This design comes from an exercise in tuning for small area, a short achievable clock period and few clock cycles per item on the open sky130 flow, not from production work.
The RTL was checked by simulation tests, not by an equivalence proof against the original design.
The series may have gaps, and a smaller design here may also do less where the tests do not look.

==> flow/design.v <==
module INV_IP(IN_1, IN_2, OUT_INV);
input [5:0] IN_1, IN_2;
output reg [5:0] OUT_INV;
always @* begin
  case ({IN_1[5:1], IN_2[4:0]})
    10'd33: OUT_INV = 6'd1;
    10'd65: OUT_INV = 6'd1;
    10'd66: OUT_INV = 6'd3;
    10'd97: OUT_INV = 6'd1;
    10'd98: OUT_INV = 6'd4;
    10'd99: OUT_INV = 6'd5;
    10'd161: OUT_INV = 6'd1;
    10'd162: OUT_INV = 6'd6;
    10'd163: OUT_INV = 6'd4;
    10'd164: OUT_INV = 6'd3;
    10'd165: OUT_INV = 6'd9;
    10'd193: OUT_INV = 6'd1;
    10'd194: OUT_INV = 6'd7;
    10'd195: OUT_INV = 6'd9;
    10'd196: OUT_INV = 6'd10;
    10'd197: OUT_INV = 6'd8;
    10'd198: OUT_INV = 6'd11;
    10'd257: OUT_INV = 6'd1;
    10'd258: OUT_INV = 6'd9;
    10'd259: OUT_INV = 6'd6;
    10'd260: OUT_INV = 6'd13;
    10'd261: OUT_INV = 6'd7;
    10'd262: OUT_INV = 6'd3;
    10'd263: OUT_INV = 6'd5;
    10'd264: OUT_INV = 6'd15;
    10'd289: OUT_INV = 6'd1;
    10'd290: OUT_INV = 6'd10;
    10'd291: OUT_INV = 6'd13;
    10'd292: OUT_INV = 6'd5;
    10'd293: OUT_INV = 6'd4;
    10'd294: OUT_INV = 6'd16;
    10'd295: OUT_INV = 6'd11;
    10'd296: OUT_INV = 6'd12;
    10'd297: OUT_INV = 6'd17;
    10'd353: OUT_INV = 6'd1;
    10'd354: OUT_INV = 6'd12;
    10'd355: OUT_INV = 6'd8;
    10'd356: OUT_INV = 6'd6;
    10'd357: OUT_INV = 6'd14;
    10'd358: OUT_INV = 6'd4;
    10'd359: OUT_INV = 6'd10;
    10'd360: OUT_INV = 6'd3;
    10'd361: OUT_INV = 6'd18;
    10'd362: OUT_INV = 6'd7;
    10'd363: OUT_INV = 6'd21;
    10'd449: OUT_INV = 6'd1;
    10'd450: OUT_INV = 6'd15;
    10'd451: OUT_INV = 6'd10;
    10'd452: OUT_INV = 6'd22;
    10'd453: OUT_INV = 6'd6;
    10'd454: OUT_INV = 6'd5;
    10'd455: OUT_INV = 6'd25;
    10'd456: OUT_INV = 6'd11;
    10'd457: OUT_INV = 6'd13;
    10'd458: OUT_INV = 6'd3;
    10'd459: OUT_INV = 6'd8;
    10'd460: OUT_INV = 6'd17;
    10'd461: OUT_INV = 6'd9;
    10'd462: OUT_INV = 6'd27;
    10'd481: OUT_INV = 6'd1;
    10'd482: OUT_INV = 6'd16;
    10'd483: OUT_INV = 6'd21;
    10'd484: OUT_INV = 6'd8;
    10'd485: OUT_INV = 6'd25;
    10'd486: OUT_INV = 6'd26;
    10'd487: OUT_INV = 6'd9;
    10'd488: OUT_INV = 6'd4;
    10'd489: OUT_INV = 6'd7;
    10'd490: OUT_INV = 6'd28;
    10'd491: OUT_INV = 6'd17;
    10'd492: OUT_INV = 6'd13;
    10'd493: OUT_INV = 6'd12;
    10'd494: OUT_INV = 6'd20;
    10'd495: OUT_INV = 6'd29;
    10'd577: OUT_INV = 6'd1;
    10'd578: OUT_INV = 6'd19;
    10'd579: OUT_INV = 6'd25;
    10'd580: OUT_INV = 6'd28;
    10'd581: OUT_INV = 6'd15;
    10'd582: OUT_INV = 6'd31;
    10'd583: OUT_INV = 6'd16;
    10'd584: OUT_INV = 6'd14;
    10'd585: OUT_INV = 6'd33;
    10'd586: OUT_INV = 6'd26;
    10'd587: OUT_INV = 6'd27;
    10'd588: OUT_INV = 6'd34;
    10'd589: OUT_INV = 6'd20;
    10'd590: OUT_INV = 6'd8;
    10'd591: OUT_INV = 6'd5;
    10'd592: OUT_INV = 6'd7;
    10'd593: OUT_INV = 6'd24;
    10'd594: OUT_INV = 6'd35;
    10'd641: OUT_INV = 6'd1;
    10'd642: OUT_INV = 6'd21;
    10'd643: OUT_INV = 6'd14;
    10'd644: OUT_INV = 6'd31;
    10'd645: OUT_INV = 6'd33;
    10'd646: OUT_INV = 6'd7;
    10'd647: OUT_INV = 6'd6;
    10'd648: OUT_INV = 6'd36;
    10'd649: OUT_INV = 6'd32;
    10'd650: OUT_INV = 6'd37;
    10'd651: OUT_INV = 6'd15;
    10'd652: OUT_INV = 6'd24;
    10'd653: OUT_INV = 6'd19;
    10'd654: OUT_INV = 6'd3;
    10'd655: OUT_INV = 6'd11;
    10'd656: OUT_INV = 6'd18;
    10'd657: OUT_INV = 6'd29;
    10'd658: OUT_INV = 6'd16;
    10'd659: OUT_INV = 6'd13;
    10'd660: OUT_INV = 6'd39;
    10'd673: OUT_INV = 6'd1;
    10'd674: OUT_INV = 6'd22;
    10'd675: OUT_INV = 6'd29;
    10'd676: OUT_INV = 6'd11;
    10'd677: OUT_INV = 6'd26;
    10'd678: OUT_INV = 6'd36;
    10'd679: OUT_INV = 6'd37;
    10'd680: OUT_INV = 6'd27;
    10'd681: OUT_INV = 6'd24;
    10'd682: OUT_INV = 6'd13;
    10'd683: OUT_INV = 6'd4;
    10'd684: OUT_INV = 6'd18;
    10'd685: OUT_INV = 6'd10;
    10'd686: OUT_INV = 6'd40;
    10'd687: OUT_INV = 6'd23;
    10'd688: OUT_INV = 6'd35;
    10'd689: OUT_INV = 6'd38;
    10'd690: OUT_INV = 6'd12;
    10'd691: OUT_INV = 6'd34;
    10'd692: OUT_INV = 6'd28;
    10'd693: OUT_INV = 6'd41;
    10'd737: OUT_INV = 6'd1;
    10'd738: OUT_INV = 6'd24;
    10'd739: OUT_INV = 6'd16;
    10'd740: OUT_INV = 6'd12;
    10'd741: OUT_INV = 6'd19;
    10'd742: OUT_INV = 6'd8;
    10'd743: OUT_INV = 6'd27;
    10'd744: OUT_INV = 6'd6;
    10'd745: OUT_INV = 6'd21;
    10'd746: OUT_INV = 6'd33;
    10'd747: OUT_INV = 6'd30;
    10'd748: OUT_INV = 6'd4;
    10'd749: OUT_INV = 6'd29;
    10'd750: OUT_INV = 6'd37;
    10'd751: OUT_INV = 6'd22;
    10'd752: OUT_INV = 6'd3;
    10'd753: OUT_INV = 6'd36;
    10'd754: OUT_INV = 6'd34;
    10'd755: OUT_INV = 6'd5;
    10'd756: OUT_INV = 6'd40;
    10'd757: OUT_INV = 6'd9;
    10'd758: OUT_INV = 6'd15;
    10'd759: OUT_INV = 6'd45;
    10'd833: OUT_INV = 6'd1;
    10'd834: OUT_INV = 6'd27;
    10'd835: OUT_INV = 6'd18;
    10'd836: OUT_INV = 6'd40;
    10'd837: OUT_INV = 6'd32;
    10'd838: OUT_INV = 6'd9;
    10'd839: OUT_INV = 6'd38;
    10'd840: OUT_INV = 6'd20;
    10'd841: OUT_INV = 6'd6;
    10'd842: OUT_INV = 6'd16;
    10'd843: OUT_INV = 6'd29;
    10'd844: OUT_INV = 6'd31;
    10'd845: OUT_INV = 6'd49;
    10'd846: OUT_INV = 6'd19;
    10'd847: OUT_INV = 6'd46;
    10'd848: OUT_INV = 6'd10;
    10'd849: OUT_INV = 6'd25;
    10'd850: OUT_INV = 6'd3;
    10'd851: OUT_INV = 6'd14;
    10'd852: OUT_INV = 6'd8;
    10'd853: OUT_INV = 6'd48;
    10'd854: OUT_INV = 6'd41;
    10'd855: OUT_INV = 6'd30;
    10'd856: OUT_INV = 6'd42;
    10'd857: OUT_INV = 6'd17;
    10'd858: OUT_INV = 6'd51;
    10'd929: OUT_INV = 6'd1;
    10'd930: OUT_INV = 6'd30;
    10'd931: OUT_INV = 6'd20;
    10'd932: OUT_INV = 6'd15;
    10'd933: OUT_INV = 6'd12;
    10'd934: OUT_INV = 6'd10;
    10'd935: OUT_INV = 6'd17;
    10'd936: OUT_INV = 6'd37;
    10'd937: OUT_INV = 6'd46;
    10'd938: OUT_INV = 6'd6;
    10'd939: OUT_INV = 6'd43;
    10'd940: OUT_INV = 6'd5;
    10'd941: OUT_INV = 6'd50;
    10'd942: OUT_INV = 6'd38;
    10'd943: OUT_INV = 6'd4;
    10'd944: OUT_INV = 6'd48;
    10'd945: OUT_INV = 6'd7;
    10'd946: OUT_INV = 6'd23;
    10'd947: OUT_INV = 6'd28;
    10'd948: OUT_INV = 6'd3;
    10'd949: OUT_INV = 6'd45;
    10'd950: OUT_INV = 6'd51;
    10'd951: OUT_INV = 6'd18;
    10'd952: OUT_INV = 6'd32;
    10'd953: OUT_INV = 6'd26;
    10'd954: OUT_INV = 6'd25;
    10'd955: OUT_INV = 6'd35;
    10'd956: OUT_INV = 6'd19;
    10'd957: OUT_INV = 6'd57;
    10'd961: OUT_INV = 6'd1;
    10'd962: OUT_INV = 6'd31;
    10'd963: OUT_INV = 6'd41;
    10'd964: OUT_INV = 6'd46;
    10'd965: OUT_INV = 6'd49;
    10'd966: OUT_INV = 6'd51;
    10'd967: OUT_INV = 6'd35;
    10'd968: OUT_INV = 6'd23;
    10'd969: OUT_INV = 6'd34;
    10'd970: OUT_INV = 6'd55;
    10'd971: OUT_INV = 6'd50;
    10'd972: OUT_INV = 6'd56;
    10'd973: OUT_INV = 6'd47;
    10'd974: OUT_INV = 6'd48;
    10'd975: OUT_INV = 6'd57;
    10'd976: OUT_INV = 6'd42;
    10'd977: OUT_INV = 6'd18;
    10'd978: OUT_INV = 6'd17;
    10'd979: OUT_INV = 6'd45;
    10'd980: OUT_INV = 6'd58;
    10'd981: OUT_INV = 6'd32;
    10'd982: OUT_INV = 6'd25;
    10'd983: OUT_INV = 6'd8;
    10'd984: OUT_INV = 6'd28;
    10'd985: OUT_INV = 6'd22;
    10'd986: OUT_INV = 6'd54;
    10'd987: OUT_INV = 6'd52;
    10'd988: OUT_INV = 6'd24;
    10'd989: OUT_INV = 6'd40;
    10'd990: OUT_INV = 6'd59;
    default: OUT_INV = 6'd0;
  endcase
end
endmodule
module EC_TOP(
    clk, rst_n, in_valid,
    in_Px, in_Py, in_Qx, in_Qy, in_prime, in_a,
    out_valid, out_Rx, out_Ry
);
input clk, rst_n, in_valid;
input [5:0] in_Px, in_Py, in_Qx, in_Qy, in_prime, in_a;
output out_valid;
output [5:0] out_Rx, out_Ry;
reg vld;
reg [5:0] s_q, w_q, u_q, pmy_q, p_q;
wire a0 = ~(in_Px[0] ^ in_Qx[0]);
wire a1 = ~(in_Px[1] ^ in_Qx[1]);
wire a2 = ~(in_Px[2] ^ in_Qx[2]);
wire a3 = ~(in_Px[3] ^ in_Qx[3]);
wire a4 = ~(in_Px[4] ^ in_Qx[4]);
wire a5 = ~(in_Px[5] ^ in_Qx[5]);
wire a6 = ~(in_Py[0] ^ in_Qy[0]);
wire a7 = ~(in_Py[1] ^ in_Qy[1]);
wire a8 = ~(in_Py[2] ^ in_Qy[2]);
wire a9 = ~(in_Py[3] ^ in_Qy[3]);
wire a10 = ~(in_Py[4] ^ in_Qy[4]);
wire a11 = ~(in_Py[5] ^ in_Qy[5]);
wire a12 = a0 & a1 & a2 & a3 & a4 & a5 & a6 & a7 & a8 & a9 & a10 & a11;
wire a13 = ~in_Px[0];
wire a14 = in_Qx[0] ^ a13;
wire a15 = ~a14;
wire a16 = in_Qx[0] | a13;
wire a17 = ~in_Px[1];
wire as18, ac18;
EC_FA u_afa18 (.a(in_Qx[1]), .b(a17), .c(a16), .s(as18), .co(ac18));
wire a19 = ~in_Px[2];
wire as20, ac20;
EC_FA u_afa20 (.a(in_Qx[2]), .b(a19), .c(ac18), .s(as20), .co(ac20));
wire a21 = ~in_Px[3];
wire as22, ac22;
EC_FA u_afa22 (.a(in_Qx[3]), .b(a21), .c(ac20), .s(as22), .co(ac22));
wire a23 = ~in_Px[4];
wire as24, ac24;
EC_FA u_afa24 (.a(in_Qx[4]), .b(a23), .c(ac22), .s(as24), .co(ac24));
wire a25 = ~in_Px[5];
wire as26, ac26;
EC_FA u_afa26 (.a(in_Qx[5]), .b(a25), .c(ac24), .s(as26), .co(ac26));
wire a27 = ~ac26;
wire as28, ac28;
EC_HA u_aha28 (.a(a15), .b(in_prime[0]), .s(as28), .co(ac28));
wire as29, ac29;
EC_FA u_afa29 (.a(as18), .b(in_prime[1]), .c(ac28), .s(as29), .co(ac29));
wire as30, ac30;
EC_FA u_afa30 (.a(as20), .b(in_prime[2]), .c(ac29), .s(as30), .co(ac30));
wire as31, ac31;
EC_FA u_afa31 (.a(as22), .b(in_prime[3]), .c(ac30), .s(as31), .co(ac31));
wire as32, ac32;
EC_FA u_afa32 (.a(as24), .b(in_prime[4]), .c(ac31), .s(as32), .co(ac32));
wire as33, ac33;
EC_FA u_afa33 (.a(as26), .b(in_prime[5]), .c(ac32), .s(as33), .co(ac33));
wire a34 = ac26 ? a15 : as28;
wire a35 = ac26 ? as18 : as29;
wire a36 = ac26 ? as20 : as30;
wire a37 = ac26 ? as22 : as31;
wire a38 = ac26 ? as24 : as32;
wire a39 = ac26 ? as26 : as33;
wire a40 = ~in_Py[0];
wire a41 = in_prime[0] ^ a40;
wire a42 = ~a41;
wire a43 = in_prime[0] | a40;
wire a44 = ~in_Py[1];
wire as45, ac45;
EC_FA u_afa45 (.a(in_prime[1]), .b(a44), .c(a43), .s(as45), .co(ac45));
wire a46 = ~in_Py[2];
wire as47, ac47;
EC_FA u_afa47 (.a(in_prime[2]), .b(a46), .c(ac45), .s(as47), .co(ac47));
wire a48 = ~in_Py[3];
wire as49, ac49;
EC_FA u_afa49 (.a(in_prime[3]), .b(a48), .c(ac47), .s(as49), .co(ac49));
wire a50 = ~in_Py[4];
wire as51, ac51;
EC_FA u_afa51 (.a(in_prime[4]), .b(a50), .c(ac49), .s(as51), .co(ac51));
wire a52 = ~in_Py[5];
wire as53, ac53;
EC_FA u_afa53 (.a(in_prime[5]), .b(a52), .c(ac51), .s(as53), .co(ac53));
wire a54 = ~in_prime[0];
wire a55 = ~a54;
wire a56 = ~in_prime[1];
wire as57, ac57;
EC_FA u_afa57 (.a(in_Py[0]), .b(a56), .c(a54), .s(as57), .co(ac57));
wire a58 = ~in_prime[2];
wire as59, ac59;
EC_FA u_afa59 (.a(in_Py[1]), .b(a58), .c(ac57), .s(as59), .co(ac59));
wire a60 = ~in_prime[3];
wire as61, ac61;
EC_FA u_afa61 (.a(in_Py[2]), .b(a60), .c(ac59), .s(as61), .co(ac61));
wire a62 = ~in_prime[4];
wire as63, ac63;
EC_FA u_afa63 (.a(in_Py[3]), .b(a62), .c(ac61), .s(as63), .co(ac63));
wire a64 = ~in_prime[5];
wire as65, ac65;
EC_FA u_afa65 (.a(in_Py[4]), .b(a64), .c(ac63), .s(as65), .co(ac65));
wire a66 = in_Py[5] ^ ac65;
wire a67 = ~a66;
wire a68 = in_Py[5] | ac65;
wire a69 = a68 & a55;
wire a70 = a68 ? as57 : in_Py[0];
wire a71 = a68 ? as59 : in_Py[1];
wire a72 = a68 ? as61 : in_Py[2];
wire a73 = a68 ? as63 : in_Py[3];
wire a74 = a68 ? as65 : in_Py[4];
wire a75 = a12 ? a69 : a34;
wire a76 = a12 ? a70 : a35;
wire a77 = a12 ? a71 : a36;
wire a78 = a12 ? a72 : a37;
wire a79 = a12 ? a73 : a38;
wire a80 = a12 ? a74 : a39;
wire a81 = ~a75;
wire a82 = in_prime[1] ^ a81;
wire a83 = ~a82;
wire a84 = in_prime[1] | a81;
wire a85 = ~a76;
wire a86 = (in_prime[2] & a85) | (in_prime[2] & a84) | (a85 & a84);
wire a87 = ~a77;
wire a88 = (in_prime[3] & a87) | (in_prime[3] & a86) | (a87 & a86);
wire a89 = ~a78;
wire a90 = (in_prime[4] & a89) | (in_prime[4] & a88) | (a89 & a88);
wire a91 = ~a79;
wire a92 = (in_prime[5] & a91) | (in_prime[5] & a90) | (a91 & a90);
wire a93 = ~a80;
wire as94, ac94;
EC_HA u_aha94 (.a(a93), .b(a92), .s(as94), .co(ac94));
wire a95 = ~ac94;
wire a96 = ~a75;
wire a97 = in_prime[0] ^ a96;
wire a98 = ~a97;
wire a99 = in_prime[0] | a96;
wire a100 = ~a76;
wire as101, ac101;
EC_FA u_afa101 (.a(in_prime[1]), .b(a100), .c(a99), .s(as101), .co(ac101));
wire a102 = ~a77;
wire as103, ac103;
EC_FA u_afa103 (.a(in_prime[2]), .b(a102), .c(ac101), .s(as103), .co(ac103));
wire a104 = ~a78;
wire as105, ac105;
EC_FA u_afa105 (.a(in_prime[3]), .b(a104), .c(ac103), .s(as105), .co(ac105));
wire a106 = ~a79;
wire as107, ac107;
EC_FA u_afa107 (.a(in_prime[4]), .b(a106), .c(ac105), .s(as107), .co(ac107));
wire a108 = ~a80;
wire as109, ac109;
EC_FA u_afa109 (.a(in_prime[5]), .b(a108), .c(ac107), .s(as109), .co(ac109));
wire a110 = a95 ? a98 : a75;
wire a111 = a95 ? as101 : a76;
wire a112 = a95 ? as103 : a77;
wire a113 = a95 ? as105 : a78;
wire a114 = a95 ? as107 : a79;
wire [5:0] inv_y;
INV_IP u_inv(.IN_1(in_prime), .IN_2({1'b0, {a114, a113, a112, a111, a110}}), .OUT_INV(inv_y));
wire a115 = ~inv_y[0];
wire a116 = in_prime[0] ^ a115;
wire a117 = ~a116;
wire a118 = in_prime[0] | a115;
wire a119 = ~inv_y[1];
wire as120, ac120;
EC_FA u_afa120 (.a(in_prime[1]), .b(a119), .c(a118), .s(as120), .co(ac120));
wire a121 = ~inv_y[2];
wire as122, ac122;
EC_FA u_afa122 (.a(in_prime[2]), .b(a121), .c(ac120), .s(as122), .co(ac122));
wire a123 = ~inv_y[3];
wire as124, ac124;
EC_FA u_afa124 (.a(in_prime[3]), .b(a123), .c(ac122), .s(as124), .co(ac124));
wire a125 = ~inv_y[4];
wire as126, ac126;
EC_FA u_afa126 (.a(in_prime[4]), .b(a125), .c(ac124), .s(as126), .co(ac126));
wire a127 = ~inv_y[5];
wire as128, ac128;
EC_FA u_afa128 (.a(in_prime[5]), .b(a127), .c(ac126), .s(as128), .co(ac128));
wire a129 = a95 ? a117 : inv_y[0];
wire a130 = a95 ? as120 : inv_y[1];
wire a131 = a95 ? as122 : inv_y[2];
wire a132 = a95 ? as124 : inv_y[3];
wire a133 = a95 ? as126 : inv_y[4];
wire a134 = a95 ? as128 : inv_y[5];
wire as135, ac135;
EC_HA u_aha135 (.a(in_Px[1]), .b(in_Px[0]), .s(as135), .co(ac135));
wire as136, ac136;
EC_FA u_afa136 (.a(in_Px[2]), .b(in_Px[1]), .c(ac135), .s(as136), .co(ac136));
wire as137, ac137;
EC_FA u_afa137 (.a(in_Px[3]), .b(in_Px[2]), .c(ac136), .s(as137), .co(ac137));
wire as138, ac138;
EC_FA u_afa138 (.a(in_Px[4]), .b(in_Px[3]), .c(ac137), .s(as138), .co(ac138));
wire as139, ac139;
EC_FA u_afa139 (.a(in_Px[5]), .b(in_Px[4]), .c(ac138), .s(as139), .co(ac139));
wire as140, ac140;
EC_HA u_aha140 (.a(in_Px[5]), .b(ac139), .s(as140), .co(ac140));
wire a141 = ~in_prime[0];
wire a142 = in_Px[0] ^ a141;
wire a143 = ~a142;
wire a144 = in_Px[0] | a141;
wire a145 = ~in_prime[1];
wire as146, ac146;
EC_FA u_afa146 (.a(as135), .b(a145), .c(a144), .s(as146), .co(ac146));
wire a147 = ~in_prime[2];
wire as148, ac148;
EC_FA u_afa148 (.a(as136), .b(a147), .c(ac146), .s(as148), .co(ac148));
wire a149 = ~in_prime[3];
wire as150, ac150;
EC_FA u_afa150 (.a(as137), .b(a149), .c(ac148), .s(as150), .co(ac150));
wire a151 = ~in_prime[4];
wire as152, ac152;
EC_FA u_afa152 (.a(as138), .b(a151), .c(ac150), .s(as152), .co(ac152));
wire a153 = ~in_prime[5];
wire as154, ac154;
EC_FA u_afa154 (.a(as139), .b(a153), .c(ac152), .s(as154), .co(ac154));
wire a155 = as140 ^ ac154;
wire a156 = ~a155;
wire a157 = as140 | ac154;
wire a158 = ac140 ^ a157;
wire a159 = ~a158;
wire a160 = ac140 | a157;
wire a161 = ~in_prime[0];
wire a162 = as135 ^ a161;
wire a163 = ~a162;
wire a164 = as135 | a161;
wire a165 = ~in_prime[1];
wire as166, ac166;
EC_FA u_afa166 (.a(as136), .b(a165), .c(a164), .s(as166), .co(ac166));
wire a167 = ~in_prime[2];
wire as168, ac168;
EC_FA u_afa168 (.a(as137), .b(a167), .c(ac166), .s(as168), .co(ac168));
wire a169 = ~in_prime[3];
wire as170, ac170;
EC_FA u_afa170 (.a(as138), .b(a169), .c(ac168), .s(as170), .co(ac170));
wire a171 = ~in_prime[4];
wire as172, ac172;
EC_FA u_afa172 (.a(as139), .b(a171), .c(ac170), .s(as172), .co(ac172));
wire a173 = ~in_prime[5];
wire as174, ac174;
EC_FA u_afa174 (.a(as140), .b(a173), .c(ac172), .s(as174), .co(ac174));
wire a175 = ac140 ^ ac174;
wire a176 = ~a175;
wire a177 = ac140 | ac174;
wire a178 = a160 ? a143 : in_Px[0];
wire a179 = a160 ? as146 : as135;
wire a180 = a160 ? as148 : as136;
wire a181 = a160 ? as150 : as137;
wire a182 = a160 ? as152 : as138;
wire a183 = a160 ? as154 : as139;
wire a184 = a177 ? in_Px[0] : a178;
wire a185 = a177 ? a163 : a179;
wire a186 = a177 ? as166 : a180;
wire a187 = a177 ? as168 : a181;
wire a188 = a177 ? as170 : a182;
wire a189 = a177 ? as172 : a183;
wire a190 = a12 & a184;
wire a191 = a12 & a185;
wire a192 = a12 & a186;
wire a193 = a12 & a187;
wire a194 = a12 & a188;
wire a195 = a12 & a189;
wire a196 = a12 ? in_a[0] : in_Qy[0];
wire a197 = a12 ? in_a[1] : in_Qy[1];
wire a198 = a12 ? in_a[2] : in_Qy[2];
wire a199 = a12 ? in_a[3] : in_Qy[3];
wire a200 = a12 ? in_a[4] : in_Qy[4];
wire a201 = a12 ? in_a[5] : in_Qy[5];
wire a202 = ~a12;
wire a203 = a202 & a42;
wire a204 = a202 & as45;
wire a205 = a202 & as47;
wire a206 = a202 & as49;
wire a207 = a202 & as51;
wire a208 = a202 & as53;
wire a209 = a190 & in_Px[0];
wire a210 = a190 & in_Px[1];
wire a211 = a190 & in_Px[2];
wire a212 = a190 & in_Px[3];
wire a213 = a190 & in_Px[4];
wire a214 = a190 & in_Px[5];
wire a215 = a191 & in_Px[0];
wire a216 = a191 & in_Px[1];
wire a217 = a191 & in_Px[2];
wire a218 = a191 & in_Px[3];
wire a219 = a191 & in_Px[4];
wire a220 = a191 & in_Px[5];
wire a221 = a192 & in_Px[0];
wire a222 = a192 & in_Px[1];
wire a223 = a192 & in_Px[2];
wire a224 = a192 & in_Px[3];
wire a225 = a192 & in_Px[4];
wire a226 = a192 & in_Px[5];
wire a227 = a193 & in_Px[0];
wire a228 = a193 & in_Px[1];
wire a229 = a193 & in_Px[2];
wire a230 = a193 & in_Px[3];
wire a231 = a193 & in_Px[4];
wire a232 = a193 & in_Px[5];
wire a233 = a194 & in_Px[0];
wire a234 = a194 & in_Px[1];
wire a235 = a194 & in_Px[2];
wire a236 = a194 & in_Px[3];
wire a237 = a194 & in_Px[4];
wire a238 = a194 & in_Px[5];
wire a239 = a195 & in_Px[0];
wire a240 = a195 & in_Px[1];
wire a241 = a195 & in_Px[2];
wire a242 = a195 & in_Px[3];
wire a243 = a195 & in_Px[4];
wire a244 = a195 & in_Px[5];
wire as245, ac245;
EC_FA u_afa245 (.a(a196), .b(a203), .c(a209), .s(as245), .co(ac245));
wire as246, ac246;
EC_FA u_afa246 (.a(a197), .b(a204), .c(a210), .s(as246), .co(ac246));
wire as247, ac247;
EC_FA u_afa247 (.a(a215), .b(ac245), .c(as246), .s(as247), .co(ac247));
wire as248, ac248;
EC_FA u_afa248 (.a(a198), .b(a205), .c(a211), .s(as248), .co(ac248));
wire as249, ac249;
EC_FA u_afa249 (.a(a216), .b(a221), .c(ac246), .s(as249), .co(ac249));
wire as250, ac250;
EC_FA u_afa250 (.a(as248), .b(as249), .c(ac247), .s(as250), .co(ac250));
wire as251, ac251;
EC_FA u_afa251 (.a(a199), .b(a206), .c(a212), .s(as251), .co(ac251));
wire as252, ac252;
EC_FA u_afa252 (.a(a217), .b(a222), .c(a227), .s(as252), .co(ac252));
wire as253, ac253;
EC_FA u_afa253 (.a(ac248), .b(as251), .c(as252), .s(as253), .co(ac253));
wire as254, ac254;
EC_FA u_afa254 (.a(ac249), .b(as253), .c(ac250), .s(as254), .co(ac254));
wire as255, ac255;
EC_FA u_afa255 (.a(a200), .b(a207), .c(a213), .s(as255), .co(ac255));
wire as256, ac256;
EC_FA u_afa256 (.a(a218), .b(a223), .c(a228), .s(as256), .co(ac256));
wire as257, ac257;
EC_FA u_afa257 (.a(a233), .b(ac251), .c(ac252), .s(as257), .co(ac257));
wire as258, ac258;
EC_FA u_afa258 (.a(as255), .b(as256), .c(as257), .s(as258), .co(ac258));
wire as259, ac259;
EC_FA u_afa259 (.a(ac253), .b(as258), .c(ac254), .s(as259), .co(ac259));
wire as260, ac260;
EC_FA u_afa260 (.a(a201), .b(a208), .c(a214), .s(as260), .co(ac260));
wire as261, ac261;
EC_FA u_afa261 (.a(a219), .b(a224), .c(a229), .s(as261), .co(ac261));
wire as262, ac262;
EC_FA u_afa262 (.a(a234), .b(a239), .c(ac255), .s(as262), .co(ac262));
wire as263, ac263;
EC_FA u_afa263 (.a(ac256), .b(as260), .c(as261), .s(as263), .co(ac263));
wire as264, ac264;
EC_FA u_afa264 (.a(ac257), .b(as262), .c(as263), .s(as264), .co(ac264));
wire as265, ac265;
EC_FA u_afa265 (.a(ac258), .b(as264), .c(ac259), .s(as265), .co(ac265));
wire as266, ac266;
EC_FA u_afa266 (.a(a220), .b(a225), .c(a230), .s(as266), .co(ac266));
wire as267, ac267;
EC_FA u_afa267 (.a(a235), .b(a240), .c(ac260), .s(as267), .co(ac267));
wire as268, ac268;
EC_FA u_afa268 (.a(ac261), .b(as266), .c(ac262), .s(as268), .co(ac268));
wire as269, ac269;
EC_FA u_afa269 (.a(as267), .b(ac263), .c(as268), .s(as269), .co(ac269));
wire as270, ac270;
EC_FA u_afa270 (.a(ac264), .b(as269), .c(ac265), .s(as270), .co(ac270));
wire as271, ac271;
EC_FA u_afa271 (.a(a226), .b(a231), .c(a236), .s(as271), .co(ac271));
wire as272, ac272;
EC_FA u_afa272 (.a(a241), .b(ac266), .c(as271), .s(as272), .co(ac272));
wire as273, ac273;
EC_FA u_afa273 (.a(ac267), .b(as272), .c(ac268), .s(as273), .co(ac273));
wire as274, ac274;
EC_FA u_afa274 (.a(ac269), .b(as273), .c(ac270), .s(as274), .co(ac274));
wire as275, ac275;
EC_FA u_afa275 (.a(a232), .b(a237), .c(a242), .s(as275), .co(ac275));
wire as276, ac276;
EC_FA u_afa276 (.a(ac271), .b(as275), .c(ac272), .s(as276), .co(ac276));
wire as277, ac277;
EC_FA u_afa277 (.a(as276), .b(ac273), .c(ac274), .s(as277), .co(ac277));
wire as278, ac278;
EC_FA u_afa278 (.a(a238), .b(a243), .c(ac275), .s(as278), .co(ac278));
wire as279, ac279;
EC_FA u_afa279 (.a(as278), .b(ac276), .c(ac277), .s(as279), .co(ac279));
wire as280, ac280;
EC_FA u_afa280 (.a(a244), .b(ac278), .c(ac279), .s(as280), .co(ac280));
wire a281 = ~in_prime[0];
wire a282 = as265 ^ a281;
wire a283 = ~a282;
wire a284 = as265 | a281;
wire a285 = ~in_prime[1];
wire as286, ac286;
EC_FA u_afa286 (.a(as270), .b(a285), .c(a284), .s(as286), .co(ac286));
wire a287 = ~in_prime[2];
wire as288, ac288;
EC_FA u_afa288 (.a(as274), .b(a287), .c(ac286), .s(as288), .co(ac288));
wire a289 = ~in_prime[3];
wire as290, ac290;
EC_FA u_afa290 (.a(as277), .b(a289), .c(ac288), .s(as290), .co(ac290));
wire a291 = ~in_prime[4];
wire as292, ac292;
EC_FA u_afa292 (.a(as279), .b(a291), .c(ac290), .s(as292), .co(ac292));
wire a293 = ~in_prime[5];
wire as294, ac294;
EC_FA u_afa294 (.a(as280), .b(a293), .c(ac292), .s(as294), .co(ac294));
wire a295 = ac280 ^ ac294;
wire a296 = ~a295;
wire a297 = ac280 | ac294;
wire a298 = a297 ? a283 : as265;
wire a299 = a297 ? as286 : as270;
wire a300 = a297 ? as288 : as274;
wire a301 = a297 ? as290 : as277;
wire a302 = a297 ? as292 : as279;
wire a303 = a297 ? as294 : as280;
wire a304 = ~in_prime[0];
wire a305 = as259 ^ a304;
wire a306 = ~a305;
wire a307 = as259 | a304;
wire a308 = ~in_prime[1];
wire as309, ac309;
EC_FA u_afa309 (.a(a298), .b(a308), .c(a307), .s(as309), .co(ac309));
wire a310 = ~in_prime[2];
wire as311, ac311;
EC_FA u_afa311 (.a(a299), .b(a310), .c(ac309), .s(as311), .co(ac311));
wire a312 = ~in_prime[3];
wire as313, ac313;
EC_FA u_afa313 (.a(a300), .b(a312), .c(ac311), .s(as313), .co(ac313));
wire a314 = ~in_prime[4];
wire as315, ac315;
EC_FA u_afa315 (.a(a301), .b(a314), .c(ac313), .s(as315), .co(ac315));
wire a316 = ~in_prime[5];
wire as317, ac317;
EC_FA u_afa317 (.a(a302), .b(a316), .c(ac315), .s(as317), .co(ac317));
wire a318 = a303 ^ ac317;
wire a319 = ~a318;
wire a320 = a303 | ac317;
wire a321 = a320 ? a306 : as259;
wire a322 = a320 ? as309 : a298;
wire a323 = a320 ? as311 : a299;
wire a324 = a320 ? as313 : a300;
wire a325 = a320 ? as315 : a301;
wire a326 = a320 ? as317 : a302;
wire a327 = ~in_prime[0];
wire a328 = as254 ^ a327;
wire a329 = ~a328;
wire a330 = as254 | a327;
wire a331 = ~in_prime[1];
wire as332, ac332;
EC_FA u_afa332 (.a(a321), .b(a331), .c(a330), .s(as332), .co(ac332));
wire a333 = ~in_prime[2];
wire as334, ac334;
EC_FA u_afa334 (.a(a322), .b(a333), .c(ac332), .s(as334), .co(ac334));
wire a335 = ~in_prime[3];
wire as336, ac336;
EC_FA u_afa336 (.a(a323), .b(a335), .c(ac334), .s(as336), .co(ac336));
wire a337 = ~in_prime[4];
wire as338, ac338;
EC_FA u_afa338 (.a(a324), .b(a337), .c(ac336), .s(as338), .co(ac338));
wire a339 = ~in_prime[5];
wire as340, ac340;
EC_FA u_afa340 (.a(a325), .b(a339), .c(ac338), .s(as340), .co(ac340));
wire a341 = a326 ^ ac340;
wire a342 = ~a341;
wire a343 = a326 | ac340;
wire a344 = a343 ? a329 : as254;
wire a345 = a343 ? as332 : a321;
wire a346 = a343 ? as334 : a322;
wire a347 = a343 ? as336 : a323;
wire a348 = a343 ? as338 : a324;
wire a349 = a343 ? as340 : a325;
wire a350 = ~in_prime[0];
wire a351 = as250 ^ a350;
wire a352 = ~a351;
wire a353 = as250 | a350;
wire a354 = ~in_prime[1];
wire as355, ac355;
EC_FA u_afa355 (.a(a344), .b(a354), .c(a353), .s(as355), .co(ac355));
wire a356 = ~in_prime[2];
wire as357, ac357;
EC_FA u_afa357 (.a(a345), .b(a356), .c(ac355), .s(as357), .co(ac357));
wire a358 = ~in_prime[3];
wire as359, ac359;
EC_FA u_afa359 (.a(a346), .b(a358), .c(ac357), .s(as359), .co(ac359));
wire a360 = ~in_prime[4];
wire as361, ac361;
EC_FA u_afa361 (.a(a347), .b(a360), .c(ac359), .s(as361), .co(ac361));
wire a362 = ~in_prime[5];
wire as363, ac363;
EC_FA u_afa363 (.a(a348), .b(a362), .c(ac361), .s(as363), .co(ac363));
wire a364 = a349 ^ ac363;
wire a365 = ~a364;
wire a366 = a349 | ac363;
wire a367 = a366 ? a352 : as250;
wire a368 = a366 ? as355 : a344;
wire a369 = a366 ? as357 : a345;
wire a370 = a366 ? as359 : a346;
wire a371 = a366 ? as361 : a347;
wire a372 = a366 ? as363 : a348;
wire a373 = ~in_prime[0];
wire a374 = as247 ^ a373;
wire a375 = ~a374;
wire a376 = as247 | a373;
wire a377 = ~in_prime[1];
wire as378, ac378;
EC_FA u_afa378 (.a(a367), .b(a377), .c(a376), .s(as378), .co(ac378));
wire a379 = ~in_prime[2];
wire as380, ac380;
EC_FA u_afa380 (.a(a368), .b(a379), .c(ac378), .s(as380), .co(ac380));
wire a381 = ~in_prime[3];
wire as382, ac382;
EC_FA u_afa382 (.a(a369), .b(a381), .c(ac380), .s(as382), .co(ac382));
wire a383 = ~in_prime[4];
wire as384, ac384;
EC_FA u_afa384 (.a(a370), .b(a383), .c(ac382), .s(as384), .co(ac384));
wire a385 = ~in_prime[5];
wire as386, ac386;
EC_FA u_afa386 (.a(a371), .b(a385), .c(ac384), .s(as386), .co(ac386));
wire a387 = a372 ^ ac386;
wire a388 = ~a387;
wire a389 = a372 | ac386;
wire a390 = a389 ? a375 : as247;
wire a391 = a389 ? as378 : a367;
wire a392 = a389 ? as380 : a368;
wire a393 = a389 ? as382 : a369;
wire a394 = a389 ? as384 : a370;
wire a395 = a389 ? as386 : a371;
wire a396 = ~in_prime[0];
wire a397 = as245 ^ a396;
wire a398 = ~a397;
wire a399 = as245 | a396;
wire a400 = ~in_prime[1];
wire as401, ac401;
EC_FA u_afa401 (.a(a390), .b(a400), .c(a399), .s(as401), .co(ac401));
wire a402 = ~in_prime[2];
wire as403, ac403;
EC_FA u_afa403 (.a(a391), .b(a402), .c(ac401), .s(as403), .co(ac403));
wire a404 = ~in_prime[3];
wire as405, ac405;
EC_FA u_afa405 (.a(a392), .b(a404), .c(ac403), .s(as405), .co(ac405));
wire a406 = ~in_prime[4];
wire as407, ac407;
EC_FA u_afa407 (.a(a393), .b(a406), .c(ac405), .s(as407), .co(ac407));
wire a408 = ~in_prime[5];
wire as409, ac409;
EC_FA u_afa409 (.a(a394), .b(a408), .c(ac407), .s(as409), .co(ac409));
wire a410 = a395 ^ ac409;
wire a411 = ~a410;
wire a412 = a395 | ac409;
wire a413 = a412 ? a398 : as245;
wire a414 = a412 ? as401 : a390;
wire a415 = a412 ? as403 : a391;
wire a416 = a412 ? as405 : a392;
wire a417 = a412 ? as407 : a393;
wire a418 = a412 ? as409 : a394;
wire a419 = a413 & a129;
wire a420 = a413 & a130;
wire a421 = a413 & a131;
wire a422 = a413 & a132;
wire a423 = a413 & a133;
wire a424 = a413 & a134;
wire a425 = a414 & a129;
wire a426 = a414 & a130;
wire a427 = a414 & a131;
wire a428 = a414 & a132;
wire a429 = a414 & a133;
wire a430 = a414 & a134;
wire a431 = a415 & a129;
wire a432 = a415 & a130;
wire a433 = a415 & a131;
wire a434 = a415 & a132;
wire a435 = a415 & a133;
wire a436 = a415 & a134;
wire a437 = a416 & a129;
wire a438 = a416 & a130;
wire a439 = a416 & a131;
wire a440 = a416 & a132;
wire a441 = a416 & a133;
wire a442 = a416 & a134;
wire a443 = a417 & a129;
wire a444 = a417 & a130;
wire a445 = a417 & a131;
wire a446 = a417 & a132;
wire a447 = a417 & a133;
wire a448 = a417 & a134;
wire a449 = a418 & a129;
wire a450 = a418 & a130;
wire a451 = a418 & a131;
wire a452 = a418 & a132;
wire a453 = a418 & a133;
wire a454 = a418 & a134;
wire as455, ac455;
EC_HA u_aha455 (.a(a420), .b(a425), .s(as455), .co(ac455));
wire as456, ac456;
EC_FA u_afa456 (.a(a421), .b(a426), .c(a431), .s(as456), .co(ac456));
wire as457, ac457;
EC_HA u_aha457 (.a(ac455), .b(as456), .s(as457), .co(ac457));
wire as458, ac458;
EC_FA u_afa458 (.a(a422), .b(a427), .c(a432), .s(as458), .co(ac458));
wire as459, ac459;
EC_FA u_afa459 (.a(a437), .b(ac456), .c(as458), .s(as459), .co(ac459));
wire as460, ac460;
EC_HA u_aha460 (.a(ac457), .b(as459), .s(as460), .co(ac460));
wire as461, ac461;
EC_FA u_afa461 (.a(a423), .b(a428), .c(a433), .s(as461), .co(ac461));
wire as462, ac462;
EC_FA u_afa462 (.a(a438), .b(a443), .c(ac458), .s(as462), .co(ac462));
wire as463, ac463;
EC_FA u_afa463 (.a(as461), .b(ac459), .c(as462), .s(as463), .co(ac463));
wire as464, ac464;
EC_HA u_aha464 (.a(ac460), .b(as463), .s(as464), .co(ac464));
wire as465, ac465;
EC_FA u_afa465 (.a(a424), .b(a429), .c(a434), .s(as465), .co(ac465));
wire as466, ac466;
EC_FA u_afa466 (.a(a439), .b(a444), .c(a449), .s(as466), .co(ac466));
wire as467, ac467;
EC_FA u_afa467 (.a(ac461), .b(as465), .c(as466), .s(as467), .co(ac467));
wire as468, ac468;
EC_FA u_afa468 (.a(ac462), .b(as467), .c(ac463), .s(as468), .co(ac468));
wire as469, ac469;
EC_HA u_aha469 (.a(ac464), .b(as468), .s(as469), .co(ac469));
wire as470, ac470;
EC_FA u_afa470 (.a(a430), .b(a435), .c(a440), .s(as470), .co(ac470));
wire as471, ac471;
EC_FA u_afa471 (.a(a445), .b(a450), .c(ac465), .s(as471), .co(ac471));
wire as472, ac472;
EC_FA u_afa472 (.a(ac466), .b(as470), .c(ac467), .s(as472), .co(ac472));
wire as473, ac473;
EC_FA u_afa473 (.a(as471), .b(as472), .c(ac468), .s(as473), .co(ac473));
wire as474, ac474;
EC_HA u_aha474 (.a(ac469), .b(as473), .s(as474), .co(ac474));
wire as475, ac475;
EC_FA u_afa475 (.a(a436), .b(a441), .c(a446), .s(as475), .co(ac475));
wire as476, ac476;
EC_FA u_afa476 (.a(a451), .b(ac470), .c(as475), .s(as476), .co(ac476));
wire as477, ac477;
EC_FA u_afa477 (.a(ac471), .b(as476), .c(ac472), .s(as477), .co(ac477));
wire as478, ac478;
EC_FA u_afa478 (.a(as477), .b(ac473), .c(ac474), .s(as478), .co(ac478));
wire as479, ac479;
EC_FA u_afa479 (.a(a442), .b(a447), .c(a452), .s(as479), .co(ac479));
wire as480, ac480;
EC_FA u_afa480 (.a(ac475), .b(as479), .c(ac476), .s(as480), .co(ac480));
wire as481, ac481;
EC_FA u_afa481 (.a(as480), .b(ac477), .c(ac478), .s(as481), .co(ac481));
wire as482, ac482;
EC_FA u_afa482 (.a(a448), .b(a453), .c(ac479), .s(as482), .co(ac482));
wire as483, ac483;
EC_FA u_afa483 (.a(as482), .b(ac480), .c(ac481), .s(as483), .co(ac483));
wire as484, ac484;
EC_FA u_afa484 (.a(a454), .b(ac482), .c(ac483), .s(as484), .co(ac484));
wire a485 = ~in_prime[0];
wire a486 = as469 ^ a485;
wire a487 = ~a486;
wire a488 = as469 | a485;
wire a489 = ~in_prime[1];
wire as490, ac490;
EC_FA u_afa490 (.a(as474), .b(a489), .c(a488), .s(as490), .co(ac490));
wire a491 = ~in_prime[2];
wire as492, ac492;
EC_FA u_afa492 (.a(as478), .b(a491), .c(ac490), .s(as492), .co(ac492));
wire a493 = ~in_prime[3];
wire as494, ac494;
EC_FA u_afa494 (.a(as481), .b(a493), .c(ac492), .s(as494), .co(ac494));
wire a495 = ~in_prime[4];
wire as496, ac496;
EC_FA u_afa496 (.a(as483), .b(a495), .c(ac494), .s(as496), .co(ac496));
wire a497 = ~in_prime[5];
wire as498, ac498;
EC_FA u_afa498 (.a(as484), .b(a497), .c(ac496), .s(as498), .co(ac498));
wire a499 = ac484 ^ ac498;
wire a500 = ~a499;
wire a501 = ac484 | ac498;
wire a502 = a501 ? a487 : as469;
wire a503 = a501 ? as490 : as474;
wire a504 = a501 ? as492 : as478;
wire a505 = a501 ? as494 : as481;
wire a506 = a501 ? as496 : as483;
wire a507 = a501 ? as498 : as484;
wire a508 = ~in_prime[0];
wire a509 = as464 ^ a508;
wire a510 = ~a509;
wire a511 = as464 | a508;
wire a512 = ~in_prime[1];
wire as513, ac513;
EC_FA u_afa513 (.a(a502), .b(a512), .c(a511), .s(as513), .co(ac513));
wire a514 = ~in_prime[2];
wire as515, ac515;
EC_FA u_afa515 (.a(a503), .b(a514), .c(ac513), .s(as515), .co(ac515));
wire a516 = ~in_prime[3];
wire as517, ac517;
EC_FA u_afa517 (.a(a504), .b(a516), .c(ac515), .s(as517), .co(ac517));
wire a518 = ~in_prime[4];
wire as519, ac519;
EC_FA u_afa519 (.a(a505), .b(a518), .c(ac517), .s(as519), .co(ac519));
wire a520 = ~in_prime[5];
wire as521, ac521;
EC_FA u_afa521 (.a(a506), .b(a520), .c(ac519), .s(as521), .co(ac521));
wire a522 = a507 ^ ac521;
wire a523 = ~a522;
wire a524 = a507 | ac521;
wire a525 = a524 ? a510 : as464;
wire a526 = a524 ? as513 : a502;
wire a527 = a524 ? as515 : a503;
wire a528 = a524 ? as517 : a504;
wire a529 = a524 ? as519 : a505;
wire a530 = a524 ? as521 : a506;
wire a531 = ~in_prime[0];
wire a532 = as460 ^ a531;
wire a533 = ~a532;
wire a534 = as460 | a531;
wire a535 = ~in_prime[1];
wire as536, ac536;
EC_FA u_afa536 (.a(a525), .b(a535), .c(a534), .s(as536), .co(ac536));
wire a537 = ~in_prime[2];
wire as538, ac538;
EC_FA u_afa538 (.a(a526), .b(a537), .c(ac536), .s(as538), .co(ac538));
wire a539 = ~in_prime[3];
wire as540, ac540;
EC_FA u_afa540 (.a(a527), .b(a539), .c(ac538), .s(as540), .co(ac540));
wire a541 = ~in_prime[4];
wire as542, ac542;
EC_FA u_afa542 (.a(a528), .b(a541), .c(ac540), .s(as542), .co(ac542));
wire a543 = ~in_prime[5];
wire as544, ac544;
EC_FA u_afa544 (.a(a529), .b(a543), .c(ac542), .s(as544), .co(ac544));
wire a545 = a530 ^ ac544;
wire a546 = ~a545;
wire a547 = a530 | ac544;
wire a548 = a547 ? a533 : as460;
wire a549 = a547 ? as536 : a525;
wire a550 = a547 ? as538 : a526;
wire a551 = a547 ? as540 : a527;
wire a552 = a547 ? as542 : a528;
wire a553 = a547 ? as544 : a529;
wire a554 = ~in_prime[0];
wire a555 = as457 ^ a554;
wire a556 = ~a555;
wire a557 = as457 | a554;
wire a558 = ~in_prime[1];
wire as559, ac559;
EC_FA u_afa559 (.a(a548), .b(a558), .c(a557), .s(as559), .co(ac559));
wire a560 = ~in_prime[2];
wire as561, ac561;
EC_FA u_afa561 (.a(a549), .b(a560), .c(ac559), .s(as561), .co(ac561));
wire a562 = ~in_prime[3];
wire as563, ac563;
EC_FA u_afa563 (.a(a550), .b(a562), .c(ac561), .s(as563), .co(ac563));
wire a564 = ~in_prime[4];
wire as565, ac565;
EC_FA u_afa565 (.a(a551), .b(a564), .c(ac563), .s(as565), .co(ac565));
wire a566 = ~in_prime[5];
wire as567, ac567;
EC_FA u_afa567 (.a(a552), .b(a566), .c(ac565), .s(as567), .co(ac567));
wire a568 = a553 ^ ac567;
wire a569 = ~a568;
wire a570 = a553 | ac567;
wire a571 = a570 ? a556 : as457;
wire a572 = a570 ? as559 : a548;
wire a573 = a570 ? as561 : a549;
wire a574 = a570 ? as563 : a550;
wire a575 = a570 ? as565 : a551;
wire a576 = a570 ? as567 : a552;
wire a577 = ~in_prime[0];
wire a578 = as455 ^ a577;
wire a579 = ~a578;
wire a580 = as455 | a577;
wire a581 = ~in_prime[1];
wire as582, ac582;
EC_FA u_afa582 (.a(a571), .b(a581), .c(a580), .s(as582), .co(ac582));
wire a583 = ~in_prime[2];
wire as584, ac584;
EC_FA u_afa584 (.a(a572), .b(a583), .c(ac582), .s(as584), .co(ac584));
wire a585 = ~in_prime[3];
wire as586, ac586;
EC_FA u_afa586 (.a(a573), .b(a585), .c(ac584), .s(as586), .co(ac586));
wire a587 = ~in_prime[4];
wire as588, ac588;
EC_FA u_afa588 (.a(a574), .b(a587), .c(ac586), .s(as588), .co(ac588));
wire a589 = ~in_prime[5];
wire as590, ac590;
EC_FA u_afa590 (.a(a575), .b(a589), .c(ac588), .s(as590), .co(ac590));
wire a591 = a576 ^ ac590;
wire a592 = ~a591;
wire a593 = a576 | ac590;
wire a594 = a593 ? a579 : as455;
wire a595 = a593 ? as582 : a571;
wire a596 = a593 ? as584 : a572;
wire a597 = a593 ? as586 : a573;
wire a598 = a593 ? as588 : a574;
wire a599 = a593 ? as590 : a575;
wire a600 = ~in_prime[0];
wire a601 = a419 ^ a600;
wire a602 = ~a601;
wire a603 = a419 | a600;
wire a604 = ~in_prime[1];
wire as605, ac605;
EC_FA u_afa605 (.a(a594), .b(a604), .c(a603), .s(as605), .co(ac605));
wire a606 = ~in_prime[2];
wire as607, ac607;
EC_FA u_afa607 (.a(a595), .b(a606), .c(ac605), .s(as607), .co(ac607));
wire a608 = ~in_prime[3];
wire as609, ac609;
EC_FA u_afa609 (.a(a596), .b(a608), .c(ac607), .s(as609), .co(ac609));
wire a610 = ~in_prime[4];
wire as611, ac611;
EC_FA u_afa611 (.a(a597), .b(a610), .c(ac609), .s(as611), .co(ac611));
wire a612 = ~in_prime[5];
wire as613, ac613;
EC_FA u_afa613 (.a(a598), .b(a612), .c(ac611), .s(as613), .co(ac613));
wire a614 = a599 ^ ac613;
wire a615 = ~a614;
wire a616 = a599 | ac613;
wire a617 = a616 ? a602 : a419;
wire a618 = a616 ? as605 : a594;
wire a619 = a616 ? as607 : a595;
wire a620 = a616 ? as609 : a596;
wire a621 = a616 ? as611 : a597;
wire a622 = a616 ? as613 : a598;
wire as623, ac623;
EC_HA u_aha623 (.a(in_Px[0]), .b(in_Qx[0]), .s(as623), .co(ac623));
wire as624, ac624;
EC_FA u_afa624 (.a(in_Px[1]), .b(in_Qx[1]), .c(ac623), .s(as624), .co(ac624));
wire as625, ac625;
EC_FA u_afa625 (.a(in_Px[2]), .b(in_Qx[2]), .c(ac624), .s(as625), .co(ac625));
wire as626, ac626;
EC_FA u_afa626 (.a(in_Px[3]), .b(in_Qx[3]), .c(ac625), .s(as626), .co(ac626));
wire as627, ac627;
EC_FA u_afa627 (.a(in_Px[4]), .b(in_Qx[4]), .c(ac626), .s(as627), .co(ac627));
wire as628, ac628;
EC_FA u_afa628 (.a(in_Px[5]), .b(in_Qx[5]), .c(ac627), .s(as628), .co(ac628));
wire a629 = ~in_prime[0];
wire a630 = as623 ^ a629;
wire a631 = ~a630;
wire a632 = as623 | a629;
wire a633 = ~in_prime[1];
wire as634, ac634;
EC_FA u_afa634 (.a(as624), .b(a633), .c(a632), .s(as634), .co(ac634));
wire a635 = ~in_prime[2];
wire as636, ac636;
EC_FA u_afa636 (.a(as625), .b(a635), .c(ac634), .s(as636), .co(ac636));
wire a637 = ~in_prime[3];
wire as638, ac638;
EC_FA u_afa638 (.a(as626), .b(a637), .c(ac636), .s(as638), .co(ac638));
wire a639 = ~in_prime[4];
wire as640, ac640;
EC_FA u_afa640 (.a(as627), .b(a639), .c(ac638), .s(as640), .co(ac640));
wire a641 = ~in_prime[5];
wire as642, ac642;
EC_FA u_afa642 (.a(as628), .b(a641), .c(ac640), .s(as642), .co(ac642));
wire a643 = ac628 ^ ac642;
wire a644 = ~a643;
wire a645 = ac628 | ac642;
wire a646 = a645 ? a631 : as623;
wire a647 = a645 ? as634 : as624;
wire a648 = a645 ? as636 : as625;
wire a649 = a645 ? as638 : as626;
wire a650 = a645 ? as640 : as627;
wire a651 = a645 ? as642 : as628;
wire as652, ac652;
EC_HA u_aha652 (.a(in_Px[0]), .b(a646), .s(as652), .co(ac652));
wire as653, ac653;
EC_FA u_afa653 (.a(in_Px[1]), .b(a647), .c(ac652), .s(as653), .co(ac653));
wire as654, ac654;
EC_FA u_afa654 (.a(in_Px[2]), .b(a648), .c(ac653), .s(as654), .co(ac654));
wire as655, ac655;
EC_FA u_afa655 (.a(in_Px[3]), .b(a649), .c(ac654), .s(as655), .co(ac655));
wire as656, ac656;
EC_FA u_afa656 (.a(in_Px[4]), .b(a650), .c(ac655), .s(as656), .co(ac656));
wire as657, ac657;
EC_FA u_afa657 (.a(in_Px[5]), .b(a651), .c(ac656), .s(as657), .co(ac657));
wire a658 = ~in_prime[0];
wire a659 = as652 ^ a658;
wire a660 = ~a659;
wire a661 = as652 | a658;
wire a662 = ~in_prime[1];
wire as663, ac663;
EC_FA u_afa663 (.a(as653), .b(a662), .c(a661), .s(as663), .co(ac663));
wire a664 = ~in_prime[2];
wire as665, ac665;
EC_FA u_afa665 (.a(as654), .b(a664), .c(ac663), .s(as665), .co(ac665));
wire a666 = ~in_prime[3];
wire as667, ac667;
EC_FA u_afa667 (.a(as655), .b(a666), .c(ac665), .s(as667), .co(ac667));
wire a668 = ~in_prime[4];
wire as669, ac669;
EC_FA u_afa669 (.a(as656), .b(a668), .c(ac667), .s(as669), .co(ac669));
wire a670 = ~in_prime[5];
wire as671, ac671;
EC_FA u_afa671 (.a(as657), .b(a670), .c(ac669), .s(as671), .co(ac671));
wire a672 = ac657 ^ ac671;
wire a673 = ~a672;
wire a674 = ac657 | ac671;
wire a675 = a674 ? a660 : as652;
wire a676 = a674 ? as663 : as653;
wire a677 = a674 ? as665 : as654;
wire a678 = a674 ? as667 : as655;
wire a679 = a674 ? as669 : as656;
wire a680 = a674 ? as671 : as657;
always @(posedge clk or negedge rst_n)
    if (!rst_n) vld <= 1'b0;
    else vld <= in_valid;
always @(posedge clk) begin
    s_q   <= {a622, a621, a620, a619, a618, a617};
    w_q   <= {a680, a679, a678, a677, a676, a675};
    u_q   <= {a651, a650, a649, a648, a647, a646};
    pmy_q <= {as53, as51, as49, as47, as45, a42};
    p_q   <= in_prime;
end
wire b0 = s_q[0] & s_q[1];
wire b1 = s_q[0] & s_q[2];
wire b2 = s_q[0] & s_q[3];
wire b3 = s_q[0] & s_q[4];
wire b4 = s_q[0] & s_q[5];
wire b5 = s_q[1] & s_q[2];
wire b6 = s_q[1] & s_q[3];
wire b7 = s_q[1] & s_q[4];
wire b8 = s_q[1] & s_q[5];
wire b9 = s_q[2] & s_q[3];
wire b10 = s_q[2] & s_q[4];
wire b11 = s_q[2] & s_q[5];
wire b12 = s_q[3] & s_q[4];
wire b13 = s_q[3] & s_q[5];
wire b14 = s_q[4] & s_q[5];
wire bs15, bc15;
EC_HA u_bha15 (.a(s_q[1]), .b(b0), .s(bs15), .co(bc15));
wire bs16, bc16;
EC_HA u_bha16 (.a(b1), .b(bc15), .s(bs16), .co(bc16));
wire bs17, bc17;
EC_FA u_bfa17 (.a(s_q[2]), .b(b2), .c(b5), .s(bs17), .co(bc17));
wire bs18, bc18;
EC_HA u_bha18 (.a(bc16), .b(bs17), .s(bs18), .co(bc18));
wire bs19, bc19;
EC_FA u_bfa19 (.a(b3), .b(b6), .c(bc17), .s(bs19), .co(bc19));
wire bs20, bc20;
EC_HA u_bha20 (.a(bc18), .b(bs19), .s(bs20), .co(bc20));
wire bs21, bc21;
EC_FA u_bfa21 (.a(s_q[3]), .b(b4), .c(b7), .s(bs21), .co(bc21));
wire bs22, bc22;
EC_FA u_bfa22 (.a(b9), .b(bs21), .c(bc19), .s(bs22), .co(bc22));
wire bs23, bc23;
EC_HA u_bha23 (.a(bc20), .b(bs22), .s(bs23), .co(bc23));
wire bs24, bc24;
EC_FA u_bfa24 (.a(b8), .b(b10), .c(bc21), .s(bs24), .co(bc24));
wire bs25, bc25;
EC_FA u_bfa25 (.a(bs24), .b(bc22), .c(bc23), .s(bs25), .co(bc25));
wire bs26, bc26;
EC_FA u_bfa26 (.a(s_q[4]), .b(b11), .c(b12), .s(bs26), .co(bc26));
wire bs27, bc27;
EC_FA u_bfa27 (.a(bs26), .b(bc24), .c(bc25), .s(bs27), .co(bc27));
wire bs28, bc28;
EC_FA u_bfa28 (.a(b13), .b(bc26), .c(bc27), .s(bs28), .co(bc28));
wire bs29, bc29;
EC_FA u_bfa29 (.a(s_q[5]), .b(b14), .c(bc28), .s(bs29), .co(bc29));
wire b30 = ~p_q[0];
wire b31 = bs20 ^ b30;
wire b32 = ~b31;
wire b33 = bs20 | b30;
wire b34 = ~p_q[1];
wire bs35, bc35;
EC_FA u_bfa35 (.a(bs23), .b(b34), .c(b33), .s(bs35), .co(bc35));
wire b36 = ~p_q[2];
wire bs37, bc37;
EC_FA u_bfa37 (.a(bs25), .b(b36), .c(bc35), .s(bs37), .co(bc37));
wire b38 = ~p_q[3];
wire bs39, bc39;
EC_FA u_bfa39 (.a(bs27), .b(b38), .c(bc37), .s(bs39), .co(bc39));
wire b40 = ~p_q[4];
wire bs41, bc41;
EC_FA u_bfa41 (.a(bs28), .b(b40), .c(bc39), .s(bs41), .co(bc41));
wire b42 = ~p_q[5];
wire bs43, bc43;
EC_FA u_bfa43 (.a(bs29), .b(b42), .c(bc41), .s(bs43), .co(bc43));
wire b44 = bc29 ^ bc43;
wire b45 = ~b44;
wire b46 = bc29 | bc43;
wire b47 = b46 ? b32 : bs20;
wire b48 = b46 ? bs35 : bs23;
wire b49 = b46 ? bs37 : bs25;
wire b50 = b46 ? bs39 : bs27;
wire b51 = b46 ? bs41 : bs28;
wire b52 = b46 ? bs43 : bs29;
wire b53 = ~p_q[0];
wire b54 = bs18 ^ b53;
wire b55 = ~b54;
wire b56 = bs18 | b53;
wire b57 = ~p_q[1];
wire bs58, bc58;
EC_FA u_bfa58 (.a(b47), .b(b57), .c(b56), .s(bs58), .co(bc58));
wire b59 = ~p_q[2];
wire bs60, bc60;
EC_FA u_bfa60 (.a(b48), .b(b59), .c(bc58), .s(bs60), .co(bc60));
wire b61 = ~p_q[3];
wire bs62, bc62;
EC_FA u_bfa62 (.a(b49), .b(b61), .c(bc60), .s(bs62), .co(bc62));
wire b63 = ~p_q[4];
wire bs64, bc64;
EC_FA u_bfa64 (.a(b50), .b(b63), .c(bc62), .s(bs64), .co(bc64));
wire b65 = ~p_q[5];
wire bs66, bc66;
EC_FA u_bfa66 (.a(b51), .b(b65), .c(bc64), .s(bs66), .co(bc66));
wire b67 = b52 ^ bc66;
wire b68 = ~b67;
wire b69 = b52 | bc66;
wire b70 = b69 ? b55 : bs18;
wire b71 = b69 ? bs58 : b47;
wire b72 = b69 ? bs60 : b48;
wire b73 = b69 ? bs62 : b49;
wire b74 = b69 ? bs64 : b50;
wire b75 = b69 ? bs66 : b51;
wire b76 = ~p_q[0];
wire b77 = bs16 ^ b76;
wire b78 = ~b77;
wire b79 = bs16 | b76;
wire b80 = ~p_q[1];
wire bs81, bc81;
EC_FA u_bfa81 (.a(b70), .b(b80), .c(b79), .s(bs81), .co(bc81));
wire b82 = ~p_q[2];
wire bs83, bc83;
EC_FA u_bfa83 (.a(b71), .b(b82), .c(bc81), .s(bs83), .co(bc83));
wire b84 = ~p_q[3];
wire bs85, bc85;
EC_FA u_bfa85 (.a(b72), .b(b84), .c(bc83), .s(bs85), .co(bc85));
wire b86 = ~p_q[4];
wire bs87, bc87;
EC_FA u_bfa87 (.a(b73), .b(b86), .c(bc85), .s(bs87), .co(bc87));
wire b88 = ~p_q[5];
wire bs89, bc89;
EC_FA u_bfa89 (.a(b74), .b(b88), .c(bc87), .s(bs89), .co(bc89));
wire b90 = b75 ^ bc89;
wire b91 = ~b90;
wire b92 = b75 | bc89;
wire b93 = b92 ? b78 : bs16;
wire b94 = b92 ? bs81 : b70;
wire b95 = b92 ? bs83 : b71;
wire b96 = b92 ? bs85 : b72;
wire b97 = b92 ? bs87 : b73;
wire b98 = b92 ? bs89 : b74;
wire b99 = ~p_q[0];
wire b100 = bs15 ^ b99;
wire b101 = ~b100;
wire b102 = bs15 | b99;
wire b103 = ~p_q[1];
wire bs104, bc104;
EC_FA u_bfa104 (.a(b93), .b(b103), .c(b102), .s(bs104), .co(bc104));
wire b105 = ~p_q[2];
wire bs106, bc106;
EC_FA u_bfa106 (.a(b94), .b(b105), .c(bc104), .s(bs106), .co(bc106));
wire b107 = ~p_q[3];
wire bs108, bc108;
EC_FA u_bfa108 (.a(b95), .b(b107), .c(bc106), .s(bs108), .co(bc108));
wire b109 = ~p_q[4];
wire bs110, bc110;
EC_FA u_bfa110 (.a(b96), .b(b109), .c(bc108), .s(bs110), .co(bc110));
wire b111 = ~p_q[5];
wire bs112, bc112;
EC_FA u_bfa112 (.a(b97), .b(b111), .c(bc110), .s(bs112), .co(bc112));
wire b113 = b98 ^ bc112;
wire b114 = ~b113;
wire b115 = b98 | bc112;
wire b116 = b115 ? b101 : bs15;
wire b117 = b115 ? bs104 : b93;
wire b118 = b115 ? bs106 : b94;
wire b119 = b115 ? bs108 : b95;
wire b120 = b115 ? bs110 : b96;
wire b121 = b115 ? bs112 : b97;
wire b122 = ~p_q[0];
wire b123 = ~b122;
wire b124 = ~p_q[1];
wire bs125, bc125;
EC_FA u_bfa125 (.a(b116), .b(b124), .c(b122), .s(bs125), .co(bc125));
wire b126 = ~p_q[2];
wire bs127, bc127;
EC_FA u_bfa127 (.a(b117), .b(b126), .c(bc125), .s(bs127), .co(bc127));
wire b128 = ~p_q[3];
wire bs129, bc129;
EC_FA u_bfa129 (.a(b118), .b(b128), .c(bc127), .s(bs129), .co(bc129));
wire b130 = ~p_q[4];
wire bs131, bc131;
EC_FA u_bfa131 (.a(b119), .b(b130), .c(bc129), .s(bs131), .co(bc131));
wire b132 = ~p_q[5];
wire bs133, bc133;
EC_FA u_bfa133 (.a(b120), .b(b132), .c(bc131), .s(bs133), .co(bc133));
wire b134 = b121 ^ bc133;
wire b135 = ~b134;
wire b136 = b121 | bc133;
wire b137 = b136 & b123;
wire b138 = b136 ? bs125 : b116;
wire b139 = b136 ? bs127 : b117;
wire b140 = b136 ? bs129 : b118;
wire b141 = b136 ? bs131 : b119;
wire b142 = b136 ? bs133 : b120;
wire b143 = ~p_q[0];
wire b144 = s_q[0] ^ b143;
wire b145 = ~b144;
wire b146 = s_q[0] | b143;
wire b147 = ~p_q[1];
wire bs148, bc148;
EC_FA u_bfa148 (.a(b137), .b(b147), .c(b146), .s(bs148), .co(bc148));
wire b149 = ~p_q[2];
wire bs150, bc150;
EC_FA u_bfa150 (.a(b138), .b(b149), .c(bc148), .s(bs150), .co(bc150));
wire b151 = ~p_q[3];
wire bs152, bc152;
EC_FA u_bfa152 (.a(b139), .b(b151), .c(bc150), .s(bs152), .co(bc152));
wire b153 = ~p_q[4];
wire bs154, bc154;
EC_FA u_bfa154 (.a(b140), .b(b153), .c(bc152), .s(bs154), .co(bc154));
wire b155 = ~p_q[5];
wire bs156, bc156;
EC_FA u_bfa156 (.a(b141), .b(b155), .c(bc154), .s(bs156), .co(bc156));
wire b157 = b142 ^ bc156;
wire b158 = ~b157;
wire b159 = b142 | bc156;
wire b160 = b159 ? b145 : s_q[0];
wire b161 = b159 ? bs148 : b137;
wire b162 = b159 ? bs150 : b138;
wire b163 = b159 ? bs152 : b139;
wire b164 = b159 ? bs154 : b140;
wire b165 = b159 ? bs156 : b141;
wire b166 = ~u_q[0];
wire b167 = b160 ^ b166;
wire b168 = ~b167;
wire b169 = b160 | b166;
wire b170 = ~u_q[1];
wire bs171, bc171;
EC_FA u_bfa171 (.a(b161), .b(b170), .c(b169), .s(bs171), .co(bc171));
wire b172 = ~u_q[2];
wire bs173, bc173;
EC_FA u_bfa173 (.a(b162), .b(b172), .c(bc171), .s(bs173), .co(bc173));
wire b174 = ~u_q[3];
wire bs175, bc175;
EC_FA u_bfa175 (.a(b163), .b(b174), .c(bc173), .s(bs175), .co(bc175));
wire b176 = ~u_q[4];
wire bs177, bc177;
EC_FA u_bfa177 (.a(b164), .b(b176), .c(bc175), .s(bs177), .co(bc177));
wire b178 = ~u_q[5];
wire bs179, bc179;
EC_FA u_bfa179 (.a(b165), .b(b178), .c(bc177), .s(bs179), .co(bc179));
wire b180 = ~bc179;
wire bs181, bc181;
EC_HA u_bha181 (.a(b168), .b(p_q[0]), .s(bs181), .co(bc181));
wire bs182, bc182;
EC_FA u_bfa182 (.a(bs171), .b(p_q[1]), .c(bc181), .s(bs182), .co(bc182));
wire bs183, bc183;
EC_FA u_bfa183 (.a(bs173), .b(p_q[2]), .c(bc182), .s(bs183), .co(bc183));
wire bs184, bc184;
EC_FA u_bfa184 (.a(bs175), .b(p_q[3]), .c(bc183), .s(bs184), .co(bc184));
wire bs185, bc185;
EC_FA u_bfa185 (.a(bs177), .b(p_q[4]), .c(bc184), .s(bs185), .co(bc185));
wire bs186, bc186;
EC_FA u_bfa186 (.a(bs179), .b(p_q[5]), .c(bc185), .s(bs186), .co(bc186));
wire b187 = bc179 ? b168 : bs181;
wire b188 = bc179 ? bs171 : bs182;
wire b189 = bc179 ? bs173 : bs183;
wire b190 = bc179 ? bs175 : bs184;
wire b191 = bc179 ? bs177 : bs185;
wire b192 = bc179 ? bs179 : bs186;
wire b193 = ~b160;
wire b194 = w_q[0] ^ b193;
wire b195 = ~b194;
wire b196 = w_q[0] | b193;
wire b197 = ~b161;
wire bs198, bc198;
EC_FA u_bfa198 (.a(w_q[1]), .b(b197), .c(b196), .s(bs198), .co(bc198));
wire b199 = ~b162;
wire bs200, bc200;
EC_FA u_bfa200 (.a(w_q[2]), .b(b199), .c(bc198), .s(bs200), .co(bc200));
wire b201 = ~b163;
wire bs202, bc202;
EC_FA u_bfa202 (.a(w_q[3]), .b(b201), .c(bc200), .s(bs202), .co(bc202));
wire b203 = ~b164;
wire bs204, bc204;
EC_FA u_bfa204 (.a(w_q[4]), .b(b203), .c(bc202), .s(bs204), .co(bc204));
wire b205 = ~b165;
wire bs206, bc206;
EC_FA u_bfa206 (.a(w_q[5]), .b(b205), .c(bc204), .s(bs206), .co(bc206));
wire b207 = ~bc206;
wire bs208, bc208;
EC_HA u_bha208 (.a(b195), .b(p_q[0]), .s(bs208), .co(bc208));
wire bs209, bc209;
EC_FA u_bfa209 (.a(bs198), .b(p_q[1]), .c(bc208), .s(bs209), .co(bc209));
wire bs210, bc210;
EC_FA u_bfa210 (.a(bs200), .b(p_q[2]), .c(bc209), .s(bs210), .co(bc210));
wire bs211, bc211;
EC_FA u_bfa211 (.a(bs202), .b(p_q[3]), .c(bc210), .s(bs211), .co(bc211));
wire bs212, bc212;
EC_FA u_bfa212 (.a(bs204), .b(p_q[4]), .c(bc211), .s(bs212), .co(bc212));
wire bs213, bc213;
EC_FA u_bfa213 (.a(bs206), .b(p_q[5]), .c(bc212), .s(bs213), .co(bc213));
wire b214 = bc206 ? b195 : bs208;
wire b215 = bc206 ? bs198 : bs209;
wire b216 = bc206 ? bs200 : bs210;
wire b217 = bc206 ? bs202 : bs211;
wire b218 = bc206 ? bs204 : bs212;
wire b219 = bc206 ? bs206 : bs213;
wire b220 = s_q[0] & b214;
wire b221 = s_q[0] & b215;
wire b222 = s_q[0] & b216;
wire b223 = s_q[0] & b217;
wire b224 = s_q[0] & b218;
wire b225 = s_q[0] & b219;
wire b226 = s_q[1] & b214;
wire b227 = s_q[1] & b215;
wire b228 = s_q[1] & b216;
wire b229 = s_q[1] & b217;
wire b230 = s_q[1] & b218;
wire b231 = s_q[1] & b219;
wire b232 = s_q[2] & b214;
wire b233 = s_q[2] & b215;
wire b234 = s_q[2] & b216;
wire b235 = s_q[2] & b217;
wire b236 = s_q[2] & b218;
wire b237 = s_q[2] & b219;
wire b238 = s_q[3] & b214;
wire b239 = s_q[3] & b215;
wire b240 = s_q[3] & b216;
wire b241 = s_q[3] & b217;
wire b242 = s_q[3] & b218;
wire b243 = s_q[3] & b219;
wire b244 = s_q[4] & b214;
wire b245 = s_q[4] & b215;
wire b246 = s_q[4] & b216;
wire b247 = s_q[4] & b217;
wire b248 = s_q[4] & b218;
wire b249 = s_q[4] & b219;
wire b250 = s_q[5] & b214;
wire b251 = s_q[5] & b215;
wire b252 = s_q[5] & b216;
wire b253 = s_q[5] & b217;
wire b254 = s_q[5] & b218;
wire b255 = s_q[5] & b219;
wire bs256, bc256;
EC_HA u_bha256 (.a(pmy_q[0]), .b(b220), .s(bs256), .co(bc256));
wire bs257, bc257;
EC_FA u_bfa257 (.a(pmy_q[1]), .b(b221), .c(b226), .s(bs257), .co(bc257));
wire bs258, bc258;
EC_HA u_bha258 (.a(bc256), .b(bs257), .s(bs258), .co(bc258));
wire bs259, bc259;
EC_FA u_bfa259 (.a(pmy_q[2]), .b(b222), .c(b227), .s(bs259), .co(bc259));
wire bs260, bc260;
EC_FA u_bfa260 (.a(b232), .b(bc257), .c(bs259), .s(bs260), .co(bc260));
wire bs261, bc261;
EC_HA u_bha261 (.a(bc258), .b(bs260), .s(bs261), .co(bc261));
wire bs262, bc262;
EC_FA u_bfa262 (.a(pmy_q[3]), .b(b223), .c(b228), .s(bs262), .co(bc262));
wire bs263, bc263;
EC_FA u_bfa263 (.a(b233), .b(b238), .c(bc259), .s(bs263), .co(bc263));
wire bs264, bc264;
EC_FA u_bfa264 (.a(bs262), .b(bc260), .c(bs263), .s(bs264), .co(bc264));
wire bs265, bc265;
EC_HA u_bha265 (.a(bc261), .b(bs264), .s(bs265), .co(bc265));
wire bs266, bc266;
EC_FA u_bfa266 (.a(pmy_q[4]), .b(b229), .c(b234), .s(bs266), .co(bc266));
wire bs267, bc267;
EC_FA u_bfa267 (.a(b239), .b(b244), .c(b224), .s(bs267), .co(bc267));
wire bs268, bc268;
EC_FA u_bfa268 (.a(bc262), .b(bs266), .c(bs267), .s(bs268), .co(bc268));
wire bs269, bc269;
EC_FA u_bfa269 (.a(bc263), .b(bs268), .c(bc264), .s(bs269), .co(bc269));
wire bs270, bc270;
EC_HA u_bha270 (.a(bc265), .b(bs269), .s(bs270), .co(bc270));
wire bs271, bc271;
EC_FA u_bfa271 (.a(pmy_q[5]), .b(b235), .c(b240), .s(bs271), .co(bc271));
wire bs272, bc272;
EC_FA u_bfa272 (.a(b245), .b(b250), .c(b230), .s(bs272), .co(bc272));
wire bs273, bc273;
EC_FA u_bfa273 (.a(bc266), .b(bs271), .c(b225), .s(bs273), .co(bc273));
wire bs274, bc274;
EC_FA u_bfa274 (.a(bc267), .b(bs272), .c(bc268), .s(bs274), .co(bc274));
wire bs275, bc275;
EC_FA u_bfa275 (.a(bs273), .b(bs274), .c(bc269), .s(bs275), .co(bc275));
wire bs276, bc276;
EC_HA u_bha276 (.a(bc270), .b(bs275), .s(bs276), .co(bc276));
wire bs277, bc277;
EC_FA u_bfa277 (.a(b241), .b(b246), .c(b251), .s(bs277), .co(bc277));
wire bs278, bc278;
EC_FA u_bfa278 (.a(b236), .b(bc271), .c(bs277), .s(bs278), .co(bc278));
wire bs279, bc279;
EC_FA u_bfa279 (.a(b231), .b(bc272), .c(bc273), .s(bs279), .co(bc279));
wire bs280, bc280;
EC_FA u_bfa280 (.a(bs278), .b(bc274), .c(bs279), .s(bs280), .co(bc280));
wire bs281, bc281;
EC_FA u_bfa281 (.a(bs280), .b(bc275), .c(bc276), .s(bs281), .co(bc281));
wire bs282, bc282;
EC_FA u_bfa282 (.a(b247), .b(b252), .c(b242), .s(bs282), .co(bc282));
wire bs283, bc283;
EC_FA u_bfa283 (.a(bc277), .b(b237), .c(bs282), .s(bs283), .co(bc283));
wire bs284, bc284;
EC_FA u_bfa284 (.a(bc278), .b(bs283), .c(bc279), .s(bs284), .co(bc284));
wire bs285, bc285;
EC_FA u_bfa285 (.a(bc280), .b(bs284), .c(bc281), .s(bs285), .co(bc285));
wire bs286, bc286;
EC_FA u_bfa286 (.a(b253), .b(b248), .c(b243), .s(bs286), .co(bc286));
wire bs287, bc287;
EC_FA u_bfa287 (.a(bc282), .b(bc283), .c(bs286), .s(bs287), .co(bc287));
wire bs288, bc288;
EC_FA u_bfa288 (.a(bs287), .b(bc284), .c(bc285), .s(bs288), .co(bc288));
wire bs289, bc289;
EC_FA u_bfa289 (.a(b254), .b(b249), .c(bc286), .s(bs289), .co(bc289));
wire bs290, bc290;
EC_FA u_bfa290 (.a(bc287), .b(bs289), .c(bc288), .s(bs290), .co(bc290));
wire bs291, bc291;
EC_FA u_bfa291 (.a(b255), .b(bc289), .c(bc290), .s(bs291), .co(bc291));
wire b292 = ~p_q[0];
wire b293 = bs276 ^ b292;
wire b294 = ~b293;
wire b295 = bs276 | b292;
wire b296 = ~p_q[1];
wire bs297, bc297;
EC_FA u_bfa297 (.a(bs281), .b(b296), .c(b295), .s(bs297), .co(bc297));
wire b298 = ~p_q[2];
wire bs299, bc299;
EC_FA u_bfa299 (.a(bs285), .b(b298), .c(bc297), .s(bs299), .co(bc299));
wire b300 = ~p_q[3];
wire bs301, bc301;
EC_FA u_bfa301 (.a(bs288), .b(b300), .c(bc299), .s(bs301), .co(bc301));
wire b302 = ~p_q[4];
wire bs303, bc303;
EC_FA u_bfa303 (.a(bs290), .b(b302), .c(bc301), .s(bs303), .co(bc303));
wire b304 = ~p_q[5];
wire bs305, bc305;
EC_FA u_bfa305 (.a(bs291), .b(b304), .c(bc303), .s(bs305), .co(bc305));
wire b306 = bc291 ^ bc305;
wire b307 = ~b306;
wire b308 = bc291 | bc305;
wire b309 = b308 ? b294 : bs276;
wire b310 = b308 ? bs297 : bs281;
wire b311 = b308 ? bs299 : bs285;
wire b312 = b308 ? bs301 : bs288;
wire b313 = b308 ? bs303 : bs290;
wire b314 = b308 ? bs305 : bs291;
wire b315 = ~p_q[0];
wire b316 = bs270 ^ b315;
wire b317 = ~b316;
wire b318 = bs270 | b315;
wire b319 = ~p_q[1];
wire bs320, bc320;
EC_FA u_bfa320 (.a(b309), .b(b319), .c(b318), .s(bs320), .co(bc320));
wire b321 = ~p_q[2];
wire bs322, bc322;
EC_FA u_bfa322 (.a(b310), .b(b321), .c(bc320), .s(bs322), .co(bc322));
wire b323 = ~p_q[3];
wire bs324, bc324;
EC_FA u_bfa324 (.a(b311), .b(b323), .c(bc322), .s(bs324), .co(bc324));
wire b325 = ~p_q[4];
wire bs326, bc326;
EC_FA u_bfa326 (.a(b312), .b(b325), .c(bc324), .s(bs326), .co(bc326));
wire b327 = ~p_q[5];
wire bs328, bc328;
EC_FA u_bfa328 (.a(b313), .b(b327), .c(bc326), .s(bs328), .co(bc328));
wire b329 = b314 ^ bc328;
wire b330 = ~b329;
wire b331 = b314 | bc328;
wire b332 = b331 ? b317 : bs270;
wire b333 = b331 ? bs320 : b309;
wire b334 = b331 ? bs322 : b310;
wire b335 = b331 ? bs324 : b311;
wire b336 = b331 ? bs326 : b312;
wire b337 = b331 ? bs328 : b313;
wire b338 = ~p_q[0];
wire b339 = bs265 ^ b338;
wire b340 = ~b339;
wire b341 = bs265 | b338;
wire b342 = ~p_q[1];
wire bs343, bc343;
EC_FA u_bfa343 (.a(b332), .b(b342), .c(b341), .s(bs343), .co(bc343));
wire b344 = ~p_q[2];
wire bs345, bc345;
EC_FA u_bfa345 (.a(b333), .b(b344), .c(bc343), .s(bs345), .co(bc345));
wire b346 = ~p_q[3];
wire bs347, bc347;
EC_FA u_bfa347 (.a(b334), .b(b346), .c(bc345), .s(bs347), .co(bc347));
wire b348 = ~p_q[4];
wire bs349, bc349;
EC_FA u_bfa349 (.a(b335), .b(b348), .c(bc347), .s(bs349), .co(bc349));
wire b350 = ~p_q[5];
wire bs351, bc351;
EC_FA u_bfa351 (.a(b336), .b(b350), .c(bc349), .s(bs351), .co(bc351));
wire b352 = b337 ^ bc351;
wire b353 = ~b352;
wire b354 = b337 | bc351;
wire b355 = b354 ? b340 : bs265;
wire b356 = b354 ? bs343 : b332;
wire b357 = b354 ? bs345 : b333;
wire b358 = b354 ? bs347 : b334;
wire b359 = b354 ? bs349 : b335;
wire b360 = b354 ? bs351 : b336;
wire b361 = ~p_q[0];
wire b362 = bs261 ^ b361;
wire b363 = ~b362;
wire b364 = bs261 | b361;
wire b365 = ~p_q[1];
wire bs366, bc366;
EC_FA u_bfa366 (.a(b355), .b(b365), .c(b364), .s(bs366), .co(bc366));
wire b367 = ~p_q[2];
wire bs368, bc368;
EC_FA u_bfa368 (.a(b356), .b(b367), .c(bc366), .s(bs368), .co(bc368));
wire b369 = ~p_q[3];
wire bs370, bc370;
EC_FA u_bfa370 (.a(b357), .b(b369), .c(bc368), .s(bs370), .co(bc370));
wire b371 = ~p_q[4];
wire bs372, bc372;
EC_FA u_bfa372 (.a(b358), .b(b371), .c(bc370), .s(bs372), .co(bc372));
wire b373 = ~p_q[5];
wire bs374, bc374;
EC_FA u_bfa374 (.a(b359), .b(b373), .c(bc372), .s(bs374), .co(bc374));
wire b375 = b360 ^ bc374;
wire b376 = ~b375;
wire b377 = b360 | bc374;
wire b378 = b377 ? b363 : bs261;
wire b379 = b377 ? bs366 : b355;
wire b380 = b377 ? bs368 : b356;
wire b381 = b377 ? bs370 : b357;
wire b382 = b377 ? bs372 : b358;
wire b383 = b377 ? bs374 : b359;
wire b384 = ~p_q[0];
wire b385 = bs258 ^ b384;
wire b386 = ~b385;
wire b387 = bs258 | b384;
wire b388 = ~p_q[1];
wire bs389, bc389;
EC_FA u_bfa389 (.a(b378), .b(b388), .c(b387), .s(bs389), .co(bc389));
wire b390 = ~p_q[2];
wire bs391, bc391;
EC_FA u_bfa391 (.a(b379), .b(b390), .c(bc389), .s(bs391), .co(bc391));
wire b392 = ~p_q[3];
wire bs393, bc393;
EC_FA u_bfa393 (.a(b380), .b(b392), .c(bc391), .s(bs393), .co(bc393));
wire b394 = ~p_q[4];
wire bs395, bc395;
EC_FA u_bfa395 (.a(b381), .b(b394), .c(bc393), .s(bs395), .co(bc395));
wire b396 = ~p_q[5];
wire bs397, bc397;
EC_FA u_bfa397 (.a(b382), .b(b396), .c(bc395), .s(bs397), .co(bc397));
wire b398 = b383 ^ bc397;
wire b399 = ~b398;
wire b400 = b383 | bc397;
wire b401 = b400 ? b386 : bs258;
wire b402 = b400 ? bs389 : b378;
wire b403 = b400 ? bs391 : b379;
wire b404 = b400 ? bs393 : b380;
wire b405 = b400 ? bs395 : b381;
wire b406 = b400 ? bs397 : b382;
wire b407 = ~p_q[0];
wire b408 = bs256 ^ b407;
wire b409 = ~b408;
wire b410 = bs256 | b407;
wire b411 = ~p_q[1];
wire bs412, bc412;
EC_FA u_bfa412 (.a(b401), .b(b411), .c(b410), .s(bs412), .co(bc412));
wire b413 = ~p_q[2];
wire bs414, bc414;
EC_FA u_bfa414 (.a(b402), .b(b413), .c(bc412), .s(bs414), .co(bc414));
wire b415 = ~p_q[3];
wire bs416, bc416;
EC_FA u_bfa416 (.a(b403), .b(b415), .c(bc414), .s(bs416), .co(bc416));
wire b417 = ~p_q[4];
wire bs418, bc418;
EC_FA u_bfa418 (.a(b404), .b(b417), .c(bc416), .s(bs418), .co(bc418));
wire b419 = ~p_q[5];
wire bs420, bc420;
EC_FA u_bfa420 (.a(b405), .b(b419), .c(bc418), .s(bs420), .co(bc420));
wire b421 = b406 ^ bc420;
wire b422 = ~b421;
wire b423 = b406 | bc420;
wire b424 = b423 ? b409 : bs256;
wire b425 = b423 ? bs412 : b401;
wire b426 = b423 ? bs414 : b402;
wire b427 = b423 ? bs416 : b403;
wire b428 = b423 ? bs418 : b404;
wire b429 = b423 ? bs420 : b405;
assign out_valid = vld;
assign out_Rx = {b192, b191, b190, b189, b188, b187} & {6{vld}};
assign out_Ry = {b429, b428, b427, b426, b425, b424} & {6{vld}};
endmodule
module EC_FA(a, b, c, s, co);
input a, b, c;
output s, co;
assign s = a ^ b ^ c;
assign co = (a & b) | (a & c) | (b & c);
endmodule
module EC_HA(a, b, s, co);
input a, b;
output s, co;
assign s = a ^ b;
assign co = a & b;
endmodule
==> flow/run.sh <==
#!/bin/bash
# synth_recipe.tcl (not shown) runs the flow's synth.tcl, then flattens the netlist and writes it again
# the make line also repeats each setting of config.mk as NAME=value (left out here)
make -C /OpenROAD-flow-scripts/flow DESIGN_CONFIG=/design/flow/config.mk WORK_HOME=/design/flow/orfs CLKGATE_MAP_FILE= SYNTH_SCRIPT=/design/flow/synth_recipe.tcl finish
==> flow/config.mk <==
export PLATFORM = sky130hd
export DESIGN_NAME = EC_TOP
export DESIGN_NICKNAME = EC_TOP
export VERILOG_FILES = /design/flow/design.v
export SDC_FILE = /design/flow/constraint.sdc
export NUM_CORES = 4
export LEC_CHECK = 0
export ABC_AREA = 1
export CAP_MARGIN = 20
export CORE_MARGIN = 2
export CORE_UTILIZATION = 40
export SLEW_MARGIN = 20
export SYNTH_HIERARCHICAL = 1
export SYNTH_MEMORY_MAX_BITS = 16384
==> flow/constraint.sdc <==
create_clock -name core_clock -period 220.0 [get_ports {clk}]
set_input_delay 44.0000 -clock core_clock [delete_from_list [all_inputs] [get_ports {clk}]]
set_output_delay 44.0000 -clock core_clock [all_outputs]
set_load 0.01 [all_outputs]
run_1/final_placement.png
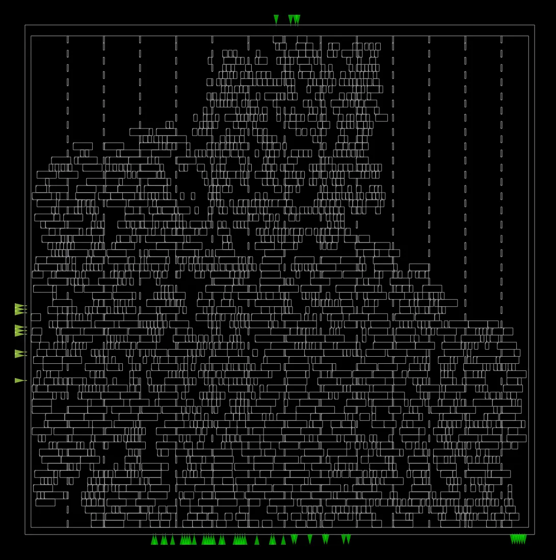
share of the final layout cell area in sequential cells: 3.98%
Finished Layout Cells: 2409
number of sequential storage elements: 31
utilization after layout: 44.1%

run_1/met2.png
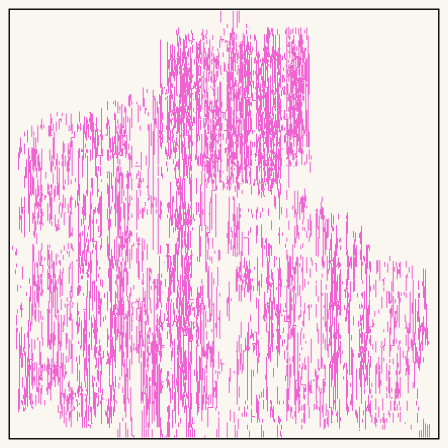
longest straight run: 54.1 um
share of all routed wire: 47%
wire length on this layer: 19100 um
nets with wire on the layer: 1879
main direction: vertical

==> run summary, run 1 <==
The count of placed standard cells including taps is 2401.

The leftover overflow at the end of global routing came out at 0. From synthesis to final layout, the design area changed by 8.29%. Post-CTS timing repair inserted 0 buffers for setup. Based on the critical path, the design can be clocked at up to about 0.012 GHz. A synthesized cell averages roughly 7.6 sq um. The portion of the layout cell area used by non-clock buffers came out at ~4.3%. The final HPWL from detailed placement is ~33 mm. Once placement finished, the instance area stood at about 16000 sq um. The met2 wire length came out at approximately 19 mm. The final hold slack is 43.86 ns. The area used by multi-input combinational logic came out at about 13000 sq um.

The transition time at the pin with the least slew margin is roughly 0.78 ns. The initial antenna violation count is 0. The die is ~200 um tall. The post-route minimum period is roughly 84 ns. Clock-pin slew was measured on the worst setup and hold paths at approximately 0.050 ns. Setup slack closes at 135.78 ns. Setup repair after global routing left no endpoint under its margin. The worst setup path is launched from an input pin. In the final layout, flip-flops and latches occupy about 630 sq um. The count of endpoints failing setup in the final report is 0. Yosys printed 8 warnings.

The detail route stage leaves a number of antenna-violating nets equal to 0. The element type at the critical path end is a flop. The post-synth design cell area is 14500 sq um.

Global routing used roughly 2.1% of the available met3 tracks. The met1 routing resource usage after global routing is 31.6%. The first-pass detailed-route iteration total came out at 6. The number of tapcells is about 460. Routability-driven placement finished with a final weighted congestion of 0.968. In this run the worst setup path begins at in_Px[1].

The first global-routing pass estimated just under 70 mm of wire. The diode insertion count for antenna repair is 0. The final-stage net count came out at between 2000 and 2500.

Entering global routing, the biggest net connects 50 pins. For this run, the slowest stage of the critical path takes roughly 0.60 ns. The count of hold buffers inserted by post-cts repair is 0. The busiest metal layer after global routing is met2. The average vias per placed instance is approximately 5.3. Counting buffers and inverters, the worst setup path is between 100 and 150 cells deep. The floorplan die area came out at 37900 sq um. The vias after detailed routing is 12858. The share of the final layout cell area in multi-input gates is about four fifths. The number of buffer cells added on primary ports is just over 50. The DRC marker count from the first detailed-route iteration is 994.

The worst-path cell with the longest stage delay is clkdlybuf4s50_1. The initial standard-cell utilization of the core is around two fifths. The run finished with no timing, DRC or antenna violations. The design area is between 15000 and 20000 sq um.

For the worst setup path, the data required time is 220.16 ns.

The fraction of final layout cells sized beyond drive strength 1 came out at about 6.7%. The global-route usage over all layers came out at between 20 and 25%. The root buffer cell chosen for the clock tree is clkbuf_16. The total met3 wirelength after detailed routing came out at roughly 2.7 mm. In this run the worst path has a maximum fanout of 12.

TritonCTS built the clock tree. Ranked by total area, the top cell class in this layout is multi-input gates.

Global routing used between 30% and 40% of the available met2 tracks. The hold violation count in the final report is 0.

The number of standard cells after synthesis came out at ~1900. The arrival time reported for the critical path endpoint is approximately 84 ns. The number of CTS-inserted buffers came out at 5. Dividing the detail-routed wire length by the instance count gives approximately 17 um.
Testbench counts for the RTL of run 1, summed over its fixed seeds: cycles 3,208, items 3,200.
run_1/met4.png
Supply wires on this layer in grey.
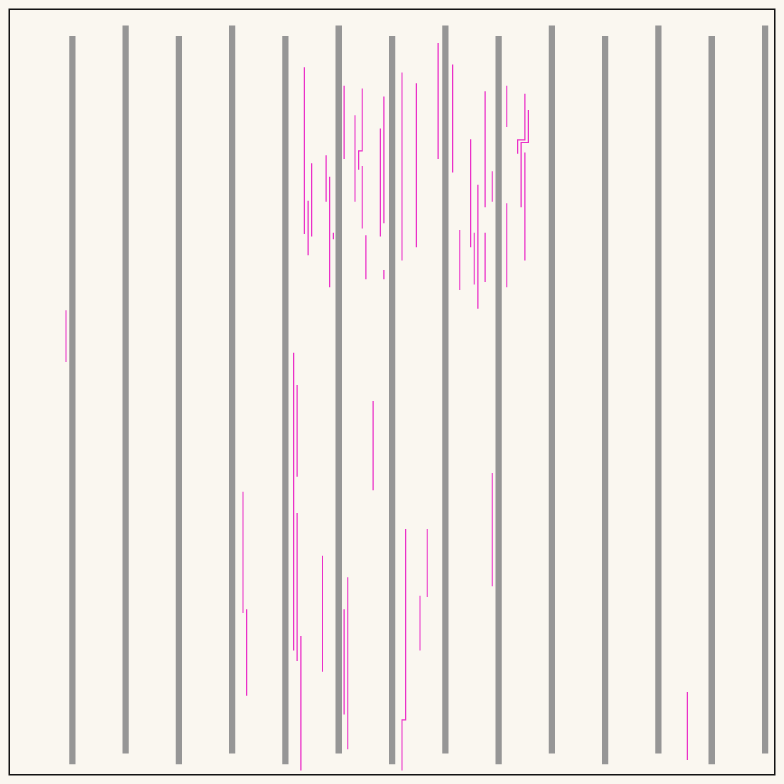
share of all routed wire: 2.8%
wire length on this layer: 1140 um

run_1/final_routing.png
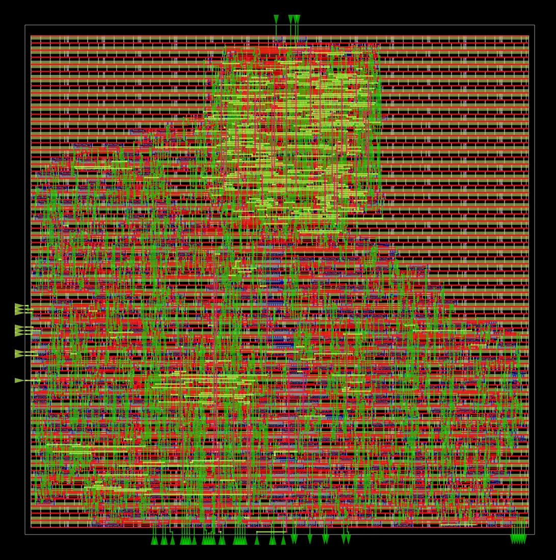

==> run 2: a larger rewrite; changed files in full <==
removed: flow/run.sh
==> flow/design.v <==
module INV_IP(IN_1, IN_2, OUT_INV);
input [5:0] IN_1, IN_2;
output reg [5:0] OUT_INV;
always @* begin
  case ({IN_1[5:1], IN_2[4:0]})
    10'd33: OUT_INV = 6'd1;
    10'd65: OUT_INV = 6'd1;
    10'd66: OUT_INV = 6'd3;
    10'd97: OUT_INV = 6'd1;
    10'd98: OUT_INV = 6'd4;
    10'd99: OUT_INV = 6'd5;
    10'd161: OUT_INV = 6'd1;
    10'd162: OUT_INV = 6'd6;
    10'd163: OUT_INV = 6'd4;
    10'd164: OUT_INV = 6'd3;
    10'd165: OUT_INV = 6'd9;
    10'd193: OUT_INV = 6'd1;
    10'd194: OUT_INV = 6'd7;
    10'd195: OUT_INV = 6'd9;
    10'd196: OUT_INV = 6'd10;
    10'd197: OUT_INV = 6'd8;
    10'd198: OUT_INV = 6'd11;
    10'd257: OUT_INV = 6'd1;
    10'd258: OUT_INV = 6'd9;
    10'd259: OUT_INV = 6'd6;
    10'd260: OUT_INV = 6'd13;
    10'd261: OUT_INV = 6'd7;
    10'd262: OUT_INV = 6'd3;
    10'd263: OUT_INV = 6'd5;
    10'd264: OUT_INV = 6'd15;
    10'd289: OUT_INV = 6'd1;
    10'd290: OUT_INV = 6'd10;
    10'd291: OUT_INV = 6'd13;
    10'd292: OUT_INV = 6'd5;
    10'd293: OUT_INV = 6'd4;
    10'd294: OUT_INV = 6'd16;
    10'd295: OUT_INV = 6'd11;
    10'd296: OUT_INV = 6'd12;
    10'd297: OUT_INV = 6'd17;
    10'd353: OUT_INV = 6'd1;
    10'd354: OUT_INV = 6'd12;
    10'd355: OUT_INV = 6'd8;
    10'd356: OUT_INV = 6'd6;
    10'd357: OUT_INV = 6'd14;
    10'd358: OUT_INV = 6'd4;
    10'd359: OUT_INV = 6'd10;
    10'd360: OUT_INV = 6'd3;
    10'd361: OUT_INV = 6'd18;
    10'd362: OUT_INV = 6'd7;
    10'd363: OUT_INV = 6'd21;
    10'd449: OUT_INV = 6'd1;
    10'd450: OUT_INV = 6'd15;
    10'd451: OUT_INV = 6'd10;
    10'd452: OUT_INV = 6'd22;
    10'd453: OUT_INV = 6'd6;
    10'd454: OUT_INV = 6'd5;
    10'd455: OUT_INV = 6'd25;
    10'd456: OUT_INV = 6'd11;
    10'd457: OUT_INV = 6'd13;
    10'd458: OUT_INV = 6'd3;
    10'd459: OUT_INV = 6'd8;
    10'd460: OUT_INV = 6'd17;
    10'd461: OUT_INV = 6'd9;
    10'd462: OUT_INV = 6'd27;
    10'd481: OUT_INV = 6'd1;
    10'd482: OUT_INV = 6'd16;
    10'd483: OUT_INV = 6'd21;
    10'd484: OUT_INV = 6'd8;
    10'd485: OUT_INV = 6'd25;
    10'd486: OUT_INV = 6'd26;
    10'd487: OUT_INV = 6'd9;
    10'd488: OUT_INV = 6'd4;
    10'd489: OUT_INV = 6'd7;
    10'd490: OUT_INV = 6'd28;
    10'd491: OUT_INV = 6'd17;
    10'd492: OUT_INV = 6'd13;
    10'd493: OUT_INV = 6'd12;
    10'd494: OUT_INV = 6'd20;
    10'd495: OUT_INV = 6'd29;
    10'd577: OUT_INV = 6'd1;
    10'd578: OUT_INV = 6'd19;
    10'd579: OUT_INV = 6'd25;
    10'd580: OUT_INV = 6'd28;
    10'd581: OUT_INV = 6'd15;
    10'd582: OUT_INV = 6'd31;
    10'd583: OUT_INV = 6'd16;
    10'd584: OUT_INV = 6'd14;
    10'd585: OUT_INV = 6'd33;
    10'd586: OUT_INV = 6'd26;
    10'd587: OUT_INV = 6'd27;
    10'd588: OUT_INV = 6'd34;
    10'd589: OUT_INV = 6'd20;
    10'd590: OUT_INV = 6'd8;
    10'd591: OUT_INV = 6'd5;
    10'd592: OUT_INV = 6'd7;
    10'd593: OUT_INV = 6'd24;
    10'd594: OUT_INV = 6'd35;
    10'd641: OUT_INV = 6'd1;
    10'd642: OUT_INV = 6'd21;
    10'd643: OUT_INV = 6'd14;
    10'd644: OUT_INV = 6'd31;
    10'd645: OUT_INV = 6'd33;
    10'd646: OUT_INV = 6'd7;
    10'd647: OUT_INV = 6'd6;
    10'd648: OUT_INV = 6'd36;
    10'd649: OUT_INV = 6'd32;
    10'd650: OUT_INV = 6'd37;
    10'd651: OUT_INV = 6'd15;
    10'd652: OUT_INV = 6'd24;
    10'd653: OUT_INV = 6'd19;
    10'd654: OUT_INV = 6'd3;
    10'd655: OUT_INV = 6'd11;
    10'd656: OUT_INV = 6'd18;
    10'd657: OUT_INV = 6'd29;
    10'd658: OUT_INV = 6'd16;
    10'd659: OUT_INV = 6'd13;
    10'd660: OUT_INV = 6'd39;
    10'd673: OUT_INV = 6'd1;
    10'd674: OUT_INV = 6'd22;
    10'd675: OUT_INV = 6'd29;
    10'd676: OUT_INV = 6'd11;
    10'd677: OUT_INV = 6'd26;
    10'd678: OUT_INV = 6'd36;
    10'd679: OUT_INV = 6'd37;
    10'd680: OUT_INV = 6'd27;
    10'd681: OUT_INV = 6'd24;
    10'd682: OUT_INV = 6'd13;
    10'd683: OUT_INV = 6'd4;
    10'd684: OUT_INV = 6'd18;
    10'd685: OUT_INV = 6'd10;
    10'd686: OUT_INV = 6'd40;
    10'd687: OUT_INV = 6'd23;
    10'd688: OUT_INV = 6'd35;
    10'd689: OUT_INV = 6'd38;
    10'd690: OUT_INV = 6'd12;
    10'd691: OUT_INV = 6'd34;
    10'd692: OUT_INV = 6'd28;
    10'd693: OUT_INV = 6'd41;
    10'd737: OUT_INV = 6'd1;
    10'd738: OUT_INV = 6'd24;
    10'd739: OUT_INV = 6'd16;
    10'd740: OUT_INV = 6'd12;
    10'd741: OUT_INV = 6'd19;
    10'd742: OUT_INV = 6'd8;
    10'd743: OUT_INV = 6'd27;
    10'd744: OUT_INV = 6'd6;
    10'd745: OUT_INV = 6'd21;
    10'd746: OUT_INV = 6'd33;
    10'd747: OUT_INV = 6'd30;
    10'd748: OUT_INV = 6'd4;
    10'd749: OUT_INV = 6'd29;
    10'd750: OUT_INV = 6'd37;
    10'd751: OUT_INV = 6'd22;
    10'd752: OUT_INV = 6'd3;
    10'd753: OUT_INV = 6'd36;
    10'd754: OUT_INV = 6'd34;
    10'd755: OUT_INV = 6'd5;
    10'd756: OUT_INV = 6'd40;
    10'd757: OUT_INV = 6'd9;
    10'd758: OUT_INV = 6'd15;
    10'd759: OUT_INV = 6'd45;
    10'd833: OUT_INV = 6'd1;
    10'd834: OUT_INV = 6'd27;
    10'd835: OUT_INV = 6'd18;
    10'd836: OUT_INV = 6'd40;
    10'd837: OUT_INV = 6'd32;
    10'd838: OUT_INV = 6'd9;
    10'd839: OUT_INV = 6'd38;
    10'd840: OUT_INV = 6'd20;
    10'd841: OUT_INV = 6'd6;
    10'd842: OUT_INV = 6'd16;
    10'd843: OUT_INV = 6'd29;
    10'd844: OUT_INV = 6'd31;
    10'd845: OUT_INV = 6'd49;
    10'd846: OUT_INV = 6'd19;
    10'd847: OUT_INV = 6'd46;
    10'd848: OUT_INV = 6'd10;
    10'd849: OUT_INV = 6'd25;
    10'd850: OUT_INV = 6'd3;
    10'd851: OUT_INV = 6'd14;
    10'd852: OUT_INV = 6'd8;
    10'd853: OUT_INV = 6'd48;
    10'd854: OUT_INV = 6'd41;
    10'd855: OUT_INV = 6'd30;
    10'd856: OUT_INV = 6'd42;
    10'd857: OUT_INV = 6'd17;
    10'd858: OUT_INV = 6'd51;
    10'd929: OUT_INV = 6'd1;
    10'd930: OUT_INV = 6'd30;
    10'd931: OUT_INV = 6'd20;
    10'd932: OUT_INV = 6'd15;
    10'd933: OUT_INV = 6'd12;
    10'd934: OUT_INV = 6'd10;
    10'd935: OUT_INV = 6'd17;
    10'd936: OUT_INV = 6'd37;
    10'd937: OUT_INV = 6'd46;
    10'd938: OUT_INV = 6'd6;
    10'd939: OUT_INV = 6'd43;
    10'd940: OUT_INV = 6'd5;
    10'd941: OUT_INV = 6'd50;
    10'd942: OUT_INV = 6'd38;
    10'd943: OUT_INV = 6'd4;
    10'd944: OUT_INV = 6'd48;
    10'd945: OUT_INV = 6'd7;
    10'd946: OUT_INV = 6'd23;
    10'd947: OUT_INV = 6'd28;
    10'd948: OUT_INV = 6'd3;
    10'd949: OUT_INV = 6'd45;
    10'd950: OUT_INV = 6'd51;
    10'd951: OUT_INV = 6'd18;
    10'd952: OUT_INV = 6'd32;
    10'd953: OUT_INV = 6'd26;
    10'd954: OUT_INV = 6'd25;
    10'd955: OUT_INV = 6'd35;
    10'd956: OUT_INV = 6'd19;
    10'd957: OUT_INV = 6'd57;
    10'd961: OUT_INV = 6'd1;
    10'd962: OUT_INV = 6'd31;
    10'd963: OUT_INV = 6'd41;
    10'd964: OUT_INV = 6'd46;
    10'd965: OUT_INV = 6'd49;
    10'd966: OUT_INV = 6'd51;
    10'd967: OUT_INV = 6'd35;
    10'd968: OUT_INV = 6'd23;
    10'd969: OUT_INV = 6'd34;
    10'd970: OUT_INV = 6'd55;
    10'd971: OUT_INV = 6'd50;
    10'd972: OUT_INV = 6'd56;
    10'd973: OUT_INV = 6'd47;
    10'd974: OUT_INV = 6'd48;
    10'd975: OUT_INV = 6'd57;
    10'd976: OUT_INV = 6'd42;
    10'd977: OUT_INV = 6'd18;
    10'd978: OUT_INV = 6'd17;
    10'd979: OUT_INV = 6'd45;
    10'd980: OUT_INV = 6'd58;
    10'd981: OUT_INV = 6'd32;
    10'd982: OUT_INV = 6'd25;
    10'd983: OUT_INV = 6'd8;
    10'd984: OUT_INV = 6'd28;
    10'd985: OUT_INV = 6'd22;
    10'd986: OUT_INV = 6'd54;
    10'd987: OUT_INV = 6'd52;
    10'd988: OUT_INV = 6'd24;
    10'd989: OUT_INV = 6'd40;
    10'd990: OUT_INV = 6'd59;
    default: OUT_INV = 6'd0;
  endcase
end
endmodule
module EC_TOP(
    clk, rst_n, in_valid,
    in_Px, in_Py, in_Qx, in_Qy, in_prime, in_a,
    out_valid, out_Rx, out_Ry
);
input clk, rst_n, in_valid;
input [5:0] in_Px, in_Py, in_Qx, in_Qy, in_prime, in_a;
output out_valid;
output [5:0] out_Rx, out_Ry;
reg vld;
reg [5:0] s_q, w_q, u_q, pmy_q, p_q;
wire a0 = ~(in_Px[0] ^ in_Qx[0]);
wire a1 = ~(in_Px[1] ^ in_Qx[1]);
wire a2 = ~(in_Px[2] ^ in_Qx[2]);
wire a3 = ~(in_Px[3] ^ in_Qx[3]);
wire a4 = ~(in_Px[4] ^ in_Qx[4]);
wire a5 = ~(in_Px[5] ^ in_Qx[5]);
wire a6 = ~(in_Py[0] ^ in_Qy[0]);
wire a7 = ~(in_Py[1] ^ in_Qy[1]);
wire a8 = ~(in_Py[2] ^ in_Qy[2]);
wire a9 = ~(in_Py[3] ^ in_Qy[3]);
wire a10 = ~(in_Py[4] ^ in_Qy[4]);
wire a11 = ~(in_Py[5] ^ in_Qy[5]);
wire a12 = a0 & a1 & a2 & a3 & a4 & a5 & a6 & a7 & a8 & a9 & a10 & a11;
wire a13 = ~in_Px[0];
wire a14 = in_Qx[0] ^ a13;
wire a15 = ~a14;
wire a16 = in_Qx[0] | a13;
wire a17 = ~in_Px[1];
wire a18 = in_Qx[1] ^ a17 ^ a16;
wire a19 = (in_Qx[1] & a17) | (in_Qx[1] & a16) | (a17 & a16);
wire a20 = ~in_Px[2];
wire a21 = in_Qx[2] ^ a20 ^ a19;
wire a22 = (in_Qx[2] & a20) | (in_Qx[2] & a19) | (a20 & a19);
wire a23 = ~in_Px[3];
wire a24 = in_Qx[3] ^ a23 ^ a22;
wire a25 = (in_Qx[3] & a23) | (in_Qx[3] & a22) | (a23 & a22);
wire a26 = ~in_Px[4];
wire a27 = in_Qx[4] ^ a26 ^ a25;
wire a28 = (in_Qx[4] & a26) | (in_Qx[4] & a25) | (a26 & a25);
wire a29 = ~in_Px[5];
wire a30 = in_Qx[5] ^ a29 ^ a28;
wire a31 = (in_Qx[5] & a29) | (in_Qx[5] & a28) | (a29 & a28);
wire a32 = ~a31;
wire a33 = a15 ^ in_prime[0];
wire a34 = a15 & in_prime[0];
wire a35 = a18 ^ in_prime[1] ^ a34;
wire a36 = (a18 & in_prime[1]) | (a18 & a34) | (in_prime[1] & a34);
wire a37 = a21 ^ in_prime[2] ^ a36;
wire a38 = (a21 & in_prime[2]) | (a21 & a36) | (in_prime[2] & a36);
wire a39 = a24 ^ in_prime[3] ^ a38;
wire a40 = (a24 & in_prime[3]) | (a24 & a38) | (in_prime[3] & a38);
wire a41 = a27 ^ in_prime[4] ^ a40;
wire a42 = (a27 & in_prime[4]) | (a27 & a40) | (in_prime[4] & a40);
wire a43 = a30 ^ in_prime[5] ^ a42;
wire a44 = (a30 & in_prime[5]) | (a30 & a42) | (in_prime[5] & a42);
wire a45 = a31 ? a15 : a33;
wire a46 = a31 ? a18 : a35;
wire a47 = a31 ? a21 : a37;
wire a48 = a31 ? a24 : a39;
wire a49 = a31 ? a27 : a41;
wire a50 = a31 ? a30 : a43;
wire a51 = ~in_Py[0];
wire a52 = in_prime[0] ^ a51;
wire a53 = ~a52;
wire a54 = in_prime[0] | a51;
wire a55 = ~in_Py[1];
wire a56 = in_prime[1] ^ a55 ^ a54;
wire a57 = (in_prime[1] & a55) | (in_prime[1] & a54) | (a55 & a54);
wire a58 = ~in_Py[2];
wire a59 = in_prime[2] ^ a58 ^ a57;
wire a60 = (in_prime[2] & a58) | (in_prime[2] & a57) | (a58 & a57);
wire a61 = ~in_Py[3];
wire a62 = in_prime[3] ^ a61 ^ a60;
wire a63 = (in_prime[3] & a61) | (in_prime[3] & a60) | (a61 & a60);
wire a64 = ~in_Py[4];
wire a65 = in_prime[4] ^ a64 ^ a63;
wire a66 = (in_prime[4] & a64) | (in_prime[4] & a63) | (a64 & a63);
wire a67 = ~in_Py[5];
wire a68 = in_prime[5] ^ a67 ^ a66;
wire a69 = (in_prime[5] & a67) | (in_prime[5] & a66) | (a67 & a66);
wire a70 = ~in_prime[0];
wire a71 = ~a70;
wire a72 = ~in_prime[1];
wire a73 = in_Py[0] ^ a72 ^ a70;
wire a74 = (in_Py[0] & a72) | (in_Py[0] & a70) | (a72 & a70);
wire a75 = ~in_prime[2];
wire a76 = in_Py[1] ^ a75 ^ a74;
wire a77 = (in_Py[1] & a75) | (in_Py[1] & a74) | (a75 & a74);
wire a78 = ~in_prime[3];
wire a79 = in_Py[2] ^ a78 ^ a77;
wire a80 = (in_Py[2] & a78) | (in_Py[2] & a77) | (a78 & a77);
wire a81 = ~in_prime[4];
wire a82 = in_Py[3] ^ a81 ^ a80;
wire a83 = (in_Py[3] & a81) | (in_Py[3] & a80) | (a81 & a80);
wire a84 = ~in_prime[5];
wire a85 = in_Py[4] ^ a84 ^ a83;
wire a86 = (in_Py[4] & a84) | (in_Py[4] & a83) | (a84 & a83);
wire a87 = in_Py[5] ^ a86;
wire a88 = ~a87;
wire a89 = in_Py[5] | a86;
wire a90 = a89 & a71;
wire a91 = a89 ? a73 : in_Py[0];
wire a92 = a89 ? a76 : in_Py[1];
wire a93 = a89 ? a79 : in_Py[2];
wire a94 = a89 ? a82 : in_Py[3];
wire a95 = a89 ? a85 : in_Py[4];
wire a96 = a12 ? a90 : a45;
wire a97 = a12 ? a91 : a46;
wire a98 = a12 ? a92 : a47;
wire a99 = a12 ? a93 : a48;
wire a100 = a12 ? a94 : a49;
wire a101 = a12 ? a95 : a50;
wire a102 = ~a96;
wire a103 = in_prime[1] ^ a102;
wire a104 = ~a103;
wire a105 = in_prime[1] | a102;
wire a106 = ~a97;
wire a107 = (in_prime[2] & a106) | (in_prime[2] & a105) | (a106 & a105);
wire a108 = ~a98;
wire a109 = (in_prime[3] & a108) | (in_prime[3] & a107) | (a108 & a107);
wire a110 = ~a99;
wire a111 = (in_prime[4] & a110) | (in_prime[4] & a109) | (a110 & a109);
wire a112 = ~a100;
wire a113 = (in_prime[5] & a112) | (in_prime[5] & a111) | (a112 & a111);
wire a114 = ~a101;
wire as115, ac115;
EC_HA u_aha115 (.a(a114), .b(a113), .s(as115), .co(ac115));
wire a116 = ~ac115;
wire a117 = ~a96;
wire a118 = in_prime[0] ^ a117;
wire a119 = ~a118;
wire a120 = in_prime[0] | a117;
wire a121 = ~a97;
wire a122 = in_prime[1] ^ a121 ^ a120;
wire a123 = (in_prime[1] & a121) | (in_prime[1] & a120) | (a121 & a120);
wire a124 = ~a98;
wire a125 = in_prime[2] ^ a124 ^ a123;
wire a126 = (in_prime[2] & a124) | (in_prime[2] & a123) | (a124 & a123);
wire a127 = ~a99;
wire a128 = in_prime[3] ^ a127 ^ a126;
wire a129 = (in_prime[3] & a127) | (in_prime[3] & a126) | (a127 & a126);
wire a130 = ~a100;
wire a131 = in_prime[4] ^ a130 ^ a129;
wire a132 = (in_prime[4] & a130) | (in_prime[4] & a129) | (a130 & a129);
wire a133 = ~a101;
wire a134 = in_prime[5] ^ a133 ^ a132;
wire a135 = (in_prime[5] & a133) | (in_prime[5] & a132) | (a133 & a132);
wire a136 = a116 ? a119 : a96;
wire a137 = a116 ? a122 : a97;
wire a138 = a116 ? a125 : a98;
wire a139 = a116 ? a128 : a99;
wire a140 = a116 ? a131 : a100;
wire [5:0] inv_y;
INV_IP u_inv(.IN_1(in_prime), .IN_2({1'b0, {a140, a139, a138, a137, a136}}), .OUT_INV(inv_y));
wire a141 = ~inv_y[0];
wire a142 = in_prime[0] ^ a141;
wire a143 = ~a142;
wire a144 = in_prime[0] | a141;
wire a145 = ~inv_y[1];
wire a146 = in_prime[1] ^ a145 ^ a144;
wire a147 = (in_prime[1] & a145) | (in_prime[1] & a144) | (a145 & a144);
wire a148 = ~inv_y[2];
wire a149 = in_prime[2] ^ a148 ^ a147;
wire a150 = (in_prime[2] & a148) | (in_prime[2] & a147) | (a148 & a147);
wire a151 = ~inv_y[3];
wire a152 = in_prime[3] ^ a151 ^ a150;
wire a153 = (in_prime[3] & a151) | (in_prime[3] & a150) | (a151 & a150);
wire a154 = ~inv_y[4];
wire a155 = in_prime[4] ^ a154 ^ a153;
wire a156 = (in_prime[4] & a154) | (in_prime[4] & a153) | (a154 & a153);
wire a157 = ~inv_y[5];
wire a158 = in_prime[5] ^ a157 ^ a156;
wire a159 = (in_prime[5] & a157) | (in_prime[5] & a156) | (a157 & a156);
wire a160 = a116 ? a143 : inv_y[0];
wire a161 = a116 ? a146 : inv_y[1];
wire a162 = a116 ? a149 : inv_y[2];
wire a163 = a116 ? a152 : inv_y[3];
wire a164 = a116 ? a155 : inv_y[4];
wire a165 = a116 ? a158 : inv_y[5];
wire a166 = in_Px[1] ^ in_Px[0];
wire a167 = in_Px[1] & in_Px[0];
wire a168 = in_Px[2] ^ in_Px[1] ^ a167;
wire a169 = (in_Px[2] & in_Px[1]) | (in_Px[2] & a167) | (in_Px[1] & a167);
wire a170 = in_Px[3] ^ in_Px[2] ^ a169;
wire a171 = (in_Px[3] & in_Px[2]) | (in_Px[3] & a169) | (in_Px[2] & a169);
wire a172 = in_Px[4] ^ in_Px[3] ^ a171;
wire a173 = (in_Px[4] & in_Px[3]) | (in_Px[4] & a171) | (in_Px[3] & a171);
wire a174 = in_Px[5] ^ in_Px[4] ^ a173;
wire a175 = (in_Px[5] & in_Px[4]) | (in_Px[5] & a173) | (in_Px[4] & a173);
wire a176 = in_Px[5] ^ a175;
wire a177 = in_Px[5] & a175;
wire a178 = ~in_prime[0];
wire a179 = in_Px[0] ^ a178;
wire a180 = ~a179;
wire a181 = in_Px[0] | a178;
wire a182 = ~in_prime[1];
wire a183 = a166 ^ a182 ^ a181;
wire a184 = (a166 & a182) | (a166 & a181) | (a182 & a181);
wire a185 = ~in_prime[2];
wire a186 = a168 ^ a185 ^ a184;
wire a187 = (a168 & a185) | (a168 & a184) | (a185 & a184);
wire a188 = ~in_prime[3];
wire a189 = a170 ^ a188 ^ a187;
wire a190 = (a170 & a188) | (a170 & a187) | (a188 & a187);
wire a191 = ~in_prime[4];
wire a192 = a172 ^ a191 ^ a190;
wire a193 = (a172 & a191) | (a172 & a190) | (a191 & a190);
wire a194 = ~in_prime[5];
wire a195 = a174 ^ a194 ^ a193;
wire a196 = (a174 & a194) | (a174 & a193) | (a194 & a193);
wire a197 = a176 ^ a196;
wire a198 = ~a197;
wire a199 = a176 | a196;
wire a200 = a177 ^ a199;
wire a201 = ~a200;
wire a202 = a177 | a199;
wire a203 = ~in_prime[0];
wire a204 = a166 ^ a203;
wire a205 = ~a204;
wire a206 = a166 | a203;
wire a207 = ~in_prime[1];
wire a208 = a168 ^ a207 ^ a206;
wire a209 = (a168 & a207) | (a168 & a206) | (a207 & a206);
wire a210 = ~in_prime[2];
wire a211 = a170 ^ a210 ^ a209;
wire a212 = (a170 & a210) | (a170 & a209) | (a210 & a209);
wire a213 = ~in_prime[3];
wire a214 = a172 ^ a213 ^ a212;
wire a215 = (a172 & a213) | (a172 & a212) | (a213 & a212);
wire a216 = ~in_prime[4];
wire a217 = a174 ^ a216 ^ a215;
wire a218 = (a174 & a216) | (a174 & a215) | (a216 & a215);
wire a219 = ~in_prime[5];
wire a220 = a176 ^ a219 ^ a218;
wire a221 = (a176 & a219) | (a176 & a218) | (a219 & a218);
wire a222 = a177 ^ a221;
wire a223 = ~a222;
wire a224 = a177 | a221;
wire a225 = a202 ? a180 : in_Px[0];
wire a226 = a202 ? a183 : a166;
wire a227 = a202 ? a186 : a168;
wire a228 = a202 ? a189 : a170;
wire a229 = a202 ? a192 : a172;
wire a230 = a202 ? a195 : a174;
wire a231 = a224 ? in_Px[0] : a225;
wire a232 = a224 ? a205 : a226;
wire a233 = a224 ? a208 : a227;
wire a234 = a224 ? a211 : a228;
wire a235 = a224 ? a214 : a229;
wire a236 = a224 ? a217 : a230;
wire a237 = a12 & a231;
wire a238 = a12 & a232;
wire a239 = a12 & a233;
wire a240 = a12 & a234;
wire a241 = a12 & a235;
wire a242 = a12 & a236;
wire a243 = a12 ? in_a[0] : in_Qy[0];
wire a244 = a12 ? in_a[1] : in_Qy[1];
wire a245 = a12 ? in_a[2] : in_Qy[2];
wire a246 = a12 ? in_a[3] : in_Qy[3];
wire a247 = a12 ? in_a[4] : in_Qy[4];
wire a248 = a12 ? in_a[5] : in_Qy[5];
wire a249 = ~a12;
wire a250 = a249 & a53;
wire a251 = a249 & a56;
wire a252 = a249 & a59;
wire a253 = a249 & a62;
wire a254 = a249 & a65;
wire a255 = a249 & a68;
wire a256 = a237 & in_Px[0];
wire a257 = a237 & in_Px[1];
wire a258 = a237 & in_Px[2];
wire a259 = a237 & in_Px[3];
wire a260 = a237 & in_Px[4];
wire a261 = a237 & in_Px[5];
wire a262 = a238 & in_Px[0];
wire a263 = a238 & in_Px[1];
wire a264 = a238 & in_Px[2];
wire a265 = a238 & in_Px[3];
wire a266 = a238 & in_Px[4];
wire a267 = a238 & in_Px[5];
wire a268 = a239 & in_Px[0];
wire a269 = a239 & in_Px[1];
wire a270 = a239 & in_Px[2];
wire a271 = a239 & in_Px[3];
wire a272 = a239 & in_Px[4];
wire a273 = a239 & in_Px[5];
wire a274 = a240 & in_Px[0];
wire a275 = a240 & in_Px[1];
wire a276 = a240 & in_Px[2];
wire a277 = a240 & in_Px[3];
wire a278 = a240 & in_Px[4];
wire a279 = a240 & in_Px[5];
wire a280 = a241 & in_Px[0];
wire a281 = a241 & in_Px[1];
wire a282 = a241 & in_Px[2];
wire a283 = a241 & in_Px[3];
wire a284 = a241 & in_Px[4];
wire a285 = a241 & in_Px[5];
wire a286 = a242 & in_Px[0];
wire a287 = a242 & in_Px[1];
wire a288 = a242 & in_Px[2];
wire a289 = a242 & in_Px[3];
wire a290 = a242 & in_Px[4];
wire a291 = a242 & in_Px[5];
wire as292, ac292;
EC_FA u_afa292 (.a(a243), .b(a250), .c(a256), .s(as292), .co(ac292));
wire as293, ac293;
EC_FA u_afa293 (.a(a244), .b(a251), .c(a257), .s(as293), .co(ac293));
wire as294, ac294;
EC_FA u_afa294 (.a(a262), .b(ac292), .c(as293), .s(as294), .co(ac294));
wire as295, ac295;
EC_FA u_afa295 (.a(a245), .b(a252), .c(a258), .s(as295), .co(ac295));
wire as296, ac296;
EC_FA u_afa296 (.a(a263), .b(a268), .c(ac293), .s(as296), .co(ac296));
wire as297, ac297;
EC_FA u_afa297 (.a(as295), .b(as296), .c(ac294), .s(as297), .co(ac297));
wire as298, ac298;
EC_FA u_afa298 (.a(a246), .b(a253), .c(a259), .s(as298), .co(ac298));
wire as299, ac299;
EC_FA u_afa299 (.a(a264), .b(a269), .c(a274), .s(as299), .co(ac299));
wire as300, ac300;
EC_FA u_afa300 (.a(ac295), .b(as298), .c(as299), .s(as300), .co(ac300));
wire as301, ac301;
EC_FA u_afa301 (.a(ac296), .b(as300), .c(ac297), .s(as301), .co(ac301));
wire as302, ac302;
EC_FA u_afa302 (.a(a247), .b(a254), .c(a260), .s(as302), .co(ac302));
wire as303, ac303;
EC_FA u_afa303 (.a(a265), .b(a270), .c(a275), .s(as303), .co(ac303));
wire as304, ac304;
EC_FA u_afa304 (.a(a280), .b(ac298), .c(ac299), .s(as304), .co(ac304));
wire as305, ac305;
EC_FA u_afa305 (.a(as302), .b(as303), .c(as304), .s(as305), .co(ac305));
wire as306, ac306;
EC_FA u_afa306 (.a(ac300), .b(as305), .c(ac301), .s(as306), .co(ac306));
wire as307, ac307;
EC_FA u_afa307 (.a(a248), .b(a255), .c(a261), .s(as307), .co(ac307));
wire as308, ac308;
EC_FA u_afa308 (.a(a266), .b(a271), .c(a276), .s(as308), .co(ac308));
wire as309, ac309;
EC_FA u_afa309 (.a(a281), .b(a286), .c(ac302), .s(as309), .co(ac309));
wire as310, ac310;
EC_FA u_afa310 (.a(ac303), .b(as307), .c(as308), .s(as310), .co(ac310));
wire as311, ac311;
EC_FA u_afa311 (.a(ac304), .b(as309), .c(as310), .s(as311), .co(ac311));
wire as312, ac312;
EC_FA u_afa312 (.a(ac305), .b(as311), .c(ac306), .s(as312), .co(ac312));
wire as313, ac313;
EC_FA u_afa313 (.a(a267), .b(a272), .c(a277), .s(as313), .co(ac313));
wire as314, ac314;
EC_FA u_afa314 (.a(a282), .b(a287), .c(ac307), .s(as314), .co(ac314));
wire as315, ac315;
EC_FA u_afa315 (.a(ac308), .b(as313), .c(ac309), .s(as315), .co(ac315));
wire as316, ac316;
EC_FA u_afa316 (.a(as314), .b(ac310), .c(as315), .s(as316), .co(ac316));
wire as317, ac317;
EC_FA u_afa317 (.a(ac311), .b(as316), .c(ac312), .s(as317), .co(ac317));
wire as318, ac318;
EC_FA u_afa318 (.a(a273), .b(a278), .c(a283), .s(as318), .co(ac318));
wire as319, ac319;
EC_FA u_afa319 (.a(a288), .b(ac313), .c(as318), .s(as319), .co(ac319));
wire as320, ac320;
EC_FA u_afa320 (.a(ac314), .b(as319), .c(ac315), .s(as320), .co(ac320));
wire as321, ac321;
EC_FA u_afa321 (.a(ac316), .b(as320), .c(ac317), .s(as321), .co(ac321));
wire as322, ac322;
EC_FA u_afa322 (.a(a279), .b(a284), .c(a289), .s(as322), .co(ac322));
wire as323, ac323;
EC_FA u_afa323 (.a(ac318), .b(as322), .c(ac319), .s(as323), .co(ac323));
wire as324, ac324;
EC_FA u_afa324 (.a(as323), .b(ac320), .c(ac321), .s(as324), .co(ac324));
wire as325, ac325;
EC_FA u_afa325 (.a(a285), .b(a290), .c(ac322), .s(as325), .co(ac325));
wire as326, ac326;
EC_FA u_afa326 (.a(as325), .b(ac323), .c(ac324), .s(as326), .co(ac326));
wire as327, ac327;
EC_FA u_afa327 (.a(a291), .b(ac325), .c(ac326), .s(as327), .co(ac327));
wire a328 = ~in_prime[0];
wire a329 = as312 ^ a328 ^ 1'b1;
wire a330 = (as312 & a328) | (as312 & 1'b1) | (a328 & 1'b1);
wire a331 = ~in_prime[1];
wire a332 = as317 ^ a331 ^ a330;
wire a333 = (as317 & a331) | (as317 & a330) | (a331 & a330);
wire a334 = ~in_prime[2];
wire a335 = as321 ^ a334 ^ a333;
wire a336 = (as321 & a334) | (as321 & a333) | (a334 & a333);
wire a337 = ~in_prime[3];
wire a338 = as324 ^ a337 ^ a336;
wire a339 = (as324 & a337) | (as324 & a336) | (a337 & a336);
wire a340 = ~in_prime[4];
wire a341 = as326 ^ a340 ^ a339;
wire a342 = (as326 & a340) | (as326 & a339) | (a340 & a339);
wire a343 = ~in_prime[5];
wire a344 = as327 ^ a343 ^ a342;
wire a345 = (as327 & a343) | (as327 & a342) | (a343 & a342);
wire a346 = ac327 | a345;
wire a347 = a346 ? a329 : as312;
wire a348 = a346 ? a332 : as317;
wire a349 = a346 ? a335 : as321;
wire a350 = a346 ? a338 : as324;
wire a351 = a346 ? a341 : as326;
wire a352 = a346 ? a344 : as327;
wire a353 = ~in_prime[0];
wire a354 = as306 ^ a353 ^ 1'b1;
wire a355 = (as306 & a353) | (as306 & 1'b1) | (a353 & 1'b1);
wire a356 = ~in_prime[1];
wire a357 = a347 ^ a356 ^ a355;
wire a358 = (a347 & a356) | (a347 & a355) | (a356 & a355);
wire a359 = ~in_prime[2];
wire a360 = a348 ^ a359 ^ a358;
wire a361 = (a348 & a359) | (a348 & a358) | (a359 & a358);
wire a362 = ~in_prime[3];
wire a363 = a349 ^ a362 ^ a361;
wire a364 = (a349 & a362) | (a349 & a361) | (a362 & a361);
wire a365 = ~in_prime[4];
wire a366 = a350 ^ a365 ^ a364;
wire a367 = (a350 & a365) | (a350 & a364) | (a365 & a364);
wire a368 = ~in_prime[5];
wire a369 = a351 ^ a368 ^ a367;
wire a370 = (a351 & a368) | (a351 & a367) | (a368 & a367);
wire a371 = a352 | a370;
wire a372 = a371 ? a354 : as306;
wire a373 = a371 ? a357 : a347;
wire a374 = a371 ? a360 : a348;
wire a375 = a371 ? a363 : a349;
wire a376 = a371 ? a366 : a350;
wire a377 = a371 ? a369 : a351;
wire a378 = ~in_prime[0];
wire a379 = as301 ^ a378 ^ 1'b1;
wire a380 = (as301 & a378) | (as301 & 1'b1) | (a378 & 1'b1);
wire a381 = ~in_prime[1];
wire a382 = a372 ^ a381 ^ a380;
wire a383 = (a372 & a381) | (a372 & a380) | (a381 & a380);
wire a384 = ~in_prime[2];
wire a385 = a373 ^ a384 ^ a383;
wire a386 = (a373 & a384) | (a373 & a383) | (a384 & a383);
wire a387 = ~in_prime[3];
wire a388 = a374 ^ a387 ^ a386;
wire a389 = (a374 & a387) | (a374 & a386) | (a387 & a386);
wire a390 = ~in_prime[4];
wire a391 = a375 ^ a390 ^ a389;
wire a392 = (a375 & a390) | (a375 & a389) | (a390 & a389);
wire a393 = ~in_prime[5];
wire a394 = a376 ^ a393 ^ a392;
wire a395 = (a376 & a393) | (a376 & a392) | (a393 & a392);
wire a396 = a377 | a395;
wire a397 = a396 ? a379 : as301;
wire a398 = a396 ? a382 : a372;
wire a399 = a396 ? a385 : a373;
wire a400 = a396 ? a388 : a374;
wire a401 = a396 ? a391 : a375;
wire a402 = a396 ? a394 : a376;
wire a403 = ~in_prime[0];
wire a404 = as297 ^ a403 ^ 1'b1;
wire a405 = (as297 & a403) | (as297 & 1'b1) | (a403 & 1'b1);
wire a406 = ~in_prime[1];
wire a407 = a397 ^ a406 ^ a405;
wire a408 = (a397 & a406) | (a397 & a405) | (a406 & a405);
wire a409 = ~in_prime[2];
wire a410 = a398 ^ a409 ^ a408;
wire a411 = (a398 & a409) | (a398 & a408) | (a409 & a408);
wire a412 = ~in_prime[3];
wire a413 = a399 ^ a412 ^ a411;
wire a414 = (a399 & a412) | (a399 & a411) | (a412 & a411);
wire a415 = ~in_prime[4];
wire a416 = a400 ^ a415 ^ a414;
wire a417 = (a400 & a415) | (a400 & a414) | (a415 & a414);
wire a418 = ~in_prime[5];
wire a419 = a401 ^ a418 ^ a417;
wire a420 = (a401 & a418) | (a401 & a417) | (a418 & a417);
wire a421 = a402 | a420;
wire a422 = a421 ? a404 : as297;
wire a423 = a421 ? a407 : a397;
wire a424 = a421 ? a410 : a398;
wire a425 = a421 ? a413 : a399;
wire a426 = a421 ? a416 : a400;
wire a427 = a421 ? a419 : a401;
wire a428 = ~in_prime[0];
wire a429 = as294 ^ a428 ^ 1'b1;
wire a430 = (as294 & a428) | (as294 & 1'b1) | (a428 & 1'b1);
wire a431 = ~in_prime[1];
wire a432 = a422 ^ a431 ^ a430;
wire a433 = (a422 & a431) | (a422 & a430) | (a431 & a430);
wire a434 = ~in_prime[2];
wire a435 = a423 ^ a434 ^ a433;
wire a436 = (a423 & a434) | (a423 & a433) | (a434 & a433);
wire a437 = ~in_prime[3];
wire a438 = a424 ^ a437 ^ a436;
wire a439 = (a424 & a437) | (a424 & a436) | (a437 & a436);
wire a440 = ~in_prime[4];
wire a441 = a425 ^ a440 ^ a439;
wire a442 = (a425 & a440) | (a425 & a439) | (a440 & a439);
wire a443 = ~in_prime[5];
wire a444 = a426 ^ a443 ^ a442;
wire a445 = (a426 & a443) | (a426 & a442) | (a443 & a442);
wire a446 = a427 | a445;
wire a447 = a446 ? a429 : as294;
wire a448 = a446 ? a432 : a422;
wire a449 = a446 ? a435 : a423;
wire a450 = a446 ? a438 : a424;
wire a451 = a446 ? a441 : a425;
wire a452 = a446 ? a444 : a426;
wire a453 = ~in_prime[0];
wire a454 = as292 ^ a453 ^ 1'b1;
wire a455 = (as292 & a453) | (as292 & 1'b1) | (a453 & 1'b1);
wire a456 = ~in_prime[1];
wire a457 = a447 ^ a456 ^ a455;
wire a458 = (a447 & a456) | (a447 & a455) | (a456 & a455);
wire a459 = ~in_prime[2];
wire a460 = a448 ^ a459 ^ a458;
wire a461 = (a448 & a459) | (a448 & a458) | (a459 & a458);
wire a462 = ~in_prime[3];
wire a463 = a449 ^ a462 ^ a461;
wire a464 = (a449 & a462) | (a449 & a461) | (a462 & a461);
wire a465 = ~in_prime[4];
wire a466 = a450 ^ a465 ^ a464;
wire a467 = (a450 & a465) | (a450 & a464) | (a465 & a464);
wire a468 = ~in_prime[5];
wire a469 = a451 ^ a468 ^ a467;
wire a470 = (a451 & a468) | (a451 & a467) | (a468 & a467);
wire a471 = a452 | a470;
wire a472 = a471 ? a454 : as292;
wire a473 = a471 ? a457 : a447;
wire a474 = a471 ? a460 : a448;
wire a475 = a471 ? a463 : a449;
wire a476 = a471 ? a466 : a450;
wire a477 = a471 ? a469 : a451;
wire a478 = a472 & a160;
wire a479 = a472 & a161;
wire a480 = a472 & a162;
wire a481 = a472 & a163;
wire a482 = a472 & a164;
wire a483 = a472 & a165;
wire a484 = a473 & a160;
wire a485 = a473 & a161;
wire a486 = a473 & a162;
wire a487 = a473 & a163;
wire a488 = a473 & a164;
wire a489 = a473 & a165;
wire a490 = a474 & a160;
wire a491 = a474 & a161;
wire a492 = a474 & a162;
wire a493 = a474 & a163;
wire a494 = a474 & a164;
wire a495 = a474 & a165;
wire a496 = a475 & a160;
wire a497 = a475 & a161;
wire a498 = a475 & a162;
wire a499 = a475 & a163;
wire a500 = a475 & a164;
wire a501 = a475 & a165;
wire a502 = a476 & a160;
wire a503 = a476 & a161;
wire a504 = a476 & a162;
wire a505 = a476 & a163;
wire a506 = a476 & a164;
wire a507 = a476 & a165;
wire a508 = a477 & a160;
wire a509 = a477 & a161;
wire a510 = a477 & a162;
wire a511 = a477 & a163;
wire a512 = a477 & a164;
wire a513 = a477 & a165;
wire as514, ac514;
EC_HA u_aha514 (.a(a484), .b(a479), .s(as514), .co(ac514));
wire as515, ac515;
EC_FA u_afa515 (.a(a490), .b(a485), .c(ac514), .s(as515), .co(ac515));
wire as516, ac516;
EC_HA u_aha516 (.a(a480), .b(as515), .s(as516), .co(ac516));
wire as517, ac517;
EC_FA u_afa517 (.a(a496), .b(a491), .c(a486), .s(as517), .co(ac517));
wire as518, ac518;
EC_FA u_afa518 (.a(ac515), .b(a481), .c(ac516), .s(as518), .co(ac518));
wire as519, ac519;
EC_HA u_aha519 (.a(as517), .b(as518), .s(as519), .co(ac519));
wire as520, ac520;
EC_FA u_afa520 (.a(a502), .b(a497), .c(a492), .s(as520), .co(ac520));
wire as521, ac521;
EC_FA u_afa521 (.a(a487), .b(ac517), .c(as520), .s(as521), .co(ac521));
wire as522, ac522;
EC_FA u_afa522 (.a(a482), .b(ac518), .c(as521), .s(as522), .co(ac522));
wire as523, ac523;
EC_HA u_aha523 (.a(ac519), .b(as522), .s(as523), .co(ac523));
wire as524, ac524;
EC_FA u_afa524 (.a(a508), .b(a503), .c(a498), .s(as524), .co(ac524));
wire as525, ac525;
EC_FA u_afa525 (.a(a493), .b(ac520), .c(as524), .s(as525), .co(ac525));
wire as526, ac526;
EC_FA u_afa526 (.a(a488), .b(ac521), .c(as525), .s(as526), .co(ac526));
wire as527, ac527;
EC_FA u_afa527 (.a(a483), .b(ac522), .c(as526), .s(as527), .co(ac527));
wire as528, ac528;
EC_HA u_aha528 (.a(ac523), .b(as527), .s(as528), .co(ac528));
wire as529, ac529;
EC_FA u_afa529 (.a(a509), .b(a504), .c(a499), .s(as529), .co(ac529));
wire as530, ac530;
EC_FA u_afa530 (.a(ac524), .b(a494), .c(ac525), .s(as530), .co(ac530));
wire as531, ac531;
EC_FA u_afa531 (.a(as529), .b(a489), .c(ac526), .s(as531), .co(ac531));
wire as532, ac532;
EC_FA u_afa532 (.a(as530), .b(ac527), .c(as531), .s(as532), .co(ac532));
wire as533, ac533;
EC_HA u_aha533 (.a(ac528), .b(as532), .s(as533), .co(ac533));
wire as534, ac534;
EC_FA u_afa534 (.a(a510), .b(a505), .c(a500), .s(as534), .co(ac534));
wire as535, ac535;
EC_FA u_afa535 (.a(ac529), .b(a495), .c(ac530), .s(as535), .co(ac535));
wire as536, ac536;
EC_FA u_afa536 (.a(as534), .b(ac531), .c(as535), .s(as536), .co(ac536));
wire as537, ac537;
EC_FA u_afa537 (.a(ac532), .b(as536), .c(ac533), .s(as537), .co(ac537));
wire as538, ac538;
EC_FA u_afa538 (.a(a511), .b(a506), .c(a501), .s(as538), .co(ac538));
wire as539, ac539;
EC_FA u_afa539 (.a(ac534), .b(ac535), .c(as538), .s(as539), .co(ac539));
wire as540, ac540;
EC_FA u_afa540 (.a(as539), .b(ac536), .c(ac537), .s(as540), .co(ac540));
wire as541, ac541;
EC_FA u_afa541 (.a(a512), .b(a507), .c(ac538), .s(as541), .co(ac541));
wire as542, ac542;
EC_FA u_afa542 (.a(ac539), .b(as541), .c(ac540), .s(as542), .co(ac542));
wire as543, ac543;
EC_FA u_afa543 (.a(a513), .b(ac541), .c(ac542), .s(as543), .co(ac543));
wire a544 = ~in_prime[0];
wire a545 = as528 ^ a544 ^ 1'b1;
wire a546 = (as528 & a544) | (as528 & 1'b1) | (a544 & 1'b1);
wire a547 = ~in_prime[1];
wire a548 = as533 ^ a547 ^ a546;
wire a549 = (as533 & a547) | (as533 & a546) | (a547 & a546);
wire a550 = ~in_prime[2];
wire a551 = as537 ^ a550 ^ a549;
wire a552 = (as537 & a550) | (as537 & a549) | (a550 & a549);
wire a553 = ~in_prime[3];
wire a554 = as540 ^ a553 ^ a552;
wire a555 = (as540 & a553) | (as540 & a552) | (a553 & a552);
wire a556 = ~in_prime[4];
wire a557 = as542 ^ a556 ^ a555;
wire a558 = (as542 & a556) | (as542 & a555) | (a556 & a555);
wire a559 = ~in_prime[5];
wire a560 = as543 ^ a559 ^ a558;
wire a561 = (as543 & a559) | (as543 & a558) | (a559 & a558);
wire a562 = ac543 | a561;
wire a563 = a562 ? a545 : as528;
wire a564 = a562 ? a548 : as533;
wire a565 = a562 ? a551 : as537;
wire a566 = a562 ? a554 : as540;
wire a567 = a562 ? a557 : as542;
wire a568 = a562 ? a560 : as543;
wire a569 = ~in_prime[0];
wire a570 = as523 ^ a569 ^ 1'b1;
wire a571 = (as523 & a569) | (as523 & 1'b1) | (a569 & 1'b1);
wire a572 = ~in_prime[1];
wire a573 = a563 ^ a572 ^ a571;
wire a574 = (a563 & a572) | (a563 & a571) | (a572 & a571);
wire a575 = ~in_prime[2];
wire a576 = a564 ^ a575 ^ a574;
wire a577 = (a564 & a575) | (a564 & a574) | (a575 & a574);
wire a578 = ~in_prime[3];
wire a579 = a565 ^ a578 ^ a577;
wire a580 = (a565 & a578) | (a565 & a577) | (a578 & a577);
wire a581 = ~in_prime[4];
wire a582 = a566 ^ a581 ^ a580;
wire a583 = (a566 & a581) | (a566 & a580) | (a581 & a580);
wire a584 = ~in_prime[5];
wire a585 = a567 ^ a584 ^ a583;
wire a586 = (a567 & a584) | (a567 & a583) | (a584 & a583);
wire a587 = a568 | a586;
wire a588 = a587 ? a570 : as523;
wire a589 = a587 ? a573 : a563;
wire a590 = a587 ? a576 : a564;
wire a591 = a587 ? a579 : a565;
wire a592 = a587 ? a582 : a566;
wire a593 = a587 ? a585 : a567;
wire a594 = ~in_prime[0];
wire a595 = as519 ^ a594 ^ 1'b1;
wire a596 = (as519 & a594) | (as519 & 1'b1) | (a594 & 1'b1);
wire a597 = ~in_prime[1];
wire a598 = a588 ^ a597 ^ a596;
wire a599 = (a588 & a597) | (a588 & a596) | (a597 & a596);
wire a600 = ~in_prime[2];
wire a601 = a589 ^ a600 ^ a599;
wire a602 = (a589 & a600) | (a589 & a599) | (a600 & a599);
wire a603 = ~in_prime[3];
wire a604 = a590 ^ a603 ^ a602;
wire a605 = (a590 & a603) | (a590 & a602) | (a603 & a602);
wire a606 = ~in_prime[4];
wire a607 = a591 ^ a606 ^ a605;
wire a608 = (a591 & a606) | (a591 & a605) | (a606 & a605);
wire a609 = ~in_prime[5];
wire a610 = a592 ^ a609 ^ a608;
wire a611 = (a592 & a609) | (a592 & a608) | (a609 & a608);
wire a612 = a593 | a611;
wire a613 = a612 ? a595 : as519;
wire a614 = a612 ? a598 : a588;
wire a615 = a612 ? a601 : a589;
wire a616 = a612 ? a604 : a590;
wire a617 = a612 ? a607 : a591;
wire a618 = a612 ? a610 : a592;
wire a619 = ~in_prime[0];
wire a620 = as516 ^ a619 ^ 1'b1;
wire a621 = (as516 & a619) | (as516 & 1'b1) | (a619 & 1'b1);
wire a622 = ~in_prime[1];
wire a623 = a613 ^ a622 ^ a621;
wire a624 = (a613 & a622) | (a613 & a621) | (a622 & a621);
wire a625 = ~in_prime[2];
wire a626 = a614 ^ a625 ^ a624;
wire a627 = (a614 & a625) | (a614 & a624) | (a625 & a624);
wire a628 = ~in_prime[3];
wire a629 = a615 ^ a628 ^ a627;
wire a630 = (a615 & a628) | (a615 & a627) | (a628 & a627);
wire a631 = ~in_prime[4];
wire a632 = a616 ^ a631 ^ a630;
wire a633 = (a616 & a631) | (a616 & a630) | (a631 & a630);
wire a634 = ~in_prime[5];
wire a635 = a617 ^ a634 ^ a633;
wire a636 = (a617 & a634) | (a617 & a633) | (a634 & a633);
wire a637 = a618 | a636;
wire a638 = a637 ? a620 : as516;
wire a639 = a637 ? a623 : a613;
wire a640 = a637 ? a626 : a614;
wire a641 = a637 ? a629 : a615;
wire a642 = a637 ? a632 : a616;
wire a643 = a637 ? a635 : a617;
wire a644 = ~in_prime[0];
wire a645 = as514 ^ a644 ^ 1'b1;
wire a646 = (as514 & a644) | (as514 & 1'b1) | (a644 & 1'b1);
wire a647 = ~in_prime[1];
wire a648 = a638 ^ a647 ^ a646;
wire a649 = (a638 & a647) | (a638 & a646) | (a647 & a646);
wire a650 = ~in_prime[2];
wire a651 = a639 ^ a650 ^ a649;
wire a652 = (a639 & a650) | (a639 & a649) | (a650 & a649);
wire a653 = ~in_prime[3];
wire a654 = a640 ^ a653 ^ a652;
wire a655 = (a640 & a653) | (a640 & a652) | (a653 & a652);
wire a656 = ~in_prime[4];
wire a657 = a641 ^ a656 ^ a655;
wire a658 = (a641 & a656) | (a641 & a655) | (a656 & a655);
wire a659 = ~in_prime[5];
wire a660 = a642 ^ a659 ^ a658;
wire a661 = (a642 & a659) | (a642 & a658) | (a659 & a658);
wire a662 = a643 | a661;
wire a663 = a662 ? a645 : as514;
wire a664 = a662 ? a648 : a638;
wire a665 = a662 ? a651 : a639;
wire a666 = a662 ? a654 : a640;
wire a667 = a662 ? a657 : a641;
wire a668 = a662 ? a660 : a642;
wire a669 = ~in_prime[0];
wire a670 = a478 ^ a669 ^ 1'b1;
wire a671 = (a478 & a669) | (a478 & 1'b1) | (a669 & 1'b1);
wire a672 = ~in_prime[1];
wire a673 = a663 ^ a672 ^ a671;
wire a674 = (a663 & a672) | (a663 & a671) | (a672 & a671);
wire a675 = ~in_prime[2];
wire a676 = a664 ^ a675 ^ a674;
wire a677 = (a664 & a675) | (a664 & a674) | (a675 & a674);
wire a678 = ~in_prime[3];
wire a679 = a665 ^ a678 ^ a677;
wire a680 = (a665 & a678) | (a665 & a677) | (a678 & a677);
wire a681 = ~in_prime[4];
wire a682 = a666 ^ a681 ^ a680;
wire a683 = (a666 & a681) | (a666 & a680) | (a681 & a680);
wire a684 = ~in_prime[5];
wire a685 = a667 ^ a684 ^ a683;
wire a686 = (a667 & a684) | (a667 & a683) | (a684 & a683);
wire a687 = a668 | a686;
wire a688 = a687 ? a670 : a478;
wire a689 = a687 ? a673 : a663;
wire a690 = a687 ? a676 : a664;
wire a691 = a687 ? a679 : a665;
wire a692 = a687 ? a682 : a666;
wire a693 = a687 ? a685 : a667;
wire a694 = in_Px[0] ^ in_Qx[0];
wire a695 = in_Px[0] & in_Qx[0];
wire a696 = in_Px[1] ^ in_Qx[1] ^ a695;
wire a697 = (in_Px[1] & in_Qx[1]) | (in_Px[1] & a695) | (in_Qx[1] & a695);
wire a698 = in_Px[2] ^ in_Qx[2] ^ a697;
wire a699 = (in_Px[2] & in_Qx[2]) | (in_Px[2] & a697) | (in_Qx[2] & a697);
wire a700 = in_Px[3] ^ in_Qx[3] ^ a699;
wire a701 = (in_Px[3] & in_Qx[3]) | (in_Px[3] & a699) | (in_Qx[3] & a699);
wire a702 = in_Px[4] ^ in_Qx[4] ^ a701;
wire a703 = (in_Px[4] & in_Qx[4]) | (in_Px[4] & a701) | (in_Qx[4] & a701);
wire a704 = in_Px[5] ^ in_Qx[5] ^ a703;
wire a705 = (in_Px[5] & in_Qx[5]) | (in_Px[5] & a703) | (in_Qx[5] & a703);
wire a706 = ~in_prime[0];
wire a707 = a694 ^ a706;
wire a708 = ~a707;
wire a709 = a694 | a706;
wire a710 = ~in_prime[1];
wire a711 = a696 ^ a710 ^ a709;
wire a712 = (a696 & a710) | (a696 & a709) | (a710 & a709);
wire a713 = ~in_prime[2];
wire a714 = a698 ^ a713 ^ a712;
wire a715 = (a698 & a713) | (a698 & a712) | (a713 & a712);
wire a716 = ~in_prime[3];
wire a717 = a700 ^ a716 ^ a715;
wire a718 = (a700 & a716) | (a700 & a715) | (a716 & a715);
wire a719 = ~in_prime[4];
wire a720 = a702 ^ a719 ^ a718;
wire a721 = (a702 & a719) | (a702 & a718) | (a719 & a718);
wire a722 = ~in_prime[5];
wire a723 = a704 ^ a722 ^ a721;
wire a724 = (a704 & a722) | (a704 & a721) | (a722 & a721);
wire a725 = a705 ^ a724;
wire a726 = ~a725;
wire a727 = a705 | a724;
wire a728 = a727 ? a708 : a694;
wire a729 = a727 ? a711 : a696;
wire a730 = a727 ? a714 : a698;
wire a731 = a727 ? a717 : a700;
wire a732 = a727 ? a720 : a702;
wire a733 = a727 ? a723 : a704;
wire a734 = in_Px[0] ^ a728;
wire a735 = in_Px[0] & a728;
wire a736 = in_Px[1] ^ a729 ^ a735;
wire a737 = (in_Px[1] & a729) | (in_Px[1] & a735) | (a729 & a735);
wire a738 = in_Px[2] ^ a730 ^ a737;
wire a739 = (in_Px[2] & a730) | (in_Px[2] & a737) | (a730 & a737);
wire a740 = in_Px[3] ^ a731 ^ a739;
wire a741 = (in_Px[3] & a731) | (in_Px[3] & a739) | (a731 & a739);
wire a742 = in_Px[4] ^ a732 ^ a741;
wire a743 = (in_Px[4] & a732) | (in_Px[4] & a741) | (a732 & a741);
wire a744 = in_Px[5] ^ a733 ^ a743;
wire a745 = (in_Px[5] & a733) | (in_Px[5] & a743) | (a733 & a743);
wire a746 = ~in_prime[0];
wire a747 = a734 ^ a746;
wire a748 = ~a747;
wire a749 = a734 | a746;
wire a750 = ~in_prime[1];
wire a751 = a736 ^ a750 ^ a749;
wire a752 = (a736 & a750) | (a736 & a749) | (a750 & a749);
wire a753 = ~in_prime[2];
wire a754 = a738 ^ a753 ^ a752;
wire a755 = (a738 & a753) | (a738 & a752) | (a753 & a752);
wire a756 = ~in_prime[3];
wire a757 = a740 ^ a756 ^ a755;
wire a758 = (a740 & a756) | (a740 & a755) | (a756 & a755);
wire a759 = ~in_prime[4];
wire a760 = a742 ^ a759 ^ a758;
wire a761 = (a742 & a759) | (a742 & a758) | (a759 & a758);
wire a762 = ~in_prime[5];
wire a763 = a744 ^ a762 ^ a761;
wire a764 = (a744 & a762) | (a744 & a761) | (a762 & a761);
wire a765 = a745 ^ a764;
wire a766 = ~a765;
wire a767 = a745 | a764;
wire a768 = a767 ? a748 : a734;
wire a769 = a767 ? a751 : a736;
wire a770 = a767 ? a754 : a738;
wire a771 = a767 ? a757 : a740;
wire a772 = a767 ? a760 : a742;
wire a773 = a767 ? a763 : a744;
always @(posedge clk or negedge rst_n)
    if (!rst_n) vld <= 1'b0;
    else vld <= in_valid;
always @(posedge clk) begin
    s_q   <= {a693, a692, a691, a690, a689, a688};
    w_q   <= {a773, a772, a771, a770, a769, a768};
    u_q   <= {a733, a732, a731, a730, a729, a728};
    pmy_q <= {a68, a65, a62, a59, a56, a53};
    p_q   <= in_prime;
end
wire b0 = s_q[0] & s_q[1];
wire b1 = s_q[0] & s_q[2];
wire b2 = s_q[0] & s_q[3];
wire b3 = s_q[0] & s_q[4];
wire b4 = s_q[0] & s_q[5];
wire b5 = s_q[1] & s_q[2];
wire b6 = s_q[1] & s_q[3];
wire b7 = s_q[1] & s_q[4];
wire b8 = s_q[1] & s_q[5];
wire b9 = s_q[2] & s_q[3];
wire b10 = s_q[2] & s_q[4];
wire b11 = s_q[2] & s_q[5];
wire b12 = s_q[3] & s_q[4];
wire b13 = s_q[3] & s_q[5];
wire b14 = s_q[4] & s_q[5];
wire bs15, bc15;
EC_HA u_bha15 (.a(s_q[1]), .b(b0), .s(bs15), .co(bc15));
wire bs16, bc16;
EC_HA u_bha16 (.a(b1), .b(bc15), .s(bs16), .co(bc16));
wire bs17, bc17;
EC_FA u_bfa17 (.a(s_q[2]), .b(b2), .c(b5), .s(bs17), .co(bc17));
wire bs18, bc18;
EC_HA u_bha18 (.a(bc16), .b(bs17), .s(bs18), .co(bc18));
wire bs19, bc19;
EC_FA u_bfa19 (.a(b3), .b(b6), .c(bc17), .s(bs19), .co(bc19));
wire bs20, bc20;
EC_HA u_bha20 (.a(bc18), .b(bs19), .s(bs20), .co(bc20));
wire bs21, bc21;
EC_FA u_bfa21 (.a(s_q[3]), .b(b4), .c(b7), .s(bs21), .co(bc21));
wire bs22, bc22;
EC_FA u_bfa22 (.a(b9), .b(bs21), .c(bc19), .s(bs22), .co(bc22));
wire bs23, bc23;
EC_HA u_bha23 (.a(bc20), .b(bs22), .s(bs23), .co(bc23));
wire bs24, bc24;
EC_FA u_bfa24 (.a(b8), .b(b10), .c(bc21), .s(bs24), .co(bc24));
wire bs25, bc25;
EC_FA u_bfa25 (.a(bs24), .b(bc22), .c(bc23), .s(bs25), .co(bc25));
wire bs26, bc26;
EC_FA u_bfa26 (.a(s_q[4]), .b(b11), .c(b12), .s(bs26), .co(bc26));
wire bs27, bc27;
EC_FA u_bfa27 (.a(bs26), .b(bc24), .c(bc25), .s(bs27), .co(bc27));
wire bs28, bc28;
EC_FA u_bfa28 (.a(b13), .b(bc26), .c(bc27), .s(bs28), .co(bc28));
wire bs29, bc29;
EC_FA u_bfa29 (.a(s_q[5]), .b(b14), .c(bc28), .s(bs29), .co(bc29));
wire b30 = ~p_q[0];
wire b31 = bs20 ^ b30 ^ 1'b1;
wire b32 = (bs20 & b30) | (bs20 & 1'b1) | (b30 & 1'b1);
wire b33 = ~p_q[1];
wire b34 = bs23 ^ b33 ^ b32;
wire b35 = (bs23 & b33) | (bs23 & b32) | (b33 & b32);
wire b36 = ~p_q[2];
wire b37 = bs25 ^ b36 ^ b35;
wire b38 = (bs25 & b36) | (bs25 & b35) | (b36 & b35);
wire b39 = ~p_q[3];
wire b40 = bs27 ^ b39 ^ b38;
wire b41 = (bs27 & b39) | (bs27 & b38) | (b39 & b38);
wire b42 = ~p_q[4];
wire b43 = bs28 ^ b42 ^ b41;
wire b44 = (bs28 & b42) | (bs28 & b41) | (b42 & b41);
wire b45 = ~p_q[5];
wire b46 = bs29 ^ b45 ^ b44;
wire b47 = (bs29 & b45) | (bs29 & b44) | (b45 & b44);
wire b48 = bc29 | b47;
wire b49 = b48 ? b31 : bs20;
wire b50 = b48 ? b34 : bs23;
wire b51 = b48 ? b37 : bs25;
wire b52 = b48 ? b40 : bs27;
wire b53 = b48 ? b43 : bs28;
wire b54 = b48 ? b46 : bs29;
wire b55 = ~p_q[0];
wire b56 = bs18 ^ b55 ^ 1'b1;
wire b57 = (bs18 & b55) | (bs18 & 1'b1) | (b55 & 1'b1);
wire b58 = ~p_q[1];
wire b59 = b49 ^ b58 ^ b57;
wire b60 = (b49 & b58) | (b49 & b57) | (b58 & b57);
wire b61 = ~p_q[2];
wire b62 = b50 ^ b61 ^ b60;
wire b63 = (b50 & b61) | (b50 & b60) | (b61 & b60);
wire b64 = ~p_q[3];
wire b65 = b51 ^ b64 ^ b63;
wire b66 = (b51 & b64) | (b51 & b63) | (b64 & b63);
wire b67 = ~p_q[4];
wire b68 = b52 ^ b67 ^ b66;
wire b69 = (b52 & b67) | (b52 & b66) | (b67 & b66);
wire b70 = ~p_q[5];
wire b71 = b53 ^ b70 ^ b69;
wire b72 = (b53 & b70) | (b53 & b69) | (b70 & b69);
wire b73 = b54 | b72;
wire b74 = b73 ? b56 : bs18;
wire b75 = b73 ? b59 : b49;
wire b76 = b73 ? b62 : b50;
wire b77 = b73 ? b65 : b51;
wire b78 = b73 ? b68 : b52;
wire b79 = b73 ? b71 : b53;
wire b80 = ~p_q[0];
wire b81 = bs16 ^ b80 ^ 1'b1;
wire b82 = (bs16 & b80) | (bs16 & 1'b1) | (b80 & 1'b1);
wire b83 = ~p_q[1];
wire b84 = b74 ^ b83 ^ b82;
wire b85 = (b74 & b83) | (b74 & b82) | (b83 & b82);
wire b86 = ~p_q[2];
wire b87 = b75 ^ b86 ^ b85;
wire b88 = (b75 & b86) | (b75 & b85) | (b86 & b85);
wire b89 = ~p_q[3];
wire b90 = b76 ^ b89 ^ b88;
wire b91 = (b76 & b89) | (b76 & b88) | (b89 & b88);
wire b92 = ~p_q[4];
wire b93 = b77 ^ b92 ^ b91;
wire b94 = (b77 & b92) | (b77 & b91) | (b92 & b91);
wire b95 = ~p_q[5];
wire b96 = b78 ^ b95 ^ b94;
wire b97 = (b78 & b95) | (b78 & b94) | (b95 & b94);
wire b98 = b79 | b97;
wire b99 = b98 ? b81 : bs16;
wire b100 = b98 ? b84 : b74;
wire b101 = b98 ? b87 : b75;
wire b102 = b98 ? b90 : b76;
wire b103 = b98 ? b93 : b77;
wire b104 = b98 ? b96 : b78;
wire b105 = ~p_q[0];
wire b106 = bs15 ^ b105 ^ 1'b1;
wire b107 = (bs15 & b105) | (bs15 & 1'b1) | (b105 & 1'b1);
wire b108 = ~p_q[1];
wire b109 = b99 ^ b108 ^ b107;
wire b110 = (b99 & b108) | (b99 & b107) | (b108 & b107);
wire b111 = ~p_q[2];
wire b112 = b100 ^ b111 ^ b110;
wire b113 = (b100 & b111) | (b100 & b110) | (b111 & b110);
wire b114 = ~p_q[3];
wire b115 = b101 ^ b114 ^ b113;
wire b116 = (b101 & b114) | (b101 & b113) | (b114 & b113);
wire b117 = ~p_q[4];
wire b118 = b102 ^ b117 ^ b116;
wire b119 = (b102 & b117) | (b102 & b116) | (b117 & b116);
wire b120 = ~p_q[5];
wire b121 = b103 ^ b120 ^ b119;
wire b122 = (b103 & b120) | (b103 & b119) | (b120 & b119);
wire b123 = b104 | b122;
wire b124 = b123 ? b106 : bs15;
wire b125 = b123 ? b109 : b99;
wire b126 = b123 ? b112 : b100;
wire b127 = b123 ? b115 : b101;
wire b128 = b123 ? b118 : b102;
wire b129 = b123 ? b121 : b103;
wire b130 = ~p_q[0];
wire b131 = 1'b0 ^ b130 ^ 1'b1;
wire b132 = (1'b0 & b130) | (1'b0 & 1'b1) | (b130 & 1'b1);
wire b133 = ~p_q[1];
wire b134 = b124 ^ b133 ^ b132;
wire b135 = (b124 & b133) | (b124 & b132) | (b133 & b132);
wire b136 = ~p_q[2];
wire b137 = b125 ^ b136 ^ b135;
wire b138 = (b125 & b136) | (b125 & b135) | (b136 & b135);
wire b139 = ~p_q[3];
wire b140 = b126 ^ b139 ^ b138;
wire b141 = (b126 & b139) | (b126 & b138) | (b139 & b138);
wire b142 = ~p_q[4];
wire b143 = b127 ^ b142 ^ b141;
wire b144 = (b127 & b142) | (b127 & b141) | (b142 & b141);
wire b145 = ~p_q[5];
wire b146 = b128 ^ b145 ^ b144;
wire b147 = (b128 & b145) | (b128 & b144) | (b145 & b144);
wire b148 = b129 | b147;
wire b149 = b148 ? b131 : 1'b0;
wire b150 = b148 ? b134 : b124;
wire b151 = b148 ? b137 : b125;
wire b152 = b148 ? b140 : b126;
wire b153 = b148 ? b143 : b127;
wire b154 = b148 ? b146 : b128;
wire b155 = ~p_q[0];
wire b156 = s_q[0] ^ b155 ^ 1'b1;
wire b157 = (s_q[0] & b155) | (s_q[0] & 1'b1) | (b155 & 1'b1);
wire b158 = ~p_q[1];
wire b159 = b149 ^ b158 ^ b157;
wire b160 = (b149 & b158) | (b149 & b157) | (b158 & b157);
wire b161 = ~p_q[2];
wire b162 = b150 ^ b161 ^ b160;
wire b163 = (b150 & b161) | (b150 & b160) | (b161 & b160);
wire b164 = ~p_q[3];
wire b165 = b151 ^ b164 ^ b163;
wire b166 = (b151 & b164) | (b151 & b163) | (b164 & b163);
wire b167 = ~p_q[4];
wire b168 = b152 ^ b167 ^ b166;
wire b169 = (b152 & b167) | (b152 & b166) | (b167 & b166);
wire b170 = ~p_q[5];
wire b171 = b153 ^ b170 ^ b169;
wire b172 = (b153 & b170) | (b153 & b169) | (b170 & b169);
wire b173 = b154 | b172;
wire b174 = b173 ? b156 : s_q[0];
wire b175 = b173 ? b159 : b149;
wire b176 = b173 ? b162 : b150;
wire b177 = b173 ? b165 : b151;
wire b178 = b173 ? b168 : b152;
wire b179 = b173 ? b171 : b153;
wire b180 = ~u_q[0];
wire b181 = b174 ^ b180;
wire b182 = ~b181;
wire b183 = b174 | b180;
wire b184 = ~u_q[1];
wire b185 = b175 ^ b184 ^ b183;
wire b186 = (b175 & b184) | (b175 & b183) | (b184 & b183);
wire b187 = ~u_q[2];
wire b188 = b176 ^ b187 ^ b186;
wire b189 = (b176 & b187) | (b176 & b186) | (b187 & b186);
wire b190 = ~u_q[3];
wire b191 = b177 ^ b190 ^ b189;
wire b192 = (b177 & b190) | (b177 & b189) | (b190 & b189);
wire b193 = ~u_q[4];
wire b194 = b178 ^ b193 ^ b192;
wire b195 = (b178 & b193) | (b178 & b192) | (b193 & b192);
wire b196 = ~u_q[5];
wire b197 = b179 ^ b196 ^ b195;
wire b198 = (b179 & b196) | (b179 & b195) | (b196 & b195);
wire b199 = ~b198;
wire b200 = b182 ^ p_q[0];
wire b201 = b182 & p_q[0];
wire b202 = b185 ^ p_q[1] ^ b201;
wire b203 = (b185 & p_q[1]) | (b185 & b201) | (p_q[1] & b201);
wire b204 = b188 ^ p_q[2] ^ b203;
wire b205 = (b188 & p_q[2]) | (b188 & b203) | (p_q[2] & b203);
wire b206 = b191 ^ p_q[3] ^ b205;
wire b207 = (b191 & p_q[3]) | (b191 & b205) | (p_q[3] & b205);
wire b208 = b194 ^ p_q[4] ^ b207;
wire b209 = (b194 & p_q[4]) | (b194 & b207) | (p_q[4] & b207);
wire b210 = b197 ^ p_q[5] ^ b209;
wire b211 = (b197 & p_q[5]) | (b197 & b209) | (p_q[5] & b209);
wire b212 = b198 ? b182 : b200;
wire b213 = b198 ? b185 : b202;
wire b214 = b198 ? b188 : b204;
wire b215 = b198 ? b191 : b206;
wire b216 = b198 ? b194 : b208;
wire b217 = b198 ? b197 : b210;
wire b218 = ~b174;
wire b219 = w_q[0] ^ b218;
wire b220 = ~b219;
wire b221 = w_q[0] | b218;
wire b222 = ~b175;
wire b223 = w_q[1] ^ b222 ^ b221;
wire b224 = (w_q[1] & b222) | (w_q[1] & b221) | (b222 & b221);
wire b225 = ~b176;
wire b226 = w_q[2] ^ b225 ^ b224;
wire b227 = (w_q[2] & b225) | (w_q[2] & b224) | (b225 & b224);
wire b228 = ~b177;
wire b229 = w_q[3] ^ b228 ^ b227;
wire b230 = (w_q[3] & b228) | (w_q[3] & b227) | (b228 & b227);
wire b231 = ~b178;
wire b232 = w_q[4] ^ b231 ^ b230;
wire b233 = (w_q[4] & b231) | (w_q[4] & b230) | (b231 & b230);
wire b234 = ~b179;
wire b235 = w_q[5] ^ b234 ^ b233;
wire b236 = (w_q[5] & b234) | (w_q[5] & b233) | (b234 & b233);
wire b237 = ~b236;
wire b238 = b220 ^ p_q[0];
wire b239 = b220 & p_q[0];
wire b240 = b223 ^ p_q[1] ^ b239;
wire b241 = (b223 & p_q[1]) | (b223 & b239) | (p_q[1] & b239);
wire b242 = b226 ^ p_q[2] ^ b241;
wire b243 = (b226 & p_q[2]) | (b226 & b241) | (p_q[2] & b241);
wire b244 = b229 ^ p_q[3] ^ b243;
wire b245 = (b229 & p_q[3]) | (b229 & b243) | (p_q[3] & b243);
wire b246 = b232 ^ p_q[4] ^ b245;
wire b247 = (b232 & p_q[4]) | (b232 & b245) | (p_q[4] & b245);
wire b248 = b235 ^ p_q[5] ^ b247;
wire b249 = (b235 & p_q[5]) | (b235 & b247) | (p_q[5] & b247);
wire b250 = b236 ? b220 : b238;
wire b251 = b236 ? b223 : b240;
wire b252 = b236 ? b226 : b242;
wire b253 = b236 ? b229 : b244;
wire b254 = b236 ? b232 : b246;
wire b255 = b236 ? b235 : b248;
wire b256 = s_q[0] & b250;
wire b257 = s_q[0] & b251;
wire b258 = s_q[0] & b252;
wire b259 = s_q[0] & b253;
wire b260 = s_q[0] & b254;
wire b261 = s_q[0] & b255;
wire b262 = s_q[1] & b250;
wire b263 = s_q[1] & b251;
wire b264 = s_q[1] & b252;
wire b265 = s_q[1] & b253;
wire b266 = s_q[1] & b254;
wire b267 = s_q[1] & b255;
wire b268 = s_q[2] & b250;
wire b269 = s_q[2] & b251;
wire b270 = s_q[2] & b252;
wire b271 = s_q[2] & b253;
wire b272 = s_q[2] & b254;
wire b273 = s_q[2] & b255;
wire b274 = s_q[3] & b250;
wire b275 = s_q[3] & b251;
wire b276 = s_q[3] & b252;
wire b277 = s_q[3] & b253;
wire b278 = s_q[3] & b254;
wire b279 = s_q[3] & b255;
wire b280 = s_q[4] & b250;
wire b281 = s_q[4] & b251;
wire b282 = s_q[4] & b252;
wire b283 = s_q[4] & b253;
wire b284 = s_q[4] & b254;
wire b285 = s_q[4] & b255;
wire b286 = s_q[5] & b250;
wire b287 = s_q[5] & b251;
wire b288 = s_q[5] & b252;
wire b289 = s_q[5] & b253;
wire b290 = s_q[5] & b254;
wire b291 = s_q[5] & b255;
wire bs292, bc292;
EC_HA u_bha292 (.a(pmy_q[0]), .b(b256), .s(bs292), .co(bc292));
wire bs293, bc293;
EC_FA u_bfa293 (.a(pmy_q[1]), .b(b257), .c(b262), .s(bs293), .co(bc293));
wire bs294, bc294;
EC_HA u_bha294 (.a(bc292), .b(bs293), .s(bs294), .co(bc294));
wire bs295, bc295;
EC_FA u_bfa295 (.a(pmy_q[2]), .b(b258), .c(b263), .s(bs295), .co(bc295));
wire bs296, bc296;
EC_FA u_bfa296 (.a(b268), .b(bc293), .c(bs295), .s(bs296), .co(bc296));
wire bs297, bc297;
EC_HA u_bha297 (.a(bc294), .b(bs296), .s(bs297), .co(bc297));
wire bs298, bc298;
EC_FA u_bfa298 (.a(pmy_q[3]), .b(b259), .c(b264), .s(bs298), .co(bc298));
wire bs299, bc299;
EC_FA u_bfa299 (.a(b269), .b(b274), .c(bc295), .s(bs299), .co(bc299));
wire bs300, bc300;
EC_FA u_bfa300 (.a(bs298), .b(bc296), .c(bs299), .s(bs300), .co(bc300));
wire bs301, bc301;
EC_HA u_bha301 (.a(bc297), .b(bs300), .s(bs301), .co(bc301));
wire bs302, bc302;
EC_FA u_bfa302 (.a(pmy_q[4]), .b(b265), .c(b270), .s(bs302), .co(bc302));
wire bs303, bc303;
EC_FA u_bfa303 (.a(b275), .b(b280), .c(b260), .s(bs303), .co(bc303));
wire bs304, bc304;
EC_FA u_bfa304 (.a(bc298), .b(bs302), .c(bs303), .s(bs304), .co(bc304));
wire bs305, bc305;
EC_FA u_bfa305 (.a(bc299), .b(bs304), .c(bc300), .s(bs305), .co(bc305));
wire bs306, bc306;
EC_HA u_bha306 (.a(bc301), .b(bs305), .s(bs306), .co(bc306));
wire bs307, bc307;
EC_FA u_bfa307 (.a(pmy_q[5]), .b(b271), .c(b276), .s(bs307), .co(bc307));
wire bs308, bc308;
EC_FA u_bfa308 (.a(b281), .b(b286), .c(b266), .s(bs308), .co(bc308));
wire bs309, bc309;
EC_FA u_bfa309 (.a(bc302), .b(bs307), .c(b261), .s(bs309), .co(bc309));
wire bs310, bc310;
EC_FA u_bfa310 (.a(bc303), .b(bs308), .c(bc304), .s(bs310), .co(bc310));
wire bs311, bc311;
EC_FA u_bfa311 (.a(bs309), .b(bs310), .c(bc305), .s(bs311), .co(bc311));
wire bs312, bc312;
EC_HA u_bha312 (.a(bc306), .b(bs311), .s(bs312), .co(bc312));
wire bs313, bc313;
EC_FA u_bfa313 (.a(b277), .b(b282), .c(b287), .s(bs313), .co(bc313));
wire bs314, bc314;
EC_FA u_bfa314 (.a(b272), .b(bc307), .c(bs313), .s(bs314), .co(bc314));
wire bs315, bc315;
EC_FA u_bfa315 (.a(b267), .b(bc308), .c(bc309), .s(bs315), .co(bc315));
wire bs316, bc316;
EC_FA u_bfa316 (.a(bs314), .b(bc310), .c(bs315), .s(bs316), .co(bc316));
wire bs317, bc317;
EC_FA u_bfa317 (.a(bs316), .b(bc311), .c(bc312), .s(bs317), .co(bc317));
wire bs318, bc318;
EC_FA u_bfa318 (.a(b283), .b(b288), .c(b278), .s(bs318), .co(bc318));
wire bs319, bc319;
EC_FA u_bfa319 (.a(bc313), .b(b273), .c(bs318), .s(bs319), .co(bc319));
wire bs320, bc320;
EC_FA u_bfa320 (.a(bc314), .b(bs319), .c(bc315), .s(bs320), .co(bc320));
wire bs321, bc321;
EC_FA u_bfa321 (.a(bc316), .b(bs320), .c(bc317), .s(bs321), .co(bc321));
wire bs322, bc322;
EC_FA u_bfa322 (.a(b289), .b(b284), .c(b279), .s(bs322), .co(bc322));
wire bs323, bc323;
EC_FA u_bfa323 (.a(bc318), .b(bc319), .c(bs322), .s(bs323), .co(bc323));
wire bs324, bc324;
EC_FA u_bfa324 (.a(bs323), .b(bc320), .c(bc321), .s(bs324), .co(bc324));
wire bs325, bc325;
EC_FA u_bfa325 (.a(b290), .b(b285), .c(bc322), .s(bs325), .co(bc325));
wire bs326, bc326;
EC_FA u_bfa326 (.a(bc323), .b(bs325), .c(bc324), .s(bs326), .co(bc326));
wire bs327, bc327;
EC_FA u_bfa327 (.a(b291), .b(bc325), .c(bc326), .s(bs327), .co(bc327));
wire b328 = ~p_q[0];
wire b329 = bs312 ^ b328 ^ 1'b1;
wire b330 = (bs312 & b328) | (bs312 & 1'b1) | (b328 & 1'b1);
wire b331 = ~p_q[1];
wire b332 = bs317 ^ b331 ^ b330;
wire b333 = (bs317 & b331) | (bs317 & b330) | (b331 & b330);
wire b334 = ~p_q[2];
wire b335 = bs321 ^ b334 ^ b333;
wire b336 = (bs321 & b334) | (bs321 & b333) | (b334 & b333);
wire b337 = ~p_q[3];
wire b338 = bs324 ^ b337 ^ b336;
wire b339 = (bs324 & b337) | (bs324 & b336) | (b337 & b336);
wire b340 = ~p_q[4];
wire b341 = bs326 ^ b340 ^ b339;
wire b342 = (bs326 & b340) | (bs326 & b339) | (b340 & b339);
wire b343 = ~p_q[5];
wire b344 = bs327 ^ b343 ^ b342;
wire b345 = (bs327 & b343) | (bs327 & b342) | (b343 & b342);
wire b346 = bc327 | b345;
wire b347 = b346 ? b329 : bs312;
wire b348 = b346 ? b332 : bs317;
wire b349 = b346 ? b335 : bs321;
wire b350 = b346 ? b338 : bs324;
wire b351 = b346 ? b341 : bs326;
wire b352 = b346 ? b344 : bs327;
wire b353 = ~p_q[0];
wire b354 = bs306 ^ b353 ^ 1'b1;
wire b355 = (bs306 & b353) | (bs306 & 1'b1) | (b353 & 1'b1);
wire b356 = ~p_q[1];
wire b357 = b347 ^ b356 ^ b355;
wire b358 = (b347 & b356) | (b347 & b355) | (b356 & b355);
wire b359 = ~p_q[2];
wire b360 = b348 ^ b359 ^ b358;
wire b361 = (b348 & b359) | (b348 & b358) | (b359 & b358);
wire b362 = ~p_q[3];
wire b363 = b349 ^ b362 ^ b361;
wire b364 = (b349 & b362) | (b349 & b361) | (b362 & b361);
wire b365 = ~p_q[4];
wire b366 = b350 ^ b365 ^ b364;
wire b367 = (b350 & b365) | (b350 & b364) | (b365 & b364);
wire b368 = ~p_q[5];
wire b369 = b351 ^ b368 ^ b367;
wire b370 = (b351 & b368) | (b351 & b367) | (b368 & b367);
wire b371 = b352 | b370;
wire b372 = b371 ? b354 : bs306;
wire b373 = b371 ? b357 : b347;
wire b374 = b371 ? b360 : b348;
wire b375 = b371 ? b363 : b349;
wire b376 = b371 ? b366 : b350;
wire b377 = b371 ? b369 : b351;
wire b378 = ~p_q[0];
wire b379 = bs301 ^ b378 ^ 1'b1;
wire b380 = (bs301 & b378) | (bs301 & 1'b1) | (b378 & 1'b1);
wire b381 = ~p_q[1];
wire b382 = b372 ^ b381 ^ b380;
wire b383 = (b372 & b381) | (b372 & b380) | (b381 & b380);
wire b384 = ~p_q[2];
wire b385 = b373 ^ b384 ^ b383;
wire b386 = (b373 & b384) | (b373 & b383) | (b384 & b383);
wire b387 = ~p_q[3];
wire b388 = b374 ^ b387 ^ b386;
wire b389 = (b374 & b387) | (b374 & b386) | (b387 & b386);
wire b390 = ~p_q[4];
wire b391 = b375 ^ b390 ^ b389;
wire b392 = (b375 & b390) | (b375 & b389) | (b390 & b389);
wire b393 = ~p_q[5];
wire b394 = b376 ^ b393 ^ b392;
wire b395 = (b376 & b393) | (b376 & b392) | (b393 & b392);
wire b396 = b377 | b395;
wire b397 = b396 ? b379 : bs301;
wire b398 = b396 ? b382 : b372;
wire b399 = b396 ? b385 : b373;
wire b400 = b396 ? b388 : b374;
wire b401 = b396 ? b391 : b375;
wire b402 = b396 ? b394 : b376;
wire b403 = ~p_q[0];
wire b404 = bs297 ^ b403 ^ 1'b1;
wire b405 = (bs297 & b403) | (bs297 & 1'b1) | (b403 & 1'b1);
wire b406 = ~p_q[1];
wire b407 = b397 ^ b406 ^ b405;
wire b408 = (b397 & b406) | (b397 & b405) | (b406 & b405);
wire b409 = ~p_q[2];
wire b410 = b398 ^ b409 ^ b408;
wire b411 = (b398 & b409) | (b398 & b408) | (b409 & b408);
wire b412 = ~p_q[3];
wire b413 = b399 ^ b412 ^ b411;
wire b414 = (b399 & b412) | (b399 & b411) | (b412 & b411);
wire b415 = ~p_q[4];
wire b416 = b400 ^ b415 ^ b414;
wire b417 = (b400 & b415) | (b400 & b414) | (b415 & b414);
wire b418 = ~p_q[5];
wire b419 = b401 ^ b418 ^ b417;
wire b420 = (b401 & b418) | (b401 & b417) | (b418 & b417);
wire b421 = b402 | b420;
wire b422 = b421 ? b404 : bs297;
wire b423 = b421 ? b407 : b397;
wire b424 = b421 ? b410 : b398;
wire b425 = b421 ? b413 : b399;
wire b426 = b421 ? b416 : b400;
wire b427 = b421 ? b419 : b401;
wire b428 = ~p_q[0];
wire b429 = bs294 ^ b428 ^ 1'b1;
wire b430 = (bs294 & b428) | (bs294 & 1'b1) | (b428 & 1'b1);
wire b431 = ~p_q[1];
wire b432 = b422 ^ b431 ^ b430;
wire b433 = (b422 & b431) | (b422 & b430) | (b431 & b430);
wire b434 = ~p_q[2];
wire b435 = b423 ^ b434 ^ b433;
wire b436 = (b423 & b434) | (b423 & b433) | (b434 & b433);
wire b437 = ~p_q[3];
wire b438 = b424 ^ b437 ^ b436;
wire b439 = (b424 & b437) | (b424 & b436) | (b437 & b436);
wire b440 = ~p_q[4];
wire b441 = b425 ^ b440 ^ b439;
wire b442 = (b425 & b440) | (b425 & b439) | (b440 & b439);
wire b443 = ~p_q[5];
wire b444 = b426 ^ b443 ^ b442;
wire b445 = (b426 & b443) | (b426 & b442) | (b443 & b442);
wire b446 = b427 | b445;
wire b447 = b446 ? b429 : bs294;
wire b448 = b446 ? b432 : b422;
wire b449 = b446 ? b435 : b423;
wire b450 = b446 ? b438 : b424;
wire b451 = b446 ? b441 : b425;
wire b452 = b446 ? b444 : b426;
wire b453 = ~p_q[0];
wire b454 = bs292 ^ b453 ^ 1'b1;
wire b455 = (bs292 & b453) | (bs292 & 1'b1) | (b453 & 1'b1);
wire b456 = ~p_q[1];
wire b457 = b447 ^ b456 ^ b455;
wire b458 = (b447 & b456) | (b447 & b455) | (b456 & b455);
wire b459 = ~p_q[2];
wire b460 = b448 ^ b459 ^ b458;
wire b461 = (b448 & b459) | (b448 & b458) | (b459 & b458);
wire b462 = ~p_q[3];
wire b463 = b449 ^ b462 ^ b461;
wire b464 = (b449 & b462) | (b449 & b461) | (b462 & b461);
wire b465 = ~p_q[4];
wire b466 = b450 ^ b465 ^ b464;
wire b467 = (b450 & b465) | (b450 & b464) | (b465 & b464);
wire b468 = ~p_q[5];
wire b469 = b451 ^ b468 ^ b467;
wire b470 = (b451 & b468) | (b451 & b467) | (b468 & b467);
wire b471 = b452 | b470;
wire b472 = b471 ? b454 : bs292;
wire b473 = b471 ? b457 : b447;
wire b474 = b471 ? b460 : b448;
wire b475 = b471 ? b463 : b449;
wire b476 = b471 ? b466 : b450;
wire b477 = b471 ? b469 : b451;
assign out_valid = vld;
assign out_Rx = {b217, b216, b215, b214, b213, b212} & {6{vld}};
assign out_Ry = {b477, b476, b475, b474, b473, b472} & {6{vld}};
endmodule
module EC_FA(a, b, c, s, co);
input a, b, c;
output s, co;
assign s = a ^ b ^ c;
assign co = (a & b) | (a & c) | (b & c);
endmodule
module EC_HA(a, b, s, co);
input a, b;
output s, co;
assign s = a ^ b;
assign co = a & b;
endmodule
==> flow/flow/run.sh <==
#!/bin/bash
# Own layout flow:
#  1. the standard synthesis (standard.sh synth), unchanged;
#  2. an area-oriented re-mapping (ABC amap) of the combinational standard
#     cells only: flip-flops, full/half adders and tie cells stay as they are,
#     so the registers keep their names and cell types;
#  3. the standard layout from floorplan to finish, with buf_1 port buffers.
# Each tool writes its full output to a log file in the work folder.
set -euo pipefail
W="$PWD"
RES="$W/orfs/results/$FLOW_PLATFORM/EC_TOP/base"
bash standard.sh synth > "$W/synth.log" 2>&1
cp "$RES/1_2_yosys.v" "$W/1_2_yosys_standard.v"
REMAP_IN="$W/1_2_yosys_standard.v" REMAP_OUT="$RES/1_2_yosys.v" \
  yosys -c flow/remap.tcl > "$W/remap.log" 2>&1
rm -f "$RES/1_synth.odb"
export BUFFER_PORTS_ARGS="-buffer_cell sky130_fd_sc_hd__buf_1"
bash standard.sh > "$W/layout.log" 2>&1
==> flow/flow/amap.abc <==
strash
dch
amap
topo
stime -c
==> flow/flow/remap.tcl <==
# Re-map the combinational cells of the standard synthesis for area.
# Flip-flops, full/half adders and tie cells are kept as they are.
yosys -import
set lib $::env(FLOW_HOME)/platforms/$::env(FLOW_PLATFORM)/lib/sky130_fd_sc_hd__tt_025C_1v80.lib
set top $::env(FLOW_TOP)
set flat $::env(PWD)/remap_flat.v
# 1. the other cells as their logic functions
read_liberty -ignore_miss_func $lib
read_verilog $::env(REMAP_IN)
hierarchy -check -top $top
blackbox sky130_fd_sc_hd__df* sky130_fd_sc_hd__fa_* sky130_fd_sc_hd__ha_* sky130_fd_sc_hd__conb_*
flatten
opt_clean -purge
select $top
write_verilog -noattr -selected $flat
select -clear
design -reset
# 2. map that logic again
read_liberty -lib $lib
read_verilog $flat
hierarchy -check -top $top
techmap
opt -fast
set dont {}
foreach c {probe_p_8 probec_p_8 lpflow_*} { lappend dont -dont_use sky130_fd_sc_hd__$c }
abc -liberty $lib {*}$dont -script [file dirname [info script]]/amap.abc
opt_clean -purge
setundef -zero
hilomap -singleton -hicell sky130_fd_sc_hd__conb_1 HI -locell sky130_fd_sc_hd__conb_1 LO
insbuf -buf sky130_fd_sc_hd__buf_4 A X
opt_clean -purge
check -assert
tee -o $::env(PWD)/remap_stat.txt stat -liberty $lib
write_verilog -noattr -nohex -nodec $::env(REMAP_OUT)
==> flow/standard.sh <==
#!/bin/bash
# synth_recipe.tcl (not shown) runs the flow's synth.tcl, then flattens the netlist and writes it again
# the make line also repeats each setting of config.mk as NAME=value (left out here)
make -C /OpenROAD-flow-scripts/flow DESIGN_CONFIG=/design/flow/config.mk WORK_HOME=/design/flow/orfs CLKGATE_MAP_FILE= SYNTH_SCRIPT=/design/flow/synth_recipe.tcl "${@:-finish}"
run_2/final_routing.png
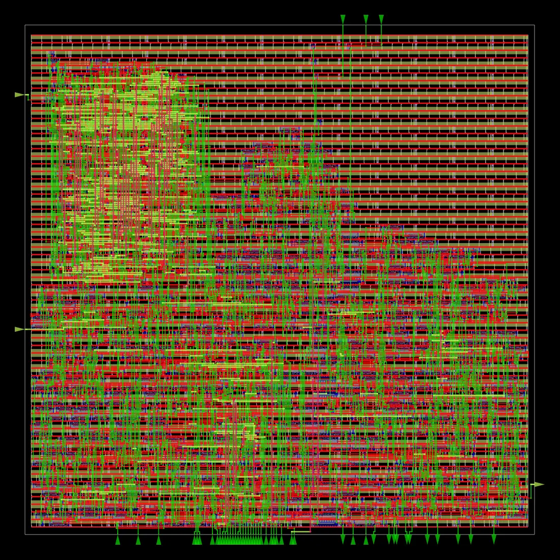
metal2 WL: 18.5 mm
met1 wire length: 15.7 mm

run_2/met4.png
Supply wires on this layer in grey.
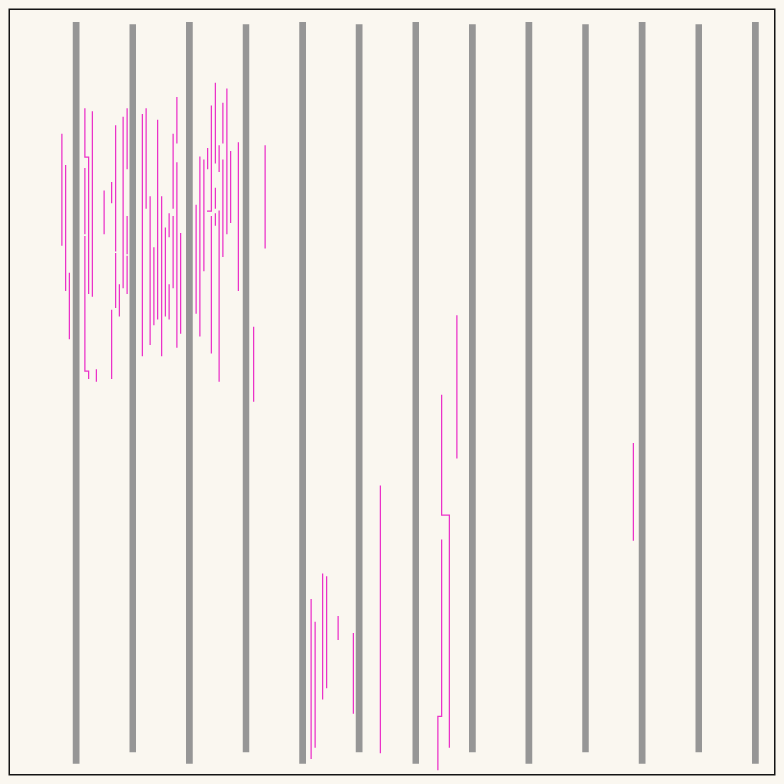
share of all routed wire: 4.0%
wire length on this layer: 1540 um
longest straight run: 63.9 um
nets with wire on the layer: 50
main direction: vertical

==> run summary, run 2 <==
STA classifies the critical path startpoint as an input pin. The hold violation count in the final report came out at 0. The busiest metal layer after global routing is met2. After layout, the clock buffer instance count stands at 5. The cell sitting at the root of the clock tree is a clkbuf_16. The first-pass detailed-route iteration total is 6. The initial standard-cell utilization of the core came out at 40.7%. The final-stage net count came out at between 1500 and 2000. The fraction of final layout cells sized beyond drive strength 1 is under 10%. The floorplan die area came out at 33600 sq um. In this run the worst path has a maximum fanout of 10. The pre-CTS setup slack came out at between 100 and 150 ns.

The arrival time reported for the critical path endpoint came out at 85.02 ns. The number of placement rows came out at 65. The number of buffer cells added on primary ports came out at 51.

On the worst path, the slowest cell contributes a delay of about 0.7 ns. The met2 track utilization from global routing is between 40% and 50%. The post-synth design cell area is around 13000 sq um. The average wire length per cell after detail routing is between 15 and 20 um. Summed over all layers, the global routing overflow is 0.

Across every metal layer, demand over resource in global routing totals 23.6%.

The element type at the critical path end is a flop.

The least setup slack across all paths after layout is 135.14 ns. The vias after detailed routing came out at around 12000. The final core utilization is a little over two fifths. The average vias per placed instance came out at 5.98. The design area is roughly 14000 sq um.

The count of warnings emitted by yosys came out at 8. The portion of the layout cell area used by non-clock buffers came out at approximately 2.8%. The count of placed standard cells including taps came out at between 1500 and 2000. The number of tapcells came out at between 400 and 500. The number of gates on the worst path with buffers counted came out at roughly 140.

The final weighted congestion of routability-driven global placement is 0.986. The initial antenna violation count was 0. The met1 routing resource usage after global routing is 31.2%. The number of standard cells after synthesis came out at ~1500. The DRC marker count from the first detailed-route iteration is around 1300. The share of the final layout cell area in multi-input gates came out at between 80 and 90%. The total wire length came out at about 38 mm.

The total met3 wirelength after detailed routing is ~2.6 mm. On the critical path, the stage with the largest delay is an instance of o21ai_0. The overall die height is 183 um. The routed design could run at a clock period as short as 84.86 ns. The final antenna-violating net count is 0. The layout sequential cell count is 31.

The first-pass GRT wire length is 63.0 mm. The run finished with no timing, DRC or antenna violations. Summed over all nets, the half-perimeter wirelength after detailed placement is 30.7 mm. The critical path required time came out at approximately 220 ns.

In this run the worst setup path begins at in_Px[2]. The repair_antennas step left the layout with diodes totalling 0. After clock tree synthesis, the flow added hold-fix buffers numbering 0. The final hold slack is around 43 ns. The timing-limited maximum frequency came out at 0.0118 GHz. In the final layout, the multi-input gates occupy between 10000 and 15000 sq um. The met3 track demand over resource came out at around 1.8%.

The clock transition at the registers of the reported paths came out at ~0.050 ns. The number of setup buffers added after CTS is 0. The count of non-filler cells in the finished layout came out at ~2000. The non-clock buffer total of the final layout came out at 77.

TritonCTS built the clock tree. Setup repair after global routing left no endpoint under its margin. Relative to the synthesized area, the layout overhead comes to 7.55%. Across the whole layout, storage elements make up about 4.5% of the cell area.

The transition time at the pin with the least slew margin is just over 0.9 ns. Ranked by total area, the top cell class in this layout is multi-input gates. The maximum number of pins on one net before global-route repair is 41.
Testbench counts for the RTL of run 2, summed over its fixed seeds: cycles 3,208, items 3,200.
run_2/clock_map.png
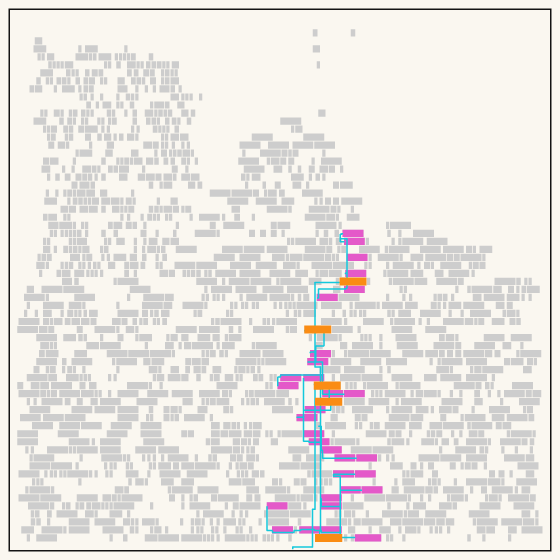
[clock wires] cyan | length: 434 um
[flip-flops] magenta | count: 31
[cells driving clock nets] orange | count: 5
routed clock nets: 6

==> run 3, diff against run 2 <==
--- a/flow/flow/remap.tcl
+++ b/flow/flow/remap.tcl
@@ -8,7 +8,7 @@
 read_liberty -ignore_miss_func $lib
 read_verilog $::env(REMAP_IN)
 hierarchy -check -top $top
-blackbox sky130_fd_sc_hd__df* sky130_fd_sc_hd__fa_* sky130_fd_sc_hd__ha_* sky130_fd_sc_hd__conb_*
+blackbox sky130_fd_sc_hd__df* sky130_fd_sc_hd__fa_* sky130_fd_sc_hd__ha_* sky130_fd_sc_hd__conb_* {*}[expr {[info exists ::env(REMAP_KEEP)] ? $::env(REMAP_KEEP) : ""}]
 flatten
 opt_clean -purge
 select $top
==> run summary, run 3 <==
Setup repair after global routing left no endpoint under its margin. The final HPWL from detailed placement is between 30 and 40 mm. Setup slack closes at roughly 140 ns.

The count of warnings emitted by yosys came out at 8. Entering global routing, the biggest net connects 41 pins. In the final design, more cell area goes to multi-input gates than to any other class. The timing-limited maximum frequency came out at between 0.01 and 0.015 GHz. The total met3 wirelength after detailed routing came out at around 2.6 mm. The mean instance size in the synthesized netlist is 8.69 sq um. The post-synth design cell area is 12800 sq um. The area used by multi-input combinational logic is between 10000 and 15000 sq um.

After detailed placement, the design holds a cell count of 1945. The critical path required time is roughly 220 ns. The design area is around 14000 sq um. The count of clock buffers in the final design came out at 5. Tracing the worst setup path back leads to its startpoint at in_Px[2]. The number of standard cells after synthesis came out at ~1500.

The count of hold buffers inserted by post-cts repair is 0. The layout sequential cell count came out at 31. The flow ran to the end and the layout has no timing, DRC or antenna violations. Summing all placed instances gives a cell area of around 14000 sq um. The average wire length per cell after detail routing came out at 19.6 um. STA classifies the critical path endpoint as a flop. The met3 track demand over resource came out at under 10%.

The delay of the slowest cell on the worst path is ~0.7 ns. Before antenna repair, the detailed router went through 6 iterations. The average vias per placed instance came out at approximately 6.

The met2 track utilization from global routing is between 40% and 50%. The number of CTS-inserted buffers came out at 5. The total overflow left after global routing is 0. The number of placement rows is between 60 and 70. In the global route stage, overall resource usage came out at between 20% and 30%. Clock tree synthesis selected as its root buffer the cell clkbuf_16. The fraction of final layout cells sized beyond drive strength 1 is roughly 2.7%. The final antenna-violating net count came out at 0. Buffers added to address setup during post-CTS repair amount to 0. The non-clock buffer total of the final layout came out at 77. STA classifies the critical path startpoint as an input pin. The diode insertion count for antenna repair is 0. In this run the most used layer during global routing was met2. The overall die height came out at roughly 180 um.
run_3/density.png
The bar under the picture is 50 um long. 18 x 18 tiles, from dark blue (low) to red (high), 0 to 100% covered.
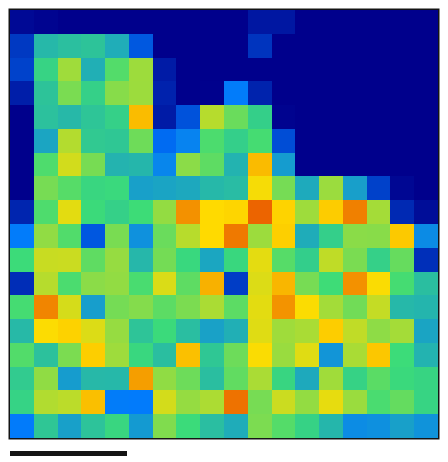
emptiest ninth of the die: upper right
nearly empty tiles: 22%
fullest tile: 89%

run_3/met2.png
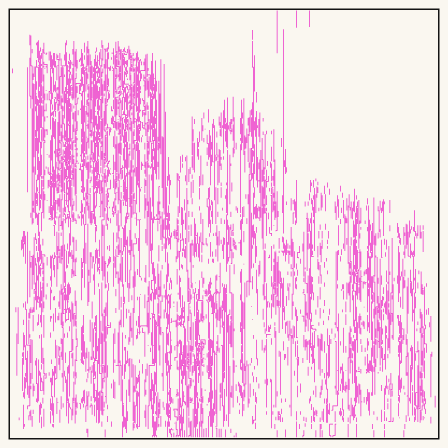
nets with wire on the layer: 1702
longest straight run: 87.4 um
share of all routed wire: 48%
wire length on this layer: 18500 um

run_3/final_placement.png
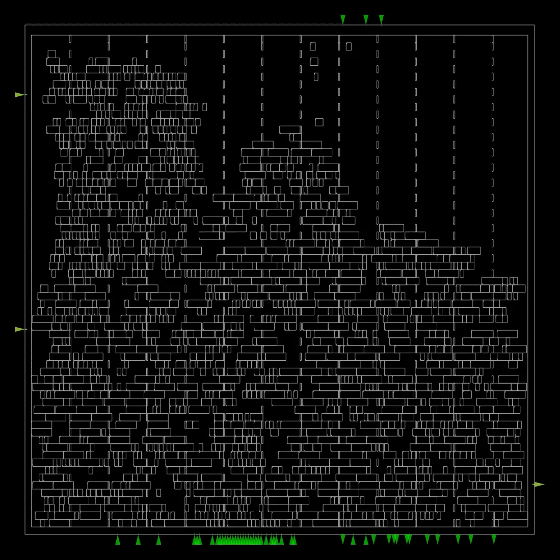
Filler Cell Count: 3148
placeable core area: 31600 sq um
well-tap cell count: 402
share of the final layout cell area in sequential cells: 4.53%
Finished Layout Cells: 1953

## Run 4: large edit since run 3, in outline
flow/design.v: 1659 -> 1720 lines; modules unchanged: 3
  EC_TOP: edited, 1397 -> 1453 lines
  EC_MUX: new, 5 lines
==> module EC_MUX as of run 4 <==
module EC_MUX(s, a, b, y);
input s, a, b;
output y;
assign y = s ? a : b;
endmodule
run_4/met2.png
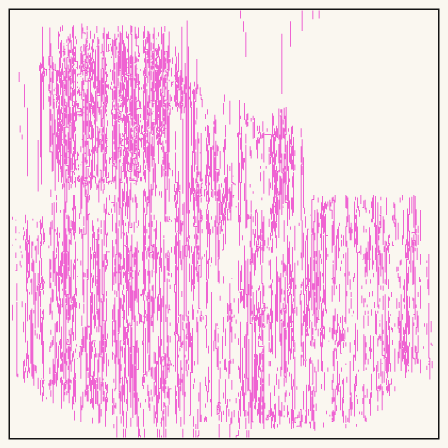
longest straight run: 83.3 um
share of all routed wire: 48%
wire length on this layer: 18900 um
nets with wire on the layer: 1683
main direction: vertical

run_4/registers.png
Other sequential cells in the stronger grey, the rest of the logic in the fainter grey.
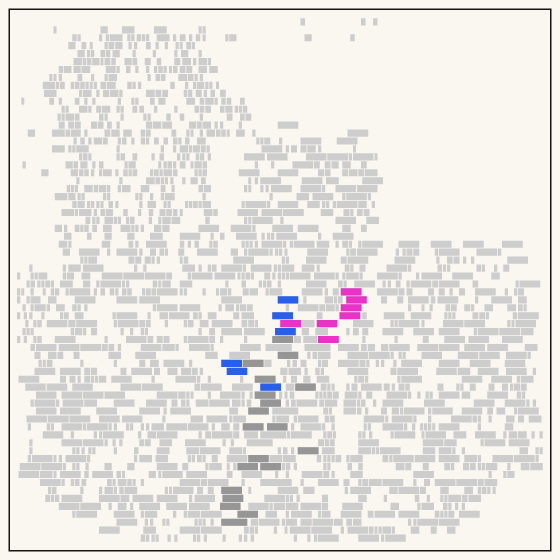
| signal | colour | sequential cells |
|---|---|---|
| `s_q` | magenta | 7 |
| `pmy_q` | blue | 6 |

==> run summary, run 4 <==
For the worst setup path, the data required time is 220.16 ns. The pre-CTS setup slack is 138.30 ns. The detailed router finished its first iteration with ~1200 violations. The leftover overflow at the end of global routing came out at 0. The total wire length came out at between 30 and 40 mm. Counting I/O delays and the setup requirement, the final critical path takes about 80 ns. Registers represent a cell area share of 4.56%. Row generation in the floorplan step produced 66 rows. The number of tapcells came out at ~440. Input and output buffers added on the ports amount to 51. The count of hold buffers inserted by post-cts repair is 0. The hold violation count in the final report is 0.

The design area came out at between 10000 and 15000 sq um. The run finished with no timing, DRC or antenna violations. The delay of the slowest cell on the worst path came out at around 0.7 ns.

The final weighted congestion of routability-driven global placement came out at just over 1. The initial antenna violation count is 0. The met3 track demand over resource came out at under 10%. The number of setup buffers added after CTS is 0.

The number of CTS-inserted buffers is 5. The layout has between 3000 and 4000 filler cells. The die covers between 30000 and 40000 sq um.

For the pin with the worst max-slew slack, the measured transition is about 0.9 ns. The detailed router used layers up to and including met4. Of the total standard cell area in the layout, the multi-input combinational portion is just over 80%. The overall die height is 185 um.

Detailed routing inserted a total of 11812 vias. The first-pass GRT wire length is 63.9 mm. The count of nets left with antenna violations once routing finished came out at 0.

The repair_antennas step left the layout with diodes totalling 0. The sort of element at the start of the critical path is an input pin. The clock tree from TritonCTS is built. CTS placed an instance of clkbuf_16 at the clock tree root.

The count of clock buffers in the final design came out at 7.

The fraction of final layout cells sized beyond drive strength 1 is about 2.7%. The count of non-filler cells in the finished layout is ~2000. The final-stage net count is 2000. The sequential cells in the finished layout cover a total of ~650 sq um.

The met2 wire length came out at ~19 mm. The met2 track utilization from global routing came out at around 41%. The mean instance size in the synthesized netlist is a little under 9 sq um. The clock transition at the registers of the reported paths came out at approximately 0.05 ns.

The placed instance area came out at about 14000 sq um. For this run, the number of Yosys warnings is 8.

Counting buffers and inverters, the worst setup path is roughly 130 cells deep. The non-clock buffer total of the final layout came out at 79. The final HPWL from detailed placement is roughly 31 mm. The tightest hold path in the finished design has a slack of 43.48 ns. The total met3 wirelength after detailed routing is approximately 2.7 mm.

The launching element of the worst setup path is in_Px[2]. The met1 routing resource usage after global routing came out at 32.1%. Entering global routing, the biggest net connects 39 pins. The layout sequential cell count came out at 32. The average vias per placed instance is between 5 and 6. The number of standard cells after synthesis is 1509.

The post-route met1 wirelength came out at between 15 and 20 mm. The global-route usage over all layers came out at 23.8%.
Testbench counts for the RTL of run 4, summed over its fixed seeds: cycles 3,208, items 3,200.
run_4/met4.png
Supply wires on this layer in grey.
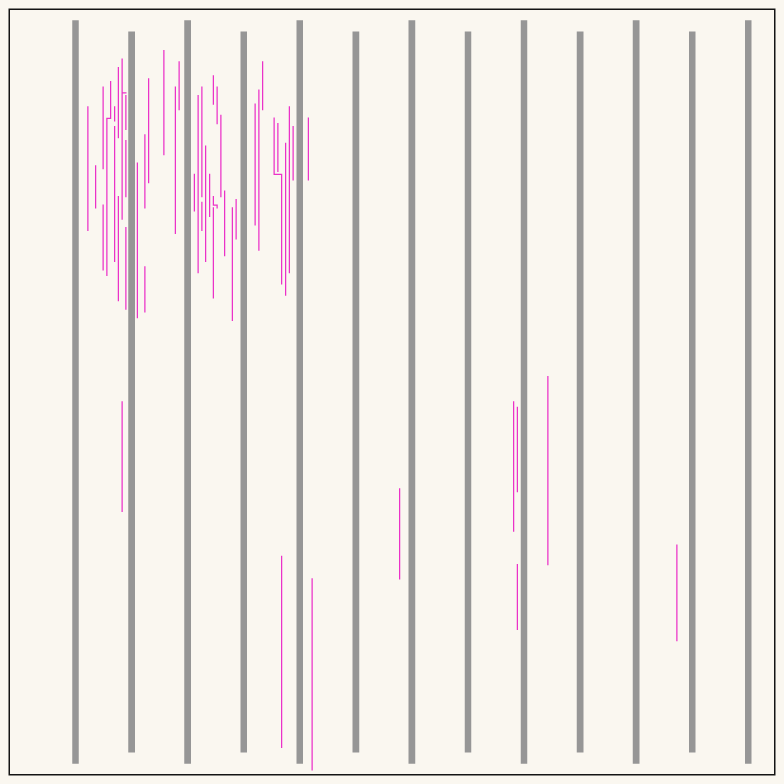
share of all routed wire: 3.1%
main direction: vertical
nets with wire on the layer: 43

==> run 5, diff against run 4 <==
--- a/flow/design.v
+++ b/flow/design.v
@@ -1038,52 +1038,12 @@
 wire a706 = a702 ? a692 : a675;
 wire a707 = a702 ? a695 : a677;
 wire a708 = a702 ? a698 : a679;
-wire a709 = in_Px[0] ^ a703;
-wire a710 = in_Px[0] & a703;
-wire a711 = in_Px[1] ^ a704 ^ a710;
-wire a712 = (in_Px[1] & a704) | (in_Px[1] & a710) | (a704 & a710);
-wire a713 = in_Px[2] ^ a705 ^ a712;
-wire a714 = (in_Px[2] & a705) | (in_Px[2] & a712) | (a705 & a712);
-wire a715 = in_Px[3] ^ a706 ^ a714;
-wire a716 = (in_Px[3] & a706) | (in_Px[3] & a714) | (a706 & a714);
-wire a717 = in_Px[4] ^ a707 ^ a716;
-wire a718 = (in_Px[4] & a707) | (in_Px[4] & a716) | (a707 & a716);
-wire a719 = in_Px[5] ^ a708 ^ a718;
-wire a720 = (in_Px[5] & a708) | (in_Px[5] & a718) | (a708 & a718);
-wire a721 = ~in_prime[0];
-wire a722 = a709 ^ a721;
-wire a723 = ~a722;
-wire a724 = a709 | a721;
-wire a725 = ~in_prime[1];
-wire a726 = a711 ^ a725 ^ a724;
-wire a727 = (a711 & a725) | (a711 & a724) | (a725 & a724);
-wire a728 = ~in_prime[2];
-wire a729 = a713 ^ a728 ^ a727;
-wire a730 = (a713 & a728) | (a713 & a727) | (a728 & a727);
-wire a731 = ~in_prime[3];
-wire a732 = a715 ^ a731 ^ a730;
-wire a733 = (a715 & a731) | (a715 & a730) | (a731 & a730);
-wire a734 = ~in_prime[4];
-wire a735 = a717 ^ a734 ^ a733;
-wire a736 = (a717 & a734) | (a717 & a733) | (a734 & a733);
-wire a737 = ~in_prime[5];
-wire a738 = a719 ^ a737 ^ a736;
-wire a739 = (a719 & a737) | (a719 & a736) | (a737 & a736);
-wire a740 = a720 ^ a739;
-wire a741 = ~a740;
-wire a742 = a720 | a739;
-wire a743 = a742 ? a723 : a709;
-wire a744 = a742 ? a726 : a711;
-wire a745 = a742 ? a729 : a713;
-wire a746 = a742 ? a732 : a715;
-wire a747 = a742 ? a735 : a717;
-wire a748 = a742 ? a738 : a719;
 always @(posedge clk or negedge rst_n)
     if (!rst_n) vld <= 1'b0;
     else vld <= in_valid;
 always @(posedge clk) begin
     s_q   <= {a668, a667, a666, a665, a664, a663, a478};
-    w_q   <= {a748, a747, a746, a745, a744, a743};
+    w_q   <= {in_Px[5], in_Px[4], in_Px[3], in_Px[2], in_Px[1], in_Px[0]};
     u_q   <= {a708, a707, a706, a705, a704, a703};
     pmy_q <= {a68, a65, a62, a59, a56, a53};
     p_q   <= in_prime;
@@ -1346,23 +1306,23 @@
 wire b240 = b223 ? b216 : b231;
 wire b241 = b223 ? b219 : b233;
 wire b242 = b223 ? b222 : b235;
-wire b243 = ~b199;
+wire b243 = ~b237;
 wire b244 = w_q[0] ^ b243;
 wire b245 = ~b244;
 wire b246 = w_q[0] | b243;
-wire b247 = ~b200;
+wire b247 = ~b238;
 wire b248 = w_q[1] ^ b247 ^ b246;
 wire b249 = (w_q[1] & b247) | (w_q[1] & b246) | (b247 & b246);
-wire b250 = ~b201;
+wire b250 = ~b239;
 wire b251 = w_q[2] ^ b250 ^ b249;
 wire b252 = (w_q[2] & b250) | (w_q[2] & b249) | (b250 & b249);
-wire b253 = ~b202;
+wire b253 = ~b240;
 wire b254 = w_q[3] ^ b253 ^ b252;
 wire b255 = (w_q[3] & b253) | (w_q[3] & b252) | (b253 & b252);
-wire b256 = ~b203;
+wire b256 = ~b241;
 wire b257 = w_q[4] ^ b256 ^ b255;
 wire b258 = (w_q[4] & b256) | (w_q[4] & b255) | (b256 & b255);
-wire b259 = ~b204;
+wire b259 = ~b242;
 wire b260 = w_q[5] ^ b259 ^ b258;
 wire b261 = (w_q[5] & b259) | (w_q[5] & b258) | (b259 & b258);
 wire b262 = ~b261;
@@ -1553,13 +1513,13 @@
 wire bs447, bc447;
 EC_FA u_bfa447 (.a(pmy_q[0]), .b(b411), .c(b417), .s(bs447), .co(bc447));
 wire bs448, bc448;
-EC_FA u_bfa448 (.a(bs447), .b(b423), .c(b429), .s(bs448), .co(bc448));
+EC_FA u_bfa448 (.a(b423), .b(bs447), .c(b429), .s(bs448), .co(bc448));
 wire bs449, bc449;
 EC_FA u_bfa449 (.a(bs448), .b(b435), .c(b441), .s(bs449), .co(bc449));
 wire bs450, bc450;
 EC_FA u_bfa450 (.a(pmy_q[1]), .b(b412), .c(b418), .s(bs450), .co(bc450));
 wire bs451, bc451;
-EC_FA u_bfa451 (.a(bc447), .b(bs450), .c(b424), .s(bs451), .co(bc451));
+EC_FA u_bfa451 (.a(b424), .b(bc447), .c(bs450), .s(bs451), .co(bc451));
 wire bs452, bc452;
 EC_FA u_bfa452 (.a(bs451), .b(b430), .c(bc448), .s(bs452), .co(bc452));
 wire bs453, bc453;
@@ -1569,7 +1529,7 @@
 wire bs455, bc455;
 EC_FA u_bfa455 (.a(pmy_q[2]), .b(b413), .c(b419), .s(bs455), .co(bc455));
 wire bs456, bc456;
-EC_FA u_bfa456 (.a(bc450), .b(bs455), .c(b425), .s(bs456), .co(bc456));
+EC_FA u_bfa456 (.a(b425), .b(bc450), .c(bs455), .s(bs456), .co(bc456));
 wire bs457, bc457;
 EC_FA u_bfa457 (.a(bc451), .b(bs456), .c(b431), .s(bs457), .co(bc457));
 wire bs458, bc458;
@@ -1581,7 +1541,7 @@
 wire bs461, bc461;
 EC_FA u_bfa461 (.a(pmy_q[3]), .b(b414), .c(b420), .s(bs461), .co(bc461));
 wire bs462, bc462;
-EC_FA u_bfa462 (.a(bc455), .b(bs461), .c(b426), .s(bs462), .co(bc462));
+EC_FA u_bfa462 (.a(b426), .b(bc455), .c(bs461), .s(bs462), .co(bc462));
 wire bs463, bc463;
 EC_FA u_bfa463 (.a(bc456), .b(bs462), .c(b432), .s(bs463), .co(bc463));
 wire bs464, bc464;
@@ -1593,7 +1553,7 @@
 wire bs467, bc467;
 EC_FA u_bfa467 (.a(pmy_q[4]), .b(b415), .c(b421), .s(bs467), .co(bc467));
 wire bs468, bc468;
-EC_FA u_bfa468 (.a(bc461), .b(bs467), .c(b427), .s(bs468), .co(bc468));
+EC_FA u_bfa468 (.a(b427), .b(bc461), .c(bs467), .s(bs468), .co(bc468));
 wire bs469, bc469;
 EC_FA u_bfa469 (.a(bc462), .b(bs468), .c(b433), .s(bs469), .co(bc469));
 wire bs470, bc470;
@@ -1605,7 +1565,7 @@
 wire bs473, bc473;
 EC_FA u_bfa473 (.a(pmy_q[5]), .b(b416), .c(b422), .s(bs473), .co(bc473));
 wire bs474, bc474;
-EC_FA u_bfa474 (.a(bc467), .b(bs473), .c(b428), .s(bs474), .co(bc474));
+EC_FA u_bfa474 (.a(b428), .b(bc467), .c(bs473), .s(bs474), .co(bc474));
 wire bs475, bc475;
 EC_FA u_bfa475 (.a(bc468), .b(bs474), .c(b434), .s(bs475), .co(bc475));
 wire bs476, bc476;
--- a/flow/config.mk
+++ b/flow/config.mk
@@ -8,7 +8,9 @@
 export ABC_AREA = 1
 export CAP_MARGIN = 20
 export CORE_MARGIN = 2
-export CORE_UTILIZATION = 40
+export CORE_UTILIZATION = 60
+export CTS_BUF_LIST = sky130_fd_sc_hd__clkbuf_4 sky130_fd_sc_hd__clkbuf_8
+export GPL_TIMING_DRIVEN = 0
 export SLEW_MARGIN = 20
 export SYNTH_HIERARCHICAL = 1
 export SYNTH_MEMORY_MAX_BITS = 16384
==> run summary, run 5 <==
The tree is rooted in a clkbuf_8. For this run, the number of Yosys warnings is 8.

The final weighted congestion of routability-driven global placement is around 1.1. The fill cell instance count of the final layout is between 1500 and 2000.

Buffers inserted during clock tree synthesis total 5. The portion of the layout cell area used by non-clock buffers came out at 3.21%. The transition time at the pin with the least slew margin came out at about 1.1 ns.

After routing the design area is ~14000 sq um. The summed negative setup slack over all endpoints came out at 0 ns. TritonCTS built the clock tree. The met3 track demand over resource is 4.39%.

The worst-path maximum fanout is 12. After global routing, the most crowded layer is met2. Entering global routing, the biggest net connects 36 pins. The count of clock buffers in the final design came out at 8. The design has 32 sequential cells.

The least setup slack across all paths after layout came out at 136.21 ns. The clock period could shrink to around 84 ns. The area growth from synthesis to layout came out at 6.58%.

The average vias per placed instance is 6.44. The number of standard cells after synthesis is ~1500. The post-synth design cell area is around 13000 sq um.

The total count of max-transition violations in the final report came to 0. The number of global-route vias before repair came to between 10000 and 15000. The floorplan die area is 22500 sq um. The largest individual stage delay along the critical path comes from the cell clkinv_1. The arrival time reported for the critical path endpoint came out at roughly 40 ns. The count of non-filler cells in the finished layout is approximately 1800. The first detailed-routing pass ran for 9 iterations. The hold violation count in the final report came out at 0.

The critical path required time is roughly 180 ns. The number of buffers on the longest clock path came out at 2. The final HPWL from detailed placement is roughly 31 mm. The I/O pin count is between 50 and 60. The met2 track utilization from global routing is around three fifths. The number of setup buffers added after CTS came out at 0. The count of multi-input gates is around 1200. Counting buffers and inverters, the worst setup path is 121 cells deep. The register with the most flip-flops in the layout has 7 of them. The total of max-cap violations came out at 0. The cell with the most instances on the worst path is fa_1. The fraction of final layout cells sized beyond drive strength 1 came out at around 2.9%. Registers take 649 sq um. The count of hold buffers inserted by post-cts repair came out at 0. Final hold analysis gives a worst-case slack of approximately 43 ns. The run finished with no timing, DRC or antenna violations. By area, multi-input gates come first. The total overflow left after global routing is 0. The clock transition at the registers of the reported paths is roughly 0.07 ns. The diode insertion count for antenna repair is 0. The element type at the critical path end is an output port. Static timing analysis puts the maximum clock frequency at ~0.012 GHz. The met1 routing resource usage after global routing came out at 48.0%. The maximum level of the CTS H-tree is 2.

The sort of element at the start of the critical path is a flop. The core box area is ~21000 sq um. The area used by multi-input combinational logic is around 11000 sq um. The pre-CTS setup slack is about 140 ns. The detailed router finished its first iteration with roughly 1100 violations. The number of tapcells came out at ~280.

The final-stage net count is between 1500 and 2000. Across the whole layout, storage elements make up roughly 4.8% of the cell area. The overall die height is 150 um.

The most frequent standard cell in the layout excluding fill and tap cells is nor2_1. The initial standard-cell utilization of the core came out at 60.9%. The initial antenna violation count is 0.

Setup repair after global routing left no endpoint under its margin. The count of placed standard cells including taps came out at ~1800. The non-clock buffer total of the final layout came out at between 70 and 80. The floorplan has between 50 and 60 rows. The mean instance size in the synthesized netlist is around 8.7 sq um.

The total met3 wirelength after detailed routing is 3.33 mm. The met2 wire length is ~19 mm. Input and output buffers added on the ports amount to between 50 and 60. The share of the final layout cell area in multi-input gates came out at roughly 80%.

The first-pass GRT wire length came out at a little over 60 mm. The delay of the slowest cell on the worst path came out at 0.83 ns. Setup violations remaining at the end of the flow were counted as 0. The critical path starts at p_q[1]. The detailed router used layers up to and including met4.

Summing all placed instances gives a cell area of about 14000 sq um. The final antenna-violating net count came out at 0. The vias after detailed routing came out at ~12000. The final core utilization came out at around two thirds.
Testbench counts for the RTL of run 5, summed over its fixed seeds: cycles 3,208, items 3,200.
run_5/final_routing.png
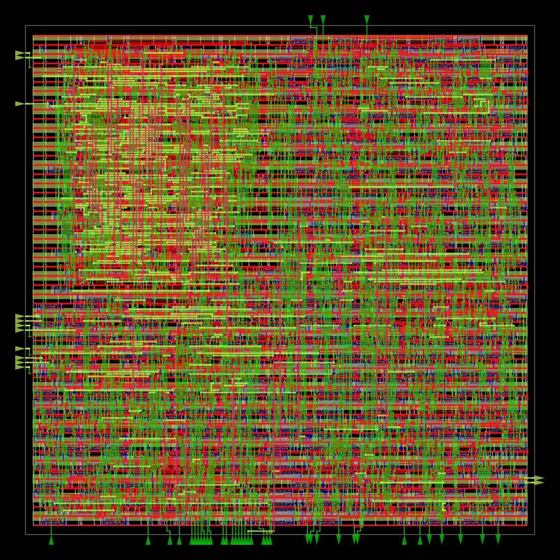
global routing usage summed across all routing layers: 35.7%
met1 wire length: 15.0 mm
average detailed-routed wire length per instance: 21.2 um
wirelength, routed: 38.6 mm

run_5/met2.png
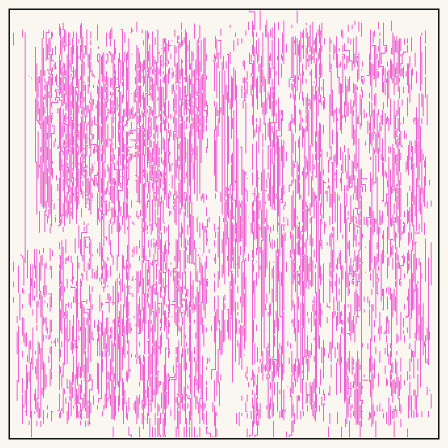
main direction: vertical
share of all routed wire: 48%
wire length on this layer: 18600 um
nets with wire on the layer: 1678

run_5/registers.png
Other sequential cells in the stronger grey, the rest of the logic in the fainter grey.
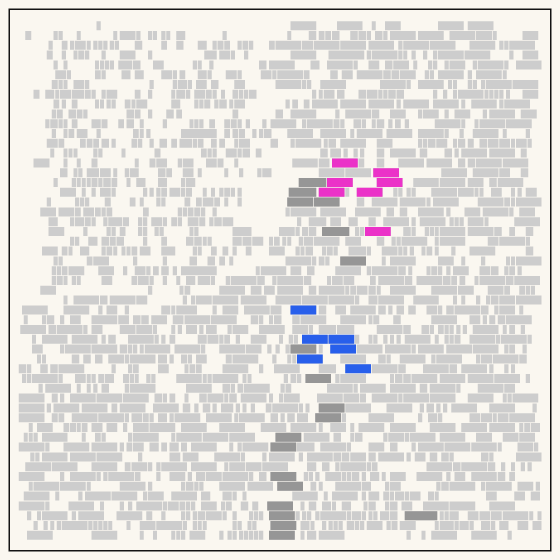
| signal | colour | sequential cells |
|---|---|---|
| `pmy_q` | blue | 6 |
| `s_q` | magenta | 7 |
not coloured: 19

==> run 6, diff against run 5 <==
--- a/flow/config.mk
+++ b/flow/config.mk
@@ -8,9 +8,8 @@
 export ABC_AREA = 1
 export CAP_MARGIN = 20
 export CORE_MARGIN = 2
-export CORE_UTILIZATION = 60
+export CORE_UTILIZATION = 50
 export CTS_BUF_LIST = sky130_fd_sc_hd__clkbuf_4 sky130_fd_sc_hd__clkbuf_8
-export GPL_TIMING_DRIVEN = 0
 export SLEW_MARGIN = 20
 export SYNTH_HIERARCHICAL = 1
 export SYNTH_MEMORY_MAX_BITS = 16384
run_6/clock_map.png
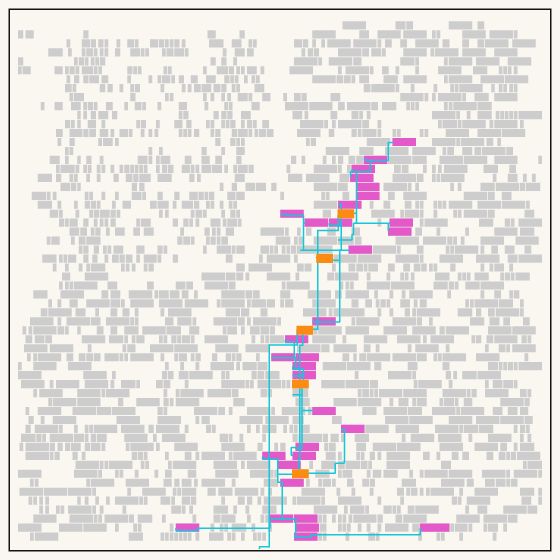
[flip-flops] magenta | count: 32
[cells driving clock nets] orange | count: 5
[clock wires] cyan | length: 536 um
routed clock nets: 6

run_6/met2.png
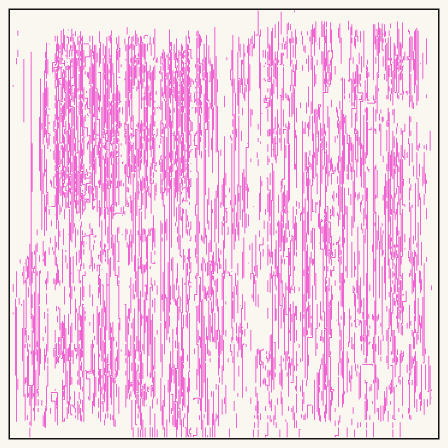
wire length on this layer: 19400 um
longest straight run: 101 um
share of all routed wire: 48%
nets with wire on the layer: 1626

==> run summary, run 6 <==
The fraction of final layout cells sized beyond drive strength 1 came out at ~2.4%. The worst setup path is captured at an output port. The synthesized netlist occupies a cell area of approximately 13000 sq um. The floorplan die area came out at 26800 sq um. The maximum number of pins on one net before global-route repair is 37.

The arrival time reported for the critical path endpoint came out at 38.85 ns. The run finished with no timing, DRC or antenna violations. Clock buffers in the final layout number 7.

The number of CTS-inserted buffers is 5. The met2 wire length is between 15 and 20 mm. The met1 routing resource usage after global routing came out at 43.0%. The number of standard cells after synthesis came out at 1473. The number of gates on the worst path with buffers counted came out at around 120. The layout sequential cell count is 32. The core box area is about 25000 sq um. Data on the critical path is required at its endpoint by ~180 ns. Setup repair after global routing left no endpoint under its margin.

The average vias per placed instance came out at ~6.1. The number of tapcells came out at 330. met2 is the most crowded layer. The delay of the slowest cell on the worst path is 0.75 ns. The area used by multi-input combinational logic came out at around 11000 sq um.

Row generation in the floorplan step produced 58 rows. The cell family with the largest share of critical-path delay is adder cells. The dominant kind of cell is multi-input gates. The critical path starts at p_q[1]. STA classifies the critical path startpoint as a flop. The total count of max-transition violations in the final report is 0. The final weighted congestion of routability-driven global placement came out at 1.03. The HPWL after detailed placement is ~33 mm. Across the run, the number of max-cap violations was 0. The library cell used most frequently in the layout, excluding fill and tap cells, is nor2_1. The timing-limited maximum frequency is about 0.012 GHz. Sequential cells make up under 10% of the cell area. The met2 track utilization from global routing came out at between 50 and 60%.

Buffers placed on the I/O ports in this run total between 50 and 60. The initial standard-cell utilization of the core came out at 50.9%. Along the worst path, the maximum fanout reaches 10. The portion of the layout cell area used by non-clock buffers is 2.76%.

In the final routing, the length of wire on met1 measures approximately 17 mm. The smallest clock period supported by the final layout is computed as between 80 and 90 ns. The overall die height came out at around 160 um. Multi-input gates account for between 80% and 90% of the area. The clock tree from TritonCTS is built. The number of antenna diodes in the final layout is 0. The first-pass GRT wire length came out at ~65 mm.

The non-clock buffer total of the final layout is 75. The area of all sequential standard cells came out at 646 sq um.

Setup slack on the critical path of the routed design comes to about 140 ns. The finished cells cover approximately 14000 sq um. Hold is met by roughly 43 ns. The final antenna-violating net count came out at 0.

In the layout the commonest cells are 298 x nor2_1, 291 x fa_1, 246 x clkinv_1. The maximum level of the CTS H-tree came out at 2. Setup violations remaining at the end of the flow were counted as 0. The count of hold buffers inserted by post-cts repair came out at 0. The final core utilization came out at approximately 54%. The transition time at the pin with the least slew margin is between 1 and 1.5 ns.

The count of multi-input gates is ~1200. The number of buffers on the longest clock path is 2. The hold violation count in the final report is 0. After detailed placement, the total cell area comes to 13500 sq um. The total wire length is 40.3 mm. Prior to clock tree synthesis, the placed netlist has a worst setup slack of ~140 ns. The worst-path cell with the longest stage delay is dfxtp_1.

The leftover overflow at the end of global routing came out at 0. Clock tree synthesis selected as its root buffer the cell clkbuf_8. After clock tree synthesis, the clock-pin slew on the worst setup and hold paths is around 0.08 ns.

At the end of the flow, the number of nets in the layout was between 1500 and 2000. The initial antenna violation count is 0. By instance count, the cell type seen most on the critical path is fa_1. The number of setup buffers added after CTS came out at 0. The vias after detailed routing came out at 11454. During I/O placement, the number of pins put on the boundary was 52. The fill cell instance count of the final layout came out at 2433.

Global routing consumed, on the met3 layer, 3.69% of the routing resources. After detailed routing, no signal wire sits above met4. The number of global-route vias before repair came to 11953. The first-pass detailed-route iteration total came out at 6.

The DRC marker count from the first detailed-route iteration came out at between 1000 and 1500. The mean instance size in the synthesized netlist is a little under 9 sq um. After detailed routing, the number of remaining DRC violations is 0. The average wire length per cell after detail routing came out at 21.5 um. For this run, the number of Yosys warnings is 8. The flip-flop count of the largest register, all copies and words added is 7.

The summed negative setup slack over all endpoints came out at 0 ns. The count of placed standard cells including taps came out at approximately 1900. For this run, the number of standard cells in the final layout without fillers is approximately 1900. The area growth from synthesis to layout is 6.56%.
run_6/final_routing.png
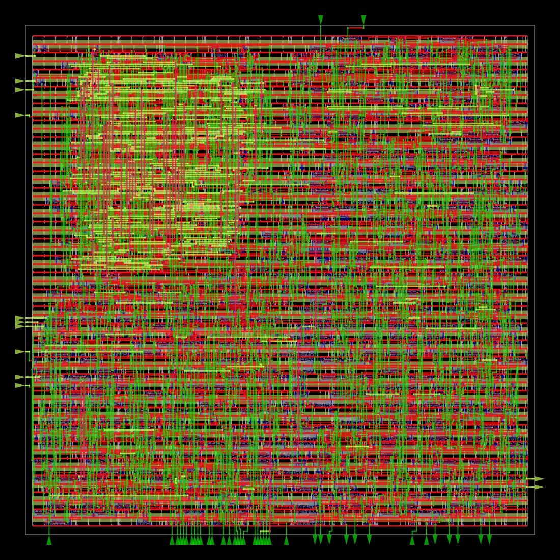
WL met3: 2.97 mm
global routing usage summed across all routing layers: 31.7%

==> run 7, diff against run 6 <==
--- a/flow/config.mk
+++ b/flow/config.mk
@@ -6,10 +6,10 @@
 export NUM_CORES = 4
 export LEC_CHECK = 0
 export ABC_AREA = 1
-export CAP_MARGIN = 20
+export CAP_MARGIN = 0
 export CORE_MARGIN = 2
 export CORE_UTILIZATION = 50
 export CTS_BUF_LIST = sky130_fd_sc_hd__clkbuf_4 sky130_fd_sc_hd__clkbuf_8
-export SLEW_MARGIN = 20
+export SLEW_MARGIN = 0
 export SYNTH_HIERARCHICAL = 1
 export SYNTH_MEMORY_MAX_BITS = 16384
run_7/final_placement.png
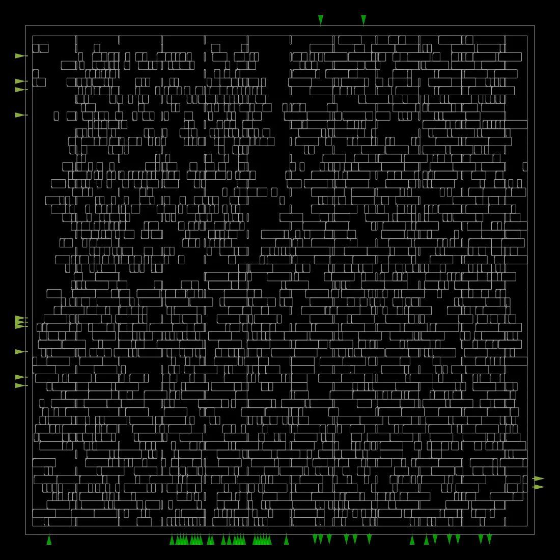
well-tap cell count: 330
placeable core area: 25100 sq um
number of sequential storage elements: 32
row cnt: 58

run_7/met2.png
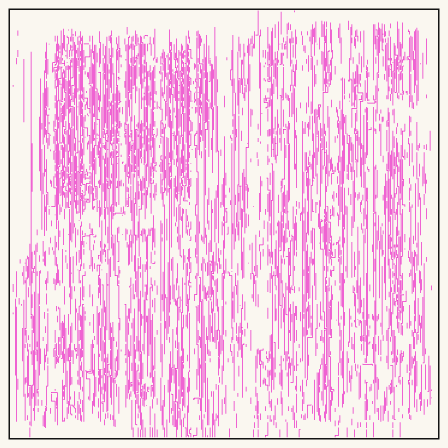
longest straight run: 101 um
share of all routed wire: 48%
main direction: vertical
nets with wire on the layer: 1625

run_7/met4.png
Supply wires on this layer in grey.
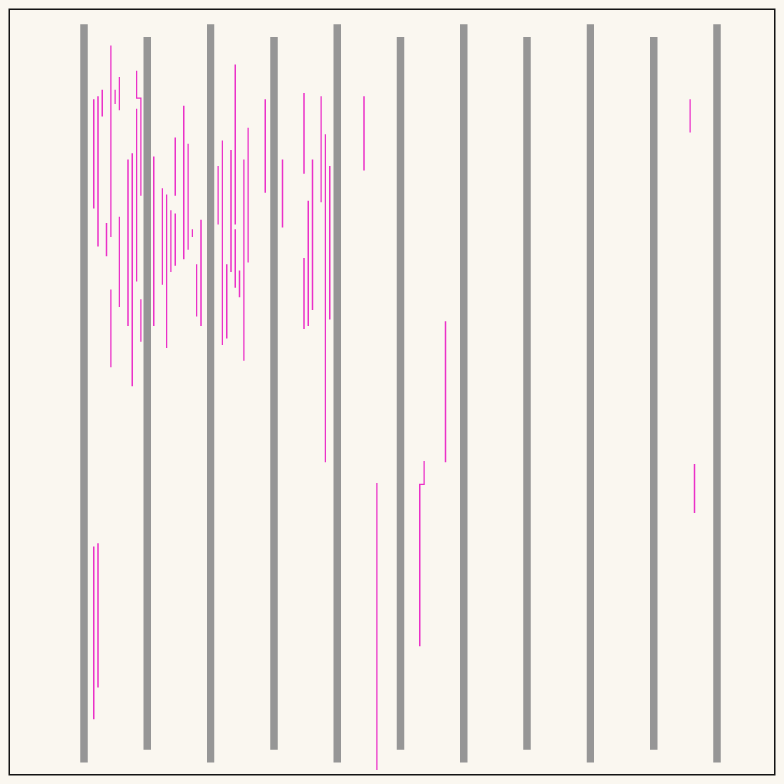
longest straight run: 70.0 um
wire length on this layer: 1230 um
nets with wire on the layer: 41
share of all routed wire: 3.1%

==> run summary, run 7 <==
The cell that appears most often on the critical path is fa_1. The fill cell instance count of the final layout is roughly 2400. Once the clock tree was built, the setup fixing pass inserted 0 buffers. The worst setup path is captured at an output port. The critical path required time came out at between 150 and 200 ns. The share of the final layout cell area in multi-input gates is about four fifths. Setup total negative slack on the finished layout was measured at 0 ns.

The flip-flop count of the largest register, all copies and words added is 7. Including well taps, the total number of placed cells is approximately 1900. Across the whole layout, storage elements make up between 4 and 5% of the cell area. The hold violation count in the final report came to 0. The floorplan die area is roughly 27000 sq um.

The vias after detailed routing came out at 11448. The count of warnings emitted by yosys is 8. Summing all multi-input logic gate instances after layout gives 11100 sq um. After detailed routing, the total wire length is 40.3 mm.

The diode insertion count for antenna repair came out at 0. Using the TritonRoute via totals, the vias-per-cell ratio works out to 6.11. The worst setup path is launched from a flop. The final antenna-violating net count is 0. The count of hold buffers inserted by post-cts repair came out at 0.

The overall die height is approximately 160 um. The total count of max-transition violations in the final report is 0. The non-clock buffer total of the final layout is 75. After technology mapping, the gate count stands at between 1000 and 1500. Derived from the worst setup path, the maximum achievable clock frequency is between 0.01 and 0.015 GHz. The total met3 wirelength after detailed routing came out at between 3 and 4 mm. The final-stage net count came out at between 1500 and 2000. The average wire length per cell after detail routing is 21.5 um. The design area is between 10000 and 15000 sq um.

The number of CTS-inserted buffers came out at 5. The initial utilization of the core area, before any placement, comes to between 50% and 60%. Setup violations remaining at the end of the flow were counted as 0. Leaving out fill and tap cells, the most frequent cells in the layout are 298 x nor2_1, 291 x fa_1, 246 x clkinv_1. The critical path starts at p_q[1]. The run finished with no timing, DRC or antenna violations. The congestion estimate from routability-driven global placement came to slightly above 1. The post-route met1 wirelength is approximately 17 mm. The count of buffers added on input and output ports is a little over 50. The number of global-route vias before repair is about 12000. The number of gates on the worst path with buffers counted came out at 122. The mean instance size in the synthesized netlist came out at between 8 and 9 sq um. The placed instance area is ~13000 sq um. The met2 wire length is between 15 and 20 mm. The arrival time reported for the critical path endpoint is between 30 and 40 ns. At the placement stage, the worst setup path has a slack of 137.29 ns. The met3 track demand over resource came out at 3.69%.

The busiest metal layer after global routing is met2. The clock transition at the registers of the reported paths came out at approximately 0.08 ns. The final hold slack is 43.44 ns.

The least setup slack across all paths after layout came out at 137.15 ns. The worst-path cell with the longest stage delay is dfxtp_1.
==> run 8, diff against run 7 <==
==> flow/config.mk (replaced) <==
export PLATFORM = sky130hd
export DESIGN_NAME = EC_TOP
export DESIGN_NICKNAME = EC_TOP
export VERILOG_FILES = /design/flow/design.v
export SDC_FILE = /design/flow/constraint.sdc
export NUM_CORES = 4
export LEC_CHECK = 0
export ABC_AREA = 1
export CAP_MARGIN = 20
export CORE_MARGIN = 2
export CORE_UTILIZATION = 40
export SLEW_MARGIN = 20
export SYNTH_HIERARCHICAL = 1
export SYNTH_MEMORY_MAX_BITS = 16384
==> run summary, run 8 <==
The leftover overflow at the end of global routing came out at 0. The initial antenna violation count came out at 0. The number of buffers on the longest clock path came out at 2. The least setup slack across all paths after layout came out at 136.92 ns. The detail route stage leaves a number of antenna-violating nets equal to 0. The met1 routing resource usage after global routing came out at 32.5%.

The tool flagged a number of max-cap violations equal to 0.

The timing-limited maximum frequency came out at around 0.012 GHz. The finished cells cover approximately 14000 sq um. The maximum level of the CTS H-tree came out at 2. The summed negative setup slack over all endpoints came out at 0 ns.

The worst setup path is launched from a flop. The met3 track demand over resource is 1.84%. For this block, the routed nets add up to slightly above 40 mm of wire. The total count of max-transition violations in the final report came out at 0. The area of all sequential standard cells came out at ~650 sq um. The first global-routing pass estimated roughly 65 mm of wire.

The number of global-route vias before repair is between 10000 and 15000. Clock tree synthesis selected as its root buffer the cell clkbuf_16. The initial standard-cell utilization of the core came out at between 40% and 50%. The plain and repair buffers instantiated in the layout total 78.

The flow inserted ~400 tap cells. The final hold slack came out at 43.47 ns. Summing all placed instances gives a cell area of around 14000 sq um. The sequential share of cell area came out at 4.70%. The final HPWL from detailed placement came out at between 30 and 40 mm.

The run finished with no timing, DRC or antenna violations. The flip-flop count of the largest register, all copies and words added is 7. The overall die height is 183 um. The delay of the slowest cell on the worst path came out at between 0.7 and 0.8 ns. The arrival time reported for the critical path endpoint is approximately 40 ns.

For this run, the post-layout net count is around 2000. The count of endpoints failing setup in the final report came out at 0.

At the pin with the least slew margin, the transition time is 0.969 ns. The fraction of final layout cells sized beyond drive strength 1 is 2.52%. The top cell types in the final layout, fill and taps aside, are 298 x nor2_1, 291 x fa_1, 246 x clkinv_1. The largest individual stage delay along the critical path comes from the cell dfxtp_1. The element type at the critical path end is an output port. In the finished layout, the clock tree contains a buffer count of 7.

The hold violation count in the final report is 0.

The average vias per placed instance is about 6. TritonCTS built the clock tree. For the worst setup path, the data required time is around 180 ns.

The I/O pin count came out at between 50 and 60. The count of hold buffers inserted by post-cts repair came out at 0. The first-pass detailed-route iteration total is 5. The most critical setup path has its startpoint at p_q[1].

The layout sequential cell count is 32. The number of clock buffers added by TritonCTS is 5.
run_8/registers.png
Other sequential cells in the stronger grey, the rest of the logic in the fainter grey.
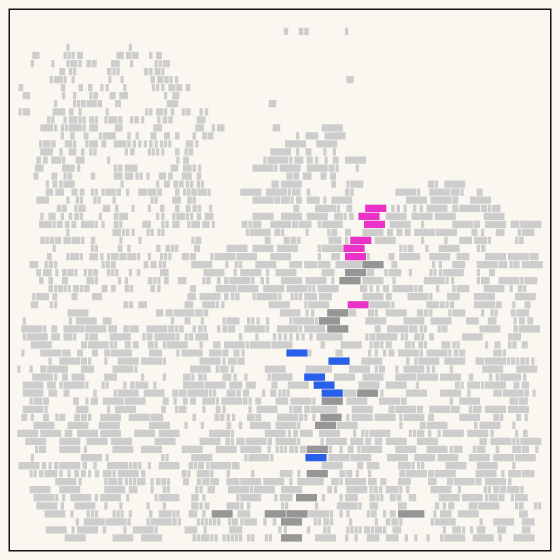
| signal | colour | sequential cells |
|---|---|---|
| `s_q` | magenta | 7 |
| `pmy_q` | blue | 6 |

run_8/final_placement.png
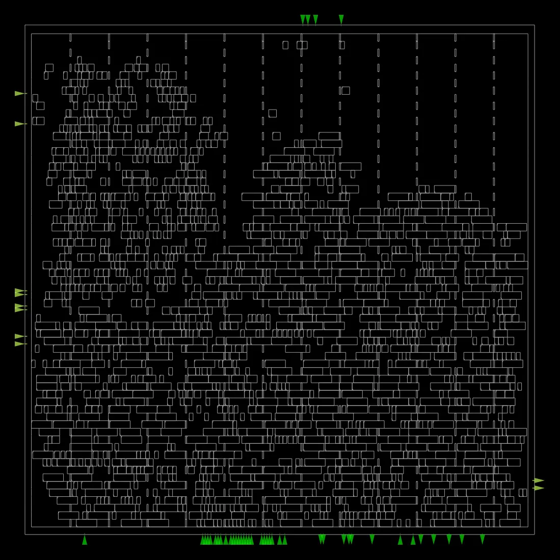
placeable core area: 31500 sq um
Finished Layout Cells: 1949
utilization after layout: 43.6%
Filler Cell Count: 3187

run_8/final_routing.png
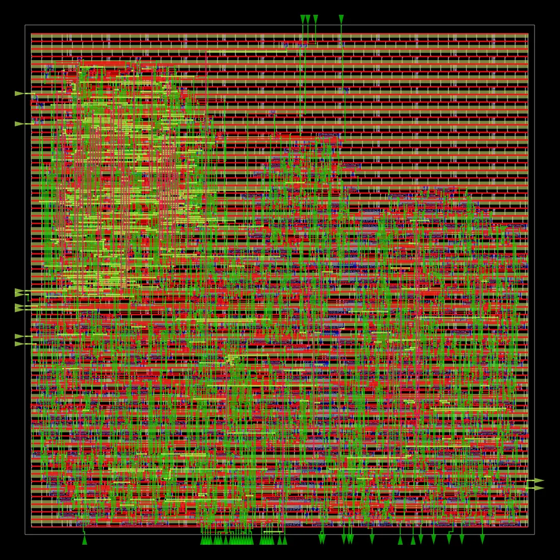
average detailed-routed wire length per instance: 20.7 um
global routing usage summed across all routing layers: 25.0%
Top Metal Used: met4
Vias: 11641
met1 wire length: 16.3 mm

--- run 9: outline of the changes from run 8 ---
flow/design.v: 1680 -> 1611 lines; modules unchanged: 4
  EC_TOP: edited, 1413 -> 1344 lines
--- a/flow/config.mk
+++ b/flow/config.mk
@@ -9,5 +9,6 @@
 export CAP_MARGIN = 20
 export CORE_MARGIN = 2
-export CORE_UTILIZATION = 40
+export CORE_UTILIZATION = 50
+export CTS_BUF_LIST = sky130_fd_sc_hd__clkbuf_4 sky130_fd_sc_hd__clkbuf_8
 export SLEW_MARGIN = 20
 export SYNTH_HIERARCHICAL = 1
run_9/registers.png
Other sequential cells in the stronger grey, the rest of the logic in the fainter grey.
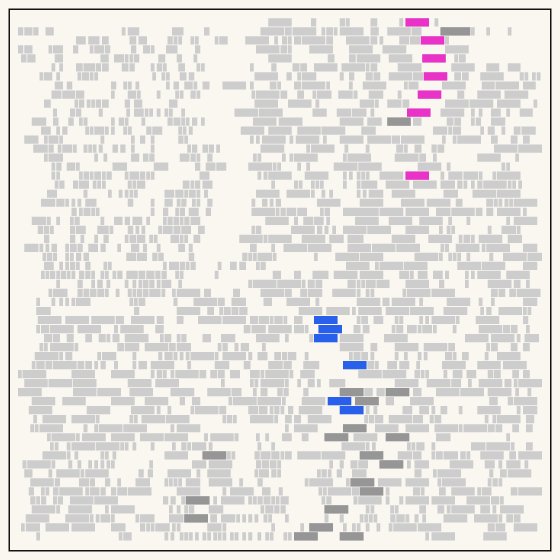
| signal | colour | sequential cells |
|---|---|---|
| `s_q` | magenta | 7 |
| `pmy_q` | blue | 6 |
not coloured: 19

run_9/final_placement.png
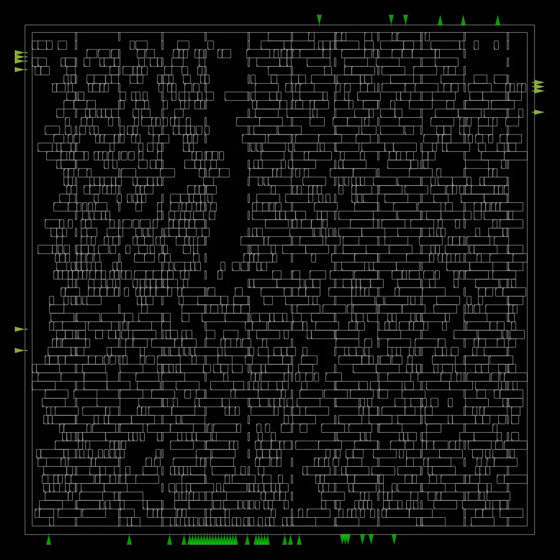
Filler Cell Count: 2382
Finished Layout Cells: 1844
share of the final layout cell area in sequential cells: 4.78%

run_9/final_routing.png
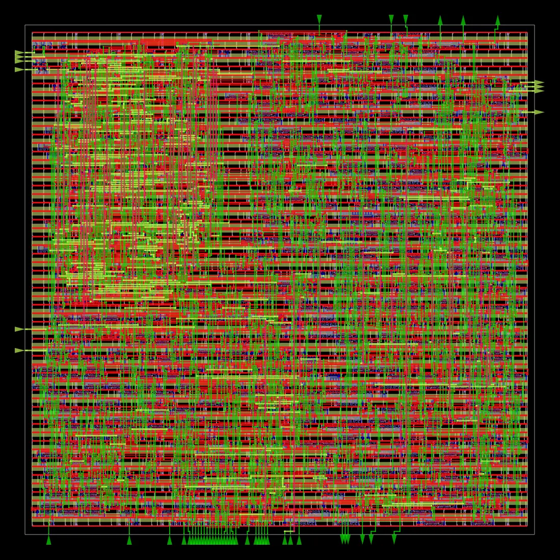
WL met3: 2.46 mm
Vias: 11291
wirelength, routed: 39.5 mm

==> run summary, run 9 <==
The flow ran to the end and the layout has no timing, DRC or antenna violations. The count of warnings emitted by yosys is 8. Data arrives at the worst endpoint at just over 80 ns. The leftover overflow at the end of global routing came out at 0. The number of gates on the worst path with buffers counted came out at about 120. The diode insertion count for antenna repair is 0. The DRC marker count from the first detailed-route iteration is 1096. STA classifies the critical path endpoint as a flop. The summed negative setup slack over all endpoints came out at 0 ns. The worst-path maximum fanout is 11. Port buffering added just over 50 buffers.

In the layout the commonest cells are 316 x nor2_1, 297 x fa_1, 196 x clkinv_1. The average vias per placed instance came out at 6.12. The maximum level of the CTS H-tree is 2. Final hold analysis gives a worst-case slack of 43.46 ns. The final core utilization is between 50% and 60%. The layout sequential cell count is 32. The number of standard cells after synthesis came out at ~1400.

Setup violations remaining at the end of the flow were counted as 0. The timing-limited maximum frequency came out at 0.0121 GHz.

The average wire length per cell after detail routing came out at 21.4 um. The first-pass detailed-route iteration total came out at 5. The dominant kind of cell is multi-input gates. In this run, post-CTS hold repair placed 0 buffers. Global routing consumed, on the met3 layer, 2.88% of the routing resources.

The total count of max-transition violations in the final report came out at 0. The post-route met1 wirelength came out at approximately 16 mm. Measured on the final layout, the clock distribution area share stands at less than 1%. The overall die height is ~160 um. The pre-CTS setup slack is around 140 ns.

The most critical setup path has its startpoint at in_Px[3]. Across the whole layout, multi-input logic makes up between 80 and 90% of the cell area.

The total of max-cap violations is 0. The number of cells upsized or downsized after cts is 0. In this run the most used layer during global routing was met2. The initial antenna violation count came out at 0. The transition time at the pin with the least slew margin came out at 0.843 ns.

Across every metal layer, demand over resource in global routing totals a little under a third. The largest individual stage delay along the critical path comes from the cell nor3_1. For met1 alone, demand over resource in global routing was between 40% and 50%. The placed instance area is ~13000 sq um. The count of placed standard cells including taps came out at about 1800. The root buffer cell chosen for the clock tree is clkbuf_8. The worst setup path is launched from an input pin. The area growth from synthesis to layout is 6.96%.

The area of all sequential standard cells came out at approximately 650 sq um. The initial utilization of the core area, before any placement, comes to roughly half. The post-route minimum period came out at between 80 and 90 ns. The post-synth design cell area came out at between 10000 and 15000 sq um.

The final HPWL from detailed placement came out at between 30 and 40 mm. The number of buffers on the longest clock path came out at 2. Data on the critical path is required at its endpoint by about 220 ns. For this run, design rule violations remaining after detail routing come to 0.

TritonCTS built the clock tree. Clock tree synthesis inserted a total of 5 buffers. During tapcell insertion the tool placed 330 well taps.

The top layer reached by signal wires is met4. The first-pass GRT wire length came out at ~65 mm. Leaving out fill and tap cells, the most frequent cell in the layout is nor2_1. The layout has 5 clock buffers. By instance count, the cell type seen most on the critical path is fa_1. The relative max-transition margin is between 40 and 50%. The core box area is 25000 sq um. The maximum number of pins on one net before global-route repair came out at 42. The count of multi-input gates came out at between 1000 and 1500. After clock tree synthesis, the clock-pin slew on the worst setup and hold paths is around 0.070 ns. In this run the mean area of a mapped cell was about 8.8 sq um. The I/O pin count came out at 52. The number of global-route vias before repair is between 10000 and 15000. The cell family contributing the most delay on the critical path is adder cells.

The number of setup buffers added after CTS is 0. The final weighted congestion of routability-driven global placement is 0.979. Measured on the final layout, buffering overhead outside the clock network stands at roughly 3.2%. The final antenna-violating net count came out at 0. Setup repair after global routing left no endpoint under its margin. The die width came out at around 160 um.

In the final design database the tool counted around 1900 nets. The flip-flop count of the largest register, all copies and words added is 7.

The plain and repair buffers instantiated in the layout total 82. The least setup slack across all paths after layout is around 140 ns. The design area came out at roughly 13000 sq um. The fraction of final layout cells sized beyond drive strength 1 came out at about 3.1%. The hold violation count in the final report came out at 0. The multi-input combinational cells in the finished layout cover a total of 11200 sq um. The delay of the slowest cell on the worst path is about 0.68 ns. The number of placement rows came out at between 50 and 60. The met2 track utilization from global routing came out at 53.4%.

The met2 wire length is ~19 mm.
Testbench counts for the RTL of run 9, summed over its fixed seeds: cycles 3,208, items 3,200.
--- run 10: outline of the changes from run 9 ---
flow/design.v: 1611 -> 1813 lines; modules unchanged: 3
  INV_IP: edited, 250 -> 257 lines
  SQ3_IP: new, 274 lines
  SQ_IP: new, 274 lines
  EC_TOP: edited, 1344 -> 991 lines
==> module SQ3_IP as of run 10 <==
module SQ3_IP(IN_1, IN_2, OUT_SQ);
input [5:0] IN_1, IN_2;
output [5:0] OUT_SQ;
reg [5:0] lo, hi;
always @* begin
  case ({IN_1[5:1], IN_2[3:0]})
    9'd16: lo = 6'd0;
    9'd17: lo = 6'd0;
    9'd32: lo = 6'd0;
    9'd33: lo = 6'd3;
    9'd34: lo = 6'd2;
    9'd48: lo = 6'd0;
    9'd49: lo = 6'd3;
    9'd50: lo = 6'd5;
    9'd51: lo = 6'd6;
    9'd80: lo = 6'd0;
    9'd81: lo = 6'd3;
    9'd82: lo = 6'd1;
    9'd83: lo = 6'd5;
    9'd84: lo = 6'd4;
    9'd85: lo = 6'd9;
    9'd96: lo = 6'd0;
    9'd97: lo = 6'd3;
    9'd98: lo = 6'd12;
    9'd99: lo = 6'd1;
    9'd100: lo = 6'd9;
    9'd101: lo = 6'd10;
    9'd102: lo = 6'd4;
    9'd128: lo = 6'd0;
    9'd129: lo = 6'd3;
    9'd130: lo = 6'd12;
    9'd131: lo = 6'd10;
    9'd132: lo = 6'd14;
    9'd133: lo = 6'd7;
    9'd134: lo = 6'd6;
    9'd135: lo = 6'd11;
    9'd136: lo = 6'd5;
    9'd144: lo = 6'd0;
    9'd145: lo = 6'd3;
    9'd146: lo = 6'd12;
    9'd147: lo = 6'd8;
    9'd148: lo = 6'd10;
    9'd149: lo = 6'd18;
    9'd150: lo = 6'd13;
    9'd151: lo = 6'd14;
    9'd152: lo = 6'd2;
    9'd153: lo = 6'd15;
    9'd176: lo = 6'd0;
    9'd177: lo = 6'd3;
    9'd178: lo = 6'd12;
    9'd179: lo = 6'd4;
    9'd180: lo = 6'd2;
    9'd181: lo = 6'd6;
    9'd182: lo = 6'd16;
    9'd183: lo = 6'd9;
    9'd184: lo = 6'd8;
    9'd185: lo = 6'd13;
    9'd186: lo = 6'd1;
    9'd187: lo = 6'd18;
    9'd224: lo = 6'd0;
    9'd225: lo = 6'd3;
    9'd226: lo = 6'd12;
    9'd227: lo = 6'd27;
    9'd228: lo = 6'd19;
    9'd229: lo = 6'd17;
    9'd230: lo = 6'd21;
    9'd231: lo = 6'd2;
    9'd232: lo = 6'd18;
    9'd233: lo = 6'd11;
    9'd234: lo = 6'd10;
    9'd235: lo = 6'd15;
    9'd236: lo = 6'd26;
    9'd237: lo = 6'd14;
    9'd238: lo = 6'd8;
    9'd240: lo = 6'd0;
    9'd241: lo = 6'd3;
    9'd242: lo = 6'd12;
    9'd243: lo = 6'd27;
    9'd244: lo = 6'd17;
    9'd245: lo = 6'd13;
    9'd246: lo = 6'd15;
    9'd247: lo = 6'd23;
    9'd248: lo = 6'd6;
    9'd249: lo = 6'd26;
    9'd250: lo = 6'd21;
    9'd251: lo = 6'd22;
    9'd252: lo = 6'd29;
    9'd253: lo = 6'd11;
    9'd254: lo = 6'd30;
    9'd255: lo = 6'd24;
    9'd288: lo = 6'd0;
    9'd289: lo = 6'd3;
    9'd290: lo = 6'd12;
    9'd291: lo = 6'd27;
    9'd292: lo = 6'd11;
    9'd293: lo = 6'd1;
    9'd294: lo = 6'd34;
    9'd295: lo = 6'd36;
    9'd296: lo = 6'd7;
    9'd297: lo = 6'd21;
    9'd298: lo = 6'd4;
    9'd299: lo = 6'd30;
    9'd300: lo = 6'd25;
    9'd301: lo = 6'd26;
    9'd302: lo = 6'd33;
    9'd303: lo = 6'd9;
    9'd320: lo = 6'd0;
    9'd321: lo = 6'd3;
    9'd322: lo = 6'd12;
    9'd323: lo = 6'd27;
    9'd324: lo = 6'd7;
    9'd325: lo = 6'd34;
    9'd326: lo = 6'd26;
    9'd327: lo = 6'd24;
    9'd328: lo = 6'd28;
    9'd329: lo = 6'd38;
    9'd330: lo = 6'd13;
    9'd331: lo = 6'd35;
    9'd332: lo = 6'd22;
    9'd333: lo = 6'd15;
    9'd334: lo = 6'd14;
    9'd335: lo = 6'd19;
    9'd336: lo = 6'd0;
    9'd337: lo = 6'd3;
    9'd338: lo = 6'd12;
    9'd339: lo = 6'd27;
    9'd340: lo = 6'd5;
    9'd341: lo = 6'd32;
    9'd342: lo = 6'd22;
    9'd343: lo = 6'd18;
    9'd344: lo = 6'd20;
    9'd345: lo = 6'd28;
    9'd346: lo = 6'd42;
    9'd347: lo = 6'd19;
    9'd348: lo = 6'd2;
    9'd349: lo = 6'd34;
    9'd350: lo = 6'd29;
    9'd351: lo = 6'd30;
    9'd368: lo = 6'd0;
    9'd369: lo = 6'd3;
    9'd370: lo = 6'd12;
    9'd371: lo = 6'd27;
    9'd372: lo = 6'd1;
    9'd373: lo = 6'd28;
    9'd374: lo = 6'd14;
    9'd375: lo = 6'd6;
    9'd376: lo = 6'd4;
    9'd377: lo = 6'd8;
    9'd378: lo = 6'd18;
    9'd379: lo = 6'd34;
    9'd380: lo = 6'd9;
    9'd381: lo = 6'd37;
    9'd382: lo = 6'd24;
    9'd383: lo = 6'd17;
    9'd416: lo = 6'd0;
    9'd417: lo = 6'd3;
    9'd418: lo = 6'd12;
    9'd419: lo = 6'd27;
    9'd420: lo = 6'd48;
    9'd421: lo = 6'd22;
    9'd422: lo = 6'd2;
    9'd423: lo = 6'd41;
    9'd424: lo = 6'd33;
    9'd425: lo = 6'd31;
    9'd426: lo = 6'd35;
    9'd427: lo = 6'd45;
    9'd428: lo = 6'd8;
    9'd429: lo = 6'd30;
    9'd430: lo = 6'd5;
    9'd431: lo = 6'd39;
    9'd464: lo = 6'd0;
    9'd465: lo = 6'd3;
    9'd466: lo = 6'd12;
    9'd467: lo = 6'd27;
    9'd468: lo = 6'd48;
    9'd469: lo = 6'd16;
    9'd470: lo = 6'd49;
    9'd471: lo = 6'd29;
    9'd472: lo = 6'd15;
    9'd473: lo = 6'd7;
    9'd474: lo = 6'd5;
    9'd475: lo = 6'd9;
    9'd476: lo = 6'd19;
    9'd477: lo = 6'd35;
    9'd478: lo = 6'd57;
    9'd479: lo = 6'd26;
    9'd480: lo = 6'd0;
    9'd481: lo = 6'd3;
    9'd482: lo = 6'd12;
    9'd483: lo = 6'd27;
    9'd484: lo = 6'd48;
    9'd485: lo = 6'd14;
    9'd486: lo = 6'd47;
    9'd487: lo = 6'd25;
    9'd488: lo = 6'd9;
    9'd489: lo = 6'd60;
    9'd490: lo = 6'd56;
    9'd491: lo = 6'd58;
    9'd492: lo = 6'd5;
    9'd493: lo = 6'd19;
    9'd494: lo = 6'd39;
    9'd495: lo = 6'd4;
    default: lo = 6'd0;
  endcase
end
always @* begin
  case ({IN_1[5:1], IN_2[3:0]})
    9'd288: hi = 6'd28;
    9'd289: hi = 6'd16;
    9'd290: hi = 6'd10;
    9'd320: hi = 6'd30;
    9'd321: hi = 6'd6;
    9'd322: hi = 6'd29;
    9'd323: hi = 6'd17;
    9'd324: hi = 6'd11;
    9'd336: hi = 6'd37;
    9'd337: hi = 6'd7;
    9'd338: hi = 6'd26;
    9'd339: hi = 6'd8;
    9'd340: hi = 6'd39;
    9'd341: hi = 6'd33;
    9'd368: hi = 6'd16;
    9'd369: hi = 6'd21;
    9'd370: hi = 6'd32;
    9'd371: hi = 6'd2;
    9'd372: hi = 6'd25;
    9'd373: hi = 6'd7;
    9'd374: hi = 6'd42;
    9'd375: hi = 6'd36;
    9'd416: hi = 6'd26;
    9'd417: hi = 6'd19;
    9'd418: hi = 6'd18;
    9'd419: hi = 6'd23;
    9'd420: hi = 6'd34;
    9'd421: hi = 6'd51;
    9'd422: hi = 6'd21;
    9'd423: hi = 6'd50;
    9'd424: hi = 6'd32;
    9'd425: hi = 6'd20;
    9'd426: hi = 6'd14;
    9'd464: hi = 6'd1;
    9'd465: hi = 6'd41;
    9'd466: hi = 6'd28;
    9'd467: hi = 6'd21;
    9'd468: hi = 6'd20;
    9'd469: hi = 6'd25;
    9'd470: hi = 6'd36;
    9'd471: hi = 6'd53;
    9'd472: hi = 6'd17;
    9'd473: hi = 6'd46;
    9'd474: hi = 6'd22;
    9'd475: hi = 6'd4;
    9'd476: hi = 6'd51;
    9'd477: hi = 6'd45;
    9'd480: hi = 6'd36;
    9'd481: hi = 6'd13;
    9'd482: hi = 6'd57;
    9'd483: hi = 6'd46;
    9'd484: hi = 6'd41;
    9'd485: hi = 6'd42;
    9'd486: hi = 6'd49;
    9'd487: hi = 6'd1;
    9'd488: hi = 6'd20;
    9'd489: hi = 6'd45;
    9'd490: hi = 6'd15;
    9'd491: hi = 6'd52;
    9'd492: hi = 6'd34;
    9'd493: hi = 6'd22;
    9'd494: hi = 6'd16;
    default: hi = 6'd0;
  endcase
end
assign OUT_SQ = IN_2[4] ? hi : lo;
endmodule
--- a/flow/flow/remap.tcl
+++ b/flow/flow/remap.tcl
@@ -9,5 +9,5 @@
 read_verilog $::env(REMAP_IN)
 hierarchy -check -top $top
-blackbox sky130_fd_sc_hd__df* sky130_fd_sc_hd__fa_* sky130_fd_sc_hd__ha_* sky130_fd_sc_hd__conb_* {*}[expr {[info exists ::env(REMAP_KEEP)] ? $::env(REMAP_KEEP) : ""}]
+blackbox sky130_fd_sc_hd__df* sky130_fd_sc_hd__fa_* sky130_fd_sc_hd__ha_* sky130_fd_sc_hd__conb_*
 flatten
 opt_clean -purge
--- a/flow/config.mk
+++ b/flow/config.mk
@@ -13,3 +13,2 @@
 export SLEW_MARGIN = 20
 export SYNTH_HIERARCHICAL = 1
-export SYNTH_MEMORY_MAX_BITS = 16384
run_10/clock_map.png
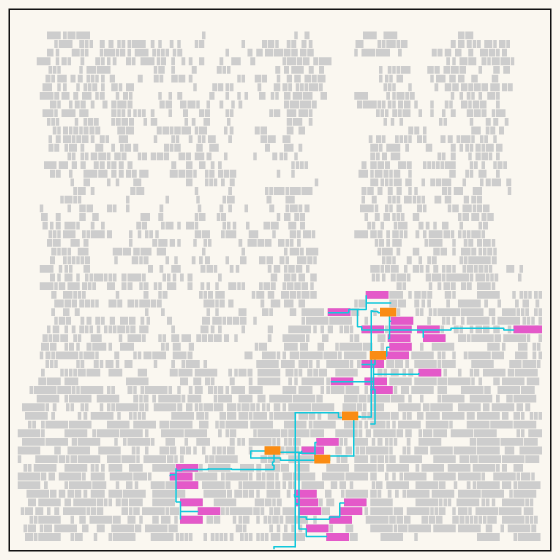
[flip-flops] magenta | count: 32
[clock wires] cyan | length: 467 um
[cells driving clock nets] orange | count: 5
routed clock nets: 6

run_10/registers.png
Other sequential cells in the stronger grey, the rest of the logic in the fainter grey.
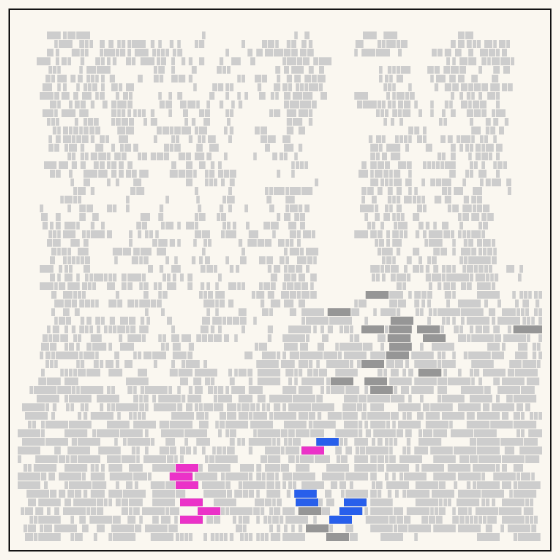
| signal | colour | sequential cells |
|---|---|---|
| `pmy_q` | blue | 6 |
| `s_q` | magenta | 7 |

==> run summary, run 10 <==
The average vias per placed instance is 6.99. Across the whole layout, storage elements make up approximately 4.4% of the cell area. The maximum level of the CTS H-tree is 2.

The total of max-cap violations came out at 0. The layout contains a multi-input combinational cell count of approximately 1600. The pre-CTS setup slack is about 150 ns. The die width is between 150 and 200 um. Synthesis produced about 1900 cells. STA classifies the critical path endpoint as an output port. The sort of element at the start of the critical path is a flop. The biggest slice of the area belongs to multi-input gates. Clock tree synthesis selected as its root buffer the cell clkbuf_8. The relative max-transition margin is 22.8%. The DRC marker count from the first detailed-route iteration came out at approximately 2700. Entering global routing, the biggest net connects 40 pins. In this run the deepest clock path goes through 2 buffers. Leaving out fill and tap cells, the most frequent cell in the layout is nor2_1.

With fillers left out, the area of the finished cells amounts to between 10000 and 15000 sq um. The placed instance area is roughly 15000 sq um. The number of global-route vias before repair came out at about 16000. The count of clock buffers in the final design is 8. The floorplan step set the die height to 170 um. The met2 track utilization from global routing came out at roughly 65%.

The number of tapcells came out at approximately 340. Among cell families on the critical path, the largest total delay comes from adder cells. The total DRC errors in the routed layout is 0. The core box area is about 27000 sq um. In the layout the commonest cells are 468 x nor2_1, 255 x clkinv_1, 195 x fa_1.

Once the clock tree was built, the setup fixing pass inserted 0 buffers. The clock transition at the registers of the reported paths is about 0.070 ns. The critical path required time is ~180 ns.

The arrival time reported for the critical path endpoint came out at 26.58 ns. The run finished with no timing, DRC or antenna violations.

The met2 wire length is about 25 mm. The worst-path cell with the longest stage delay is fa_1. The final weighted congestion of routability-driven global placement came out at 1.09.

The timing-limited maximum frequency came out at about 0.014 GHz. The cell that appears most often on the critical path is fa_1. For the pin with the worst max-slew slack, the measured transition is 1.13 ns. The count of placed standard cells including taps is approximately 2400. The diode insertion count for antenna repair came out at 0. The total count of max-transition violations in the final report was 0.

Summed over all failing endpoints, the final setup total negative slack is 0 ns. The mean instance size in the synthesized netlist came out at just over 7 sq um. The fill cell instance count of the final layout came out at ~2600.

The area used by multi-input combinational logic came out at 12100 sq um. The global-route usage over all layers is a little over 40%. The first-pass detailed-route iteration total is 9. The initial antenna violation count came out at 0. The least setup slack across all paths after layout came out at roughly 150 ns.

The I/O pin count came out at between 50 and 60. The average wire length per cell after detail routing is about 25 um. The global routing stage identified its most utilized layer as met2.

The number of buffer cells added on primary ports came out at 51. The area growth from synthesis to layout is 7.10%. The portion of the layout cell area used by non-clock buffers is under 10%.

The clock network area share came out at less than 1%. The number of placement rows came out at 60. TritonCTS built the clock tree.
Testbench counts for the RTL of run 10, summed over its fixed seeds: cycles 3,208, items 3,200.
run_10/final_routing.png
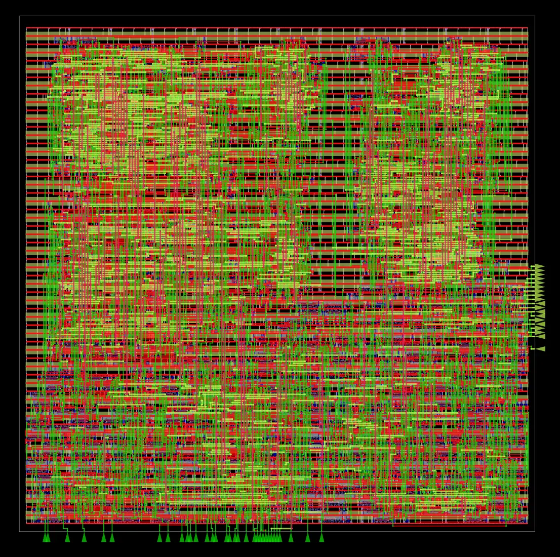
wirelength, routed: 58.6 mm
Vias: 16488
WL met3: 6.99 mm

==> run 11, diff against run 10 <==
--- a/flow/config.mk
+++ b/flow/config.mk
@@ -8,7 +8,7 @@
 export ABC_AREA = 1
 export CAP_MARGIN = 20
 export CORE_MARGIN = 2
-export CORE_UTILIZATION = 50
+export CORE_UTILIZATION = 40
 export CTS_BUF_LIST = sky130_fd_sc_hd__clkbuf_4 sky130_fd_sc_hd__clkbuf_8
 export SLEW_MARGIN = 20
 export SYNTH_HIERARCHICAL = 1
run_11/registers.png
Other sequential cells in the stronger grey, the rest of the logic in the fainter grey.
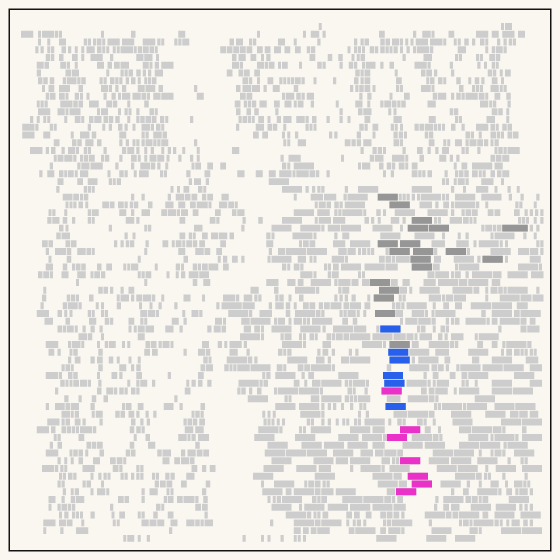
| signal | colour | sequential cells |
|---|---|---|
| `pmy_q` | blue | 6 |
| `s_q` | magenta | 7 |

run_11/final_routing.png
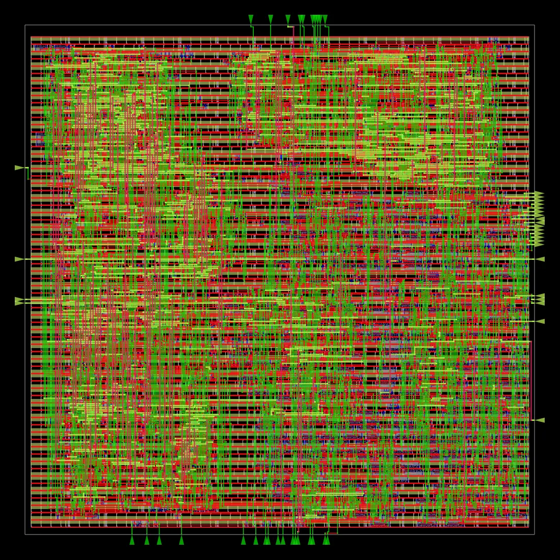
metal2 WL: 30.0 mm
global routing usage summed across all routing layers: 35.3%
average detailed-routed wire length per instance: 25.7 um
wirelength, routed: 63.7 mm
WL met3: 5.89 mm

run_11/met2.png
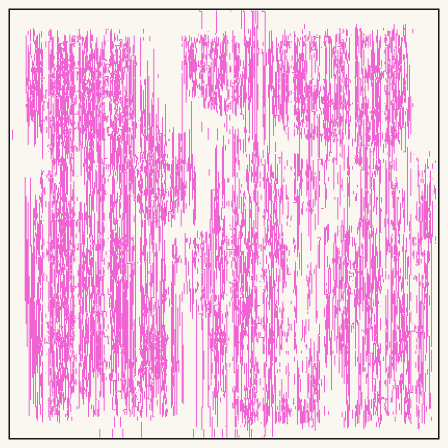
longest straight run: 86.4 um
nets with wire on the layer: 1953
wire length on this layer: 30.0 mm

==> run summary, run 11 <==
The number of buffers on the longest clock path is 2. The clock tree root driver cell is clkbuf_8.

The share of the final layout cell area in multi-input gates came out at between 80% and 90%. The number of buffer cells added on primary ports is a little over 50. The initial standard-cell utilization of the core is about 40%. In this run the number of cells on the critical path is 89. The summed negative setup slack over all endpoints came out at 0 ns. Measured on the final layout, the clock distribution area share stands at less than 1%. Global routing used 42.2% of the available met1 tracks. The count of clock buffers in the final design came out at 6.

The placed instance area came out at ~15000 sq um. Across the whole layout, storage elements account for roughly 650 sq um.

The die covers between 30000 and 40000 sq um. The run finished with no timing, DRC or antenna violations.

The met2 track utilization from global routing is ~60%. The final hold slack is roughly 43 ns. Counting the buffers created by CTS gives 5. The post-route minimum period is just over 70 ns.

STA puts the critical path data arrival time at ~71 ns. The initial antenna violation count came out at 5. The number of tapcells is between 400 and 500. The count of placed standard cells including taps is approximately 2500. The layout has 95 buffers outside the clock class. The critical path required time came out at approximately 220 ns.

The first-pass detailed-route iteration total came out at 6. The transition time at the pin with the least slew margin is slightly above 1 ns. The clock tree synthesis step divided the H-tree into 2 levels. The leftover overflow at the end of global routing is 0.

The area growth from synthesis to layout is 8.30%. In this run the worst setup path begins at in_prime[0]. The number of setup buffers added after CTS is 0. The layout sequential cell count is 32. The number of global-route vias before repair came out at 16005.

The count of non-filler cells in the finished layout is 2476. The count of hold buffers inserted by post-cts repair came out at 0. The floorplan step set the die width to 189 um. The tool flagged a number of max-cap violations equal to 0. Summing all multi-input logic gate instances after layout gives 12100 sq um.

The worst setup path is captured at a flop. The detailed router used layers up to and including met4.

## afterwards: timing with drivers on the ports
The results above use ideal ports. As a check the final layouts listed here were re-extracted and re-timed, cells and wires unchanged. Step 1 assumes that a clkbuf_16 drives the clock port and a buf_2 every other input. Step 2 times the ports against the registers' clock, not the clock port: input delays grow and output delays shrink by t, the midpoint of the rising clock arrivals with the driver on. Slacks: ideal / step 1 / step 2; pairs: ideal / step 1.
run | shift t [ns] | slack for setup (ns) | hold WS [ns] | cell pins on the clock port's net
run 1 | 0.306 | 135.776 / 135.783 / 135.477 | 43.862 / 43.853 / 44.160 | 1
run 2 | 0.308 | 135.140 / 135.145 / 134.837 | 43.471 / 43.464 / 43.772 | 1
run 3 | 0.308 | 135.140 / 135.145 / 134.837 | 43.471 / 43.464 / 43.772 | 1
run 4 | 0.302 | 138.299 / 138.312 / 138.010 | 43.482 / 43.469 / 43.772 | 1
run 5 | 0.321 | 136.208 / 136.176 / 136.497 | 43.457 / 43.448 / 43.769 | 1
run 6 | 0.322 | 137.149 / 137.117 / 137.439 | 43.442 / 43.432 / 43.754 | 1
run 7 | 0.322 | 137.149 / 137.117 / 137.439 | 43.442 / 43.432 / 43.754 | 1
run 8 | 0.308 | 136.916 / 136.882 / 137.190 | 43.473 / 43.461 / 43.769 | 1
run 9 | 0.329 | 137.038 / 137.052 / 136.723 | 43.458 / 43.449 / 43.778 | 1
run 10 | 0.321 | 149.420 / 149.390 / 149.476 | 43.451 / 43.443 / 43.763 | 1
run 11 | 0.314 | 149.405 / 149.410 / 149.096 | 43.458 / 43.452 / 43.766 | 1
After both steps every run listed still meets setup and hold. The setup slack of run 9, which loses most, moves by +0.014 ns with the drivers and by -0.315 ns with both steps.
